This is an optimization exercise on Yosys and OpenROAD, whose aim is small area, not a production implementation. RTL that was checked went through simulation tests only; none was proved equivalent to the original. Some runs may be left out. An edit can pass the tests and still lose a function that they never use. The RTL of run 3 was laid out without a check of its function.

`flow/config.mk`:
```
export PLATFORM = sky130hd
export DESIGN_NAME = CLOCK_TOP
export DESIGN_NICKNAME = CLOCK_TOP
export VERILOG_FILES = /design/flow/design.v
export SDC_FILE = /design/flow/constraint.sdc
export NUM_CORES = 4
export LEC_CHECK = 0
export CAP_MARGIN = 20
export CORE_MARGIN = 2
export CORE_UTILIZATION = 40
export SLEW_MARGIN = 20
```
`flow/constraint.sdc`:
```
create_clock -name core_clock -period 20.0 [get_ports {CLK50M}]
set_input_delay 4.0000 -clock core_clock [delete_from_list [all_inputs] [get_ports {CLK50M}]]
set_output_delay 4.0000 -clock core_clock [all_outputs]
set_load 0.01 [all_outputs]
```
`flow/design.v`:
```
module GENCLK1K( 
		CLK1K, EN1K,
		CLK50M, RSTN
		);
   input CLK50M, RSTN;
   output reg CLK1K;
   output     EN1K;
   reg [7:0] CNT, next_cnt;
   reg next_clk1k;
   assign EN1K = (CNT == 8'd249) & ~CLK1K;
   always @(posedge CLK50M or negedge RSTN) begin
      if (!RSTN) begin
	 CLK1K <= 1'h0;
	 CNT <= 8'h0;
      end
      else begin
	 CNT <= next_cnt;
	 CLK1K <= next_clk1k;
      end
   end
   always @(*) begin
	next_cnt = (CNT == 8'd249) ? 8'd0 : CNT + 8'd1;
	next_clk1k = (CNT == 8'd249) ? ~CLK1K : CLK1K;
   end
endmodule
module GENCLK10K( 
		 CLK10K, EN10K,
		 CLK50M, RSTN
		 );
   input CLK50M;
   input RSTN;
   output reg CLK10K;
   output     EN10K;
   reg [4:0] CNT, next_cnt;
   reg        next_clk10k;
   assign EN10K = (CNT == 5'd24) & ~CLK10K;
   always @(posedge CLK50M, negedge RSTN) begin
      if (!RSTN) begin
         CNT <= 5'd1;
         CLK10K <= 1'b0;
      end
      else begin
         CNT <= next_cnt;
         CLK10K <= next_clk10k;
      end
   end
   always @(*) begin
      next_cnt = (CNT == 5'd24) ? 5'd1 : CNT + 5'd1;
      next_clk10k = (CNT == 5'd24) ? ~CLK10K : CLK10K;
   end
endmodule
module DEBOUNCE #(parameter SET = 1'b1)( 
		KEY_OUT,
		CLK, EN1K, RSTN, KEY_IN
		);
   input CLK, EN1K, RSTN;  
   input KEY_IN;
   output reg KEY_OUT;
   localparam STABLE_CNT = 50;
   reg [5:0]  CNT, next_cnt;
   reg 	      PREV_KEY_IN, next_key_out, next_prev_key_in;
   always @(posedge CLK or negedge RSTN) begin
      if (!RSTN) begin
	 CNT <= 5'h0;
	 KEY_OUT <= SET;
	 PREV_KEY_IN <= SET;
      end
      else if (EN1K) begin
	 CNT <= next_cnt;
	 KEY_OUT <= next_key_out;
	 PREV_KEY_IN <= next_prev_key_in;
      end
   end
   always @(*) begin
      next_cnt = CNT;
      next_key_out = KEY_OUT;
      next_prev_key_in = PREV_KEY_IN;
      if (KEY_IN == PREV_KEY_IN) begin
	 if (CNT < STABLE_CNT) begin
	    next_cnt = CNT + 5'd1;
	 end
	 else begin
	    next_key_out = KEY_IN;
	 end
      end
      else begin
	 next_prev_key_in = KEY_IN;
      end
   end
endmodule
module BCDCNTR #(parameter MAXL = 4'h5, parameter MAXR = 4'h9, parameter SETL = 4'h0, parameter SETR = 4'h0)( 
													     BCD, CARRY,
													     CLK, EN1K, RSTN, EN, SW1, BCD_SET
													     );
   input CLK, EN1K, RSTN, EN, SW1;  
   input [7:0] BCD_SET;
   output reg [7:0] BCD;
   output reg 	    CARRY;
   reg [3:0] 	    next_left_bcd, next_right_bcd;
   reg 		    next_carry;
   always @(posedge CLK or negedge RSTN) begin
      if (!RSTN) begin
	 BCD <= {SETL, SETR};
	 CARRY <= 1'h0;
      end
      else if (EN1K) begin
	 if (SW1) begin
	    BCD <= BCD_SET;
	    CARRY <= next_carry;
	 end
	 else begin
	    BCD <= {next_left_bcd, next_right_bcd};
	    CARRY <= next_carry;
	 end
      end
   end
   always @(*) begin
      if (EN) begin
	 if (BCD[7:4] == MAXL) begin
	    if (BCD[3:0] == MAXR) begin
	       next_left_bcd = SETL;
	       next_right_bcd = SETR;
	       next_carry = 1'b1;
	    end
	    else begin
	       next_left_bcd = BCD[7:4];
	       next_right_bcd = BCD[3:0] + 4'h1;
		   next_carry = 1'b0;
	    end
	 end
	 else begin
	    if (BCD[3:0] == 4'h9) begin
	       next_right_bcd = 4'h0;
	       next_left_bcd = BCD[7:4] + 4'h1;
		   next_carry = 1'b0;
	    end
	    else begin
	       next_right_bcd = BCD[3:0] + 4'h1;
	       next_left_bcd = BCD[7:4];
		   next_carry = 1'b0;
	    end
	 end
      end
      else begin
	 next_right_bcd = BCD[3:0];
	 next_left_bcd = BCD[7:4];
	 next_carry = 1'b0;
      end
   end
endmodule
module SW_BCDCNTR #(parameter MAXL = 4'h5, parameter MAXR = 4'h9, parameter SETL = 4'h0, parameter SETR = 4'h0)( 
														BCD, CARRY,
														CLK, EN1K, RSTN, EN
														);
   input CLK, EN1K, RSTN, EN;  
   output reg [7:0] BCD;
   output reg 	    CARRY;
   reg [3:0] 	    next_left_bcd, next_right_bcd;
   reg 		    next_carry;
   always @(posedge CLK or negedge RSTN) begin
      if (!RSTN) begin
	 BCD <= {SETL, SETR};
	 CARRY <= 1'h0;
      end
      else if (EN1K) begin
	 BCD <= {next_left_bcd, next_right_bcd};
	 CARRY <= next_carry;
      end
   end
   always @(*) begin
      if (EN) begin
	 if (BCD[7:4] == MAXL) begin
	    if (BCD[3:0] == MAXR) begin
	       next_left_bcd = SETL;
	       next_right_bcd = SETR;
	       next_carry = 1'b1;
	    end
	    else begin
	       next_left_bcd = BCD[7:4];
	       next_right_bcd = BCD[3:0] + 4'h1;
		   next_carry = 1'b0;
	    end
	 end
	 else begin
	    if (BCD[3:0] == 4'h9) begin
	       next_right_bcd = 4'h0;
	       next_left_bcd = BCD[7:4] + 4'h1;
		   next_carry = 1'b0;
	    end
	    else begin
	       next_right_bcd = BCD[3:0] + 4'h1;
	       next_left_bcd = BCD[7:4];
		   next_carry = 1'b0;
	    end
	 end
      end
      else begin
	 next_right_bcd = BCD[3:0];
	 next_left_bcd = BCD[7:4];
	 next_carry = 1'b0;
      end
   end
endmodule
module DIGITCLOCK( 
		  SEC, MIN, HOUR, DAY,
		  CLK, EN1K, RSTN, SW1, SW2, SW3, SEC_SET, MIN_SET, HOUR_SET, DAY_SET,
		  SW_SEC, SW_MIN, SW_HOUR, SW_DAY
		  );
   input CLK, EN1K, RSTN, SW1, SW2, SW3;  
   input [7:0] SEC_SET, MIN_SET, HOUR_SET, DAY_SET;
   input [7:0] SW_SEC, SW_MIN, SW_HOUR, SW_DAY;
   output [7:0] SEC, MIN, HOUR, DAY;
   reg [9:0] 	CNT, next_cnt;
   reg 		EN, next_en;
   wire [7:0] 	NORMAL_SEC, NORMAL_MIN, NORMAL_HOUR, NORMAL_DAY;
   wire 	CARRY_SEC, CARRY_MIN, CARRY_HOUR, CARRY_DAY;
   assign DAY = (SW2 == 1'b1) ? SW_DAY : NORMAL_DAY;
   assign HOUR = (SW2 == 1'b1) ? SW_HOUR : NORMAL_HOUR;
   assign MIN = (SW2 == 1'b1) ? SW_MIN : NORMAL_MIN;
   assign SEC = (SW2 == 1'b1) ? SW_SEC : NORMAL_SEC;
   BCDCNTR #(.MAXL(4'h3), .MAXR(4'h1), .SETL(4'h0), .SETR(4'h1))
   UDAY ( 
	 .BCD				(NORMAL_DAY),
	 .CARRY				(CARRY_DAY),
	 .CLK				(CLK),
	 .EN1K				(EN1K),
	 .RSTN				(RSTN),
	 .EN				(CARRY_HOUR),
	 .SW1				(SW1),
	 .BCD_SET			(DAY_SET));
   BCDCNTR #(.MAXL(4'h2), .MAXR(4'h3), .SETL(4'h0), .SETR(4'h0))
   UHOUR ( 
	  .BCD				(NORMAL_HOUR),
	  .CARRY			(CARRY_HOUR),
	  .CLK			(CLK),
	 .EN1K			(EN1K),
	  .RSTN				(RSTN),
	  .EN				(CARRY_MIN),
	  .SW1				(SW1),
	  .BCD_SET			(HOUR_SET));
   BCDCNTR #(.MAXL(4'h5), .MAXR(4'h9), .SETL(4'h0), .SETR(4'h0))
   UMIN ( 
	 .BCD				(NORMAL_MIN),
	 .CARRY				(CARRY_MIN),
	 .CLK				(CLK),
	 .EN1K				(EN1K),
	 .RSTN				(RSTN),
	 .EN				(CARRY_SEC),
	 .SW1				(SW1),
	 .BCD_SET			(MIN_SET));
   BCDCNTR #(.MAXL(4'h5), .MAXR(4'h9), .SETL(4'h0), .SETR(4'h0))
   USEC ( 
	 .BCD				(NORMAL_SEC),
	 .CARRY				(CARRY_SEC),
	 .CLK				(CLK),
	 .EN1K				(EN1K),
	 .RSTN				(RSTN),
	 .EN				(EN),
	 .SW1				(SW1),
	 .BCD_SET			(SEC_SET));
   always @(posedge CLK or negedge RSTN) begin
      if (!RSTN) begin
	 CNT <= 10'h0;
	 EN <= 1'h0;
      end
      else if (EN1K) begin
	 CNT <= next_cnt;
	 EN <= next_en;
      end
   end
   always @(*) begin
      if (SW1) begin
         next_cnt = CNT;
         next_en  = 1'b0;
      end
      else begin
	 if (SW3) begin
            next_cnt = (CNT >= 10'd9) ? 10'd0 : CNT + 10'd1;
            next_en  = (CNT >= 10'd9) ? 1'd1 : 1'd0;
	 end
	 else begin
            next_cnt = (CNT >= 10'd998) ? 10'd0 : CNT + 10'd1;
            next_en  = (CNT >= 10'd998) ? 1'd1 : 1'd0;
	 end
      end
   end
endmodule
module STOPWATCH( 
		 SW_SEC, SW_MIN, SW_HOUR, SW_DAY,
		 CLK, EN1K, RSTN, SW3, KEY3
		 );
   input CLK, EN1K, RSTN, SW3, KEY3;  
   output [7:0] SW_SEC, SW_MIN, SW_HOUR, SW_DAY;
   reg [9:0] 	CNT, next_cnt;
   reg 		EN, next_en;
   reg 		STATE, next_state;
   reg [1:0] 	KEY3_SYNC, next_key3_sync;
   wire 	CARRY_SEC, CARRY_MIN, CARRY_HOUR, CARRY_DAY;
   localparam STOP = 1'b0;
   localparam START = 1'b1;
   SW_BCDCNTR #(.MAXL(4'h3), .MAXR(4'h1), .SETL(4'h0), .SETR(4'h0))
   SWDAY ( 
	  .BCD				(SW_DAY),
	  .CARRY			(CARRY_DAY),
	  .CLK			(CLK),
	 .EN1K			(EN1K),
	  .RSTN				(RSTN),
	  .EN				(CARRY_HOUR));
   SW_BCDCNTR #(.MAXL(4'h2), .MAXR(4'h3), .SETL(4'h0), .SETR(4'h0))
   SWHOUR ( 
	   .BCD				(SW_HOUR),
	   .CARRY			(CARRY_HOUR),
	   .CLK			(CLK),
	 .EN1K			(EN1K),
	   .RSTN			(RSTN),
	   .EN				(CARRY_MIN));
   SW_BCDCNTR #(.MAXL(4'h5), .MAXR(4'h9), .SETL(4'h0), .SETR(4'h0))
   SWMIN ( 
	  .BCD				(SW_MIN),
	  .CARRY			(CARRY_MIN),
	  .CLK			(CLK),
	 .EN1K			(EN1K),
	  .RSTN				(RSTN),
	  .EN				(CARRY_SEC));
   SW_BCDCNTR #(.MAXL(4'h5), .MAXR(4'h9), .SETL(4'h0), .SETR(4'h0))
   SWSEC ( 
	  .BCD				(SW_SEC),
	  .CARRY			(CARRY_SEC),
	  .CLK			(CLK),
	 .EN1K			(EN1K),
	  .RSTN				(RSTN),
	  .EN				(EN));
   always @(posedge CLK or negedge RSTN) begin
      if (!RSTN) begin
	 CNT <= 10'h0;
	 EN <= 1'h0;
	 STATE <= STOP;
	 KEY3_SYNC <= 2'b11;
      end
      else if (EN1K) begin
	 CNT <= next_cnt;
	 EN <= next_en;
	 STATE <= next_state;
	 KEY3_SYNC <= next_key3_sync;
      end
   end
   always @(*) begin
      next_cnt = CNT;
      next_en = EN;
      next_state = STATE;
      next_key3_sync = {KEY3_SYNC[0], KEY3};
      if (KEY3_SYNC == 2'b10) begin
	 next_state = (STATE == START) ? STOP : START;
      end
      else begin
	 case (STATE)
	   STOP : begin
	      next_cnt = CNT;
	      next_en = EN;
	      next_state = STATE;
	   end
	   START : begin
	      if (SW3) begin
		 next_cnt = (CNT >= 10'd9) ? 10'd0 : CNT + 10'd1;
		 next_en = (CNT >= 10'd9) ? 1'd1 : 1'd0;
		 next_state = STATE;
	      end
	      else begin
		 next_cnt = (CNT >= 10'd998) ? 10'd0 : CNT + 10'd1;
		 next_en = (CNT >= 10'd998) ? 1'd1 : 1'd0;
		 next_state = STATE;
	      end
	   end
	 endcase
      end
   end
endmodule
module MANSET( 
	      SEC_SET, MIN_SET, HOUR_SET, DAY_SET,
	      CLK, EN1K, RSTN, SW1, KEY1, KEY2, KEY3, PREV_SEC, PREV_MIN, PREV_HOUR,
	      PREV_DAY
	      );
   input CLK, EN1K, RSTN;  
   input SW1, KEY1, KEY2, KEY3;
   input [7:0] PREV_SEC, PREV_MIN, PREV_HOUR, PREV_DAY;
   output reg [7:0] SEC_SET, MIN_SET, HOUR_SET, DAY_SET;
   reg [1:0] 	    SEL, next_sel;
   reg [7:0] 	    next_sec_set, next_min_set, next_hour_set, next_day_set;
   reg [1:0] 	    KEY1_SYNC, KEY2_SYNC, KEY3_SYNC;
   reg [1:0]  next_key1_sync, next_key2_sync, next_key3_sync;
   localparam SEC_SEL = 2'b00;
   localparam MIN_SEL = 2'b01;
   localparam HOUR_SEL = 2'b10;
   localparam DAY_SEL = 2'b11;
   always @(posedge CLK or negedge RSTN) begin
      if (!RSTN) begin
	 DAY_SET <= 8'h1;
	 HOUR_SET <= 8'h0;
	 MIN_SET <= 8'h0;
	 SEC_SET <= 8'h0;
	 SEL <= 2'b00;
	 KEY1_SYNC <= 2'b11;
	 KEY2_SYNC <= 2'b11;
	 KEY3_SYNC <= 2'b11;
      end
      else if (EN1K) begin
	 DAY_SET <= next_day_set;
	 HOUR_SET <= next_hour_set;
	 MIN_SET <= next_min_set;
	 SEC_SET <= next_sec_set;
	 SEL <= next_sel;
	 KEY1_SYNC <= next_key1_sync;
	 KEY2_SYNC <= next_key2_sync;
	 KEY3_SYNC <= next_key3_sync;
      end
   end
   always @(*) begin
   next_key1_sync = {KEY1_SYNC[0], KEY1};
   next_key2_sync = {KEY2_SYNC[0], KEY2};
   next_key3_sync = {KEY3_SYNC[0], KEY3};
      if (SW1) begin
	  next_sel = SEL;
		next_sec_set = SEC_SET;
		next_min_set = MIN_SET;
		next_hour_set = HOUR_SET;
		next_day_set = DAY_SET;
	 if (KEY3_SYNC == 2'b10) begin
	    next_sel = (SEL == DAY_SEL) ? SEC_SEL : SEL + 2'b01;
	 end
	 else if (KEY2_SYNC == 2'b10) begin
	    case (SEL) 
	      SEC_SEL : begin
			if (SEC_SET[7:4] == 4'h5) begin
				if (SEC_SET[3:0] == 4'h9) begin
					next_sec_set[7:4] = 4'h0;
					next_sec_set[3:0] = 4'h0;
				end
				else begin
					next_sec_set[7:4] = SEC_SET[7:4];
					next_sec_set[3:0] = SEC_SET[3:0] + 4'h1;
				end
			end
			else begin
				if (SEC_SET[3:0] == 4'h9) begin
					next_sec_set[3:0] = 4'h0;
					next_sec_set[7:4] = SEC_SET[7:4] + 4'h1;
				end
				else begin
					next_sec_set[3:0] = SEC_SET[3:0] + 4'h1;
					next_sec_set[7:4] = SEC_SET[7:4];
				end
			end
		  end
	      MIN_SEL : begin
			if (MIN_SET[7:4] == 4'h5) begin
				if (MIN_SET[3:0] == 4'h9) begin
					next_min_set[7:4] = 4'h0;
					next_min_set[3:0] = 4'h0;
				end
				else begin
					next_min_set[7:4] = MIN_SET[7:4];
					next_min_set[3:0] = MIN_SET[3:0] + 4'h1;
				end
			end
			else begin
				if (MIN_SET[3:0] == 4'h9) begin
					next_min_set[3:0] = 4'h0;
					next_min_set[7:4] = MIN_SET[7:4] + 4'h1;
				end
				else begin
					next_min_set[3:0] = MIN_SET[3:0] + 4'h1;
					next_min_set[7:4] = MIN_SET[7:4];
				end
			end
		  end
	      HOUR_SEL : begin
			if (HOUR_SET[7:4] == 4'h2) begin
				if (HOUR_SET[3:0] == 4'h3) begin
					next_hour_set[7:4] = 4'h0;
					next_hour_set[3:0] = 4'h0;
				end
				else begin
					next_hour_set[7:4] = HOUR_SET[7:4];
					next_hour_set[3:0] = HOUR_SET[3:0] + 4'h1;
				end
			end
			else begin
				if (HOUR_SET[3:0] == 4'h9) begin
					next_hour_set[3:0] = 4'h0;
					next_hour_set[7:4] = HOUR_SET[7:4] + 4'h1;
				end
				else begin
					next_hour_set[3:0] = HOUR_SET[3:0] + 4'h1;
					next_hour_set[7:4] = HOUR_SET[7:4];
				end
			end
		  end
	      DAY_SEL : begin
			if (DAY_SET[7:4] == 4'h3) begin
				if (DAY_SET[3:0] == 4'h1) begin
					next_day_set[7:4] = 4'h0;
					next_day_set[3:0] = 4'h1;
				end
				else begin
					next_day_set[7:4] = DAY_SET[7:4];
					next_day_set[3:0] = DAY_SET[3:0] + 4'h1;
				end
			end
			else begin
				if (DAY_SET[3:0] == 4'h9) begin
					next_day_set[3:0] = 4'h0;
					next_day_set[7:4] = DAY_SET[7:4] + 4'h1;
				end
				else begin
					next_day_set[3:0] = DAY_SET[3:0] + 4'h1;
					next_day_set[7:4] = DAY_SET[7:4];
				end
			end
		  end
	    endcase
	 end
	 else if (KEY1_SYNC == 2'b10) begin
	    case (SEL) 
	      SEC_SEL : begin
			if (SEC_SET[7:4] == 4'h0) begin
				if (SEC_SET[3:0] == 4'h0) begin
					next_sec_set[7:4] = 4'h5;
					next_sec_set[3:0] = 4'h9;
				end
				else begin
					next_sec_set[7:4] = SEC_SET[7:4];
					next_sec_set[3:0] = SEC_SET[3:0] - 4'h1;
				end
			end
			else begin
				if (SEC_SET[3:0] == 4'h0) begin
					next_sec_set[3:0] = 4'h9;
					next_sec_set[7:4] = SEC_SET[7:4] - 4'h1;
				end
				else begin
					next_sec_set[3:0] = SEC_SET[3:0] - 4'h1;
					next_sec_set[7:4] = SEC_SET[7:4];
				end
			end
		  end
	      MIN_SEL : begin
			if (MIN_SET[7:4] == 4'h0) begin
				if (MIN_SET[3:0] == 4'h0) begin
					next_min_set[7:4] = 4'h5;
					next_min_set[3:0] = 4'h9;
				end
				else begin
					next_min_set[7:4] = MIN_SET[7:4];
					next_min_set[3:0] = MIN_SET[3:0] - 4'h1;
				end
			end
			else begin
				if (MIN_SET[3:0] == 4'h0) begin
					next_min_set[3:0] = 4'h9;
					next_min_set[7:4] = MIN_SET[7:4] - 4'h1;
				end
				else begin
					next_min_set[3:0] = MIN_SET[3:0] - 4'h1;
					next_min_set[7:4] = MIN_SET[7:4];
				end
			end
		  end
	      HOUR_SEL : begin
			if (HOUR_SET[7:4] == 4'h0) begin
				if (HOUR_SET[3:0] == 4'h0) begin
					next_hour_set[7:4] = 4'h2;
					next_hour_set[3:0] = 4'h3;
				end
				else begin
					next_hour_set[7:4] = HOUR_SET[7:4];
					next_hour_set[3:0] = HOUR_SET[3:0] - 4'h1;
				end
			end
			else begin
				if (HOUR_SET[3:0] == 4'h0) begin
					next_hour_set[3:0] = 4'h9;
					next_hour_set[7:4] = HOUR_SET[7:4] - 4'h1;
				end
				else begin
					next_hour_set[3:0] = HOUR_SET[3:0] - 4'h1;
					next_hour_set[7:4] = HOUR_SET[7:4];
				end
			end
		  end
	      DAY_SEL : begin
			if (DAY_SET[7:4] == 4'h0) begin
				if (DAY_SET[3:0] == 4'h1) begin
					next_day_set[7:4] = 4'h3;
					next_day_set[3:0] = 4'h1;
				end
				else begin
					next_day_set[7:4] = DAY_SET[7:4];
					next_day_set[3:0] = DAY_SET[3:0] - 4'h1;
				end
			end
			else begin
				if (DAY_SET[3:0] == 4'h0) begin
					next_day_set[3:0] = 4'h9;
					next_day_set[7:4] = DAY_SET[7:4] - 4'h1;
				end
				else begin
					next_day_set[3:0] = DAY_SET[3:0] - 4'h1;
					next_day_set[7:4] = DAY_SET[7:4];
				end
			end
		  end
	    endcase
	 end
      end
	  else begin
		next_sel = SEC_SEL;
		next_sec_set = PREV_SEC;
		next_min_set = PREV_MIN;
		next_hour_set = PREV_HOUR;
		next_day_set = PREV_DAY;
	  end
   end
endmodule
module DISPLAY7SEG( 
		   SEG,
		   OUT, PWM_ACT
		   );
   input [3:0] OUT;
   input       PWM_ACT;
   output reg [6:0] SEG;
   always @(*) begin
      case (OUT)
	4'h0 : SEG = (PWM_ACT) ? 7'b1000000 : 7'b1111111;
	4'h1 : SEG = (PWM_ACT) ? 7'b1111001 : 7'b1111111;
	4'h2 : SEG = (PWM_ACT) ? 7'b0100100 : 7'b1111111;
	4'h3 : SEG = (PWM_ACT) ? 7'b0110000 : 7'b1111111;
	4'h4 : SEG = (PWM_ACT) ? 7'b0011001 : 7'b1111111;
	4'h5 : SEG = (PWM_ACT) ? 7'b0010010 : 7'b1111111;
	4'h6 : SEG = (PWM_ACT) ? 7'b0000010 : 7'b1111111;
	4'h7 : SEG = (PWM_ACT) ? 7'b1111000 : 7'b1111111;
	4'h8 : SEG = (PWM_ACT) ? 7'b0000000 : 7'b1111111;
	4'h9 : SEG = (PWM_ACT) ? 7'b0010000 : 7'b1111111;
	default : SEG = 7'b1111111;
      endcase
   end
endmodule
module KNOCK_LED ( 
		  ALARM, LED,
		  CLK, EN1K, RSTN, SW3, KNOCK
		  );
   input CLK, EN1K, RSTN;  
   input SW3, KNOCK;
   output reg ALARM;
   output reg [17:0] LED;
   reg [9:0] 	     ONE_SEC_CNT, next_one_sec_cnt;
   reg [5:0] 	     SEC_CNT, next_sec_cnt;
   reg [4:0] 	     MIN_REMAIN, next_min_remain;
   reg 		     TIMER_EN, next_timer_en;
   reg 		     KNOCK_D, next_knock_d;
   reg 		     KNOCK_FALL, next_knock_fall;
   reg 		     ALARM_PULSE, next_alarm_pulse;
   reg 		     next_alarm;
   reg [17:0] 	     next_led;
   always @(posedge CLK or negedge RSTN) begin
      if (!RSTN) begin
	 ALARM <= 1'h0;
	 KNOCK_D <= 1'h1;
	 KNOCK_FALL <= 1'h0;
	 LED <= 18'h0;
	 MIN_REMAIN <= 5'h0;
	 ONE_SEC_CNT <= 10'h0;
	 SEC_CNT <= 6'h0;
	 TIMER_EN <= 1'h0;
	 ALARM_PULSE <= 1'b0;
      end
      else if (EN1K) begin
	 ALARM <= next_alarm;
	 LED <= next_led;
	 ONE_SEC_CNT <= next_one_sec_cnt;
	 SEC_CNT <= next_sec_cnt;
	 MIN_REMAIN <= next_min_remain;
	 TIMER_EN <= next_timer_en;
	 KNOCK_D <= next_knock_d;
	 KNOCK_FALL <= next_knock_fall;
	 ALARM_PULSE <= next_alarm_pulse;
      end
   end
   always @(*) begin
      next_knock_d = KNOCK;
      next_knock_fall = KNOCK_D & ~KNOCK;
      next_alarm = 1'b0;
	  next_led = (MIN_REMAIN == 5'd0) ? 18'd0 : (18'b1 << MIN_REMAIN) - 18'b1;
      next_one_sec_cnt = ONE_SEC_CNT;
      next_sec_cnt = SEC_CNT;
      next_min_remain = MIN_REMAIN;
      next_timer_en = TIMER_EN;
      next_alarm_pulse = 1'b0;
	  if (KNOCK_FALL) begin
		next_timer_en = 1'b1;
		next_min_remain = (MIN_REMAIN < 5'd19) ? MIN_REMAIN + 5'd1 : MIN_REMAIN;
	  end
	  else begin
		if (TIMER_EN) begin
			if (SW3) begin
				if (ONE_SEC_CNT >= 10'd9) begin
					if (MIN_REMAIN != 5'd0) begin
						if (SEC_CNT == 6'd00) begin
							next_sec_cnt = 6'd59;
							next_min_remain = MIN_REMAIN - 5'd1;
							next_one_sec_cnt = 10'd0;
						end
						else begin
							next_sec_cnt = SEC_CNT - 6'd1;
							next_one_sec_cnt = 10'd0;
						end
					end
					else begin
						if (SEC_CNT == 6'd00) begin
							next_timer_en = 1'b0;
							next_alarm_pulse = 1'b1;
							next_sec_cnt = 6'd0;
							next_one_sec_cnt = 10'd0;
						end
						else begin
							next_sec_cnt = SEC_CNT - 6'd1;
							next_one_sec_cnt = 10'd0;
						end
					end
				end
				else begin
					next_one_sec_cnt = ONE_SEC_CNT + 10'd1;
				end
			end
			else begin
				if (ONE_SEC_CNT >= 10'd999) begin
					if (MIN_REMAIN != 5'd0) begin
						if (SEC_CNT == 6'd00) begin
							next_sec_cnt = 6'd59;
							next_min_remain = MIN_REMAIN - 5'd1;
							next_one_sec_cnt = 10'd0;
						end
						else begin
							next_sec_cnt = SEC_CNT - 6'd1;
							next_one_sec_cnt = 10'd0;
						end
					end
					else begin
						if (SEC_CNT == 6'd00) begin
							next_timer_en = 1'b0;
							next_alarm_pulse = 1'b1;
							next_sec_cnt = 6'd0;
							next_one_sec_cnt = 10'd0;
						end
						else begin
							next_sec_cnt = SEC_CNT - 6'd1;
							next_one_sec_cnt = 10'd0;
						end
					end
				end
				else begin
					next_one_sec_cnt = ONE_SEC_CNT + 10'd1;
				end
			end
		end
		else begin
			next_alarm = (ALARM_PULSE == 1'b1) ? 1'b1 : 1'b0;
		end
	  end
   end
endmodule
module KNOCK_LED_ALARM( 
	     BUZ_OUT,
	     CLK, EN1K, RSTN, ALARM
	     );
   input CLK, EN1K, RSTN;  
   input ALARM;
   output reg BUZ_OUT;
   parameter IDLE = 1'b0;
   parameter BUZ = 1'b1;
   reg 	      STATE, next_state;
   reg 	      next_buz_out;
   reg 	      CLK500, next_clk500;
   reg [6:0]  BEEP_CNT1, next_beep_cnt1;
   reg [8:0]  BEEP_CNT2, next_beep_cnt2;
   reg [2:0]  ALARM_DONE, next_alarm_done;
   always @(posedge CLK or negedge RSTN) begin
      if (!RSTN) begin
	 ALARM_DONE <= 3'h0;
	 BEEP_CNT1 <= 7'h0;
	 BEEP_CNT2 <= 9'h0;
	 BUZ_OUT <= 1'h0;
	 CLK500 <= 1'h0;
	 STATE <= 1'h0;
      end
      else if (EN1K) begin
	 STATE <= next_state;
	 BUZ_OUT <= next_buz_out;
	 CLK500 <= next_clk500;
	 BEEP_CNT1 <= next_beep_cnt1;
	 BEEP_CNT2 <= next_beep_cnt2;
	 ALARM_DONE <= next_alarm_done;
      end
   end
   always @(*) begin
      next_clk500 = ~CLK500;
      case (STATE) 
	IDLE : begin
	   if (ALARM) begin
	      next_state = BUZ;
	      next_buz_out = 1'b0;
	      next_beep_cnt1 = 7'b0;
	      next_beep_cnt2 = 9'd0;
	      next_alarm_done = 3'd0;
	   end
	   else begin
	      next_state = IDLE;
	      next_buz_out = 1'b0;
	      next_beep_cnt1 = 7'b0;
	      next_beep_cnt2 = 8'b0;
	      next_alarm_done = 3'd0;
	   end
	end
	BUZ : begin
	   if (ALARM_DONE == 3'd4) begin
	      next_state = IDLE;
	      next_buz_out = 1'b0;
	      next_beep_cnt1 = 7'd0;
	      next_beep_cnt2 = 9'd0;
	      next_alarm_done = 3'd0;
	   end
	   else begin
	      if (BEEP_CNT2 >= 9'd4) begin
		 next_state = BUZ;
		 next_buz_out = 1'b0;
		 next_beep_cnt1 = 7'd0;
		 next_beep_cnt2 = (BEEP_CNT2 == 9'd511) ? 9'd0 : BEEP_CNT2 + 9'd1;
		 next_alarm_done = (BEEP_CNT2 == 9'd511) ? ALARM_DONE + 3'd1 : ALARM_DONE;
	      end
	      else begin
		 if (BEEP_CNT1 >= 7'd64) begin
		    next_state = BUZ;
		    next_buz_out = CLK500;
		    next_beep_cnt1 = (BEEP_CNT1 == 7'd127) ? 7'd0 : BEEP_CNT1 + 7'd1;
		    next_beep_cnt2 = (BEEP_CNT1 == 7'd127) ? BEEP_CNT2 + 9'd1 : BEEP_CNT2;
		    next_alarm_done = ALARM_DONE;
		 end
		 else begin
		    next_state = BUZ;
		    next_buz_out = 1'b0;
		    next_beep_cnt1 = BEEP_CNT1 + 7'd1;
		    next_beep_cnt2 = BEEP_CNT2;
		    next_alarm_done = ALARM_DONE;
		 end
	      end
	   end
	end
	default : begin
	   next_state = IDLE;
	   next_buz_out = 1'b0;
	   next_beep_cnt1 = 7'd0;
	   next_beep_cnt2 = 3'd0;
	   next_alarm_done = 1'b0;
	end
      endcase
   end
endmodule
module FIRE_DETECT( 
		   FIRE_ALARM,
		   CLK, EN1K, RSTN, SENSOR
		   );
   input CLK, EN1K, RSTN;  
   input SENSOR;
   output reg FIRE_ALARM;
   reg 	  next_fire_alarm;
   always @(posedge CLK or negedge RSTN) begin
      if (!RSTN) begin
	 FIRE_ALARM <= 1'h0;
      end
      else if (EN1K) begin
	 FIRE_ALARM <= next_fire_alarm;
      end
   end
   always @(*) begin
      next_fire_alarm = (SENSOR) ? 1'b1 : 1'b0;
   end
endmodule
module FIRE_ALARM( 
		       BUZ_OUT, FIRE_VALID,
		       CLK, EN1K, RSTN, FIRE_ALARM, KNOCK
		       );
   input CLK, EN1K, RSTN;  
   input FIRE_ALARM, KNOCK;
   output reg BUZ_OUT, FIRE_VALID;
   parameter IDLE = 1'b0;
   parameter BUZ = 1'b1;
   reg 	      STATE, next_state;
   reg 	      next_buz_out;
	reg         next_fire_valid;
   reg 	      CLK500, next_clk500;
   reg 	      KNOCK_D, next_knock_d;
   reg 	      KNOCK_FALL, next_knock_fall;
   reg [8:0]  BEEP_CNT, next_beep_cnt;
   always @(posedge CLK or negedge RSTN) begin
      if (!RSTN) begin
	 BEEP_CNT <= 8'h0;
	 BUZ_OUT <= 1'h0;
	 FIRE_VALID <= 1'h0;
	 CLK500 <= 1'h0;
	 KNOCK_D <= 1'h0;
	 KNOCK_FALL <= 1'h0;
	 STATE <= 1'h0;
      end
      else if (EN1K) begin
	 STATE <= next_state;
	 BUZ_OUT <= next_buz_out;
	 FIRE_VALID <= next_fire_valid;
	 CLK500 <= next_clk500;
	 BEEP_CNT <= next_beep_cnt;
	 KNOCK_D <= next_knock_d;
	 KNOCK_FALL <= next_knock_fall;
      end
   end
   always @(*) begin
      next_clk500 = ~CLK500;
      next_knock_d = KNOCK;
      next_knock_fall = KNOCK_D & ~KNOCK;
		next_fire_valid = FIRE_VALID;
      case (STATE) 
	IDLE : begin
	   if (FIRE_ALARM) begin
	      next_state = BUZ;
	      next_buz_out = 1'b0;
	      next_beep_cnt = 8'b0;
			next_fire_valid = 1'b1;
	   end
	   else begin
	      next_state = IDLE;
	      next_buz_out = 1'b0;
	      next_beep_cnt = 8'b0;
			next_fire_valid = 1'b0;
	   end
	end
	BUZ : begin
	   if (KNOCK_FALL) begin
	      next_state = IDLE;
	      next_buz_out = 1'b0;
	      next_beep_cnt = 8'd0;
			next_fire_valid = 1'b0;
	   end
	   else begin
	      if (BEEP_CNT >= 9'd256) begin
		 next_state = BUZ;
		 next_buz_out = CLK500;
		 next_beep_cnt = (BEEP_CNT == 8'd128) ? 8'd0 : BEEP_CNT + 8'd1;
	      end
	      else begin
		 next_state = BUZ;
		 next_buz_out = 1'b0;
		 next_beep_cnt = BEEP_CNT + 8'd1;
	      end
	   end
	end
	default : begin
	   next_state = IDLE;
	   next_buz_out = 1'b0;
	   next_beep_cnt = 8'd0;
	end
      endcase
   end
endmodule
module ROT_PWMGEN ( 
		   PWM_ACT,
		   CLK, EN10K, RSTN, SW5, ROT_A, ROT_B
		   );
   input CLK, EN10K, RSTN, SW5;
   input ROT_A, ROT_B;
   output reg PWM_ACT;
   reg [7:0]  brightness;
   reg [1:0]  prev_state;
   reg [7:0]  pwm_counter;
   wire [1:0] current_state = {ROT_A, ROT_B};
   always @(posedge CLK or negedge RSTN) begin
		if (!RSTN) begin
			brightness <= 8'd255;
		end
		else if (EN10K) begin
		if (SW5) begin
      case ({prev_state, current_state})
        4'b0001, 4'b0111, 4'b1110, 4'b1000: begin
           if (brightness <= 8'd247)
             brightness <= brightness + 8'd8;
           else
             brightness <= 8'd255;
        end
        4'b0010, 4'b0100, 4'b1101, 4'b1011: begin
           if (brightness >= 8'd8)
             brightness <= brightness - 8'd8;
           else
             brightness <= 8'd0;
        end
        default: brightness <= brightness;
      endcase
		end
		else begin
			brightness <= brightness;
		end
		end
   end
   always @(posedge CLK) begin
      if (EN10K) prev_state <= current_state;
   end
   always @(posedge CLK or negedge RSTN) begin
      if (!RSTN) begin
	 pwm_counter <= 8'b0;
      end
      else if (EN10K) begin
	 pwm_counter <= (pwm_counter == 8'd255) ? 8'd0 : pwm_counter + 8'd1;
      end
   end
   always @(posedge CLK or negedge RSTN) begin
      if (!RSTN) begin
	 PWM_ACT <= 1'b1;
      end
      else if (EN10K) begin
	 if (pwm_counter < brightness) PWM_ACT <= 1'b1;
	 else PWM_ACT <= 1'b0;
      end
   end
endmodule
module CLOCK_TOP( 
	   SEG0, SEG1, SEG2, SEG3, SEG4, SEG5, SEG6, SEG7, LED, BUZ_OUT,
	   CLK50M, KEY1, KEY2, KEY3, SW0, SW1, SW2, SW3, SW4, SW5, KNOCK,
	   SENSOR, ROT_A, ROT_B
	   );
   input CLK50M, KEY1, KEY2, KEY3, SW0, SW1, SW2, SW3, SW4, SW5, KNOCK, SENSOR, ROT_A, ROT_B;
   output [6:0] SEG0, SEG1, SEG2, SEG3, SEG4, SEG5, SEG6, SEG7;
   output [17:0] LED;
   output 	 BUZ_OUT;
   wire 	 CLK1K, CLK10K, EN1K, EN10K, CLEAN_KEY1, CLEAN_KEY2, CLEAN_KEY3, CLEAN_SW1, CLEAN_SW2, CLEAN_SW3, CLEAN_SW4, CLEAN_SW5, ALARM, FIRE_ALARM, FIRE_VALID, PWM_ACT, FIRE_BUZ, KNOCK_LED_BUZ;
   wire [7:0] 	 SEC, MIN, HOUR, DAY;
   wire [7:0] 	 SEC_SET, MIN_SET, HOUR_SET, DAY_SET;
   wire [7:0] 	 SW_SEC, SW_MIN, SW_HOUR, SW_DAY;
   assign BUZ_OUT = (FIRE_VALID) ? FIRE_BUZ : KNOCK_LED_BUZ;
   GENCLK1K
     UGENCLK1K
       ( 
	.RSTN				(SW0),
	.CLK1K				(CLK1K),
	.EN1K				(EN1K),
	.CLK50M				(CLK50M));
   GENCLK10K
     UGENCLK10K
       ( 
	.RSTN					(SW0),
	.CLK10K				(CLK10K),
	.EN10K				(EN10K),
	.CLK50M				(CLK50M));
   DEBOUNCE #(.SET(1'b1))
   UDEBOUNCE_KEY1
     ( 
      .KEY_OUT				(CLEAN_KEY1),
      .KEY_IN				(KEY1),
      .RSTN				(SW0),
      .CLK				(CLK50M),
      .EN1K				(EN1K));
   DEBOUNCE #(.SET(1'b1))
   UDEBOUNCE_KEY2
     ( 
      .KEY_OUT				(CLEAN_KEY2),
      .KEY_IN				(KEY2),
      .RSTN				(SW0),
      .CLK				(CLK50M),
      .EN1K				(EN1K));
   DEBOUNCE #(.SET(1'b1))
   UDEBOUNCE_KEY3
     ( 
      .KEY_OUT				(CLEAN_KEY3),
      .KEY_IN				(KEY3),
      .RSTN				(SW0),
      .CLK				(CLK50M),
      .EN1K				(EN1K));
   DEBOUNCE #(.SET(1'b0))
   UDEBOUNCE_SW1
     ( 
      .KEY_OUT				(CLEAN_SW1),
      .KEY_IN				(SW1),
      .RSTN				(SW0),
      .CLK				(CLK50M),
      .EN1K				(EN1K));
   DEBOUNCE #(.SET(1'b0))
   UDEBOUNCE_SW2
     ( 
      .KEY_OUT				(CLEAN_SW2),
      .KEY_IN				(SW2),
      .RSTN				(SW0),
      .CLK				(CLK50M),
      .EN1K				(EN1K));
   DEBOUNCE #(.SET(1'b0))
   UDEBOUNCE_SW3
     ( 
      .KEY_OUT				(CLEAN_SW3),
      .KEY_IN				(SW3),
      .RSTN				(SW0),
      .CLK				(CLK50M),
      .EN1K				(EN1K));
   DEBOUNCE #(.SET(1'b0))
   UDEBOUNCE_SW4
     ( 
      .KEY_OUT				(CLEAN_SW4),
      .KEY_IN				(SW4),
      .RSTN				(SW0),
      .CLK				(CLK50M),
      .EN1K				(EN1K));
   DEBOUNCE #(.SET(1'b0))
   UDEBOUNCE_SW5
     ( 
      .KEY_OUT				(CLEAN_SW5),
      .KEY_IN				(SW5),
      .RSTN				(SW0),
      .CLK				(CLK50M),
      .EN1K				(EN1K));
   DIGITCLOCK
     UDIGITCLOCK
       ( 
	.SEC					(SEC[7:0]),
	.MIN					(MIN[7:0]),
	.HOUR					(HOUR[7:0]),
	.DAY					(DAY[7:0]),
	.SEC_SET				(SEC_SET[7:0]),
	.MIN_SET				(MIN_SET[7:0]),
	.HOUR_SET				(HOUR_SET[7:0]),
	.DAY_SET				(DAY_SET[7:0]),
	.SW_SEC				(SW_SEC[7:0]),
	.SW_MIN				(SW_MIN[7:0]),
	.SW_HOUR				(SW_HOUR[7:0]),
	.SW_DAY				(SW_DAY[7:0]),
	.RSTN				(SW0),
	.CLK				(CLK50M),
	.EN1K				(EN1K),
	.SW1				(CLEAN_SW1),
	.SW2				(CLEAN_SW2),
	.SW3				(CLEAN_SW3));
   DISPLAY7SEG
     URSEC7SEG
       ( 
	.SEG				(SEG0[6:0]),
	.OUT				(SEC[3:0]),
	.PWM_ACT			(PWM_ACT));
   DISPLAY7SEG
     ULSEC7SEG
       ( 
	.SEG				(SEG1[6:0]),
	.OUT				(SEC[7:4]),
	.PWM_ACT			(PWM_ACT));
   DISPLAY7SEG
     URMIN7SEG
       ( 
	.SEG				(SEG2[6:0]),
	.OUT				(MIN[3:0]),
	.PWM_ACT			(PWM_ACT));
   DISPLAY7SEG
     ULMIN7SEG
       ( 
	.SEG				(SEG3[6:0]),
	.OUT				(MIN[7:4]),
	.PWM_ACT			(PWM_ACT));
   DISPLAY7SEG
     URHOUR7SEG
       ( 
	.SEG				(SEG4[6:0]),
	.OUT				(HOUR[3:0]),
	.PWM_ACT			(PWM_ACT));
   DISPLAY7SEG
     ULHOUR7SEG
       ( 
	.SEG				(SEG5[6:0]),
	.OUT				(HOUR[7:4]),
	.PWM_ACT			(PWM_ACT));
   DISPLAY7SEG
     URDAY7SEG
       ( 
	.SEG				(SEG6[6:0]),
	.OUT				(DAY[3:0]),
	.PWM_ACT			(PWM_ACT));
   DISPLAY7SEG
     ULDAY7SEG
       ( 
	.SEG				(SEG7[6:0]),
	.OUT				(DAY[7:4]),
	.PWM_ACT			(PWM_ACT));
   MANSET
     UMANSET
       ( 
	.SEC_SET				(SEC_SET[7:0]),
	.MIN_SET				(MIN_SET[7:0]),
	.HOUR_SET				(HOUR_SET[7:0]),
	.DAY_SET				(DAY_SET[7:0]),
	.KEY1					(CLEAN_KEY1),
	.KEY2					(CLEAN_KEY2),
	.KEY3					(CLEAN_KEY3),
	.PREV_SEC				(SEC[7:0]),
	.PREV_MIN				(MIN[7:0]),
	.PREV_HOUR				(HOUR[7:0]),
	.PREV_DAY				(DAY[7:0]),
	.RSTN				(SW0),
	.CLK				(CLK50M),
	.EN1K				(EN1K),
	.SW1				(CLEAN_SW1));
   STOPWATCH
     USTOPWATCH
       ( 
	.SW_SEC				(SW_SEC[7:0]),
	.SW_MIN				(SW_MIN[7:0]),
	.SW_HOUR				(SW_HOUR[7:0]),
	.SW_DAY				(SW_DAY[7:0]),
	.KEY3					(CLEAN_KEY3),
	.RSTN (CLEAN_SW2),
	.CLK				(CLK50M),
	.EN1K				(EN1K),
	.SW3				(CLEAN_SW3));
   KNOCK_LED_ALARM
     UALARM
       ( 
	.BUZ_OUT			(KNOCK_LED_BUZ),
	.CLK				(CLK50M),
	.EN1K				(EN1K),
	.RSTN					(SW0),
	.ALARM				(ALARM));
   KNOCK_LED
     UKNOCK
       ( 
	.LED					(LED[17:0]),
	.ALARM				(ALARM),
	.CLK				(CLK50M),
	.EN1K				(EN1K),
	.RSTN					(CLEAN_SW4),
	.SW3				(CLEAN_SW3),
	.KNOCK				(KNOCK));
   FIRE_DETECT
     UFIRE_DETECT
       ( 
	.FIRE_ALARM				(FIRE_ALARM),
	.CLK					(CLK50M),
	.EN1K					(EN1K),
	.RSTN					(SW0),
	.SENSOR				(SENSOR));
   FIRE_ALARM
     UFIRE_ALARM
       ( 
	.BUZ_OUT				(FIRE_BUZ),
	.FIRE_VALID       (FIRE_VALID),
	.CLK					(CLK50M),
	.EN1K					(EN1K),
	.RSTN					(SW0),
	.FIRE_ALARM				(FIRE_ALARM),
	.KNOCK					(KNOCK));
   ROT_PWMGEN
     UROT_PWMGEN
       ( 
	.RSTN					(SW0),
	.PWM_ACT			(PWM_ACT),
	.CLK				(CLK50M),
	.EN10K				(EN10K),
	.SW5				(CLEAN_SW5),
	.ROT_A				(ROT_A),
	.ROT_B				(ROT_B));
endmodule
```
`flow/run.sh`:
```
#!/bin/bash
# synth_recipe.tcl (not shown) runs the flow's synth.tcl, then flattens the netlist and writes it again
# the make line also repeats each setting of config.mk as NAME=value (left out here)
make -C /OpenROAD-flow-scripts/flow DESIGN_CONFIG=/design/flow/config.mk WORK_HOME=/design/flow/orfs CLKGATE_MAP_FILE= SYNTH_SCRIPT=/design/flow/synth_recipe.tcl finish
```
==> results by group, run 1 <==
Run status
  • Status: timing/DRC/antenna clean

Worst setup path
  • CP startpoint kind: flip-flop
  • Critical path's largest stage delay: 0.95 ns
  • CP Data Arrival Time: 4.25 ns
  • Critical-path maximum fanout: 60
  • Worst EP required: 16.00 ns
  • Crit path cell chain: buf_4, mux2i_1, and2_1, nand2_1, o21a_1, o221ai_1, clkdlybuf4s50_1
  • CP Class: reg -> out
  • Crit. End Element: output port
  • Slowest CP cell: dfrtp_4

STA
  • Final Hold Violating Endpoints: 0
  • Final period util: about 41%
  • Max Clk Rate: 0.121 GHz
  • Slew @ Worst Pin: around 0.95 ns
  • Final slew viol count: 0
  • Final setup viols: 0
  • Worst slew margin: 36.6%
  • RSZ-0062 raised after global routing: no

GRT
  • Number of global-route vias before repair: 15,700
  • Grt ovf: 0
  • First-pass GRT wire length: 77,700 um
  • Initial antenna violation count: 0
  • Gr usage total: around a fifth
  • Largest net degree at the start of global routing: approximately 100

Logic synthesis
  • Asr flop ratio synth: between 90 and 100%
  • Synth Cell Area: 0.0192 sq mm
  • Syn Area/Cell: 8.77 sq um
  • Top-count cell post-synth: nand2_1
  • Synth Flop Type: dfrtp_1
  • Synth Register Bits: between 300 and 400
  • Top cells by count, synth: nand2_1 (325), dfrtp_1 (286), o21ai_0 (251)
  • Syn_nets: between 2,000 and 2,500
  • Synth warn: 19
  • Synth cell types: 88
  • Number of flops mapped to enable cells by yosys: 2
  • Post-Synthesis Cells: roughly 2,200
  • Seq/Total Area, Yosys: 41.1%
  • Largest cells by area after synthesis: dfrtp_1 (37%), o21ai_0 (6.6%), nand2_1 (6.4%)
  • Synth area leader: dfrtp_1
  • Top-area cell type share of the netlist area: a little under two fifths

Route
  • Wire per inst: between 15 and 20 um
  • Vias: 16,000
  • Detailed Routing Iterations Pass 1: 6
  • Drc violations: 0
  • Final WL: 46,100 um
  • First-iteration detailed-routing DRC count: 1,000
  • Antenna Violating Nets Remaining: 0
  • Drt via density: 5.58

Clocking
  • CTS tree: built
  • Post CTS Setup Buffer Count: 0
  • Clk buf depth: 3
  • Clock Tree Root: clkbuf_16
  • Clk pin slew, worst setup/hold paths: 0.05 ns
  • TritonCTS sink count: ~310
  • H-tree depth: 2
  • CTS Buf Count: 39
  • # hold bufs at CTS: 0
  • Post_cts resized: 0

Min path
  • Worst Hold Class: reg -> async

Layout
  • Most frequent cells in the layout: nand2_1 (325), dfrtp_1 (283), o21ai_0 (251)
  • Most common cell after layout, fill and taps aside: nand2_1
  • Layout Area Growth over Synthesis: 14.2%
  • Fraction of layout cells with a size suffix above 1: 8.17%
  • Fillers: 4,552
  • N_diodes: 0
  • Nets: 2,319
  • Largest Register: UKNOCK.LED
  • Largest register FFs: 18

Floorplanning
  • CORE AREA: 0.0475 sq mm
  • IO Pins: 89
  • Die X: 223 um
  • Num rows: 80
  • Initial Util: approximately 40%
  • Die height: 223 um

Place
  • Final HPWL from detailed placement: 31,200 um
  • IO Port Bufs: 88
  • GP Congestion: 0.785

Job
  • Max cap viols: 0
-- run 1: layer usage --
metal | vias to the layer above | global-route usage [%] | wire length, um
met5 | - | 0 | 0
met3 | 76 | 2.58 | 1570
met4 | 0 | 6.34 | 1220
li1 | 7887 | - | -
met2 | 301 | 31.2 | 21600
met1 | 7720 | 24.7 | 21700
-- run 1: logic make-up after synthesis --
logic type / after synthesis / share of synthesized area, %
simple gates: 791 / 19.8
compound gates: 618 / 20.0
flops: 313 / 41.1
buf+inv: 188 / 3.87
xor+xnor: 98 / 4.48
mux: 94 / 5.26
fa+ha+maj: 84 / 5.52
-- run 1: metrics by stage --
step                utilization (%)  area (sq um)  hold slack (ns)  std cells  setup WS (ns)
floorplan                         -         19200            0.436       2186          12.89
global placement               43.1         20500            0.431       2795          12.42
detailed placement             43.1         20500            0.440       2795          12.32
CTS                            46.0         21900            0.442       2866          11.72
global route                   46.0         21900            0.411       2866          11.43
finish                         46.0         21900            0.343       2866          11.75
-- run 1: worst paths after layout --
| check | startpoint | to | slack [ns] | cells past startpoint |
|---|---|---|---|---|
| max in group asynchronous | SW0 | UDIGITCLOCK.UMIN.BCD[6]$_DFFE_PN0P_ | 15.01 | 2 |
| setup reg to reg | UGENCLK1K.CNT[1]$_DFF_PN0_ | UMANSET.MIN_SET[7]$_DFFE_PN0P_ | 16.53 | 9 |
| hold / removal | UDEBOUNCE_SW4.KEY_OUT$_DFFE_PN0P_ | UKNOCK.LED[14]$_DFFE_PN0P_ | 0.34 | 0 |
| setup / recovery | UDEBOUNCE_SW2.KEY_OUT$_DFFE_PN0P_ | SEG3[3] | 11.75 | 7 |
| hold reg to reg | UDEBOUNCE_SW4.KEY_OUT$_DFFE_PN0P_ | UKNOCK.LED[14]$_DFFE_PN0P_ | 0.34 | 0 |
| min in group core_clock | USTOPWATCH.KEY3_SYNC[0]$_DFFE_PN1P_ | USTOPWATCH.KEY3_SYNC[1]$_DFFE_PN1P_ | 0.45 | 2 |
-- run 1: layout make-up --
type	count	area [sq um]	area share, %
tap	615	769	3.52
clock buffer	54	1120	5.13
timing repair buffer	101	983	4.49
clock inverter	17	262	1.19
multi-input combinational	1685	10600	48.3
inverter	81	304	1.39
sequential	313	7880	36.0
-- run 1: worst max-delay path: cells and delay by family (launching register included) --
kind	cells	cell delay, ns
simple gates	2	0.41
compound gates	2	0.33
buf+inv	2	1.26
flops	1	0.95
mux	1	0.71
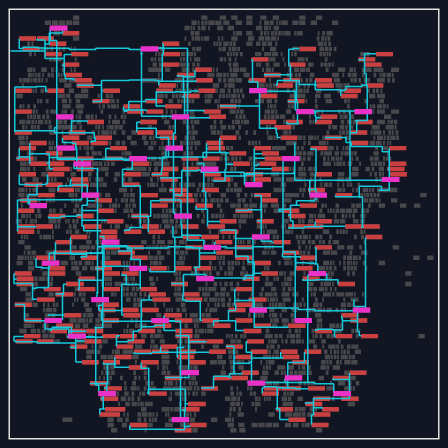
**Above:** run 1 (clock wires, drivers and flops).
[red] flip-flops | count: 313
[magenta] clock drivers | count: 39
[cyan] clock wires | length: 4,810 um
routed clock nets: 40
flops lie: all over the die
clock latency (worst-skew pair): 0.56 ns
Setup Skew: 0.0193 ns

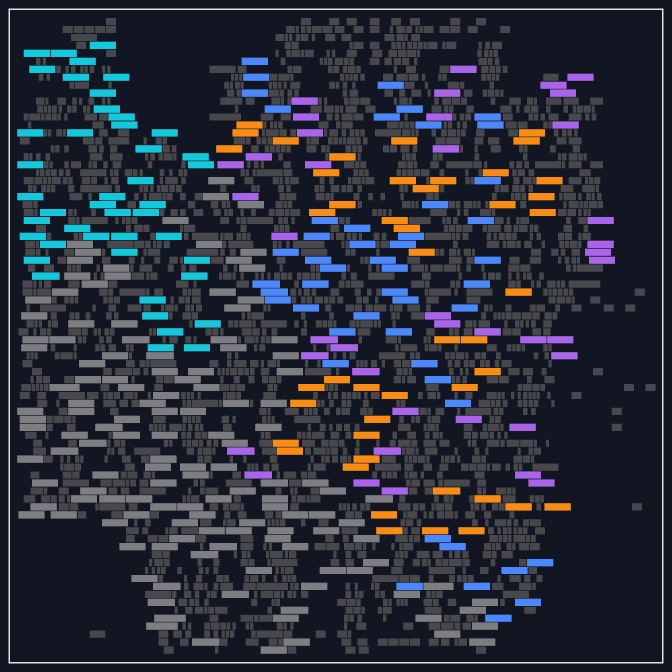
**Above:** run 1 (hierarchy map of the flops).
Other sequential cells in the stronger gray, the rest of the logic in the fainter gray.
[cyan] UKNOCK | placed flops: 44
[orange] UDIGITCLOCK | placed flops: 46
[purple] UMANSET | placed flops: 40
[blue] USTOPWATCH | placed flops: 49
not colored: 134
Final Util: 46.0%
final std cells w/o fill: 2,866
Die ar.: 0.0497 sq mm

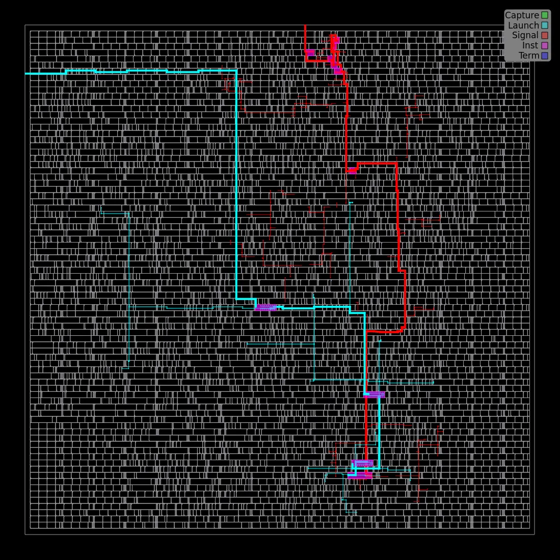
**Above:** run 1 (path with the least slack).
final worst path period need: 8.25 ns
PnR worst setup slack: 11.75 ns
Fin Setup TNS: 0 ns

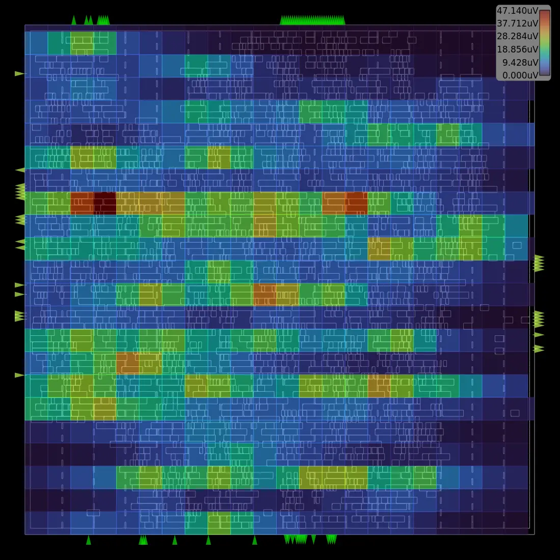
**Above:** run 1 (IR drop over the die).

## Run 2: files that changed since run 1, shown whole
==> flow/design.v <==
module DEBOUNCE #(parameter SET = 1'b1)(
   input  CLK, EN1K, RSTN, KEY_IN,
   output reg KEY_OUT);
   reg [5:0] CNT;
   reg       PREV_KEY_IN;
   wire      stable = (KEY_IN == PREV_KEY_IN);
   wire      armed = CNT[5] & CNT[4] & CNT[1];
   always @(posedge CLK or negedge RSTN) begin
      if (!RSTN) begin
         CNT <= 6'd0;
         KEY_OUT <= SET;
         PREV_KEY_IN <= SET;
      end
      else if (EN1K) begin
         PREV_KEY_IN <= KEY_IN;
         if (stable & ~armed) CNT <= CNT + 6'd1;
         if (stable & armed) KEY_OUT <= KEY_IN;
      end
   end
endmodule
module CLOCK_TOP(
   input        CLK50M, KEY1, KEY2, KEY3, SW0, SW1, SW2, SW3, SW4, SW5, KNOCK, SENSOR, ROT_A, ROT_B,
   output [6:0] SEG0, SEG1, SEG2, SEG3, SEG4, SEG5, SEG6, SEG7,
   output [17:0] LED,
   output       BUZ_OUT);
   reg  [8:0] lfsr1k;
   wire       EN1K = &lfsr1k;
   always @(posedge CLK50M or negedge SW0) begin
      if (!SW0) lfsr1k <= 9'd12;
      else if (EN1K) lfsr1k <= 9'd123;
      else lfsr1k <= {lfsr1k[7:0], lfsr1k[8] ^ lfsr1k[4]};
   end
   reg  [5:0] lfsr10k;
   wire       EN10K = &lfsr10k;
   always @(posedge CLK50M or negedge SW0) begin
      if (!SW0) lfsr10k <= 6'd37;
      else if (EN10K) lfsr10k <= 6'd49;
      else lfsr10k <= {lfsr10k[4:0], lfsr10k[5] ^ lfsr10k[4]};
   end
   wire CLEAN_KEY1, CLEAN_KEY2, CLEAN_KEY3, CLEAN_SW1, CLEAN_SW2, CLEAN_SW3, CLEAN_SW4, CLEAN_SW5;
   DEBOUNCE #(.SET(1'b1)) UDEBOUNCE_KEY1 (.CLK(CLK50M), .EN1K(EN1K), .RSTN(SW0), .KEY_IN(KEY1), .KEY_OUT(CLEAN_KEY1));
   DEBOUNCE #(.SET(1'b1)) UDEBOUNCE_KEY2 (.CLK(CLK50M), .EN1K(EN1K), .RSTN(SW0), .KEY_IN(KEY2), .KEY_OUT(CLEAN_KEY2));
   DEBOUNCE #(.SET(1'b1)) UDEBOUNCE_KEY3 (.CLK(CLK50M), .EN1K(EN1K), .RSTN(SW0), .KEY_IN(KEY3), .KEY_OUT(CLEAN_KEY3));
   DEBOUNCE #(.SET(1'b0)) UDEBOUNCE_SW1 (.CLK(CLK50M), .EN1K(EN1K), .RSTN(SW0), .KEY_IN(SW1), .KEY_OUT(CLEAN_SW1));
   DEBOUNCE #(.SET(1'b0)) UDEBOUNCE_SW2 (.CLK(CLK50M), .EN1K(EN1K), .RSTN(SW0), .KEY_IN(SW2), .KEY_OUT(CLEAN_SW2));
   DEBOUNCE #(.SET(1'b0)) UDEBOUNCE_SW3 (.CLK(CLK50M), .EN1K(EN1K), .RSTN(SW0), .KEY_IN(SW3), .KEY_OUT(CLEAN_SW3));
   DEBOUNCE #(.SET(1'b0)) UDEBOUNCE_SW4 (.CLK(CLK50M), .EN1K(EN1K), .RSTN(SW0), .KEY_IN(SW4), .KEY_OUT(CLEAN_SW4));
   DEBOUNCE #(.SET(1'b0)) UDEBOUNCE_SW5 (.CLK(CLK50M), .EN1K(EN1K), .RSTN(SW0), .KEY_IN(SW5), .KEY_OUT(CLEAN_SW5));
   reg CLK500;
   always @(posedge CLK50M or negedge SW0) begin
      if (!SW0) CLK500 <= 1'b0;
      else if (EN1K) CLK500 <= ~CLK500;
   end
   function ms_max; input [6:0] v; ms_max = v[6] & v[4] & v[3] & v[0]; endfunction
   function hr_max; input [5:0] v; hr_max = v[5] & v[1] & v[0]; endfunction
   function dy_max; input [5:0] v; dy_max = v[5] & v[4] & v[0]; endfunction
   function [6:0] ms_inc; input [6:0] v;
      if (ms_max(v)) ms_inc = 7'h00;
      else if (v[3] & v[0]) ms_inc = {v[6:4] + 3'd1, 4'd0};
      else ms_inc = {v[6:4], v[3:0] + 4'd1};
   endfunction
   function [5:0] hr_inc; input [5:0] v;
      if (hr_max(v)) hr_inc = 6'h00;
      else if (v[3] & v[0]) hr_inc = {v[5:4] + 2'd1, 4'd0};
      else hr_inc = {v[5:4], v[3:0] + 4'd1};
   endfunction
   function [5:0] dy_inc; input [5:0] v; input [3:0] setr;
      if (dy_max(v)) dy_inc = {2'd0, setr};
      else if (v[3:0] == 4'd9) dy_inc = {v[5:4] + 2'd1, 4'd0};
      else dy_inc = {v[5:4], v[3:0] + 4'd1};
   endfunction
   function [6:0] ms_dec; input [6:0] v;
      if (v[3:0] == 4'd0) begin
         if (v[6:4] == 3'd0) ms_dec = {3'd5, 4'd9};
         else ms_dec = {v[6:4] - 3'd1, 4'd9};
      end
      else ms_dec = {v[6:4], v[3:0] - 4'd1};
   endfunction
   function [5:0] hr_dec; input [5:0] v;
      if (v[3:0] == 4'd0) begin
         if (v[5:4] == 2'd0) hr_dec = {2'd2, 4'd3};
         else hr_dec = {v[5:4] - 2'd1, 4'd9};
      end
      else hr_dec = {v[5:4], v[3:0] - 4'd1};
   endfunction
   function [5:0] dy_dec; input [5:0] v;
      if (v[5:4] == 2'd0) begin
         if (v[3:0] == 4'd1) dy_dec = {2'd3, 4'd1};
         else dy_dec = {2'd0, v[3:0] - 4'd1};
      end
      else if (v[3:0] == 4'd0) dy_dec = {v[5:4] - 2'd1, 4'd9};
      else dy_dec = {v[5:4], v[3:0] - 4'd1};
   endfunction
   reg [6:0] n_sec, n_min;
   reg [5:0] n_hour, n_day;
   reg       c_sec, c_min, c_hour;
   reg [9:0] c_cnt;
   reg       c_en;
   reg [6:0] s_sec, s_min;
   reg [5:0] s_hour, s_day;
   reg [1:0] sel;
   reg [1:0] k1s, k2s, k3s;
   reg [6:0] w_sec, w_min;
   reg [5:0] w_hour, w_day;
   reg       wc_sec, wc_min, wc_hour;
   reg [9:0] w_cnt;
   reg       w_en, w_state;
   reg [1:0] wk3s;
   wire [6:0] d_sec  = CLEAN_SW2 ? w_sec  : n_sec;
   wire [6:0] d_min  = CLEAN_SW2 ? w_min  : n_min;
   wire [5:0] d_hour = CLEAN_SW2 ? w_hour : n_hour;
   wire [5:0] d_day  = CLEAN_SW2 ? w_day  : n_day;
   wire c_wrap = CLEAN_SW3 ? (c_cnt[9:4] != 6'd0) | (c_cnt[3] & (c_cnt[2:0] != 3'd0))
                           : (&c_cnt[9:5]) & c_cnt[2] & c_cnt[1];
   wire w_wrap = CLEAN_SW3 ? (w_cnt[9:4] != 6'd0) | (w_cnt[3] & (w_cnt[2:0] != 3'd0))
                           : (&w_cnt[9:5]) & w_cnt[2] & w_cnt[1];
   always @(posedge CLK50M or negedge SW0) begin
      if (!SW0) begin
         n_sec <= 7'h00; n_min <= 7'h00; n_hour <= 6'h00; n_day <= 6'h01;
         c_sec <= 1'b0; c_min <= 1'b0; c_hour <= 1'b0;
         c_cnt <= 10'd0; c_en <= 1'b0;
      end
      else if (EN1K) begin
         c_sec  <= c_en & ms_max(n_sec);
         c_min  <= c_sec & ms_max(n_min);
         c_hour <= c_min & hr_max(n_hour);
         if (CLEAN_SW1) begin
            n_sec <= s_sec; n_min <= s_min; n_hour <= s_hour; n_day <= s_day;
            c_en <= 1'b0;
         end
         else begin
            if (c_en)   n_sec  <= ms_inc(n_sec);
            if (c_sec)  n_min  <= ms_inc(n_min);
            if (c_min)  n_hour <= hr_inc(n_hour);
            if (c_hour) n_day  <= dy_inc(n_day, 4'd1);
            c_cnt <= c_wrap ? 10'd0 : c_cnt + 10'd1;
            c_en <= c_wrap;
         end
      end
   end
   wire k1_fall = k1s[1] & ~k1s[0];
   wire k2_fall = k2s[1] & ~k2s[0];
   wire k3_fall = k3s[1] & ~k3s[0];
   always @(posedge CLK50M or negedge SW0) begin
      if (!SW0) begin
         s_sec <= 7'h00; s_min <= 7'h00; s_hour <= 6'h00; s_day <= 6'h01;
         sel <= 2'd0;
         k1s <= 2'b11; k2s <= 2'b11; k3s <= 2'b11;
      end
      else if (EN1K) begin
         k1s <= {k1s[0], CLEAN_KEY1};
         k2s <= {k2s[0], CLEAN_KEY2};
         k3s <= {k3s[0], CLEAN_KEY3};
         if (!CLEAN_SW1) begin
            sel <= 2'd0;
            s_sec <= d_sec; s_min <= d_min; s_hour <= d_hour; s_day <= d_day;
         end
         else if (k3_fall) sel <= sel + 2'd1;
         else if (k2_fall) begin
            case (sel)
              2'd0: s_sec  <= ms_inc(s_sec);
              2'd1: s_min  <= ms_inc(s_min);
              2'd2: s_hour <= hr_inc(s_hour);
              2'd3: s_day  <= dy_inc(s_day, 4'd1);
            endcase
         end
         else if (k1_fall) begin
            case (sel)
              2'd0: s_sec  <= ms_dec(s_sec);
              2'd1: s_min  <= ms_dec(s_min);
              2'd2: s_hour <= hr_dec(s_hour);
              2'd3: s_day  <= dy_dec(s_day);
            endcase
         end
      end
   end
   always @(posedge CLK50M or negedge CLEAN_SW2) begin
      if (!CLEAN_SW2) begin
         w_sec <= 7'h00; w_min <= 7'h00; w_hour <= 6'h00; w_day <= 6'h00;
         wc_sec <= 1'b0; wc_min <= 1'b0; wc_hour <= 1'b0;
         w_cnt <= 10'd0; w_en <= 1'b0; w_state <= 1'b0;
         wk3s <= 2'b11;
      end
      else if (EN1K) begin
         wk3s <= {wk3s[0], CLEAN_KEY3};
         wc_sec  <= w_en & ms_max(w_sec);
         wc_min  <= wc_sec & ms_max(w_min);
         wc_hour <= wc_min & hr_max(w_hour);
         if (w_en)    w_sec  <= ms_inc(w_sec);
         if (wc_sec)  w_min  <= ms_inc(w_min);
         if (wc_min)  w_hour <= hr_inc(w_hour);
         if (wc_hour) w_day  <= dy_inc(w_day, 4'd0);
         if (wk3s[1] & ~wk3s[0]) w_state <= ~w_state;
         else if (w_state) begin
            w_cnt <= w_wrap ? 10'd0 : w_cnt + 10'd1;
            w_en <= w_wrap;
         end
      end
   end
   reg       ALARM, ALARM_PULSE, TIMER_EN, KNOCK_D, KNOCK_FALL;
   reg [4:0] MIN_REMAIN, MIN_SHOWN;
   reg [9:0] ONE_SEC_CNT;
   reg [5:0] SEC_CNT;
   wire      osc_wrap = CLEAN_SW3 ? (ONE_SEC_CNT[9:4] != 6'd0) | (ONE_SEC_CNT[3] & (ONE_SEC_CNT[2:0] != 3'd0))
                                  : (&ONE_SEC_CNT[9:5]) & (&ONE_SEC_CNT[2:0]);
   always @(posedge CLK50M or negedge CLEAN_SW4) begin
      if (!CLEAN_SW4) begin
         ALARM <= 1'b0; ALARM_PULSE <= 1'b0; TIMER_EN <= 1'b0;
         KNOCK_D <= 1'b1; KNOCK_FALL <= 1'b0;
         MIN_REMAIN <= 5'd0; MIN_SHOWN <= 5'd0;
         ONE_SEC_CNT <= 10'd0; SEC_CNT <= 6'd0;
      end
      else if (EN1K) begin
         KNOCK_D <= KNOCK;
         KNOCK_FALL <= KNOCK_D & ~KNOCK;
         MIN_SHOWN <= MIN_REMAIN;
         ALARM <= ~KNOCK_FALL & ~TIMER_EN & ALARM_PULSE;
         ALARM_PULSE <= 1'b0;
         if (KNOCK_FALL) begin
            TIMER_EN <= 1'b1;
            if (MIN_REMAIN != 5'd19) MIN_REMAIN <= MIN_REMAIN + 5'd1;
         end
         else if (TIMER_EN) begin
            if (osc_wrap) begin
               ONE_SEC_CNT <= 10'd0;
               if (SEC_CNT != 6'd0) SEC_CNT <= SEC_CNT - 6'd1;
               else if (MIN_REMAIN != 5'd0) begin
                  SEC_CNT <= 6'd59;
                  MIN_REMAIN <= MIN_REMAIN - 5'd1;
               end
               else begin
                  TIMER_EN <= 1'b0;
                  ALARM_PULSE <= 1'b1;
               end
            end
            else ONE_SEC_CNT <= ONE_SEC_CNT + 10'd1;
         end
      end
   end
   genvar gi;
   generate
      for (gi = 0; gi < 18; gi = gi + 1) begin : g_led
         assign LED[gi] = (MIN_SHOWN > gi);
      end
   endgenerate
   reg       a_state, a_buz;
   reg [1:0] a_done;
   reg [9:0] a_phase;
   wire      a_last = (&a_phase[9:3]) & ~a_phase[2] & a_phase[1] & a_phase[0];    
   wire      a_end = a_phase[2];                                                 
   always @(posedge CLK50M or negedge SW0) begin
      if (!SW0) begin
         a_state <= 1'b0; a_buz <= 1'b0; a_done <= 2'd0; a_phase <= 10'd0;
      end
      else if (EN1K) begin
         a_buz <= 1'b0;
         if (!a_state) begin
            if (ALARM) begin
               a_state <= 1'b1; a_done <= 2'd0; a_phase <= 10'd0;
            end
         end
         else if ((&a_done) & (&a_phase[9:3]) & a_end) a_state <= 1'b0;
         else begin
            a_buz <= ~a_phase[9] & a_phase[6] & CLK500;
            if (a_last & ~(&a_done)) begin
               a_phase <= 10'd0;
               a_done <= a_done + 2'd1;
            end
            else a_phase <= a_phase + 10'd1;
         end
      end
   end
   reg       FIRE_ALARM, FIRE_VALID, f_buz, f_knock_d, f_knock_fall;
   reg [8:0] BEEP_CNT;
   always @(posedge CLK50M or negedge SW0) begin
      if (!SW0) begin
         FIRE_ALARM <= 1'b0; FIRE_VALID <= 1'b0; f_buz <= 1'b0;
         f_knock_d <= 1'b0; f_knock_fall <= 1'b0; BEEP_CNT <= 9'd0;
      end
      else if (EN1K) begin
         FIRE_ALARM <= SENSOR;
         f_knock_d <= KNOCK;
         f_knock_fall <= f_knock_d & ~KNOCK;
         if (FIRE_VALID & ~f_knock_fall) begin
            f_buz <= BEEP_CNT[8] & CLK500;
            BEEP_CNT <= BEEP_CNT + 9'd1;
         end
         else begin
            f_buz <= 1'b0;
            BEEP_CNT <= 9'd0;
            FIRE_VALID <= ~FIRE_VALID & FIRE_ALARM;
         end
      end
   end
   assign BUZ_OUT = FIRE_VALID ? f_buz : a_buz;
   reg [4:0] b_hi;
   reg       b_lo;
   reg [1:0] prev_state;
   reg [7:0] pwm_counter;
   reg       PWM_ACT;
   wire [3:0] rot = {prev_state, ROT_A, ROT_B};
   wire rot_up = (rot == 4'b0001) | (rot == 4'b0111) | (rot == 4'b1110) | (rot == 4'b1000);
   wire rot_dn = (rot == 4'b0010) | (rot == 4'b0100) | (rot == 4'b1101) | (rot == 4'b1011);
   always @(posedge CLK50M or negedge SW0) begin
      if (!SW0) begin
         b_hi <= 5'd31; b_lo <= 1'b1;
         pwm_counter <= 8'd0; PWM_ACT <= 1'b1;
      end
      else if (EN10K) begin
         pwm_counter <= pwm_counter + 8'd1;
         PWM_ACT <= (pwm_counter[7:3] < b_hi) | ((pwm_counter[7:3] == b_hi) & b_lo & ~(&pwm_counter[2:0]));
         if (CLEAN_SW5 & rot_up) begin
            if (&b_hi) b_lo <= 1'b1;
            else b_hi <= b_hi + 5'd1;
         end
         else if (CLEAN_SW5 & rot_dn) begin
            if (b_hi == 5'd0) b_lo <= 1'b0;
            else b_hi <= b_hi - 5'd1;
         end
      end
   end
   always @(posedge CLK50M) begin
      if (EN10K) prev_state <= {ROT_A, ROT_B};
   end
   function [6:0] dec10;
      input [3:0] x;
      begin
      dec10[0] = (~x[0] & ~x[1] & x[2]) | (x[0] & ~x[1] & ~x[2] & ~x[3]);
      dec10[1] = (~x[0] & x[1] & x[2]) | (x[0] & ~x[1] & x[2]);
      dec10[2] = (~x[0] & x[1] & ~x[2]);
      dec10[3] = (~x[0] & ~x[1] & x[2]) | (x[0] & x[1] & x[2]) | (x[0] & ~x[1] & ~x[2] & ~x[3]);
      dec10[4] = (~x[1] & x[2]) | (x[0]);
      dec10[5] = (x[1] & ~x[2]) | (x[0] & x[1]) | (x[0] & ~x[2] & ~x[3]);
      dec10[6] = (x[0] & x[1] & x[2]) | (~x[1] & ~x[2] & ~x[3]);
      end
   endfunction
   function [6:0] dec6;
      input [2:0] x;
      begin
      dec6[0] = (x[0] & ~x[1] & ~x[2]) | (~x[0] & x[2]);
      dec6[1] = (x[0] & x[2]);
      dec6[2] = (~x[0] & x[1]);
      dec6[3] = (x[0] & ~x[1] & ~x[2]) | (~x[0] & x[2]);
      dec6[4] = ~((~x[0] & ~x[2]));
      dec6[5] = (x[0] & ~x[2]) | (x[1]);
      dec6[6] = (~x[1] & ~x[2]);
      end
   endfunction
   function [6:0] dec3;
      input [1:0] x;
      begin
      dec3[0] = (x[0]);
      dec3[1] = 1'b0;
      dec3[2] = (x[1]);
      dec3[3] = (x[0]);
      dec3[4] = (x[0]);
      dec3[5] = ~((~x[0] & ~x[1]));
      dec3[6] = (~x[1]);
      end
   endfunction
   function [6:0] dec4;
      input [1:0] x;
      begin
      dec4[0] = (x[0] & ~x[1]);
      dec4[1] = 1'b0;
      dec4[2] = (~x[0] & x[1]);
      dec4[3] = (x[0] & ~x[1]);
      dec4[4] = (x[0]);
      dec4[5] = ~((~x[0] & ~x[1]));
      dec4[6] = (~x[1]);
      end
   endfunction
   function [6:0] decfull;
      input [3:0] x;
      begin
      decfull[0] = (~x[0] & ~x[1] & x[2]) | (x[0] & ~x[1] & ~x[2] & ~x[3]) | (x[1] & x[3]) | (x[2] & x[3]);
      decfull[1] = (x[2] & x[3]) | (~x[0] & x[1] & x[2]) | (x[1] & x[3]) | (x[0] & ~x[1] & x[2]);
      decfull[2] = ~((x[2] & ~x[3]) | (x[0] & ~x[3]) | (~x[1] & ~x[2]));
      decfull[3] = (~x[0] & ~x[1] & x[2]) | (x[0] & x[1] & x[2]) | (x[2] & x[3]) | (x[0] & ~x[1] & ~x[2] & ~x[3]) | (x[1] & x[3]);
      decfull[4] = (~x[1] & x[2]) | (x[0]) | (x[1] & x[3]);
      decfull[5] = (x[1] & ~x[2]) | (x[0] & x[1]) | (x[2] & x[3]) | (x[0] & ~x[2] & ~x[3]);
      decfull[6] = (x[0] & x[1] & x[2]) | (~x[1] & ~x[2] & ~x[3]) | (x[2] & x[3]) | (x[1] & x[3]);
      end
   endfunction
   wire [6:0] blank = {7{~PWM_ACT}};
   assign SEG0 = blank | dec10(d_sec[3:0]);
   assign SEG1 = blank | dec6(d_sec[6:4]);
   assign SEG2 = blank | dec10(d_min[3:0]);
   assign SEG3 = blank | dec6(d_min[6:4]);
   assign SEG4 = blank | dec10(d_hour[3:0]);
   assign SEG5 = blank | dec3(d_hour[5:4]);
   assign SEG6 = blank | decfull(d_day[3:0]);
   assign SEG7 = blank | dec4(d_day[5:4]);
endmodule
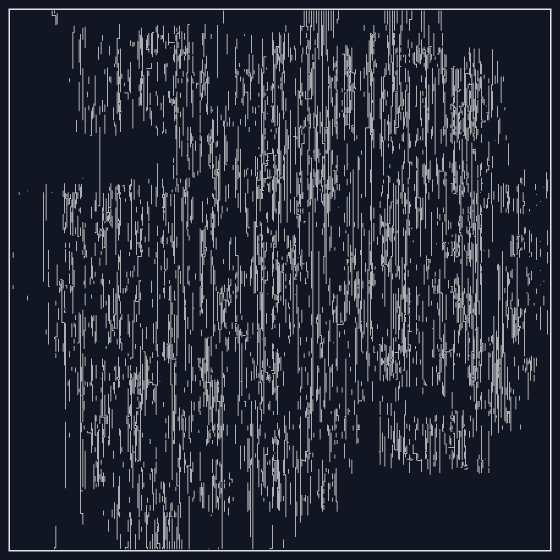
**Above:** run 2 (signal wires on met2).
longest straight run: 74.8 um
share of all routed wire: 46%
nets with wire on the layer: 1,524
Vias: 12,700
met2 GRT Util: 29.4%
final WL: 35,900 um

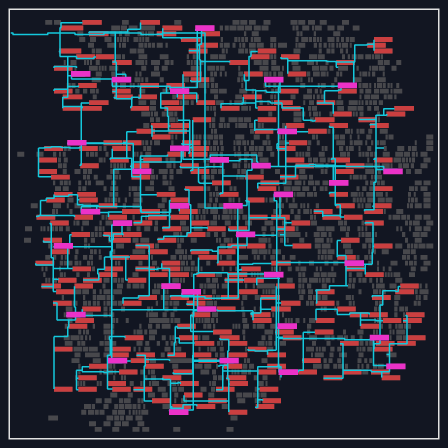
**Above:** run 2 (clock wires, drivers and flops).
[cyan] clock wires | length: 4,060 um
[red] flip-flops | count: 273
[magenta] clock drivers | count: 34
flops lie: all over the die

==> run 2 against run 1 <==
Compared with the run above: sequential share of layout area up 1.7 points; die area down 17%; wire length down 22%; via count down 20%; critical path depth down 1; final area down 17%; global-route usage down 0.98 points; utilization up 0.80 points; register-to-register slack better by 0.62 ns; largest cell class unchanged; still clean on timing, DRC and antenna; clock skew up 0.0033 ns.
==> results by group, run 2 <==
Run status
  • Status: timing/DRC/antenna clean (unchanged)

Route
  • Routed length on met3: 1510 um (was 1570 um)
  • Drc violations: 0 (unchanged)
  • Top Layer Used: met4 (unchanged)
  • DR WL met2: 16,700 um (was 21,600 um)
  • Detailed Routing Iterations Pass 1: 5 (was 6)
  • Drt via density: 5.47 (was 5.58)
  • First-iteration detailed-routing DRC count: 846 (was 1,000)
  • Wire per inst: 15.4 um (was 16.1 um)
  • Met1 Wirelength: 17,000 um (was 21,700 um)
  • Antenna Violating Nets Remaining: 0 (unchanged)

Place
  • Placed instance count: 2,266 (was 2,795)
  • IO Port Bufs: 88 (unchanged)
  • Final HPWL from detailed placement: 24,500 um (was 31,200 um)
  • Place WS: 12.94 ns (was 12.32 ns)
  • GP Congestion: 0.841 (was 0.785)
  • Cell Area, Placed: 0.0171 sq mm (was 0.0205 sq mm)

STA
  • Setup Skew: 0.0226 ns (was 0.0193 ns)
  • Max Clk Rate: 0.132 GHz (was 0.121 GHz)
  • Final Hold Violating Endpoints: 0 (unchanged)
  • PnR worst setup slack: 12.42 ns (was 11.75 ns)
  • Worst slew margin: 39.0% (was 36.6%)
  • Slew @ Worst Pin: 0.916 ns (was 0.947 ns)
  • Final period util: 37.9% (was 41.3%)
  • Final setup viols: 0 (unchanged)
  • Fin Setup TNS: 0 ns (unchanged)
  • RSZ-0062 raised after global routing: no (unchanged)
  • Final slew viol count: 0 (unchanged)

Logic synthesis
  • Post-Synthesis Cells: 1,733 (was 2,186)
  • Synth cell types: 82 (was 88)
  • Synth Cell Area: 0.0159 sq mm (was 0.0192 sq mm)
  • Synth Register Bits: 273 (was 313)
  • Asr flop ratio synth: 99.3% (was 99.4%)
  • Syn_nets: 1,821 (was 2,284)
  • Top-area cell type share of the netlist area: 38.2% (was 37.3%)
  • Synth Flop Type: dfrtp_1 (unchanged)
  • Top-count cell post-synth: dfrtp_1 (was nand2_1)
  • Synth area leader: dfrtp_1 (unchanged)
  • Number of flops mapped to enable cells by yosys: 2 (unchanged)
  • Largest cells by area after synthesis: dfrtp_1 (38%), ha_1 (5.7%), nand2_1 (5.7%) (was dfrtp_1 (37%), o21ai_0 (6.6%), nand2_1 (6.4%))
  • Syn Area/Cell: 9.15 sq um (was 8.77 sq um)
  • Synth warn: 3 (was 19)
  • Seq/Total Area, Yosys: 43.4% (was 41.1%)
  • Top cells by count, synth: dfrtp_1 (242), nand2_1 (240), o21ai_0 (133) (was nand2_1 (325), dfrtp_1 (286), o21ai_0 (251))

Floorplanning
  • Die ar.: 0.0412 sq mm (was 0.0497 sq mm)
  • Num rows: 72 (was 80)
  • IO Pins: 89 (unchanged)
  • Initial Util: 40.7% (was 40.3%)
  • CORE AREA: 0.0389 sq mm (was 0.0475 sq mm)
  • Die height: 203 um (was 223 um)
  • Die X: 203 um (was 223 um)

Worst setup path
  • CP Class: reg -> out (unchanged)
  • CP startpoint kind: flip-flop (unchanged)
  • CP Data Arrival Time: 3.58 ns (was 4.25 ns)
  • Crit. End Element: output port (unchanged)
  • Worst EP required: 16.00 ns (about the same)
  • Critical-path maximum fanout: 54 (was 60)

Clocking
  • TritonCTS sink count: 273 (was 313)
  • Clock latency (worst-skew pair): 0.51 ns (was 0.56 ns)
  • Clk pin slew, worst setup/hold paths: 0.06 ns (was 0.05 ns)
  • H-tree depth: 2 (unchanged)
  • Clk buf depth: 3 (unchanged)
  • Clock Tree Root: clkbuf_16 (unchanged)
  • Post_cts resized: 0 (unchanged)
  • CTS tree: built (unchanged)
  • Post CTS Setup Buffer Count: 0 (unchanged)
  • CTS Buf Count: 34 (was 39)
  • # hold bufs at CTS: 0 (unchanged)

Layout
  • Nets: 1,872 (was 2,319)
  • Most frequent cells in the layout: dfrtp_1 (240), nand2_1 (240), o21ai_0 (133) (was nand2_1 (325), dfrtp_1 (283), o21ai_0 (251))
  • Final instance area: 0.0182 sq mm (was 0.0219 sq mm)
  • N_diodes: 0 (unchanged)
  • Fraction of layout cells with a size suffix above 1: 8.51% (was 8.17%)
  • Layout Area Growth over Synthesis: 15.0% (was 14.2%)

Job
  • Max cap viols: 0 (unchanged)

GRT
  • M1 GR Usage: 24.0% (was 24.7%)
  • Number of global-route vias before repair: 12,500 (was 15,700)
  • Most Used Layer, Global Route: met2 (unchanged)
  • Initial antenna violation count: 0 (unchanged)
  • M3 GR Usage: 2.76% (was 2.58%)
  • Grt ovf: 0 (unchanged)
  • Largest net degree at the start of global routing: 88 (was 102)
  • Gr usage total: 17.6% (was 18.6%)
  • First-pass GRT wire length: 61,400 um (was 77,700 um)

Min path
  • Worst Hold Class: reg -> async (unchanged)
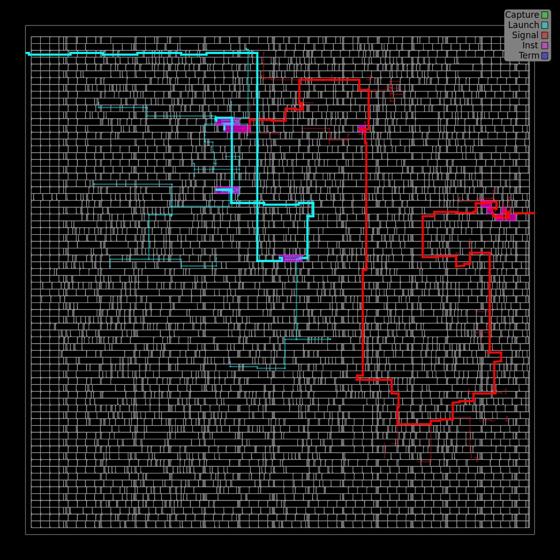
**Above:** run 2 (path with the least slack).
final worst path period need: 7.58 ns
Final Util: 46.8%
final std cells w/o fill: 2,327

==> run 2: cell count changes after synthesis, moves of 10 or more <==
cell and change:
a31oi_1 -11, dfrtp_1 -44, ha_1 -11, nand2_1 -85, o221ai_1 -15, nor3_1 -17
or3_1 +10, o21ai_0 -118, inv_1 -14, clkbuf_1 -17, xnor2_1 -11, and3_1 +11
a21oi_1 -33, nor2_1 -28
==> run 2: worst max-delay path, cell delays in order (launching register included) <==
cell and delay, ns:
dfrtp_4 0.68, buf_4 0.64, mux2_2 0.45, or3_1 0.38, a21o_1 0.21, nand3_1 0.08, clkdlybuf4s50_1 0.54
==> run 2: path summary, 6_finish.rpt <==
kind	from	to	depth (start not counted)	slack, ns
hold reg to reg	UDEBOUNCE_SW4.KEY_OUT$_DFFE_PN0P_	MIN_SHOWN[0]$_DFFE_PN0P_	0	0.12
setup / recovery	UDEBOUNCE_SW2.KEY_OUT$_DFFE_PN0P_	SEG2[3]	6	12.42
setup reg to reg	lfsr1k[1]$_DFF_PN0_	s_min[6]$_DFFE_PN0P_	6	17.15
hold / removal	UDEBOUNCE_SW4.KEY_OUT$_DFFE_PN0P_	MIN_SHOWN[0]$_DFFE_PN0P_	0	0.12
min in group core_clock	lfsr10k[3]$_DFF_PN0_	lfsr10k[4]$_DFF_PN0_	0	0.37
max in group asynchronous	SW0	s_day[0]$_DFFE_PN1P_	3	14.74
==> run 2: logic make-up after synthesis <==
logic type | count (synthesis) | synth area share, %
XOR/XNOR | 81 | 4.48
adder cells (fa/ha/maj) | 74 | 5.94
buffers and inverters | 150 | 3.86
AND/OR/NAND/NOR | 665 | 20.6
multiplexers | 78 | 5.21
AO/OA/AOI/OAI | 412 | 16.6
flip-flops | 273 | 43.4
==> run 2: stage by stage <==
step                hold slack (ns)
floorplan                     0.418
global placement              0.116
detailed placement            0.113
CTS                           0.125
global route                  0.138
finish                        0.117
==> run 2: area by class of cell <==
type,count,area [sq um]
inverter,66,248
sequential,273,6880
tap,518,648
fill,3733,20700
multi-input combinational,1310,8380
clock inverter,13,121
clock buffer,48,975
timing repair buffer,99,971
==> inputs of run 3 (changes only) <==
--- a/flow/design.v
+++ b/flow/design.v
@@ -143,9 +143,36 @@
    wire k3_fall = k3s[1] & ~k3s[0];
-   always @(posedge CLK50M or negedge SW0) begin
-      if (!SW0) begin
-         s_sec <= 7'h00; s_min <= 7'h00; s_hour <= 6'h00; s_day <= 6'h01;
-         sel <= 2'd0;
-         k1s <= 2'b11; k2s <= 2'b11; k3s <= 2'b11;
+   wire       sel_hr = (sel == 2'd2);
+   wire       sel_dy = (sel == 2'd3);
+   reg  [6:0] set_x;
+   always @(*) begin
+      case (sel)
+        2'd0: set_x = s_sec;
+        2'd1: set_x = s_min;
+        2'd2: set_x = {1'b0, s_hour};
+        default: set_x = {1'b0, s_day};
+      endcase
+   end
+   wire [2:0] sx_t = set_x[6:4];
+   wire [3:0] sx_u = set_x[3:0];
+   wire [2:0] smax_t = sel_hr ? 3'd2 : sel_dy ? 3'd3 : 3'd5;
+   wire [3:0] smax_u = sel_hr ? 4'd3 : sel_dy ? 4'd1 : 4'd9;
+   wire       sx_at_max = sel_hr ? (sx_t[1] & sx_u[1] & sx_u[0])
+                        : sel_dy ? (sx_t[1] & sx_t[0] & sx_u[0])
+                        : (sx_t[2] & sx_t[0] & sx_u[3] & sx_u[0]);
+   wire       sx_at_min = (sx_t == 3'd0) & (sx_u == {3'd0, sel_dy});
+   reg  [6:0] set_y;
+   always @(*) begin
+      if (k2_fall) begin
+         if (sx_at_max) set_y = {3'd0, 3'd0, sel_dy};
+         else if (sx_u == 4'd9) set_y = {sx_t + 3'd1, 4'd0};
+         else set_y = {sx_t, sx_u + 4'd1};
+      end
+      else begin
+         if (sx_at_min) set_y = {smax_t, smax_u};
+         else if ((sx_u == 4'd0) & (sx_t != 3'd0)) set_y = {sx_t - 3'd1, 4'd9};
+         else set_y = {sx_t, sx_u - 4'd1};
       end
-      else if (EN1K) begin
+   end
+   always @(posedge CLK50M) begin
+      if (EN1K) begin
          k1s <= {k1s[0], CLEAN_KEY1};
@@ -158,16 +185,8 @@
          else if (k3_fall) sel <= sel + 2'd1;
-         else if (k2_fall) begin
-            case (sel)
-              2'd0: s_sec  <= ms_inc(s_sec);
-              2'd1: s_min  <= ms_inc(s_min);
-              2'd2: s_hour <= hr_inc(s_hour);
-              2'd3: s_day  <= dy_inc(s_day, 4'd1);
-            endcase
-         end
-         else if (k1_fall) begin
+         else if (k2_fall | k1_fall) begin
             case (sel)
-              2'd0: s_sec  <= ms_dec(s_sec);
-              2'd1: s_min  <= ms_dec(s_min);
-              2'd2: s_hour <= hr_dec(s_hour);
-              2'd3: s_day  <= dy_dec(s_day);
+              2'd0: s_sec  <= set_y;
+              2'd1: s_min  <= set_y;
+              2'd2: s_hour <= set_y[5:0];
+              2'd3: s_day  <= set_y[5:0];
             endcase
@@ -249,23 +268,23 @@
    wire      a_last = (&a_phase[9:3]) & ~a_phase[2] & a_phase[1] & a_phase[0];    
-   wire      a_end = a_phase[2];                                                 
+   wire      a_stop = (&a_done) & (&a_phase[9:2]);                                
    always @(posedge CLK50M or negedge SW0) begin
       if (!SW0) begin
-         a_state <= 1'b0; a_buz <= 1'b0; a_done <= 2'd0; a_phase <= 10'd0;
+         a_state <= 1'b0; a_buz <= 1'b0;
       end
       else if (EN1K) begin
-         a_buz <= 1'b0;
+         a_buz <= a_state & ~a_stop & ~a_phase[9] & a_phase[6] & CLK500;
+         if (!a_state) a_state <= ALARM;
+         else if (a_stop) a_state <= 1'b0;
+      end
+   end
+   always @(posedge CLK50M) begin
+      if (EN1K) begin
          if (!a_state) begin
-            if (ALARM) begin
-               a_state <= 1'b1; a_done <= 2'd0; a_phase <= 10'd0;
-            end
+            a_done <= 2'd0; a_phase <= 10'd0;
          end
-         else if ((&a_done) & (&a_phase[9:3]) & a_end) a_state <= 1'b0;
-         else begin
-            a_buz <= ~a_phase[9] & a_phase[6] & CLK500;
-            if (a_last & ~(&a_done)) begin
-               a_phase <= 10'd0;
-               a_done <= a_done + 2'd1;
-            end
-            else a_phase <= a_phase + 10'd1;
+         else if (a_last & ~(&a_done)) begin
+            a_phase <= 10'd0;
+            a_done <= a_done + 2'd1;
          end
+         else a_phase <= a_phase + 10'd1;
       end
@@ -274,6 +293,6 @@
    reg [8:0] BEEP_CNT;
+   wire      f_run = FIRE_VALID & ~f_knock_fall;
    always @(posedge CLK50M or negedge SW0) begin
       if (!SW0) begin
-         FIRE_ALARM <= 1'b0; FIRE_VALID <= 1'b0; f_buz <= 1'b0;
-         f_knock_d <= 1'b0; f_knock_fall <= 1'b0; BEEP_CNT <= 9'd0;
+         FIRE_ALARM <= 1'b0; FIRE_VALID <= 1'b0;
       end
@@ -281,13 +300,11 @@
          FIRE_ALARM <= SENSOR;
+         if (!f_run) FIRE_VALID <= ~FIRE_VALID & FIRE_ALARM;
+      end
+   end
+   always @(posedge CLK50M) begin
+      if (EN1K) begin
          f_knock_d <= KNOCK;
          f_knock_fall <= f_knock_d & ~KNOCK;
-         if (FIRE_VALID & ~f_knock_fall) begin
-            f_buz <= BEEP_CNT[8] & CLK500;
-            BEEP_CNT <= BEEP_CNT + 9'd1;
-         end
-         else begin
-            f_buz <= 1'b0;
-            BEEP_CNT <= 9'd0;
-            FIRE_VALID <= ~FIRE_VALID & FIRE_ALARM;
-         end
+         f_buz <= f_run & BEEP_CNT[8] & CLK500;
+         BEEP_CNT <= f_run ? BEEP_CNT + 9'd1 : 9'd0;
       end
--- a/flow/config.mk
+++ b/flow/config.mk
@@ -9,3 +9,5 @@
 export CORE_MARGIN = 2
-export CORE_UTILIZATION = 40
+export CORE_UTILIZATION = 70
+export CTS_BUF_LIST = sky130_fd_sc_hd__clkbuf_4 sky130_fd_sc_hd__clkbuf_8
+export PLACE_DENSITY = 0.8
 export SLEW_MARGIN = 20
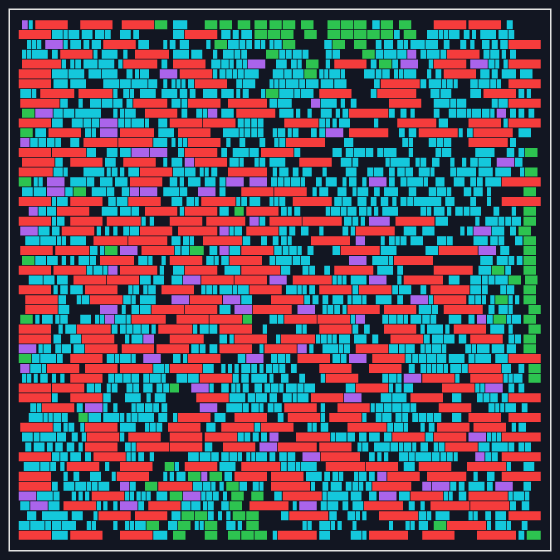
**Above:** run 3 (cells colored by class).
[cyan] combinational and other logic | cells: 1,195
[red] sequential cells | cells: 273
[green] remaining buffers and delay cells | cells: 94
[purple] clock drivers and dummy loads | cells: 81
Final Util: 80.3%
final instance area: 0.0168 sq mm
Seq area share: 42.7%
num rows: 53
CORE AREA: 0.0209 sq mm

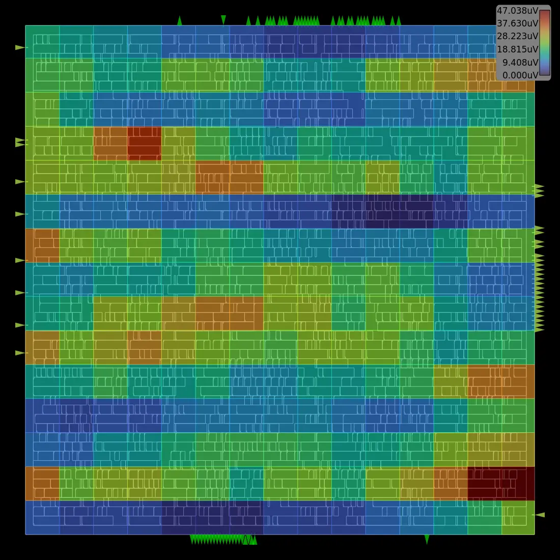
**Above:** run 3 (IR drop over the die).

==> run 3 against run 2 <==
Compared with the run above: synthesized cell count fell by 11%; area after synthesis fell by 6.3%; worst hold slack improved by 0.043 ns; clock skew rose by 0.0027 ns; non-clock buffer count fell by 5; final area fell by 8.0%; critical path depth rose by 1; critical endpoint is now SEG4[3]; largest cell class unchanged; highest routed layer unchanged.
==> results by group, run 3 <==
Route
  • Antenna Violating Nets Remaining: 0 (unchanged)
  • Drc violations: 0 (unchanged)
  • Detailed Routing Iterations Pass 1: 6 (was 5)
  • Vias: 11,900 (was 12,700)
  • Drt via density: 6.22 (was 5.47)
  • Wire per inst: 17.8 um (was 15.4 um)
  • First-iteration detailed-routing DRC count: 835 (was 846)
  • Final WL: 34,200 um (was 35,900 um)

Clocking
  • TritonCTS sink count: 273 (unchanged)
  • Clock Tree Root: clkbuf_8 (was clkbuf_16)
  • Clk buf depth: 3 (unchanged)
  • Clk pin slew, worst setup/hold paths: 0.06 ns (about the same)
  • CTS tree: built (unchanged)
  • CTS Buf Count: 44 (was 34)
  • # hold bufs at CTS: 0 (unchanged)
  • H-tree depth: 2 (unchanged)
  • Post CTS Setup Buffer Count: 0 (unchanged)
  • Post_cts resized: 0 (unchanged)

Worst setup path
  • Most frequent CP cell: mux2i_1
  • Worst EP required: 16.00 ns (about the same)
  • Slowest CP cell: mux2i_1 (was dfrtp_4)
  • Crit. End Element: output port (unchanged)
  • CP Class: reg -> out (unchanged)
  • CP top delay family: buffers and inverters (unchanged)
  • Crit path buffers/inverters: 2 (unchanged)
  • Critical-path maximum fanout: 82 (was 54)
  • Crit path cell chain: buf_6, mux2i_1, nor2b_1, mux2i_1, o21ai_0, nand2b_1, clkdlybuf4s50_1 (was buf_4, mux2_2, or3_1, a21o_1, nand3_1, clkdlybuf4s50_1)
  • CP startpoint kind: flip-flop (unchanged)
  • CP Data Arrival Time: 3.38 ns (was 3.58 ns)
  • Critical path's largest stage delay: 0.64 ns (was 0.68 ns)

Job
  • Max cap viols: 0 (unchanged)

Logic synthesis
  • Top cells by count, synth: nand2_1 (201), dfrtp_1 (191), o21ai_0 (129) (was dfrtp_1 (242), nand2_1 (240), o21ai_0 (133))
  • Synth Cell Area: 0.0148 sq mm (was 0.0159 sq mm)
  • Synth Register Bits: 273 (unchanged)
  • Synth cell types: 85 (was 82)
  • Post-Synthesis Cells: 1,537 (was 1,733)
  • Asr flop ratio synth: 78.0% (was 99.3%)
  • Synth area leader: dfrtp_1 (unchanged)
  • Synth warn: 3 (unchanged)
  • Top-count cell post-synth: nand2_1 (was dfrtp_1)
  • Syn_nets: 1,610 (was 1,821)
  • Synth Flop Type: dfrtp_1 (unchanged)
  • Seq/Total Area, Yosys: 48.2% (was 43.4%)
  • Number of flops mapped to enable cells by yosys: 60 (was 2)
  • Top-area cell type share of the netlist area: 32.2% (was 38.2%)
  • Largest cells by area after synthesis: dfrtp_1 (32%), edfxtp_1 (12%), nand2_1 (5.1%) (was dfrtp_1 (38%), ha_1 (5.7%), nand2_1 (5.7%))
  • Syn Area/Cell: 9.66 sq um (was 9.15 sq um)

Floorplanning
  • IO Pins: 89 (unchanged)
  • Die height: 150 um (was 203 um)
  • Die ar.: 0.0224 sq mm (was 0.0412 sq mm)
  • Die X: 150 um (was 203 um)
  • Initial Util: 71.1% (was 40.7%)

GRT
  • Grt ovf: 0 (unchanged)
  • Largest net degree at the start of global routing: 90 (was 88)
  • First-pass GRT wire length: 56,100 um (was 61,400 um)
  • Number of global-route vias before repair: 11,400 (was 12,500)
  • Initial antenna violation count: 0 (unchanged)
  • Gr usage total: 31.0% (was 17.6%)

STA
  • Worst slew margin: 40.2% (was 39.0%)
  • Slew @ Worst Pin: 0.888 ns (was 0.916 ns)
  • Final worst path period need: 7.38 ns (was 7.58 ns)
  • Setup Skew: 0.0253 ns (was 0.0226 ns)
  • Final setup viols: 0 (unchanged)
  • RSZ-0062 raised after global routing: no (unchanged)
  • Final slew viol count: 0 (unchanged)
  • Final Hold Violating Endpoints: 0 (unchanged)
  • Final period util: 36.9% (was 37.9%)
  • Fin Setup TNS: 0 ns (unchanged)
  • PnR worst setup slack: 12.62 ns (was 12.42 ns)
  • Hold WS: 0.160 ns (was 0.117 ns)
  • Max Clk Rate: 0.136 GHz (was 0.132 GHz)

Place
  • Placed instance count: 1,837 (was 2,266)
  • Final HPWL from detailed placement: 22,900 um (was 24,500 um)
  • GP Congestion: 0.948 (was 0.841)
  • Cell Area, Placed: 0.0158 sq mm (was 0.0171 sq mm)
  • IO Port Bufs: 88 (unchanged)
  • Place WS: 12.97 ns (was 12.94 ns)

Layout
  • Most common cell after layout, fill and taps aside: nand2_1
  • Layout Area Growth over Synthesis: 13.0% (was 15.0%)
  • Final std cells w/o fill: 1,918 (was 2,327)
  • Most frequent cells in the layout: nand2_1 (201), dfrtp_1 (189), o21ai_0 (128) (was dfrtp_1 (240), nand2_1 (240), o21ai_0 (133))
  • Nets: 1,681 (was 1,872)
  • Multi-input gate area: 0.00719 sq mm (was 0.00838 sq mm)
  • Fillers: 1,385 (was 3,733)
  • N_diodes: 0 (unchanged)
  • Fraction of layout cells with a size suffix above 1: 9.19% (was 8.51%)
  • Reg area: 0.00716 sq mm (was 0.00688 sq mm)

Min path
  • Worst Hold Class: reg -> async (unchanged)

Run status
  • Status: timing/DRC/antenna clean (unchanged)
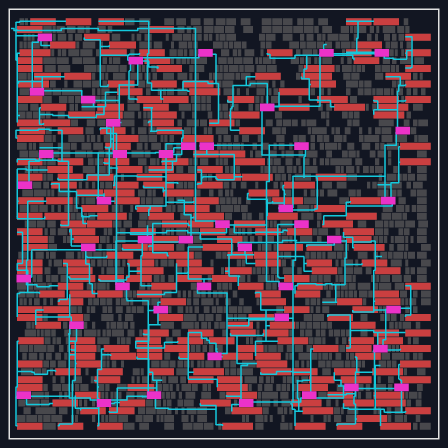
**Above:** run 3 (clock wires, drivers and flops).
[magenta] clock drivers | count: 44
[red] flip-flops | count: 273
[cyan] clock wires | length: 3,740 um
flops lie: all over the die
routed clock nets: 45
clock latency (worst-skew pair): 0.58 ns

[run 3: cell count changes after synthesis, moves of 10 or more]
cell / delta
edfxtp_1: +58
nor2_1: -13
buf_2: -10
ha_1: -15
xnor2_1: +10
a21oi_1: -24
a22o_1: -13
dfrtp_1: -51
nand2_1: -39
o21ai_1: +22
mux2_2: -18
mux2i_1: -12
inv_1: -18
[run 3: final timing paths]
path / startpoint / to / slack (ns) / cells after the start
max reg2reg: sel[0]$_SDFFCE_PN0P_ / s_hour[4]$_DFFE_PP_ / 16.09 / 10
min: UDEBOUNCE_SW4.KEY_OUT$_DFFE_PN0P_ / SEC_CNT[2]$_DFFE_PN0P_ / 0.16 / 0
min reg2reg: UDEBOUNCE_SW4.KEY_OUT$_DFFE_PN0P_ / SEC_CNT[2]$_DFFE_PN0P_ / 0.16 / 0
max: UDEBOUNCE_SW2.KEY_OUT$_DFFE_PN0P_ / SEG4[3] / 12.62 / 7
min in group core_clock: lfsr10k[3]$_DFF_PN0_ / lfsr10k[4]$_DFF_PN0_ / 0.36 / 0
max in group asynchronous: SW0 / UDEBOUNCE_SW2.KEY_OUT$_DFFE_PN0P_ / 15.20 / 2
[run 3: cells by family (layout without fill, tap and decap cells)]
family	Yosys count	in the layout	synth area share [%]
adders and majority gates	59	59	5.07
DFF	273	273	48.2
and+or+nand+nor	573	573	18.7
xor gates and xnor gates	90	90	5.31
AOI/OAI and AO/OA	372	372	15.7
buffers and inverters	120	226	3.37
muxes	50	50	3.54
[run 3: area by class of cell]
type                            count  share of cell area, %
Multi-Input combinational cell   1144                   42.9
Sequential cell                   273                   42.7
Clock inverter                      4                  0.209
Clock buffer                       77                   5.46
Timing Repair Buffer               94                   5.55
Tap cell                          275                   2.05
Inverter                           51                   1.17
[run 3: metal layers]
metal | vias to the layer above | track usage (%) | part of all wire [%]
met3 | 95 | 5.67 | 6.2
met5 | - | 0 | 0
met1 | 5780 | 42.4 | 43
met4 | 0 | 11.8 | 3.4
met2 | 406 | 49.7 | 47
li1 | 5647 | - | -
==> inputs of run 4 (changes only) <==
--- a/flow/design.v
+++ b/flow/design.v
@@ -6,6 +6,6 @@
    wire      stable = (KEY_IN == PREV_KEY_IN);
-   wire      armed = CNT[5] & CNT[4] & CNT[1];
+   wire      armed = &CNT;
    always @(posedge CLK or negedge RSTN) begin
       if (!RSTN) begin
-         CNT <= 6'd0;
+         CNT <= 6'd6;
          KEY_OUT <= SET;
@@ -15,3 +15,3 @@
          PREV_KEY_IN <= KEY_IN;
-         if (stable & ~armed) CNT <= CNT + 6'd1;
+         if (stable & ~armed) CNT <= {CNT[4:0], CNT[5] ^ CNT[4]};
          if (stable & armed) KEY_OUT <= KEY_IN;
--- a/flow/config.mk
+++ b/flow/config.mk
@@ -9,5 +9,7 @@
 export CORE_MARGIN = 2
-export CORE_UTILIZATION = 70
+export CORE_UTILIZATION = 80
 export CTS_BUF_LIST = sky130_fd_sc_hd__clkbuf_4 sky130_fd_sc_hd__clkbuf_8
-export PLACE_DENSITY = 0.8
+export CTS_CLUSTER_DIAMETER = 45
+export CTS_CLUSTER_SIZE = 14
+export PLACE_DENSITY = 0.9
 export SLEW_MARGIN = 20
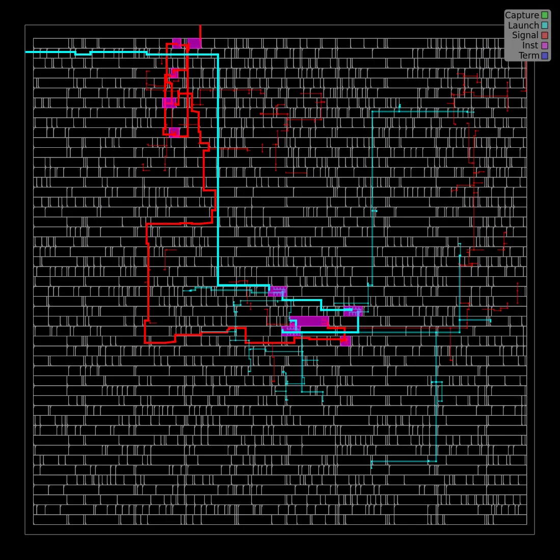
**Above:** run 4 (path with the least slack).
final worst path period need: 7.71 ns
Final Util: 91.0%
PnR worst setup slack: 12.29 ns
final std cells w/o fill: 1,805

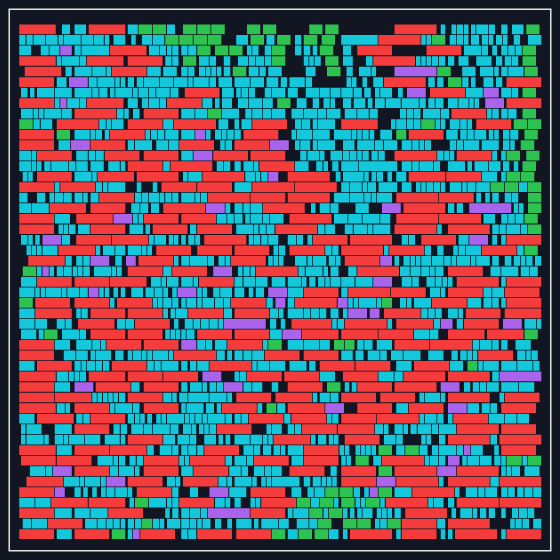
**Above:** run 4 (cells colored by class).
[red] sequential cells | cells: 273
[cyan] combinational and other logic | cells: 1,154
[green] remaining buffers and delay cells | cells: 95
[purple] clock drivers and dummy loads | cells: 54
final instance area: 0.0164 sq mm
CORE AREA: 0.0180 sq mm
Seq area share: 43.8%

==> run 4 against run 3 <==
Compared with the run above: critical path depth fell by 1; critical endpoint is now SEG0[5]; maximum frequency is 4.3% lower; clock skew is 0.015 ns higher; area after synthesis decreased by 0.80%; sequential share of layout area is 1.1 points higher; largest cell class is now sequential cells; first-iteration DRC count increased by 120%; final area decreased by 2.3%; register-to-register slack improved by 0.16 ns.
==> results by group, run 4 <==
STA
  • Setup Skew: 0.0401 ns (was 0.0253 ns)
  • Slew @ Worst Pin: 0.976 ns (was 0.888 ns)
  • Max Clk Rate: 0.130 GHz (was 0.136 GHz)
  • RSZ-0062 raised after global routing: no (unchanged)
  • Worst slew margin: 35.0% (was 40.2%)
  • Final setup viols: 0 (unchanged)
  • Final Hold Violating Endpoints: 0 (unchanged)
  • Final period util: 38.6% (was 36.9%)
  • Hold WS: 0.289 ns (was 0.160 ns)
  • Fin Setup TNS: 0 ns (unchanged)
  • Final slew viol count: 0 (unchanged)

Worst setup path
  • Worst EP required: 16.00 ns (about the same)
  • Critical-path maximum fanout: 50 (was 82)
  • CP startpoint kind: flip-flop (unchanged)
  • CP Class: reg -> out (unchanged)
  • CP Data Arrival Time: 3.71 ns (was 3.38 ns)
  • Crit. End Element: output port (unchanged)

Route
  • Final WL: 41,400 um (was 34,200 um)
  • First-iteration detailed-routing DRC count: 1,830 (was 835)
  • Vias: 12,900 (was 11,900)
  • Drc violations: 0 (unchanged)
  • Detailed Routing Iterations Pass 1: 8 (was 6)
  • Antenna Violating Nets Remaining: 0 (unchanged)
  • Wire per inst: 22.9 um (was 17.8 um)
  • Drt via density: 7.14 (was 6.22)

Place
  • GP Congestion: 0.977 (was 0.948)
  • Place WS: 12.95 ns (was 12.97 ns)
  • IO Port Bufs: 88 (unchanged)
  • Cell Area, Placed: 0.0157 sq mm (was 0.0158 sq mm)
  • Final HPWL from detailed placement: 24,500 um (was 22,900 um)
  • Placed instance count: 1,751 (was 1,837)

GRT
  • M1 GR Usage: 53.9% (was 42.4%)
  • M3 GR Usage: 5.92% (was 5.67%)
  • First-pass GRT wire length: 66,800 um (was 56,100 um)
  • Grt ovf: 0 (unchanged)
  • Number of global-route vias before repair: 12,900 (was 11,400)
  • Gr usage total: 42.5% (was 31.0%)
  • Initial antenna violation count: 0 (unchanged)
  • Met2 GRT Util: 72.0% (was 49.7%)
  • Largest net degree at the start of global routing: 78 (was 90)
  • Most Used Layer, Global Route: met2 (unchanged)

Logic synthesis
  • Synth Register Bits: 273 (unchanged)
  • Synth cell types: 74 (was 85)
  • Top-area cell type share of the netlist area: 29.7% (was 32.2%)
  • Top cells by count, synth: nand2_1 (184), dfrtp_1 (175), nor2_1 (116) (was nand2_1 (201), dfrtp_1 (191), o21ai_0 (129))
  • Synth warn: 3 (unchanged)
  • Synth Cell Area: 0.0147 sq mm (was 0.0148 sq mm)
  • Syn_nets: 1,563 (was 1,610)
  • Seq/Total Area, Yosys: 48.8% (was 48.2%)
  • Top-count cell post-synth: nand2_1 (unchanged)
  • Post-Synthesis Cells: 1,488 (was 1,537)
  • Number of flops mapped to enable cells by yosys: 60 (unchanged)
  • Synth Flop Type: dfrtp_1 (unchanged)
  • Syn Area/Cell: 9.90 sq um (was 9.66 sq um)
  • Synth area leader: dfrtp_1 (unchanged)
  • Asr flop ratio synth: 78.0% (unchanged)
  • Largest cells by area after synthesis: dfrtp_1 (30%), edfxtp_1 (12%), dfstp_2 (6.8%) (was dfrtp_1 (32%), edfxtp_1 (12%), nand2_1 (5.1%))

Clocking
  • TritonCTS sink count: 273 (unchanged)
  • Clock latency (worst-skew pair): 0.60 ns (was 0.58 ns)
  • Post CTS Setup Buffer Count: 0 (unchanged)
  • Clk buf depth: 3 (unchanged)
  • H-tree depth: 1 (was 2)
  • Post_cts resized: 0 (unchanged)
  • CTS tree: built (unchanged)
  • Clk pin slew, worst setup/hold paths: 0.09 ns (was 0.06 ns)
  • Clock Tree Root: clkbuf_8 (unchanged)
  • CTS Buf Count: 29 (was 44)
  • # hold bufs at CTS: 0 (unchanged)

Layout
  • Multi-input gate area: 0.00707 sq mm (was 0.00719 sq mm)
  • Nets: 1,628 (was 1,681)
  • N_diodes: 0 (unchanged)
  • Fraction of layout cells with a size suffix above 1: 11.7% (was 9.19%)
  • Fillers: 715 (was 1,385)
  • Most common cell after layout, fill and taps aside: nand2_1 (unchanged)
  • Reg area: 0.00718 sq mm (was 0.00716 sq mm)
  • Most frequent cells in the layout: nand2_1 (184), dfrtp_1 (173), nor2_1 (116) (was nand2_1 (201), dfrtp_1 (189), o21ai_0 (128))
  • Layout Area Growth over Synthesis: 11.3% (was 13.0%)

Job
  • Max cap viols: 0 (unchanged)

Floorplanning
  • Die ar.: 0.0195 sq mm (was 0.0224 sq mm)
  • Initial Util: 81.7% (was 71.1%)
  • Num rows: 49 (was 53)
  • IO Pins: 89 (unchanged)
  • Die X: 140 um (was 150 um)
  • Die height: 140 um (was 150 um)

Run status
  • Status: timing/DRC/antenna clean (unchanged)

Min path
  • Worst Hold Class: reg -> async (unchanged)
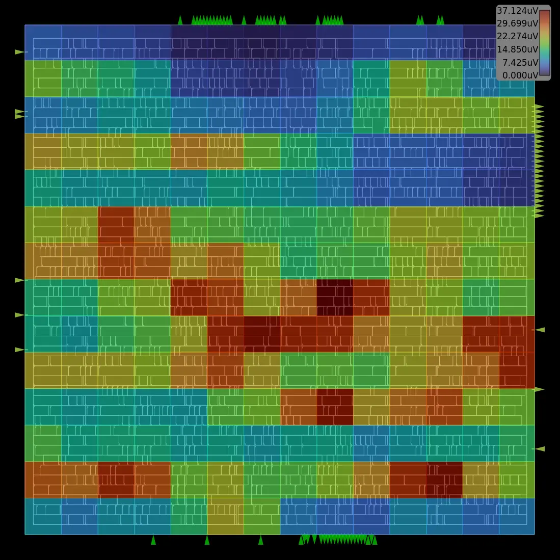
**Above:** run 4 (IR drop over the die).

run 4: cell count changes in the layout (fill, tap and decap cells not counted), sizes merged, moves of 13 or more:
cell | before | now
mux2 | 20 | 65
clkbuf | 77 | 36
o21ai | 159 | 118
xnor2 | 55 | 33
nand2 | 202 | 184
dfrtp | 191 | 175
dfstp | 22 | 38
nand4 | 25 | 10
a21oi | 66 | 80
nor2 | 103 | 116
run 4: routing by layer:
metal	vias to the layer above	routed length, um
li1	5469	-
met1	6173	14700
met2	975	20500
met3	270	3660
met4	0	2590
met5	-	0
run 4: worst max-delay path, stage by stage (launching register included):
cell             delay, ns
dfrtp_4               0.73
buf_4                 0.64
mux2i_1               0.61
nor2b_1               0.14
o21ai_0               0.25
o211ai_1              0.17
clkdlybuf4s50_1       0.54
run 4: cells by family after synthesis:
kind of cell / synth area share, %
buf+inv: 3.23
simple gates: 17.4
mux: 7.40
fa+ha+maj: 5.29
xor+xnor: 3.57
compound gates: 14.3
flops: 48.8
run 4: final timing paths:
path	startpoint	to	slack [ns]	depth (start not counted)
setup / recovery	UDEBOUNCE_SW2.KEY_OUT$_DFFE_PN0P_	SEG0[5]	12.29	6
hold / removal	UDEBOUNCE_SW2.KEY_OUT$_DFFE_PN0P_	w_hour[5]$_DFFE_PN0P_	0.29	0
setup reg to reg	sel[0]$_SDFFCE_PN0P_	s_day[2]$_DFFE_PP_	16.25	8
hold reg to reg	UDEBOUNCE_SW2.KEY_OUT$_DFFE_PN0P_	w_hour[5]$_DFFE_PN0P_	0.29	0
max in group asynchronous	SW0	UDEBOUNCE_SW2.KEY_OUT$_DFFE_PN0P_	15.10	2
min in group core_clock	lfsr1k[5]$_DFF_PN0_	lfsr1k[6]$_DFF_PN0_	0.40	0
run 4: cell type report:
cell class | instances | area share (%)
clock inverters | 18 | 1.52
inverters | 56 | 1.28
well taps | 229 | 1.75
multi-input cells | 1098 | 43.1
repair buffers | 95 | 5.70
clock buffers | 36 | 2.79
flip-flops and latches | 273 | 43.8
==> inputs of run 5 (changes only) <==
==> flow/flow/run.sh (new file) <==
#!/bin/bash
set -euo pipefail
export BUFFER_PORTS_ARGS="-buffer_cell sky130_fd_sc_hd__buf_1"
export CTS_ARGS="-sink_clustering_enable -repair_clock_nets -buf_list {sky130_fd_sc_hd__clkbuf_4 sky130_fd_sc_hd__clkbuf_8} -sink_clustering_size 20 -sink_clustering_max_diameter 60 -dont_use_dummy_load"
bash standard.sh "BUFFER_PORTS_ARGS=$BUFFER_PORTS_ARGS" "CTS_ARGS=$CTS_ARGS" finish > standard.log 2>&1
==> flow/standard.sh (new file) <==
#!/bin/bash
# synth_recipe.tcl (not shown) runs the flow's synth.tcl, then flattens the netlist and writes it again
# the make line also repeats each setting of config.mk as NAME=value (left out here)
make -C /OpenROAD-flow-scripts/flow DESIGN_CONFIG=/design/flow/config.mk WORK_HOME=/design/flow/orfs CLKGATE_MAP_FILE= SYNTH_SCRIPT=/design/flow/synth_recipe.tcl "${@:-finish}"
--- a/flow/config.mk
+++ b/flow/config.mk
@@ -10,5 +10,2 @@
 export CORE_UTILIZATION = 80
-export CTS_BUF_LIST = sky130_fd_sc_hd__clkbuf_4 sky130_fd_sc_hd__clkbuf_8
-export CTS_CLUSTER_DIAMETER = 45
-export CTS_CLUSTER_SIZE = 14
 export PLACE_DENSITY = 0.9
removed: flow/run.sh
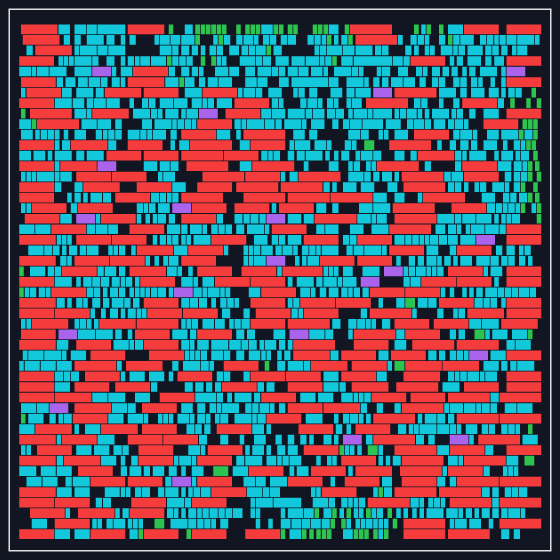
**Above:** run 5 (cells colored by class).
[purple] clock drivers | cells: 20
[green] remaining buffers and delay cells | cells: 95
[red] sequential cells | cells: 273
[cyan] combinational and other logic | cells: 1,154
Seq area share: 46.6%
Final Util: 85.5%
num rows: 49
final instance area: 0.0154 sq mm

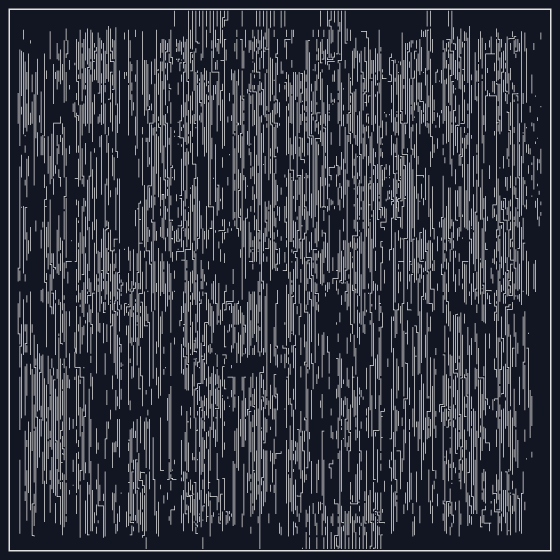
**Above:** run 5 (signal wires on met2).
share of all routed wire: 50%
nets with wire on the layer: 1,407
main direction: vertical
final WL: 33,200 um
Vias: 11,700
met2 GRT Util: 58.0%

==> run 5 against run 4 <==
Compared with the run above: maximum frequency grew 4.8%; wire length shrank 20%; critical endpoint is now SEG0[3].
==> results by group, run 5 <==
Run status
  • Status: timing/DRC/antenna clean (unchanged)

Logic synthesis
  • Number of flops mapped to enable cells by yosys: 60 (unchanged)
  • Post-Synthesis Cells: 1,488 (unchanged)
  • Synth cell types: 74 (unchanged)
  • Synth area leader: dfrtp_1 (unchanged)
  • Syn_nets: 1,563 (unchanged)
  • Seq/Total Area, Yosys: 48.8% (unchanged)
  • Top-count cell post-synth: nand2_1 (unchanged)
  • Top cells by count, synth: nand2_1 (184), dfrtp_1 (175), nor2_1 (116) (unchanged)
  • Syn Area/Cell: 9.90 sq um (unchanged)
  • Largest cells by area after synthesis: dfrtp_1 (30%), edfxtp_1 (12%), dfstp_2 (6.8%) (unchanged)
  • Synth Register Bits: 273 (unchanged)
  • Synth warn: 3 (unchanged)
  • Asr flop ratio synth: 78.0% (unchanged)
  • Synth Cell Area: 0.0147 sq mm (unchanged)
  • Synth Flop Type: dfrtp_1 (unchanged)

Clocking
  • Clk pin slew, worst setup/hold paths: 0.12 ns (was 0.09 ns)
  • CTS Buf Count: 20 (was 29)
  • Clock latency (worst-skew pair): 0.57 ns (was 0.60 ns)
  • Clk buf depth: 3 (unchanged)
  • TritonCTS sink count: 273 (unchanged)
  • H-tree depth: 1 (unchanged)
  • # hold bufs at CTS: 0 (unchanged)
  • CTS tree: built (unchanged)
  • Post CTS Setup Buffer Count: 0 (unchanged)
  • Clock Tree Root: clkbuf_8 (unchanged)
  • Post_cts resized: 0 (unchanged)

STA
  • Worst slew margin: 37.5% (was 35.0%)
  • Final slew viol count: 0 (unchanged)
  • Hold WS: 0.319 ns (was 0.289 ns)
  • Final setup viols: 0 (unchanged)
  • Max Clk Rate: 0.136 GHz (was 0.130 GHz)
  • Setup Skew: 0.0637 ns (was 0.0401 ns)
  • Slew @ Worst Pin: 0.931 ns (was 0.976 ns)
  • Final period util: 36.8% (was 38.6%)
  • Final Hold Violating Endpoints: 0 (unchanged)
  • Fin Setup TNS: 0 ns (unchanged)
  • RSZ-0062 raised after global routing: no (unchanged)

Worst setup path
  • Critical path startpoint: UDEBOUNCE_SW2.KEY_OUT$_DFFE_PN0P_ (unchanged)
  • R2R Path Start: lfsr1k[2]$_DFF_PN1_ (was sel[0]$_SDFFCE_PN0P_)
  • Worst EP required: 16.00 ns (about the same)
  • Slowest CP cell: dfrtp_4 (unchanged)
  • CP startpoint kind: flip-flop (unchanged)
  • Most frequent CP cell: mux2i_1
  • CP Class: reg -> out (unchanged)
  • Critical-path maximum fanout: 50 (unchanged)
  • Crit path cell chain: buf_4, mux2i_1, nor2b_1, mux2i_1, o21ai_0, nand2b_1, buf_1 (was buf_4, mux2i_1, nor2b_1, o21ai_0, o211ai_1, clkdlybuf4s50_1)
  • Worst reg2reg path depth: 6 (was 8)
  • Worst Setup EP: SEG0[3] (was SEG0[5])
  • Flop-to-flop setup slack: 16.22 ns (was 16.25 ns)
  • CP Data Arrival Time: 3.36 ns (was 3.71 ns)
  • Crit. End Element: output port (unchanged)
  • RR Endpoint: s_day[3]$_DFFE_PP_ (was s_day[2]$_DFFE_PP_)

Floorplanning
  • CORE AREA: 0.0180 sq mm (unchanged)
  • Initial Util: 81.7% (unchanged)
  • Die X: 140 um (unchanged)
  • Die ar.: 0.0195 sq mm (unchanged)
  • IO Pins: 89 (unchanged)
  • Die height: 140 um (unchanged)

Route
  • Drt via density: 6.62 (was 7.14)
  • Top Layer Used: met4 (unchanged)
  • Met1 Wirelength: 13,100 um (was 14,700 um)
  • Detailed Routing Iterations Pass 1: 7 (was 8)
  • First-iteration detailed-routing DRC count: 1,145 (was 1,830)
  • DR WL met2: 16,500 um (was 20,500 um)
  • Routed length on met3: 2540 um (was 3660 um)
  • Wire per inst: 18.7 um (was 22.9 um)
  • Drc violations: 0 (unchanged)
  • Antenna Violating Nets Remaining: 0 (unchanged)

Min path
  • Worst Hold Class: reg -> async (unchanged)

Layout
  • Layout Area Growth over Synthesis: 4.71% (was 11.3%)
  • Most frequent cells in the layout: nand2_1 (184), dfrtp_1 (173), nor2_1 (116) (unchanged)
  • Nets: 1,619 (was 1,628)
  • Most common cell after layout, fill and taps aside: nand2_1 (unchanged)
  • N_diodes: 0 (unchanged)
  • Fillers: 1,026 (was 715)

GRT
  • Largest net degree at the start of global routing: 84 (was 78)
  • Number of global-route vias before repair: 11,300 (was 12,900)
  • First-pass GRT wire length: 55,000 um (was 66,800 um)
  • Initial antenna violation count: 0 (unchanged)
  • Grt ovf: 0 (unchanged)
  • Gr usage total: 34.2% (was 42.5%)

Place
  • Final HPWL from detailed placement: 22,900 um (was 24,500 um)
  • Place WS: 13.28 ns (was 12.95 ns)
  • IO Port Bufs: 88 (unchanged)
  • GP Congestion: 0.975 (was 0.977)

Job
  • Max cap viols: 0 (unchanged)
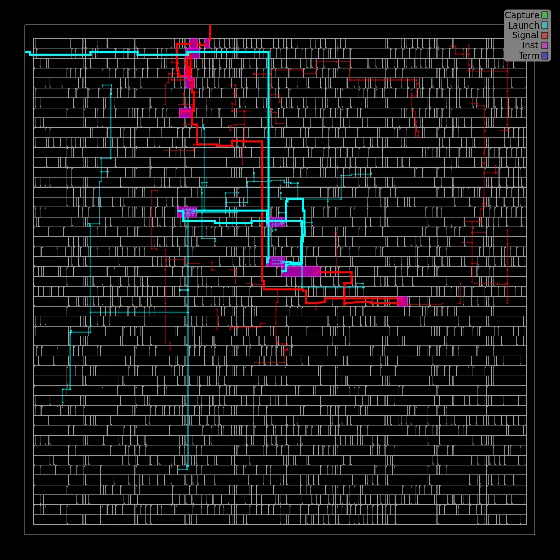
**Above:** run 5 (path with the least slack).
PnR worst setup slack: 12.64 ns
final std cells w/o fill: 1,771
final worst path period need: 7.36 ns

[run 5: cell counts after synthesis]
Identical to the previous run, type by type.
[run 5: layout make-up]
| class | count | area, sq um | area share (%) |
|---|---|---|---|
| Clock buffer | 20 | 275 | 1.79 |
| Multi-Input combinational cell | 1098 | 7070 | 45.9 |
| Timing Repair Buffer | 95 | 390 | 2.53 |
| Inverter | 56 | 210 | 1.36 |
| Sequential cell | 273 | 7180 | 46.6 |
| Tap cell | 229 | 287 | 1.86 |
[run 5: how the worst min path moves through the flow]
stage / from / to / cells past startpoint
floorplan: UDEBOUNCE_SW4.KEY_OUT$_DFFE_PN0P_ / ALARM$_DFFE_PN0P_ / 0
global placement: UDEBOUNCE_SW2.KEY_OUT$_DFFE_PN0P_ / wc_min$_DFFE_PN0P_ / 0
detailed placement: UDEBOUNCE_SW2.KEY_OUT$_DFFE_PN0P_ / wc_min$_DFFE_PN0P_ / 0
CTS: UDEBOUNCE_SW2.KEY_OUT$_DFFE_PN0P_ / wc_min$_DFFE_PN0P_ / 0
global route: UDEBOUNCE_SW2.KEY_OUT$_DFFE_PN0P_ / wc_min$_DFFE_PN0P_ / 0
finish: UDEBOUNCE_SW2.KEY_OUT$_DFFE_PN0P_ / wc_min$_DFFE_PN0P_ / 0
[run 5: metrics by stage]
step	std cells	instance area (sq um)
floorplan	1488	14700
global placement	1751	15100
detailed placement	1751	15100
CTS	1771	15400
global route	1771	15400
finish	1771	15400
[run 5: cells by family after synthesis]
| group | synth area share, % |
|---|---|
| DFF | 48.8 |
| adders and majority gates | 5.29 |
| AOI/OAI and AO/OA | 14.3 |
| muxes | 7.40 |
| xor gates and xnor gates | 3.57 |
| buffers and inverters | 3.23 |
| and+or+nand+nor | 17.4 |
[run 5: worst max-delay path: cells and delay by family (launching register included)]
family | cells | cell delay [ns]
buffers and inverters | 2 | 0.77
muxes | 2 | 0.77
DFF | 1 | 0.74
and+or+nand+nor | 2 | 0.35
AOI/OAI and AO/OA | 1 | 0.12
[run 5: metal layers]
layer  GRT usage [%]  vias to the layer above
met1            45.9                     5666
met2            58.0                      528
met4            11.8                        0
met5               0                        -
met3            4.71                       96
li1                -                     5430
==> inputs of run 6 (changes only) <==
==> flow/flow/run.sh (replaced) <==
#!/bin/bash
set -euo pipefail
export BUFFER_PORTS_ARGS="-buffer_cell sky130_fd_sc_hd__buf_1"
export CTS_ARGS="-sink_clustering_enable -repair_clock_nets -buf_list {sky130_fd_sc_hd__clkbuf_4 sky130_fd_sc_hd__clkbuf_8} -sink_clustering_size 14 -sink_clustering_max_diameter 45 -dont_use_dummy_load"
bash standard.sh "BUFFER_PORTS_ARGS=$BUFFER_PORTS_ARGS" "CTS_ARGS=$CTS_ARGS" finish > standard.log 2>&1
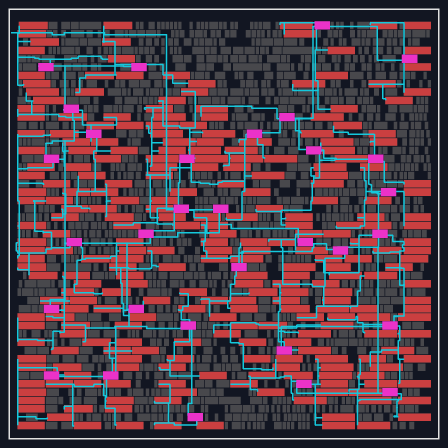
**Above:** run 6 (clock wires, drivers and flops).
[magenta] clock drivers | count: 31
[red] flip-flops | count: 273
[cyan] clock wires | length: 3,000 um
flops lie: all over the die
Setup Skew: 0.0464 ns

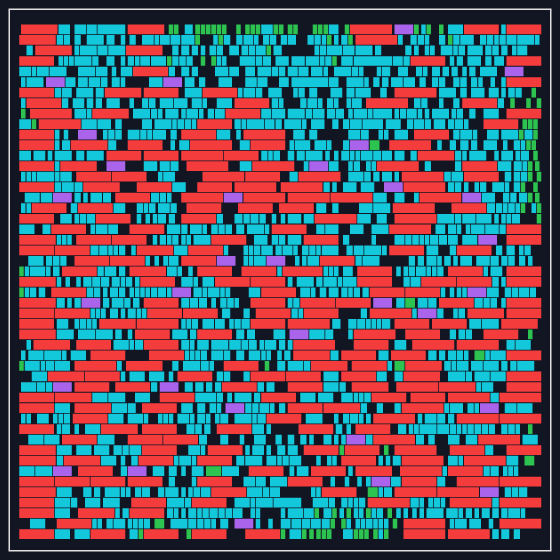
**Above:** run 6 (cells colored by class).
[cyan] combinational and other logic | cells: 1,154
[red] sequential cells | cells: 273
[green] remaining buffers and delay cells | cells: 95
[purple] clock drivers | cells: 31
Final Util: 86.4%
final instance area: 0.0156 sq mm
Seq area share: 46.1%

==> run 6 against run 5 <==
Compared with the run above: final area increased by 0.98%; first-iteration DRC count shrank 9.7%; via count grew 0.19%; final cell count is 0.62% higher; clock-buffer cell count grew 11; setup slack better by 0.017 ns; wire length rose by 1.5%; critical path depth unchanged; synthesized cell count did not move; utilization grew 0.84 points; critical path type unchanged; critical endpoint is now SEG2[3].
==> results by group, run 6 <==
Run status
  • Status: timing/DRC/antenna clean (unchanged)

Clocking
  • # hold bufs at CTS: 0 (unchanged)
  • Clk buf depth: 3 (unchanged)
  • CTS Buf Count: 31 (was 20)
  • H-tree depth: 1 (unchanged)
  • Post_cts resized: 0 (unchanged)
  • Post CTS Setup Buffer Count: 0 (unchanged)
  • Clock latency (worst-skew pair): 0.59 ns (was 0.57 ns)
  • CTS tree: built (unchanged)
  • Clk pin slew, worst setup/hold paths: 0.09 ns (was 0.12 ns)
  • TritonCTS sink count: 273 (unchanged)
  • Clock Tree Root: clkbuf_8 (unchanged)

Layout
  • Fraction of layout cells with a size suffix above 1: 10.4% (was 9.73%)
  • Fillers: 991 (was 1,026)
  • N_diodes: 0 (unchanged)
  • Layout Area Growth over Synthesis: 5.74% (was 4.71%)
  • Most common cell after layout, fill and taps aside: nand2_1 (unchanged)
  • Nets: 1,630 (was 1,619)
  • Most frequent cells in the layout: nand2_1 (184), dfrtp_1 (173), nor2_1 (116) (unchanged)

Floorplanning
  • Die height: 140 um (unchanged)
  • Initial Util: 81.7% (unchanged)
  • Die ar.: 0.0195 sq mm (unchanged)
  • IO Pins: 89 (unchanged)
  • Num rows: 49 (unchanged)
  • Die X: 140 um (unchanged)
  • CORE AREA: 0.0180 sq mm (unchanged)

STA
  • RSZ-0062 raised after global routing: no (unchanged)
  • Final Hold Violating Endpoints: 0 (unchanged)
  • Fin Setup TNS: 0 ns (unchanged)
  • Slew @ Worst Pin: 0.859 ns (was 0.931 ns)
  • Final setup viols: 0 (unchanged)
  • Worst slew margin: 42.4% (was 37.5%)
  • Final slew viol count: 0 (unchanged)
  • Hold WS: 0.295 ns (was 0.319 ns)
  • Final period util: 36.7% (was 36.8%)
  • Max Clk Rate: 0.136 GHz (about the same)

Logic synthesis
  • Top cells by count, synth: nand2_1 (184), dfrtp_1 (175), nor2_1 (116) (unchanged)
  • Post-Synthesis Cells: 1,488 (unchanged)
  • Syn_nets: 1,563 (unchanged)
  • Synth area leader: dfrtp_1 (unchanged)
  • Synth warn: 3 (unchanged)
  • Synth Cell Area: 0.0147 sq mm (unchanged)
  • Largest cells by area after synthesis: dfrtp_1 (30%), edfxtp_1 (12%), dfstp_2 (6.8%) (unchanged)
  • Synth cell types: 74 (unchanged)
  • Asr flop ratio synth: 78.0% (unchanged)
  • Seq/Total Area, Yosys: 48.8% (unchanged)
  • Top-area cell type share of the netlist area: 29.7% (unchanged)
  • Synth Flop Type: dfrtp_1 (unchanged)
  • Syn Area/Cell: 9.90 sq um (unchanged)
  • Number of flops mapped to enable cells by yosys: 60 (unchanged)
  • Top-count cell post-synth: nand2_1 (unchanged)
  • Synth Register Bits: 273 (unchanged)

Min path
  • Worst Hold Class: reg -> async (unchanged)

Place
  • IO Port Bufs: 88 (unchanged)
  • GP Congestion: 0.975 (unchanged)
  • Final HPWL from detailed placement: 22,900 um (unchanged)
  • Placed instance count: 1,751 (unchanged)

GRT
  • First-pass GRT wire length: 56,000 um (was 55,000 um)
  • Grt ovf: 0 (unchanged)
  • Largest net degree at the start of global routing: 84 (unchanged)
  • Initial antenna violation count: 0 (unchanged)
  • Number of global-route vias before repair: 11,600 (was 11,300)
  • Gr usage total: 34.7% (was 34.2%)

Worst setup path
  • Critical-path maximum fanout: 50 (unchanged)
  • Crit path cell chain: buf_4, mux2i_1, nor2b_1, mux2i_1, o21ai_0, nand2b_1, buf_1 (unchanged)
  • R2R Path Start: lfsr1k[2]$_DFF_PN1_ (unchanged)
  • Slowest CP cell: dfrtp_4 (unchanged)
  • Worst Setup EP: SEG2[3] (was SEG0[3])
  • Critical path startpoint: UDEBOUNCE_SW2.KEY_OUT$_DFFE_PN0P_ (unchanged)
  • Crit. End Element: output port (unchanged)
  • Worst reg2reg path depth: 6 (unchanged)
  • CP Class: reg -> out (unchanged)
  • CP Data Arrival Time: 3.34 ns (was 3.36 ns)
  • Most frequent CP cell: mux2i_1 (unchanged)
  • Critical path's largest stage delay: 0.73 ns (was 0.74 ns)
  • RR Endpoint: s_day[4]$_DFFE_PP_ (was s_day[3]$_DFFE_PP_)
  • Worst EP required: 16.00 ns (about the same)
  • Levels on crit path: 7 (unchanged)
  • Flop-to-flop setup slack: 16.20 ns (was 16.22 ns)
  • CP startpoint kind: flip-flop (unchanged)
  • Crit path buffers/inverters: 2 (unchanged)
  • CP top delay family: multiplexers (was buffers and inverters)

Route
  • Wire per inst: 18.9 um (was 18.7 um)
  • First-iteration detailed-routing DRC count: 1,034 (was 1,145)
  • Antenna Violating Nets Remaining: 0 (unchanged)
  • Final WL: 33,700 um (was 33,200 um)
  • Detailed Routing Iterations Pass 1: 6 (was 7)
  • Vias: 11,700 (about the same)
  • Drt via density: 6.59 (was 6.62)
  • Drc violations: 0 (unchanged)

Job
  • Max cap viols: 0 (unchanged)
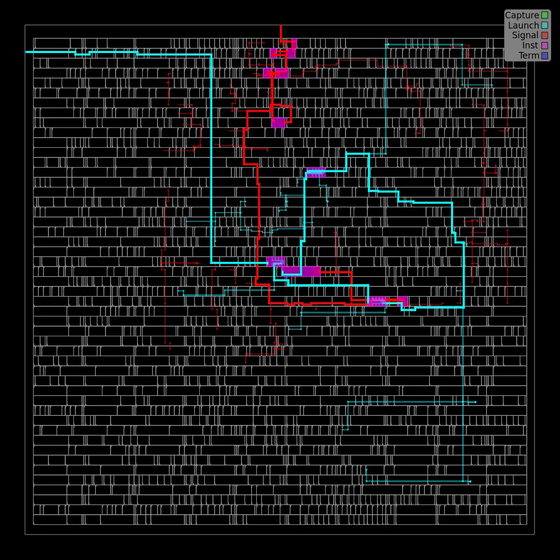
**Above:** run 6 (path with the least slack).
final std cells w/o fill: 1,782
final worst path period need: 7.34 ns
PnR worst setup slack: 12.66 ns

-- run 6: changes by cell type in the layout (fill, tap and decap cells not counted) --
cell	previous run	this run
clkbuf_8	20	31
-- run 6: cell families after synthesis --
family / synth area share (%)
flip-flops: 48.8
AO/OA/AOI/OAI: 14.3
multiplexers: 7.40
XOR/XNOR: 3.57
AND/OR/NAND/NOR: 17.4
buffers and inverters: 3.23
adder cells (fa/ha/maj): 5.29
-- run 6: layer usage --
| metal | GRT usage [%] | vias to the layer above | wire length [um] |
|---|---|---|---|
| li1 | - | 5454 | - |
| met2 | 59.1 | 541 | 16700 |
| met5 | 0 | - | 0 |
| met4 | 13.4 | 0 | 1160 |
| met3 | 4.96 | 100 | 2530 |
| met1 | 45.7 | 5647 | 13300 |
-- run 6: cell type report --
class	instances	area, sq um	share of cell area (%)
timing repair buffer	95	390	2.51
tap	229	287	1.84
clock buffer	31	427	2.74
multi-input combinational	1098	7070	45.4
sequential	273	7180	46.1
inverter	56	210	1.35
-- run 6: through the flow --
step	instance area, sq um	worst slack, ns	utilization, %
3_3_place_gp	15100	13.40	84.0
3_5_place_dp	15100	13.28	84.0
4_1_cts	15600	12.65	86.4
6_report	15600	12.66	86.4
5_1_grt	15600	12.33	86.4
2_1_floorplan	14700	12.42	-
-- run 6: worst min path at each step --
stage | from | to | slack, ns | cells after the start
floorplan | UDEBOUNCE_SW4.KEY_OUT$_DFFE_PN0P_ | ALARM$_DFFE_PN0P_ | 0.42 | 0
global placement | UDEBOUNCE_SW2.KEY_OUT$_DFFE_PN0P_ | wc_min$_DFFE_PN0P_ | 0.28 | 0
detailed placement | UDEBOUNCE_SW2.KEY_OUT$_DFFE_PN0P_ | wc_min$_DFFE_PN0P_ | 0.29 | 0
CTS | UDEBOUNCE_SW2.KEY_OUT$_DFFE_PN0P_ | wc_min$_DFFE_PN0P_ | 0.29 | 0
global route | UDEBOUNCE_SW2.KEY_OUT$_DFFE_PN0P_ | wc_min$_DFFE_PN0P_ | 0.31 | 0
finish | UDEBOUNCE_SW2.KEY_OUT$_DFFE_PN0P_ | wc_min$_DFFE_PN0P_ | 0.30 | 0
==> inputs of run 7 (changes only) <==
==> flow/flow/run.sh (replaced) <==
#!/bin/bash
# The standard layout (standard.sh, ORFS) with these changes:
#  - synthesis: flow/synth.tcl, the standard script with ABC mapping by flow/area.abc, and
#    no adder extraction (ADDER_MAP_FILE empty), so adders are mapped by ABC as plain logic;
#  - port buffers use sky130_fd_sc_hd__buf_1 (every input and output port still gets one);
#  - clock tree synthesis with clkbuf_4/clkbuf_8, sink clusters of at most 14 within 45 um,
#    and no dummy loads.
# make's full output goes to standard.log in this folder; ORFS keeps each step's log under
# orfs/logs/.
set -euo pipefail
here=$(pwd)
export MY_ABC_SCRIPT="$here/flow/area.abc"
export BUFFER_PORTS_ARGS="-buffer_cell sky130_fd_sc_hd__buf_1"
export CTS_ARGS="-sink_clustering_enable -repair_clock_nets -buf_list {sky130_fd_sc_hd__clkbuf_2 sky130_fd_sc_hd__clkbuf_4 sky130_fd_sc_hd__clkbuf_8} -sink_clustering_size 10 -sink_clustering_max_diameter 40 -dont_use_dummy_load"
bash standard.sh "SYNTH_SCRIPT=$here/flow/synth.tcl" "ADDER_MAP_FILE=" \
  "BUFFER_PORTS_ARGS=$BUFFER_PORTS_ARGS" "CTS_ARGS=$CTS_ARGS" finish > standard.log 2>&1
==> flow/flow/area.abc (new file) <==
strash
dc2
strash
dch -f
amap
==> flow/flow/synth.tcl (new file) <==
# synth_recipe.tcl (the standard synthesis) with one change: the ABC technology mapping uses
# the area-oriented script in area.abc (via $MY_ABC_SCRIPT) instead of ORFS's abc_speed
# script. Liberty, dont_use cells and constraints are passed to ABC unchanged. Registers are
# mapped by dfflibmap before ABC runs, so they are the standard synthesis's.
proc synth {args} { yosys synth -nofsm -noshare {*}$args }
proc abc {args} {
  set keep {}
  set skip 0
  foreach a $args {
    if { $skip } { set skip 0; continue }
    if { $a eq "-script" } { set skip 1; continue }
    lappend keep $a
  }
  lappend keep -script $::env(MY_ABC_SCRIPT)
  yosys abc {*}$keep
}
source $::env(SCRIPTS_DIR)/synth.tcl
# left out here: clear keep_hierarchy, flatten, clean up, hide names made inside functions, write 1_2_yosys.v
--- a/flow/config.mk
+++ b/flow/config.mk
@@ -9,4 +9,4 @@
 export CORE_MARGIN = 2
-export CORE_UTILIZATION = 80
-export PLACE_DENSITY = 0.9
+export CORE_UTILIZATION = 60
+export PLACE_DENSITY = 0.75
 export SLEW_MARGIN = 20
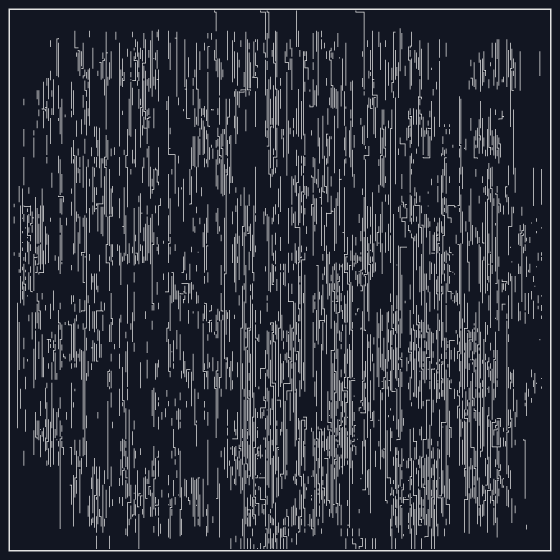
**Above:** run 7 (signal wires on met2).
wire length on this layer: 13,300 um
share of all routed wire: 46%
nets with wire on the layer: 1,376
longest straight run: 43.2 um
main direction: vertical
final WL: 28,900 um
Vias: 10,900
met2 GRT Util: 42.4%

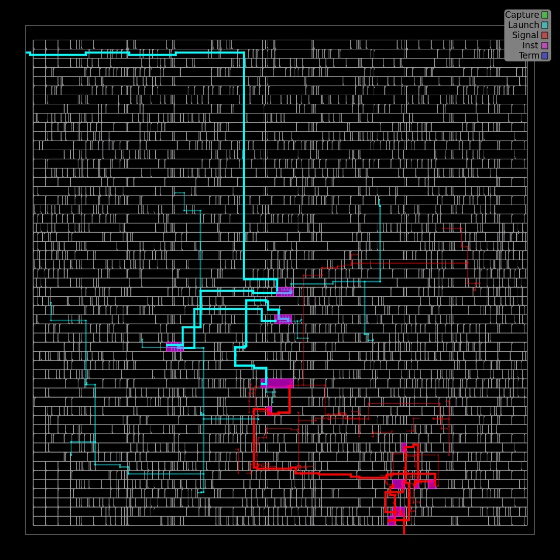
**Above:** run 7 (path with the least slack).
Final Util: 67.4%
final worst path period need: 7.89 ns

==> run 7 against run 6 <==
Compared with the run above: critical endpoint is now SEG6[3]; final cell count is 3.3% higher; global-route usage is 8.6 points lower; worst hold slack worse by 0.016 ns; still clean on timing, DRC and antenna; die area is 17% higher; critical path depth is 1 higher; critical path type unchanged; register-to-register slack worse by 0.18 ns; highest routed layer is now met5.
==> results by group, run 7 <==
Run status
  • Status: timing/DRC/antenna clean (unchanged)

STA
  • Slew @ Worst Pin: 0.925 ns (was 0.859 ns)
  • Final period util: 39.5% (was 36.7%)
  • Final slew viol count: 0 (unchanged)
  • Worst slew margin: 37.9% (was 42.4%)
  • Final Hold Violating Endpoints: 0 (unchanged)
  • Setup Skew: 0.0586 ns (was 0.0464 ns)
  • Final setup viols: 0 (unchanged)
  • RSZ-0062 raised after global routing: no (unchanged)
  • Max Clk Rate: 0.127 GHz (was 0.136 GHz)

GRT
  • First-pass GRT wire length: 48,200 um (was 56,000 um)
  • Number of global-route vias before repair: 10,300 (was 11,600)
  • Largest net degree at the start of global routing: 80 (was 84)
  • Initial antenna violation count: 1 (was 0)
  • Gr usage total: 26.1% (was 34.7%)
  • Grt ovf: 0 (unchanged)

Clocking
  • H-tree depth: 2 (was 1)
  • CTS tree: built (unchanged)
  • Clock latency (worst-skew pair): 0.55 ns (was 0.59 ns)
  • Post CTS Setup Buffer Count: 0 (unchanged)
  • CTS Buf Count: 41 (was 31)
  • Clk pin slew, worst setup/hold paths: 0.07 ns (was 0.09 ns)
  • # hold bufs at CTS: 0 (unchanged)
  • Clk buf depth: 3 (unchanged)
  • TritonCTS sink count: 273 (unchanged)
  • Clock Tree Root: clkbuf_8 (unchanged)
  • Post_cts resized: 0 (unchanged)

Layout
  • N_diodes: 0 (unchanged)
  • Most common cell after layout, fill and taps aside: nor2_1 (was nand2_1)
  • Fraction of layout cells with a size suffix above 1: 5.87% (was 10.4%)
  • Layout Area Growth over Synthesis: 9.66% (was 5.74%)
  • Final std cells w/o fill: 1,841 (was 1,782)
  • Nets: 1,582 (was 1,630)
  • Most frequent cells in the layout: nor2_1 (231), clkinv_1 (226), dfrtp_1 (173) (was nand2_1 (184), dfrtp_1 (173), nor2_1 (116))

Logic synthesis
  • Syn_nets: 1,456 (was 1,563)
  • Synth cell types: 50 (was 74)
  • Synth Cell Area: 0.0130 sq mm (was 0.0147 sq mm)
  • Asr flop ratio synth: 78.0% (unchanged)
  • Syn Area/Cell: 9.02 sq um (was 9.90 sq um)
  • Largest cells by area after synthesis: dfrtp_1 (34%), edfxtp_1 (14%), dfstp_2 (7.7%) (was dfrtp_1 (30%), edfxtp_1 (12%), dfstp_2 (6.8%))
  • Top cells by count, synth: nor2_1 (231), clkinv_1 (226), dfrtp_1 (175) (was nand2_1 (184), dfrtp_1 (175), nor2_1 (116))
  • Top-area cell type share of the netlist area: 33.7% (was 29.7%)
  • Post-Synthesis Cells: 1,442 (was 1,488)
  • Synth Flop Type: dfrtp_1 (unchanged)
  • Top-count cell post-synth: nor2_1 (was nand2_1)
  • Synth warn: 3 (unchanged)
  • Synth Register Bits: 273 (unchanged)
  • Synth area leader: dfrtp_1 (unchanged)
  • Seq/Total Area, Yosys: 55.2% (was 48.8%)
  • Number of flops mapped to enable cells by yosys: 60 (unchanged)

Worst setup path
  • CP Class: reg -> out (unchanged)
  • Crit path buffers/inverters: 3 (was 2)
  • Most frequent CP cell: clkinv_1 (was mux2i_1)
  • CP top delay family: buffers and inverters (was multiplexers)
  • Crit path cell chain: clkinv_1, o22ai_1, clkinv_1, nor2_1, or3_1, a221o_1, or2_0, buf_1 (was buf_4, mux2i_1, nor2b_1, mux2i_1, o21ai_0, nand2b_1, buf_1)
  • Worst EP required: 16.00 ns (about the same)
  • Critical path's largest stage delay: 0.92 ns (was 0.73 ns)
  • Crit. End Element: output port (unchanged)
  • CP Data Arrival Time: 3.89 ns (was 3.34 ns)
  • Slowest CP cell: clkinv_1 (was dfrtp_4)
  • CP startpoint kind: flip-flop (unchanged)
  • Critical-path maximum fanout: 31 (was 50)

Min path
  • Worst Hold Class: reg -> async (unchanged)

Floorplanning
  • Die ar.: 0.0229 sq mm (was 0.0195 sq mm)
  • CORE AREA: 0.0212 sq mm (was 0.0180 sq mm)
  • Die X: 151 um (was 140 um)
  • Die height: 151 um (was 140 um)
  • Num rows: 53 (was 49)
  • Initial Util: 61.5% (was 81.7%)

Route
  • Antenna Violating Nets Remaining: 0 (unchanged)
  • First-iteration detailed-routing DRC count: 624 (was 1,034)
  • Drt via density: 5.95 (was 6.59)
  • Wire per inst: 15.7 um (was 18.9 um)
  • Drc violations: 0 (unchanged)

Place
  • Final HPWL from detailed placement: 20,200 um (was 22,900 um)
  • GP Congestion: 0.941 (was 0.975)
  • Placed instance count: 1,799 (was 1,751)

Job
  • Max cap viols: 0 (unchanged)
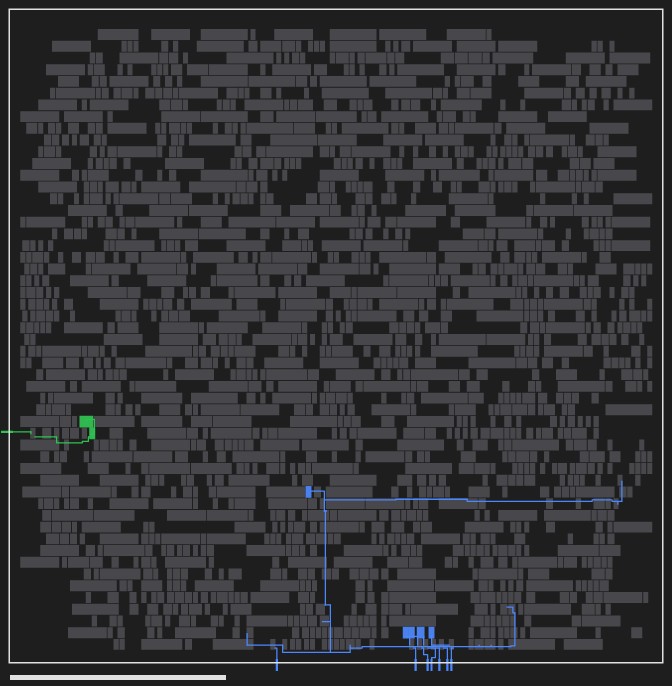
**Above:** run 7 (port wiring).
The bar under the picture is 50 um long.
[blue] SEG5 | bits: 7 | direction: output | edge: bottom | end cells: 5 | buffers: 7 | wire: 242 um
[green] KEY1 | bits: 1 | direction: input | edge: left | end cells: 2 | buffers: 1 | wire: 27.0 um
IO Pins: 89
IO Port Bufs: 88

run 7: cell types whose count changed in the layout (fill, tap and decap cells not counted), sizes merged, moves of 57 or more:
cell    before  now
mux2        65    0
clkinv       0  226
nand2      184  109
nor2       116  231
ha          59    0
o22ai        6   88
nand3       83   26
run 7: through the flow:
step	instance area [sq um]	worst slack [ns]	utilization [%]	hold WS, ns
6_report	14300	12.11	67.4	0.279
5_1_grt	14300	11.70	67.4	0.325
4_1_cts	14200	12.21	67.3	0.281
3_5_place_dp	13700	12.80	64.6	0.277
3_3_place_gp	13700	12.96	64.6	0.266
2_1_floorplan	13000	7.66	-	0.410
run 7: path summary, 6_finish.rpt:
kind                                                         from                    end  slack [ns]  depth (start not counted)
worst max-delay path            UDEBOUNCE_SW2.KEY_OUT$_DFFE_PN0P_                SEG6[3]       12.11                          8
worst min-delay path            UDEBOUNCE_SW2.KEY_OUT$_DFFE_PN0P_  w_hour[4]$_DFFE_PN0P_        0.28                          0
worst max register to register               sel[1]$_SDFFCE_PN0P_     s_sec[4]$_DFFE_PP_       16.02                         11
worst min register to register  UDEBOUNCE_SW2.KEY_OUT$_DFFE_PN0P_  w_hour[4]$_DFFE_PN0P_        0.28                          0
max in group asynchronous                                     SW0    lfsr1k[2]$_DFF_PN1_       15.02                          3
min in group core_clock                       lfsr1k[2]$_DFF_PN1_    lfsr1k[3]$_DFF_PN1_        0.36                          0
run 7: cell type report:
class / count / area (sq um)
multi-input combinational: 929 / 4900
tap: 275 / 344
clock buffer: 41 / 564
fill: 1725 / 6900
inverter: 226 / 848
sequential: 273 / 7180
timing repair buffer: 97 / 414
run 7: per-layer routing:
| layer | part of all wire [%] | global-route usage (%) | vias up |
|---|---|---|---|
| met4 | 2.7 | 8.36 | 2 |
| met5 | 0.045 | 0 | - |
| li1 | - | - | 5368 |
| met1 | 45 | 36.1 | 5158 |
| met2 | 46 | 42.4 | 342 |
| met3 | 6.3 | 4.46 | 76 |
run 7: cell families (layout without fill, tap and decap cells):
family	count (synthesis)	count (layout)	share of synthesized area, %
buf+inv	240	364	7.10
flops	273	273	55.2
compound gates	440	440	21.4
simple gates	489	489	16.3
==> inputs of run 8 (changes only) <==
--- a/flow/flow/run.sh
+++ b/flow/flow/run.sh
@@ -13,3 +13,3 @@
 export BUFFER_PORTS_ARGS="-buffer_cell sky130_fd_sc_hd__buf_1"
-export CTS_ARGS="-sink_clustering_enable -repair_clock_nets -buf_list {sky130_fd_sc_hd__clkbuf_2 sky130_fd_sc_hd__clkbuf_4 sky130_fd_sc_hd__clkbuf_8} -sink_clustering_size 10 -sink_clustering_max_diameter 40 -dont_use_dummy_load"
+export CTS_ARGS="-sink_clustering_enable -repair_clock_nets -buf_list {sky130_fd_sc_hd__clkbuf_4} -sink_clustering_size 12 -sink_clustering_max_diameter 40 -dont_use_dummy_load"
 bash standard.sh "SYNTH_SCRIPT=$here/flow/synth.tcl" "ADDER_MAP_FILE=" \
--- a/flow/config.mk
+++ b/flow/config.mk
@@ -9,4 +9,4 @@
 export CORE_MARGIN = 2
-export CORE_UTILIZATION = 60
-export PLACE_DENSITY = 0.75
+export CORE_UTILIZATION = 80
+export PLACE_DENSITY = 0.9
 export SLEW_MARGIN = 20
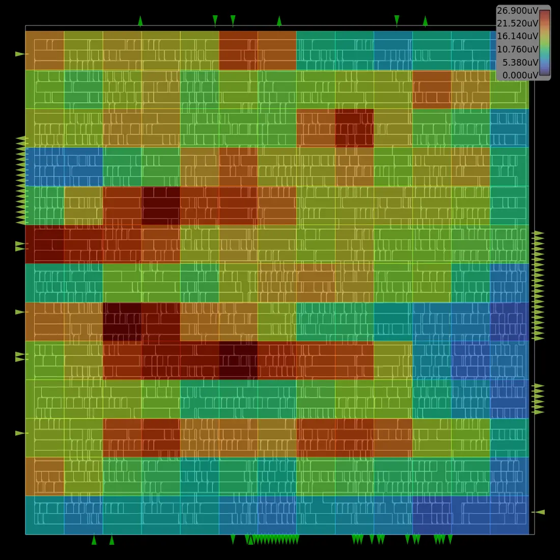
**Above:** run 8 (IR drop over the die).

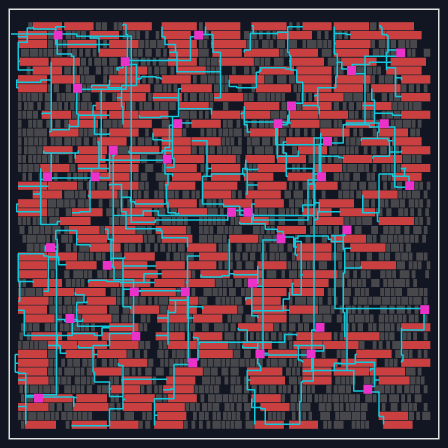
**Above:** run 8 (clock wires, drivers and flops).
[red] flip-flops | count: 273
[magenta] clock drivers | count: 35
[cyan] clock wires | length: 2,940 um
flops lie: all over the die
Setup Skew: 0.0501 ns

==> run 8 against run 7 <==
Compared with the run above: still clean on timing, DRC and antenna; area after synthesis unchanged; wire length increased by 7.3%; critical path type unchanged; die area decreased by 24%.
==> results by group, run 8 <==
Run status
  • Status: timing/DRC/antenna clean (unchanged)

Clocking
  • Post CTS Setup Buffer Count: 0 (unchanged)
  • Clk buf depth: 3 (unchanged)
  • TritonCTS sink count: 273 (unchanged)
  • Clock Tree Root: clkbuf_4 (was clkbuf_8)
  • H-tree depth: 2 (unchanged)
  • Post_cts resized: 0 (unchanged)
  • Clock latency (worst-skew pair): 0.65 ns (was 0.55 ns)
  • CTS Buf Count: 35 (was 41)
  • Clk pin slew, worst setup/hold paths: 0.12 ns (was 0.07 ns)
  • CTS tree: built (unchanged)
  • # hold bufs at CTS: 0 (unchanged)

Floorplanning
  • Die height: 131 um (was 151 um)
  • Die X: 131 um (was 151 um)
  • Die ar.: 0.0173 sq mm (was 0.0229 sq mm)
  • Num rows: 46 (was 53)
  • IO Pins: 89 (unchanged)
  • Initial Util: 81.8% (was 61.5%)
  • CORE AREA: 0.0159 sq mm (was 0.0212 sq mm)

Logic synthesis
  • Synth area leader: dfrtp_1 (unchanged)
  • Synth cell types: 50 (unchanged)
  • Seq/Total Area, Yosys: 55.2% (unchanged)
  • Syn Area/Cell: 9.02 sq um (unchanged)
  • Number of flops mapped to enable cells by yosys: 60 (unchanged)
  • Synth Flop Type: dfrtp_1 (unchanged)
  • Top-count cell post-synth: nor2_1 (unchanged)
  • Largest cells by area after synthesis: dfrtp_1 (34%), edfxtp_1 (14%), dfstp_2 (7.7%) (unchanged)
  • Synth Register Bits: 273 (unchanged)
  • Top cells by count, synth: nor2_1 (231), clkinv_1 (226), dfrtp_1 (175) (unchanged)
  • Top-area cell type share of the netlist area: 33.7% (unchanged)
  • Post-Synthesis Cells: 1,442 (unchanged)
  • Synth warn: 3 (unchanged)
  • Syn_nets: 1,456 (unchanged)
  • Synth Cell Area: 0.0130 sq mm (unchanged)
  • Asr flop ratio synth: 78.0% (unchanged)

Place
  • GP Congestion: 0.981 (was 0.941)
  • Final HPWL from detailed placement: 22,000 um (was 20,200 um)
  • Cell Area, Placed: 0.0136 sq mm (was 0.0137 sq mm)
  • Placed instance count: 1,741 (was 1,799)
  • IO Port Bufs: 88 (unchanged)
  • Place WS: 13.40 ns (was 12.80 ns)

Worst setup path
  • CP Data Arrival Time: 3.30 ns (was 3.89 ns)
  • Critical-path maximum fanout: 69 (was 31)
  • CP startpoint kind: flip-flop (unchanged)
  • Crit. End Element: output port (unchanged)
  • Worst EP required: 16.00 ns (about the same)
  • CP Class: reg -> out (unchanged)

STA
  • Fin Setup TNS: 0 ns (unchanged)
  • Max Clk Rate: 0.137 GHz (was 0.127 GHz)
  • PnR worst setup slack: 12.70 ns (was 12.11 ns)
  • Hold WS: 0.254 ns (was 0.279 ns)
  • Final period util: 36.5% (was 39.5%)
  • Final Hold Violating Endpoints: 0 (unchanged)
  • Final slew viol count: 0 (unchanged)
  • RSZ-0062 raised after global routing: no (unchanged)
  • Slew @ Worst Pin: 0.914 ns (was 0.925 ns)
  • Final setup viols: 0 (unchanged)
  • Worst slew margin: 39.1% (was 37.9%)

Layout
  • Final Util: 87.3% (was 67.4%)
  • Most common cell after layout, fill and taps aside: nor2_1 (unchanged)
  • Most frequent cells in the layout: nor2_1 (231), clkinv_1 (226), dfrtp_1 (173) (unchanged)
  • Final instance area: 0.0139 sq mm (was 0.0143 sq mm)
  • Layout Area Growth over Synthesis: 6.70% (was 9.66%)
  • Nets: 1,576 (was 1,582)
  • Fraction of layout cells with a size suffix above 1: 5.51% (was 5.87%)

Route
  • Final WL: 31,000 um (was 28,900 um)
  • Antenna Violating Nets Remaining: 0 (unchanged)
  • Drt via density: 6.52 (was 5.95)
  • First-iteration detailed-routing DRC count: 1,089 (was 624)
  • Wire per inst: 17.4 um (was 15.7 um)
  • Detailed Routing Iterations Pass 1: 6 (was 5)
  • Vias: 11,600 (was 10,900)
  • Drc violations: 0 (unchanged)

GRT
  • First-pass GRT wire length: 51,300 um (was 48,200 um)
  • Initial antenna violation count: 1 (unchanged)
  • Number of global-route vias before repair: 11,100 (was 10,300)
  • Gr usage total: 36.1% (was 26.1%)
  • Largest net degree at the start of global routing: 79 (was 80)
  • Grt ovf: 0 (unchanged)

Min path
  • Worst Hold Class: reg -> async (unchanged)

Job
  • Max cap viols: 0 (unchanged)
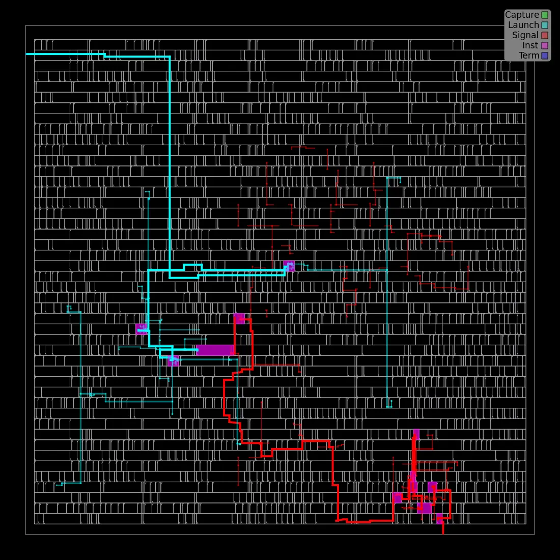
**Above:** run 8 (path with the least slack).
final worst path period need: 7.30 ns
final std cells w/o fill: 1,777

==> run 8: cell counts after synthesis <==
No cell type changed its count.
==> run 8: logic make-up (layout without fill, tap and decap cells) <==
logic type	after synthesis	in the layout	synth area share, %
AO/OA/AOI/OAI	440	440	21.4
flip-flops	273	273	55.2
other	0	1	0
buffers and inverters	240	358	7.10
AND/OR/NAND/NOR	489	489	16.3
==> run 8: final timing paths <==
kind / slack (ns) / startpoint / to / depth (start not counted)
max: 12.70 / UDEBOUNCE_SW2.KEY_OUT$_DFFE_PN0P_ / SEG6[3] / 8
min: 0.25 / UDEBOUNCE_SW4.KEY_OUT$_DFFE_PN0P_ / ONE_SEC_CNT[1]$_DFFE_PN0P_ / 1
max reg2reg: 15.74 / lfsr1k[3]$_DFF_PN1_ / w_cnt[9]$_DFFE_PN0P_ / 15
min reg2reg: 0.25 / UDEBOUNCE_SW4.KEY_OUT$_DFFE_PN0P_ / ONE_SEC_CNT[1]$_DFFE_PN0P_ / 1
max in group asynchronous: 14.90 / SW0 / UDEBOUNCE_SW2.KEY_OUT$_DFFE_PN0P_ / 3
min in group core_clock: 0.32 / lfsr1k[2]$_DFF_PN1_ / lfsr1k[3]$_DFF_PN1_ / 0
==> run 8: per-layer routing <==
metal  share of wire, %  vias to the layer above  global-route usage, %
met5                  0                        -                      0
met4                4.0                        0                   16.4
met3                9.2                      115                   6.56
met2                 49                      650                   59.5
met1                 38                     5466                   47.5
li1                   -                     5353                      -
==> run 8: area by class of cell <==
type / count / area [sq um]
fillers: 888 / 2010
inverters: 226 / 848
repair buffers: 97 / 402
multi-input cells: 929 / 4900
clock buffers: 35 / 263
flip-flops and latches: 273 / 7180
diodes: 1 / 2.50
well taps: 216 / 270
==> run 8: critical path, stage by stage (launching register included) <==
cell	delay, ns
dfrtp_2	0.39
buf_4	0.63
o22ai_1	0.29
clkinv_1	0.19
nor2_1	0.09
or3_1	0.40
a221o_1	0.29
or2_0	0.23
buf_1	0.13
==> inputs of run 9 (changes only) <==
--- a/flow/flow/run.sh
+++ b/flow/flow/run.sh
@@ -13,3 +13,3 @@
 export BUFFER_PORTS_ARGS="-buffer_cell sky130_fd_sc_hd__buf_1"
-export CTS_ARGS="-sink_clustering_enable -repair_clock_nets -buf_list {sky130_fd_sc_hd__clkbuf_4} -sink_clustering_size 12 -sink_clustering_max_diameter 40 -dont_use_dummy_load"
+export CTS_ARGS="-sink_clustering_enable -repair_clock_nets -buf_list {sky130_fd_sc_hd__clkbuf_4 sky130_fd_sc_hd__clkbuf_8} -sink_clustering_size 14 -sink_clustering_max_diameter 45 -dont_use_dummy_load"
 bash standard.sh "SYNTH_SCRIPT=$here/flow/synth.tcl" "ADDER_MAP_FILE=" \
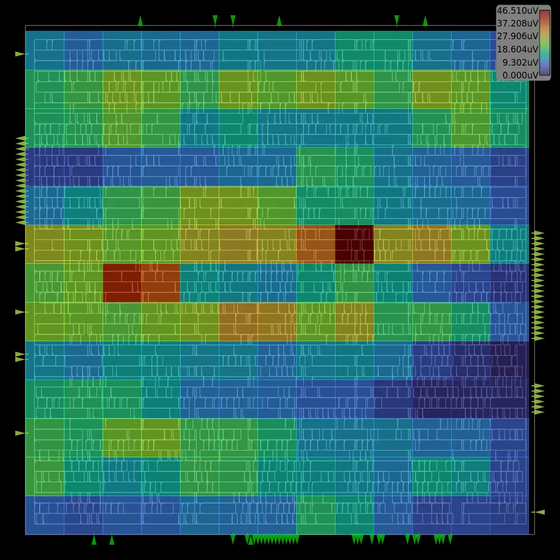
**Above:** run 9 (IR drop over the die).

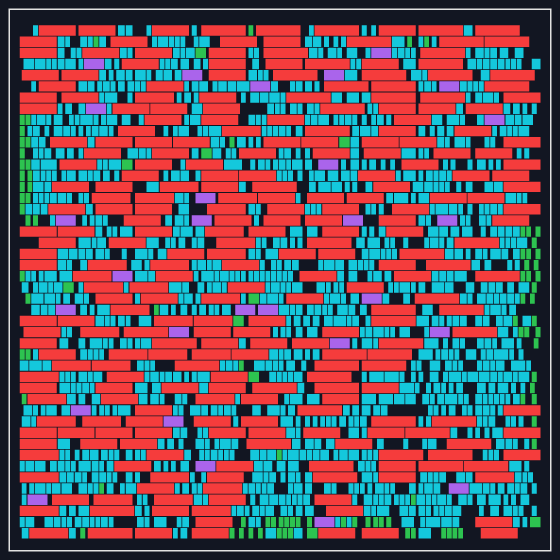
**Above:** run 9 (cells colored by class).
[red] sequential cells | cells: 273
[purple] clock drivers | cells: 28
[green] remaining buffers and delay cells | cells: 97
[cyan] combinational and other logic | cells: 1,155
CORE AREA: 0.0159 sq mm
Final Util: 88.1%

==> run 9 against run 8 <==
Compared with the run above: still clean on timing, DRC and antenna; critical path depth is the same; final area rose by 0.87%; via count is 0.57% higher; die area unchanged; highest routed layer unchanged; setup slack better by 0.088 ns; register-to-register slack worse by 0.09 ns; wire length is 4.2% higher; sequential cell count unchanged; utilization increased by 0.76 points; maximum frequency increased by 1.2%.
==> results by group, run 9 <==
Logic synthesis
  • Syn Area/Cell: 9.02 sq um (unchanged)
  • Synth area leader: dfrtp_1 (unchanged)
  • Synth Register Bits: 273 (unchanged)
  • Seq/Total Area, Yosys: 55.2% (unchanged)
  • Top-count cell post-synth: nor2_1 (unchanged)
  • Top cells by count, synth: nor2_1 (231), clkinv_1 (226), dfrtp_1 (175) (unchanged)
  • Synth Flop Type: dfrtp_1 (unchanged)
  • Largest cells by area after synthesis: dfrtp_1 (34%), edfxtp_1 (14%), dfstp_2 (7.7%) (unchanged)
  • Synth warn: 3 (unchanged)
  • Syn_nets: 1,456 (unchanged)
  • Asr flop ratio synth: 78.0% (unchanged)
  • Post-Synthesis Cells: 1,442 (unchanged)
  • Top-area cell type share of the netlist area: 33.7% (unchanged)
  • Number of flops mapped to enable cells by yosys: 60 (unchanged)
  • Synth Cell Area: 0.0130 sq mm (unchanged)

STA
  • Final slew viol count: 0 (unchanged)
  • Worst slew margin: 38.1% (was 39.1%)
  • Max Clk Rate: 0.139 GHz (was 0.137 GHz)
  • RSZ-0062 raised after global routing: no (unchanged)
  • Final setup viols: 0 (unchanged)
  • Fin Setup TNS: 0 ns (unchanged)
  • Final period util: 36.1% (was 36.5%)
  • Slew @ Worst Pin: 0.928 ns (was 0.914 ns)
  • PnR worst setup slack: 12.78 ns (was 12.70 ns)
  • Final Hold Violating Endpoints: 0 (unchanged)

Layout
  • N_diodes: 0 (was 1)
  • Layout Area Growth over Synthesis: 7.62% (was 6.70%)
  • Multi-input gate area: 0.00490 sq mm (unchanged)
  • Most frequent cells in the layout: nor2_1 (231), clkinv_1 (226), dfrtp_1 (173) (unchanged)
  • Fillers: 845 (was 888)
  • Final instance area: 0.0140 sq mm (was 0.0139 sq mm)
  • Fraction of layout cells with a size suffix above 1: 5.09% (was 5.51%)
  • Nets: 1,569 (was 1,576)

Clocking
  • Clk buf depth: 3 (unchanged)
  • # hold bufs at CTS: 0 (unchanged)
  • CTS Buf Count: 28 (was 35)
  • H-tree depth: 1 (was 2)
  • Post CTS Setup Buffer Count: 0 (unchanged)
  • TritonCTS sink count: 273 (unchanged)
  • CTS tree: built (unchanged)
  • Clk pin slew, worst setup/hold paths: 0.09 ns (was 0.12 ns)
  • Clock Tree Root: clkbuf_8 (was clkbuf_4)

Worst setup path
  • CP startpoint kind: flip-flop (unchanged)
  • CP Data Arrival Time: 3.22 ns (was 3.30 ns)
  • Worst reg2reg path depth: 15 (unchanged)
  • Critical-path maximum fanout: 69 (unchanged)
  • CP Class: reg -> out (unchanged)
  • Crit. End Element: output port (unchanged)

Route
  • Detailed Routing Iterations Pass 1: 7 (was 6)
  • First-iteration detailed-routing DRC count: 1,194 (was 1,089)
  • Antenna Violating Nets Remaining: 0 (unchanged)
  • Drt via density: 6.59 (was 6.52)
  • Drc violations: 0 (unchanged)
  • Wire per inst: 18.2 um (was 17.4 um)
  • Final WL: 32,300 um (was 31,000 um)
  • Vias: 11,700 (was 11,600)

Floorplanning
  • IO Pins: 89 (unchanged)
  • Num rows: 46 (unchanged)
  • Initial Util: 81.8% (unchanged)
  • Die ar.: 0.0173 sq mm (unchanged)
  • Die X: 131 um (unchanged)
  • Die height: 131 um (unchanged)

GRT
  • Number of global-route vias before repair: 11,300 (was 11,100)
  • Gr usage total: 37.6% (was 36.1%)
  • Grt ovf: 0 (unchanged)
  • Largest net degree at the start of global routing: 79 (unchanged)
  • Initial antenna violation count: 0 (was 1)

Place
  • Place WS: 13.40 ns (unchanged)
  • Final HPWL from detailed placement: 22,000 um (unchanged)
  • IO Port Bufs: 88 (unchanged)
  • Cell Area, Placed: 0.0136 sq mm (unchanged)

Min path
  • Worst Hold Class: reg -> async (unchanged)

Job
  • Max cap viols: 0 (unchanged)

Run status
  • Status: timing/DRC/antenna clean (unchanged)
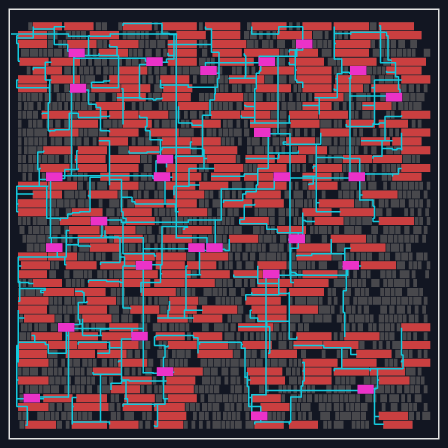
**Above:** run 9 (clock wires, drivers and flops).
[red] flip-flops | count: 273
[magenta] clock drivers | count: 28
[cyan] clock wires | length: 2,870 um
routed clock nets: 29
flops lie: all over the die
Setup Skew: 0.0321 ns
clock latency (worst-skew pair): 0.57 ns

[run 9: changes by cell type in the layout (fill, tap and decap cells not counted)]
cell      delta
clkbuf_4    -35
clkbuf_8    +28
diode_2      -1
[run 9: through the flow]
stage	hold slack (ns)	instances
after CTS	0.282	1769
after global routing	0.328	1769
after global placement	0.263	1741
final	0.267	1769
after detailed placement	0.270	1741
after floorplan	0.410	1442
[run 9: cell type report]
type	count	area share (%)
clock buffers	28	2.75
inverters	226	6.06
repair buffers	97	2.87
well taps	216	1.93
multi-input cells	929	35.1
flip-flops and latches	273	51.3
[run 9: path summary, 6_finish.rpt]
| kind | start | to | slack, ns |
|---|---|---|---|
| worst max register to register | lfsr1k[2]$_DFF_PN1_ | w_cnt[9]$_DFFE_PN0P_ | 15.65 |
| max in group asynchronous | SW0 | UDEBOUNCE_SW1.KEY_OUT$_DFFE_PN0P_ | 14.84 |
| worst max-delay path | UDEBOUNCE_SW2.KEY_OUT$_DFFE_PN0P_ | SEG6[3] | 12.78 |
| worst min-delay path | UDEBOUNCE_SW4.KEY_OUT$_DFFE_PN0P_ | MIN_REMAIN[2]$_DFFE_PN0P_ | 0.27 |
| worst min register to register | UDEBOUNCE_SW4.KEY_OUT$_DFFE_PN0P_ | MIN_REMAIN[2]$_DFFE_PN0P_ | 0.27 |
| min in group core_clock | lfsr1k[2]$_DFF_PN1_ | lfsr1k[3]$_DFF_PN1_ | 0.37 |
[run 9: cells by family after synthesis]
group	share of synthesized area [%]
DFF	55.2
AOI/OAI and AO/OA	21.4
and+or+nand+nor	16.3
buffers and inverters	7.10
[run 9: worst max-delay path, cell delays in order, from the launching register on]
cell and delay (ns):
dfrtp_2 0.38, buf_4 0.63, o22ai_1 0.29, clkinv_1 0.19, nor2_1 0.09, or3_1 0.40, a221o_1 0.29, or2_0 0.23
buf_1 0.13
[run 9: per-layer routing]
metal | up-vias | GRT usage (%) | wire, um
met5 | - | 0 | 0
met4 | 0 | 17.3 | 1470
met3 | 154 | 6.91 | 3000
met2 | 700 | 62.1 | 15600
met1 | 5481 | 48.9 | 12200
li1 | 5315 | - | -
==> inputs of run 10 (changes only) <==
--- a/flow/flow/run.sh
+++ b/flow/flow/run.sh
@@ -13,3 +13,3 @@
 export BUFFER_PORTS_ARGS="-buffer_cell sky130_fd_sc_hd__buf_1"
-export CTS_ARGS="-sink_clustering_enable -repair_clock_nets -buf_list {sky130_fd_sc_hd__clkbuf_4 sky130_fd_sc_hd__clkbuf_8} -sink_clustering_size 14 -sink_clustering_max_diameter 45 -dont_use_dummy_load"
+export CTS_ARGS="-sink_clustering_enable -repair_clock_nets -buf_list {sky130_fd_sc_hd__clkbuf_4} -sink_clustering_size 9 -sink_clustering_max_diameter 35 -dont_use_dummy_load"
 bash standard.sh "SYNTH_SCRIPT=$here/flow/synth.tcl" "ADDER_MAP_FILE=" \
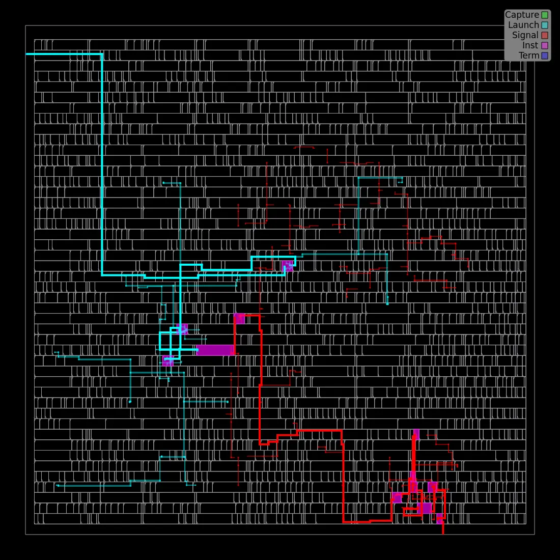
**Above:** run 10 (path with the least slack).
PnR worst setup slack: 12.69 ns
final std cells w/o fill: 1,782
Final Util: 87.6%

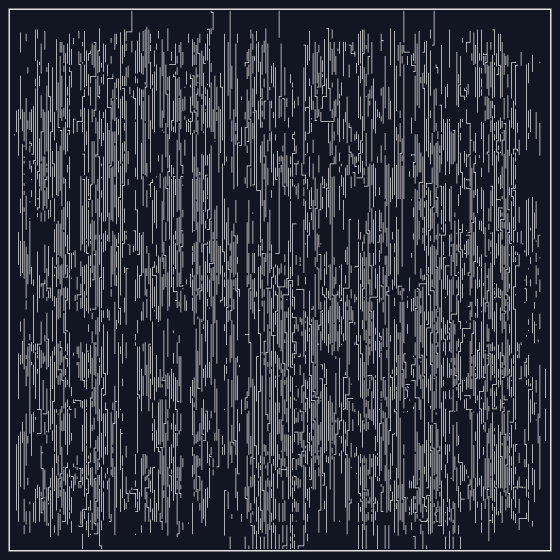
**Above:** run 10 (signal wires on met2).
nets with wire on the layer: 1,424
main direction: vertical
longest straight run: 39.8 um
share of all routed wire: 49%
wire length on this layer: 15,300 um
Vias: 11,600
final WL: 31,100 um
met2 GRT Util: 60.4%

==> run 10 against run 9 <==
Compared with the run above: non-clock buffer count stayed put; die area unchanged; wire length is 3.5% lower; highest routed layer unchanged; still clean on timing, DRC and antenna; clock-buffer cell count increased by 12; setup slack worse by 0.095 ns; register-to-register slack better by 0.09 ns; global-route usage is 1.2 points lower; worst hold slack improved by 0.0028 ns; synthesized cell count unchanged; first-iteration DRC count fell by 3.4%; sequential share of layout area grew 0.30 points.
==> results by group, run 10 <==
Clocking
  • Clk pin slew, worst setup/hold paths: 0.10 ns (was 0.09 ns)
  • TritonCTS sink count: 273 (unchanged)
  • Post_cts resized: 0 (unchanged)
  • Clk buf depth: 3 (unchanged)
  • CTS Buf Count: 40 (was 28)
  • Clock latency (worst-skew pair): 0.66 ns (was 0.57 ns)
  • CTS tree: built (unchanged)
  • H-tree depth: 2 (was 1)
  • Clock Tree Root: clkbuf_4 (was clkbuf_8)
  • Post CTS Setup Buffer Count: 0 (unchanged)
  • # hold bufs at CTS: 0 (unchanged)

STA
  • Slew @ Worst Pin: 0.946 ns (was 0.928 ns)
  • Final period util: 36.6% (was 36.1%)
  • Final slew viol count: 0 (unchanged)
  • RSZ-0062 raised after global routing: no (unchanged)
  • Final worst path period need: 7.31 ns (was 7.22 ns)
  • Worst slew margin: 36.9% (was 38.1%)
  • Hold WS: 0.270 ns (was 0.267 ns)
  • Final Hold Violating Endpoints: 0 (unchanged)
  • Setup Skew: 0.0605 ns (was 0.0321 ns)
  • Fin Setup TNS: 0 ns (unchanged)
  • Final setup viols: 0 (unchanged)
  • Max Clk Rate: 0.137 GHz (was 0.139 GHz)

Logic synthesis
  • Syn Area/Cell: 9.02 sq um (unchanged)
  • Seq/Total Area, Yosys: 55.2% (unchanged)
  • Synth cell types: 50 (unchanged)
  • Synth area leader: dfrtp_1 (unchanged)
  • Top-area cell type share of the netlist area: 33.7% (unchanged)
  • Top-count cell post-synth: nor2_1 (unchanged)
  • Synth Cell Area: 0.0130 sq mm (unchanged)
  • Top cells by count, synth: nor2_1 (231), clkinv_1 (226), dfrtp_1 (175) (unchanged)
  • Number of flops mapped to enable cells by yosys: 60 (unchanged)
  • Synth warn: 3 (unchanged)
  • Synth Register Bits: 273 (unchanged)
  • Synth Flop Type: dfrtp_1 (unchanged)
  • Syn_nets: 1,456 (unchanged)
  • Largest cells by area after synthesis: dfrtp_1 (34%), edfxtp_1 (14%), dfstp_2 (7.7%) (unchanged)
  • Asr flop ratio synth: 78.0% (unchanged)
  • Post-Synthesis Cells: 1,442 (unchanged)

Floorplanning
  • IO Pins: 89 (unchanged)
  • Initial Util: 81.8% (unchanged)
  • CORE AREA: 0.0159 sq mm (unchanged)
  • Die height: 131 um (unchanged)
  • Die ar.: 0.0173 sq mm (unchanged)
  • Die X: 131 um (unchanged)
  • Num rows: 46 (unchanged)

Route
  • Antenna Violating Nets Remaining: 0 (unchanged)
  • Detailed Routing Iterations Pass 1: 8 (was 7)
  • Drt via density: 6.53 (was 6.59)
  • Drc violations: 0 (unchanged)
  • Wire per inst: 17.5 um (was 18.2 um)
  • First-iteration detailed-routing DRC count: 1,153 (was 1,194)

Worst setup path
  • CP startpoint kind: flip-flop (unchanged)
  • Crit. End Element: output port (unchanged)
  • Critical path's largest stage delay: 0.64 ns (was 0.63 ns)
  • Worst reg2reg path depth: 15 (unchanged)
  • Slowest CP cell: buf_4 (unchanged)
  • R2R Path Start: lfsr1k[3]$_DFF_PN1_ (was lfsr1k[2]$_DFF_PN1_)
  • Critical-path maximum fanout: 69 (unchanged)
  • RR Endpoint: w_cnt[9]$_DFFE_PN0P_ (unchanged)
  • Crit path buffers/inverters: 3 (unchanged)
  • CP top delay family: buffers and inverters (unchanged)
  • Flop-to-flop setup slack: 15.74 ns (was 15.65 ns)
  • CP Class: reg -> out (unchanged)
  • Worst EP required: 16.00 ns (about the same)
  • CP Data Arrival Time: 3.31 ns (was 3.22 ns)
  • Crit path cell chain: buf_4, o22ai_1, clkinv_1, nor2_1, or3_1, a221o_1, or2_0, buf_1 (unchanged)

Place
  • IO Port Bufs: 88 (unchanged)
  • Final HPWL from detailed placement: 22,000 um (unchanged)
  • Cell Area, Placed: 0.0136 sq mm (unchanged)
  • Placed instance count: 1,741 (unchanged)
  • GP Congestion: 0.981 (unchanged)
  • Place WS: 13.40 ns (unchanged)

Layout
  • Fillers: 872 (was 845)
  • Nets: 1,581 (was 1,569)
  • Most common cell after layout, fill and taps aside: nor2_1 (unchanged)
  • Fraction of layout cells with a size suffix above 1: 5.81% (was 5.09%)
  • Layout Area Growth over Synthesis: 6.99% (was 7.62%)
  • Most frequent cells in the layout: nor2_1 (231), clkinv_1 (226), dfrtp_1 (173) (unchanged)
  • Final instance area: 0.0139 sq mm (was 0.0140 sq mm)

GRT
  • Grt ovf: 0 (unchanged)
  • Initial antenna violation count: 1 (was 0)
  • Number of global-route vias before repair: 11,200 (was 11,300)
  • Gr usage total: 36.4% (was 37.6%)
  • First-pass GRT wire length: 51,900 um (was 53,300 um)
  • Largest net degree at the start of global routing: 79 (unchanged)

Min path
  • Worst Hold Class: reg -> async (unchanged)

Job
  • Max cap viols: 0 (unchanged)

Run status
  • Status: timing/DRC/antenna clean (unchanged)
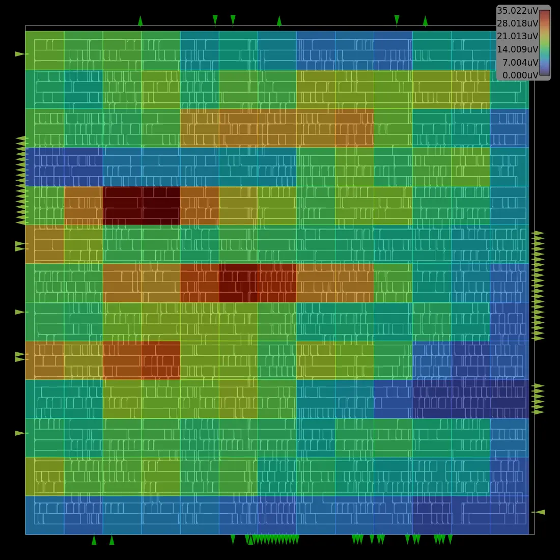
**Above:** run 10 (IR drop over the die).

-- run 10: worst register-to-register path, delay by kind of cell (launching register included) --
kind          cells  cell delay [ns]
flops             1             0.55
buf+inv           3             1.40
simple gates     12             2.25
-- run 10: per-layer routing --
layer  vias to the layer above  global-route usage (%)  wire length, um
met5                         -                       0                0
met3                       119                    7.14             2890
met1                      5509                    47.3            11900
met4                         0                    15.9             1110
met2                       626                    60.4            15300
li1                       5374                       -                -
-- run 10: final cells by class --
cell class	count	area [sq um]	share of cell area, %
flip-flops and latches	273	7180	51.6
multi-input cells	929	4900	35.3
inverters	226	848	6.10
repair buffers	97	402	2.89
clock buffers	40	300	2.16
well taps	216	270	1.94
diodes	1	2.50	0.0180
-- run 10: kinds of logic (layout without fill, tap and decap cells) --
| family | count (synthesis) | after routing | synth area share [%] |
|---|---|---|---|
| compound gates | 440 | 440 | 21.4 |
| flops | 273 | 273 | 55.2 |
| simple gates | 489 | 489 | 16.3 |
| other cells | 0 | 1 | 0 |
| buf+inv | 240 | 363 | 7.10 |
-- run 10: worst max-delay path by stage --
stage | start | end | slack, ns | cells after the start
floorplan | lfsr1k[2]$_DFF_PN1_ | SEC_CNT[5]$_DFFE_PN0P_ | 7.66 | 10
global placement | UDEBOUNCE_SW2.KEY_OUT$_DFFE_PN0P_ | SEG6[3] | 13.51 | 8
detailed placement | UDEBOUNCE_SW2.KEY_OUT$_DFFE_PN0P_ | SEG6[3] | 13.40 | 8
CTS | UDEBOUNCE_SW2.KEY_OUT$_DFFE_PN0P_ | SEG6[3] | 12.70 | 8
global route | UDEBOUNCE_SW2.KEY_OUT$_DFFE_PN0P_ | SEG6[3] | 12.47 | 8
finish | UDEBOUNCE_SW2.KEY_OUT$_DFFE_PN0P_ | SEG6[3] | 12.69 | 8
==> inputs of run 11 (changes only) <==
--- a/flow/flow/run.sh
+++ b/flow/flow/run.sh
@@ -5,3 +5,3 @@
 #  - port buffers use sky130_fd_sc_hd__buf_1 (every input and output port still gets one);
-#  - clock tree synthesis with clkbuf_4/clkbuf_8, sink clusters of at most 14 within 45 um,
+#  - clock tree synthesis with clkbuf_4 only, sink clusters of at most 9 within 35 um,
 #    and no dummy loads.
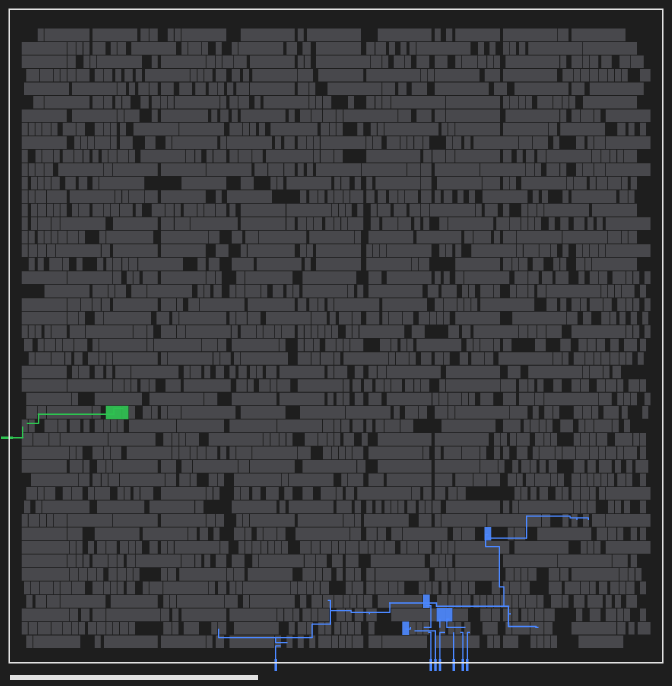
**Above:** run 11 (port wiring).
The bar under the picture is 50 um long.
[green] KEY1 | bits: 1 | direction: input | edge: left | end cells: 2 | buffers: 1 | wire: 26.7 um
[blue] SEG5 | bits: 7 | direction: output | edge: bottom | end cells: 5 | buffers: 7 | wire: 189 um

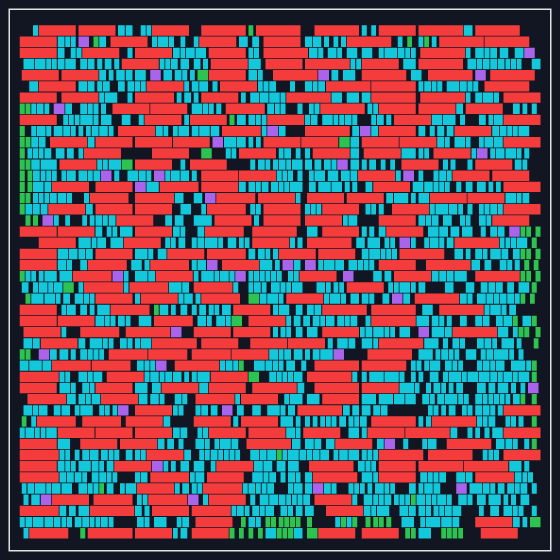
**Above:** run 11 (cells colored by class).
[cyan] combinational and other logic | cells: 1,155
[green] remaining buffers and delay cells | cells: 97
[purple] clock drivers | cells: 40
[red] sequential cells | cells: 273
final instance area: 0.0139 sq mm
Seq area share: 51.6%

==> run 11 against run 10 <==
Compared with the run above: wire length unchanged; worst hold slack is the same; sequential cell count is the same; utilization stayed put; critical path depth unchanged; final cell count unchanged; via count is the same; die area stayed put; critical path type unchanged; first-iteration DRC count unchanged; area after synthesis is the same.
==> results by group, run 11 <==
Worst setup path
  • Worst reg2reg path depth: 15 (unchanged)
  • Slowest CP cell: buf_4 (unchanged)
  • Critical path startpoint: UDEBOUNCE_SW2.KEY_OUT$_DFFE_PN0P_ (unchanged)
  • Critical-path maximum fanout: 69 (unchanged)
  • Crit path cell chain: buf_4, o22ai_1, clkinv_1, nor2_1, or3_1, a221o_1, or2_0, buf_1 (unchanged)
  • CP Class: reg -> out (unchanged)
  • RR Endpoint: w_cnt[9]$_DFFE_PN0P_ (unchanged)
  • CP top delay family: buffers and inverters (unchanged)
  • Flop-to-flop setup slack: 15.74 ns (about the same)
  • CP startpoint kind: flip-flop (unchanged)
  • CP Data Arrival Time: 3.31 ns (about the same)
  • Crit. End Element: output port (unchanged)
  • R2R Path Start: lfsr1k[3]$_DFF_PN1_ (unchanged)
  • Worst EP required: 16.00 ns (about the same)
  • Crit path buffers/inverters: 3 (unchanged)
  • Levels on crit path: 8 (unchanged)
  • Worst Setup EP: SEG6[3] (unchanged)
  • Critical path's largest stage delay: 0.64 ns (about the same)

Logic synthesis
  • Top cells by count, synth: nor2_1 (231), clkinv_1 (226), dfrtp_1 (175) (unchanged)
  • Synth Register Bits: 273 (unchanged)
  • Synth cell types: 50 (unchanged)
  • Syn Area/Cell: 9.02 sq um (unchanged)
  • Synth area leader: dfrtp_1 (unchanged)
  • Synth Cell Area: 0.0130 sq mm (unchanged)
  • Number of flops mapped to enable cells by yosys: 60 (unchanged)
  • Asr flop ratio synth: 78.0% (unchanged)
  • Synth Flop Type: dfrtp_1 (unchanged)
  • Largest cells by area after synthesis: dfrtp_1 (34%), edfxtp_1 (14%), dfstp_2 (7.7%) (unchanged)
  • Seq/Total Area, Yosys: 55.2% (unchanged)
  • Syn_nets: 1,456 (unchanged)
  • Post-Synthesis Cells: 1,442 (unchanged)
  • Top-count cell post-synth: nor2_1 (unchanged)
  • Top-area cell type share of the netlist area: 33.7% (unchanged)
  • Synth warn: 3 (unchanged)

GRT
  • Gr usage total: 36.4% (unchanged)
  • First-pass GRT wire length: 51,900 um (unchanged)
  • Largest net degree at the start of global routing: 79 (unchanged)
  • Grt ovf: 0 (unchanged)
  • Most Used Layer, Global Route: met2 (unchanged)
  • Initial antenna violation count: 1 (unchanged)
  • M1 GR Usage: 47.3% (unchanged)
  • Number of global-route vias before repair: 11,200 (unchanged)
  • M3 GR Usage: 7.14% (unchanged)
  • Met2 GRT Util: 60.4% (unchanged)

Route
  • Top Layer Used: met4 (unchanged)
  • Final WL: 31,100 um (unchanged)
  • Vias: 11,600 (unchanged)
  • First-iteration detailed-routing DRC count: 1,153 (unchanged)
  • Antenna Violating Nets Remaining: 0 (unchanged)
  • Detailed Routing Iterations Pass 1: 8 (unchanged)
  • Drc violations: 0 (unchanged)
  • Routed length on met3: 2890 um (unchanged)
  • Met1 Wirelength: 11,900 um (unchanged)
  • Drt via density: 6.53 (unchanged)
  • Wire per inst: 17.5 um (unchanged)
  • DR WL met2: 15,300 um (unchanged)

Run status
  • Status: timing/DRC/antenna clean (unchanged)

Clocking
  • Post_cts resized: 0 (unchanged)
  • Clk pin slew, worst setup/hold paths: 0.10 ns (about the same)
  • TritonCTS sink count: 273 (unchanged)
  • CTS Buf Count: 40 (unchanged)
  • Post CTS Setup Buffer Count: 0 (unchanged)
  • # hold bufs at CTS: 0 (unchanged)
  • H-tree depth: 2 (unchanged)
  • Clock Tree Root: clkbuf_4 (unchanged)
  • Clk buf depth: 3 (unchanged)
  • CTS tree: built (unchanged)

Floorplanning
  • IO Pins: 89 (unchanged)
  • Num rows: 46 (unchanged)
  • Die X: 131 um (unchanged)
  • Die height: 131 um (unchanged)
  • CORE AREA: 0.0159 sq mm (unchanged)
  • Die ar.: 0.0173 sq mm (unchanged)
  • Initial Util: 81.8% (unchanged)

Layout
  • Reg area: 0.00718 sq mm (unchanged)
  • Nets: 1,581 (unchanged)
  • Fillers: 872 (unchanged)
  • Fraction of layout cells with a size suffix above 1: 5.81% (unchanged)
  • Multi-input gate area: 0.00490 sq mm (unchanged)
  • Most frequent cells in the layout: nor2_1 (231), clkinv_1 (226), dfrtp_1 (173) (unchanged)
  • Final Util: 87.6% (unchanged)
  • Layout Area Growth over Synthesis: 6.99% (unchanged)
  • Most common cell after layout, fill and taps aside: nor2_1 (unchanged)

STA
  • Slew @ Worst Pin: 0.946 ns (unchanged)
  • RSZ-0062 raised after global routing: no (unchanged)
  • Final period util: 36.6% (unchanged)
  • Final worst path period need: 7.31 ns (unchanged)
  • PnR worst setup slack: 12.69 ns (unchanged)
  • Fin Setup TNS: 0 ns (unchanged)
  • Hold WS: 0.270 ns (unchanged)
  • Final setup viols: 0 (unchanged)
  • Worst slew margin: 36.9% (unchanged)
  • Max Clk Rate: 0.137 GHz (unchanged)
  • Final slew viol count: 0 (unchanged)
  • Final Hold Violating Endpoints: 0 (unchanged)

Min path
  • Worst Hold Class: reg -> async (unchanged)

Place
  • IO Port Bufs: 88 (unchanged)
  • Place WS: 13.40 ns (unchanged)
  • Final HPWL from detailed placement: 22,000 um (unchanged)
  • GP Congestion: 0.981 (unchanged)

Job
  • Max cap viols: 0 (unchanged)
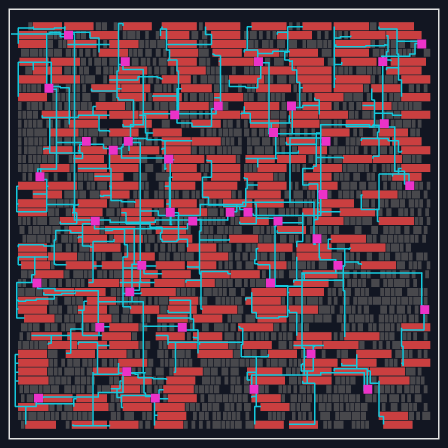
**Above:** run 11 (clock wires, drivers and flops).
[magenta] clock drivers | count: 40
[cyan] clock wires | length: 3,000 um
[red] flip-flops | count: 273
routed clock nets: 41
flops lie: all over the die
Setup Skew: 0.0605 ns
clock latency (worst-skew pair): 0.66 ns

-- run 11: cell counts after synthesis --
Identical to the previous run, type by type.
-- run 11: metrics by stage --
step,cell area (sq um),std cells
detailed placement,13600,1741
CTS,13900,1781
global placement,13600,1741
floorplan,13000,1442
global route,13900,1782
finish,13900,1782
-- run 11: worst register-to-register path, cell delays in order (launching register included) --
cell and delay (ns):
dfstp_2 0.55, nand4_1 0.11, nor4_2 0.19, buf_4 0.80
clkinv_1 0.25, buf_4 0.35, nor3_1 0.47, nand2_1 0.14
nor2_1 0.19, nand2_1 0.12, nor2_1 0.18, nand2_1 0.11
nor3b_1 0.35, and2_0 0.24, nor2_1 0.07, nor2_1 0.08
-- run 11: how the worst min path moves through the flow --
| stage | from | end | cells after the start |
|---|---|---|---|
| 2_1_floorplan | UDEBOUNCE_SW4.KEY_OUT$_DFFE_PN0P_ | ALARM$_DFFE_PN0P_ | 0 |
| 3_5_place_dp | UDEBOUNCE_SW4.KEY_OUT$_DFFE_PN0P_ | MIN_REMAIN[1]$_DFFE_PN0P_ | 1 |
| 6_report | UDEBOUNCE_SW4.KEY_OUT$_DFFE_PN0P_ | MIN_SHOWN[1]$_DFFE_PN0P_ | 1 |
| 5_1_grt | UDEBOUNCE_SW4.KEY_OUT$_DFFE_PN0P_ | MIN_SHOWN[0]$_DFFE_PN0P_ | 1 |
| 4_1_cts | UDEBOUNCE_SW4.KEY_OUT$_DFFE_PN0P_ | MIN_REMAIN[0]$_DFFE_PN0P_ | 1 |
| 3_3_place_gp | UDEBOUNCE_SW4.KEY_OUT$_DFFE_PN0P_ | MIN_SHOWN[1]$_DFFE_PN0P_ | 1 |
-- run 11: cells by family (layout without fill, tap and decap cells) --
kind of cell | Yosys count | after routing | synth area share, %
and+or+nand+nor | 489 | 489 | 16.3
DFF | 273 | 273 | 55.2
buffers and inverters | 240 | 363 | 7.10
other | 0 | 1 | 0
AOI/OAI and AO/OA | 440 | 440 | 21.4
-- run 11: area by class of cell --
type	count	area share (%)
sequential	273	51.6
multi-input combinational	929	35.3
inverter	226	6.10
timing repair buffer	97	2.89
clock buffer	40	2.16
tap	216	1.94
antenna	1	0.0180

==> gallery <==
Port wiring.
The bar under the picture is 50 um long.
(a)
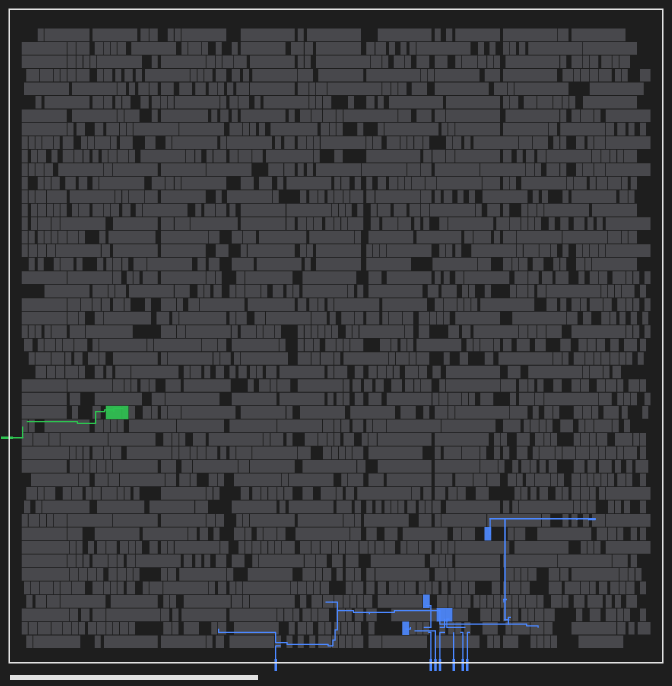
(b)
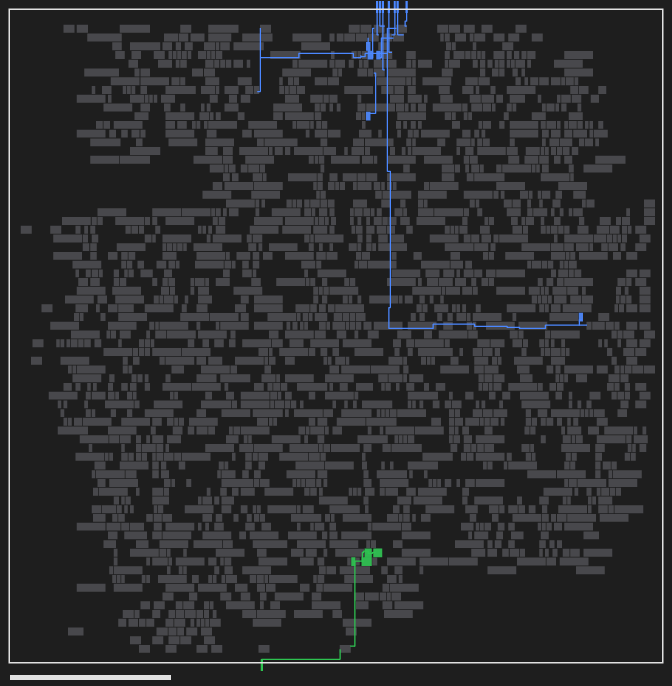
(c)
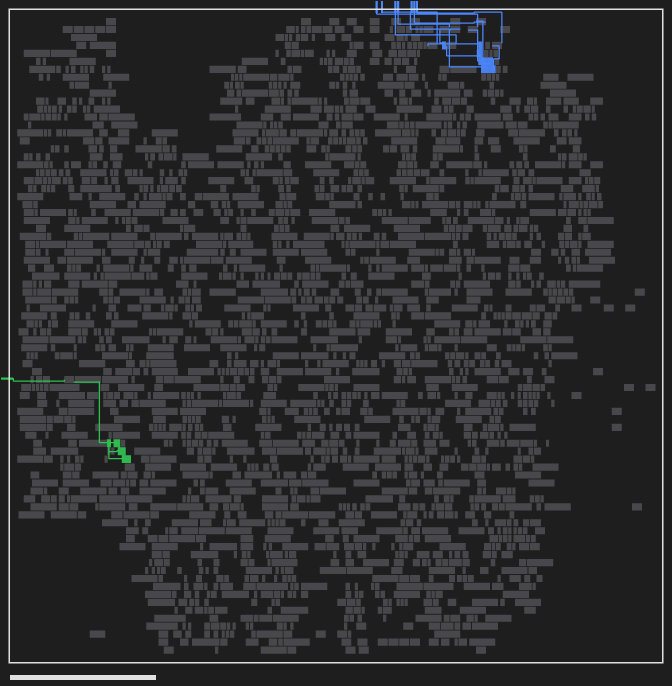
(d)
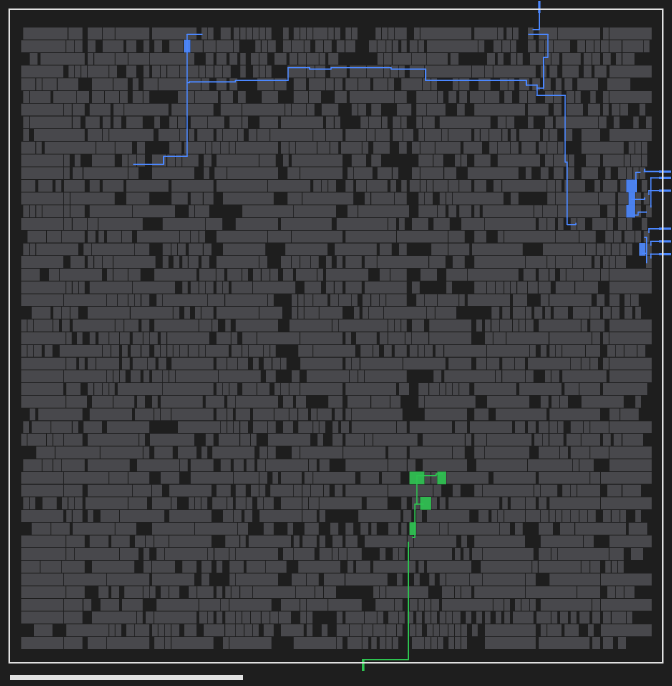
run 2: (b)
run 1: (c)
run 6: (d)
run 8: (a)
- most cells: (c)
- largest die: (c)

Key to (b):
[green] KEY1 | bits: 1 | direction: input | edge: bottom | end cells: 4 | buffers: 1 | wire: 66.8 um
[blue] SEG5 | bits: 7 | direction: output | edge: top | end cells: 5 | buffers: 7 | wire: 337 um


## Gallery

Port wiring.
The bar under the picture is 50 um long.
picture 1
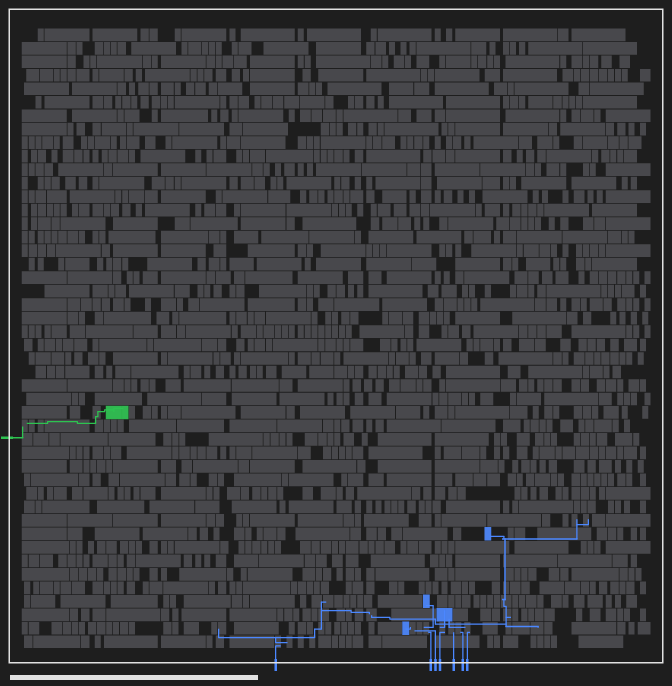
picture 2
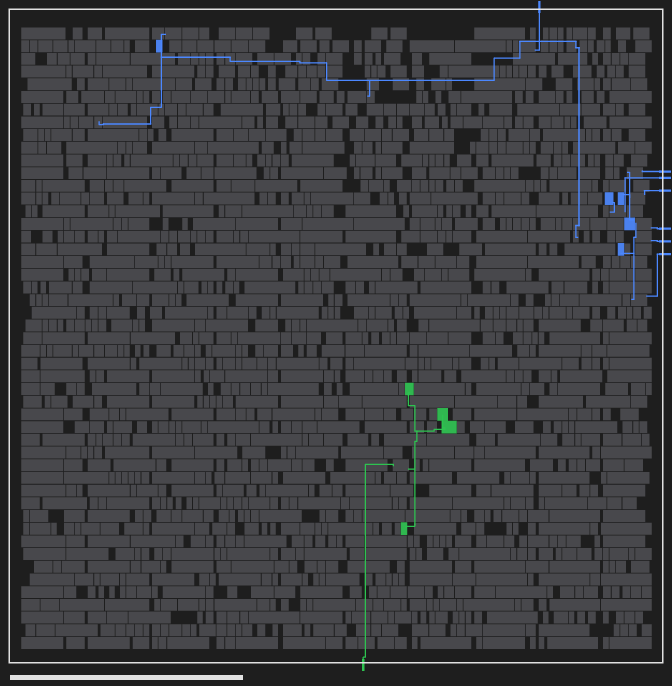
Picture 1 is run 9.
Picture 2 is run 4.

Key to picture 2:
[green] KEY1 | bits: 1 | direction: input | edge: bottom | end cells: 4 | buffers: 1 | wire: 93.5 um
[blue] SEG5 | bits: 7 | direction: output | edge: 6 right, 1 top | end cells: 5 | buffers: 7 | wire: 271 um

==> re-timing with driven ports <==
No port has a modelled driver above. Below, the same layouts with a new extraction and two added sets of constraints.
Step 1 (the two cells are an assumption about what drives the block):
set clk [get_ports {CLK50M}]
set_driving_cell -lib_cell sky130_fd_sc_hd__clkbuf_16 $clk
set_driving_cell -lib_cell sky130_fd_sc_hd__buf_2 [delete_from_list [all_inputs] $clk]
Step 2 also shifts input and output timing later by t, the mid clock arrival at the registers, as if the neighbouring blocks saw the same clock.
Slacks: no drivers / after step 1 / after step 2; pairs: no drivers / after step 1.
run | t, ns | setup slack, ns | hold WS [ns] | clock arrival spread, ns | cell pins on the clock port's net
run 1 | 0.603 | 11.746 / 11.691 / 12.293 | 0.343 / 0.343 / 0.343 | 0.020 / 0.021 | 1
run 2 | 0.553 | 12.416 / 12.363 / 12.916 | 0.117 / 0.117 / 0.117 | 0.024 / 0.024 | 1
run 3 | 0.615 | 12.623 / 12.578 / 13.193 | 0.160 / 0.160 / 0.160 | 0.028 / 0.027 | 1
run 4 | 0.623 | 12.288 / 12.243 / 12.865 | 0.289 / 0.289 / 0.289 | 0.041 / 0.041 | 1
run 5 | 0.574 | 12.642 / 12.601 / 13.175 | 0.319 / 0.319 / 0.319 | 0.064 / 0.064 | 1
run 6 | 0.612 | 12.660 / 12.619 / 13.231 | 0.295 / 0.295 / 0.295 | 0.052 / 0.052 | 1
run 7 | 0.559 | 12.106 / 12.062 / 12.621 | 0.279 / 0.279 / 0.279 | 0.058 / 0.059 | 1
run 8 | 0.669 | 12.697 / 12.655 / 13.324 | 0.254 / 0.254 / 0.254 | 0.060 / 0.060 | 1
run 9 | 0.595 | 12.785 / 12.742 / 13.336 | 0.267 / 0.267 / 0.267 | 0.035 / 0.035 | 1
run 10 | 0.670 | 12.690 / 12.645 / 13.315 | 0.270 / 0.270 / 0.270 | 0.060 / 0.060 | 1
run 11 | 0.670 | 12.690 / 12.645 / 13.315 | 0.270 / 0.270 / 0.270 | 0.060 / 0.060 | 1
After both steps every run listed still meets setup and hold.
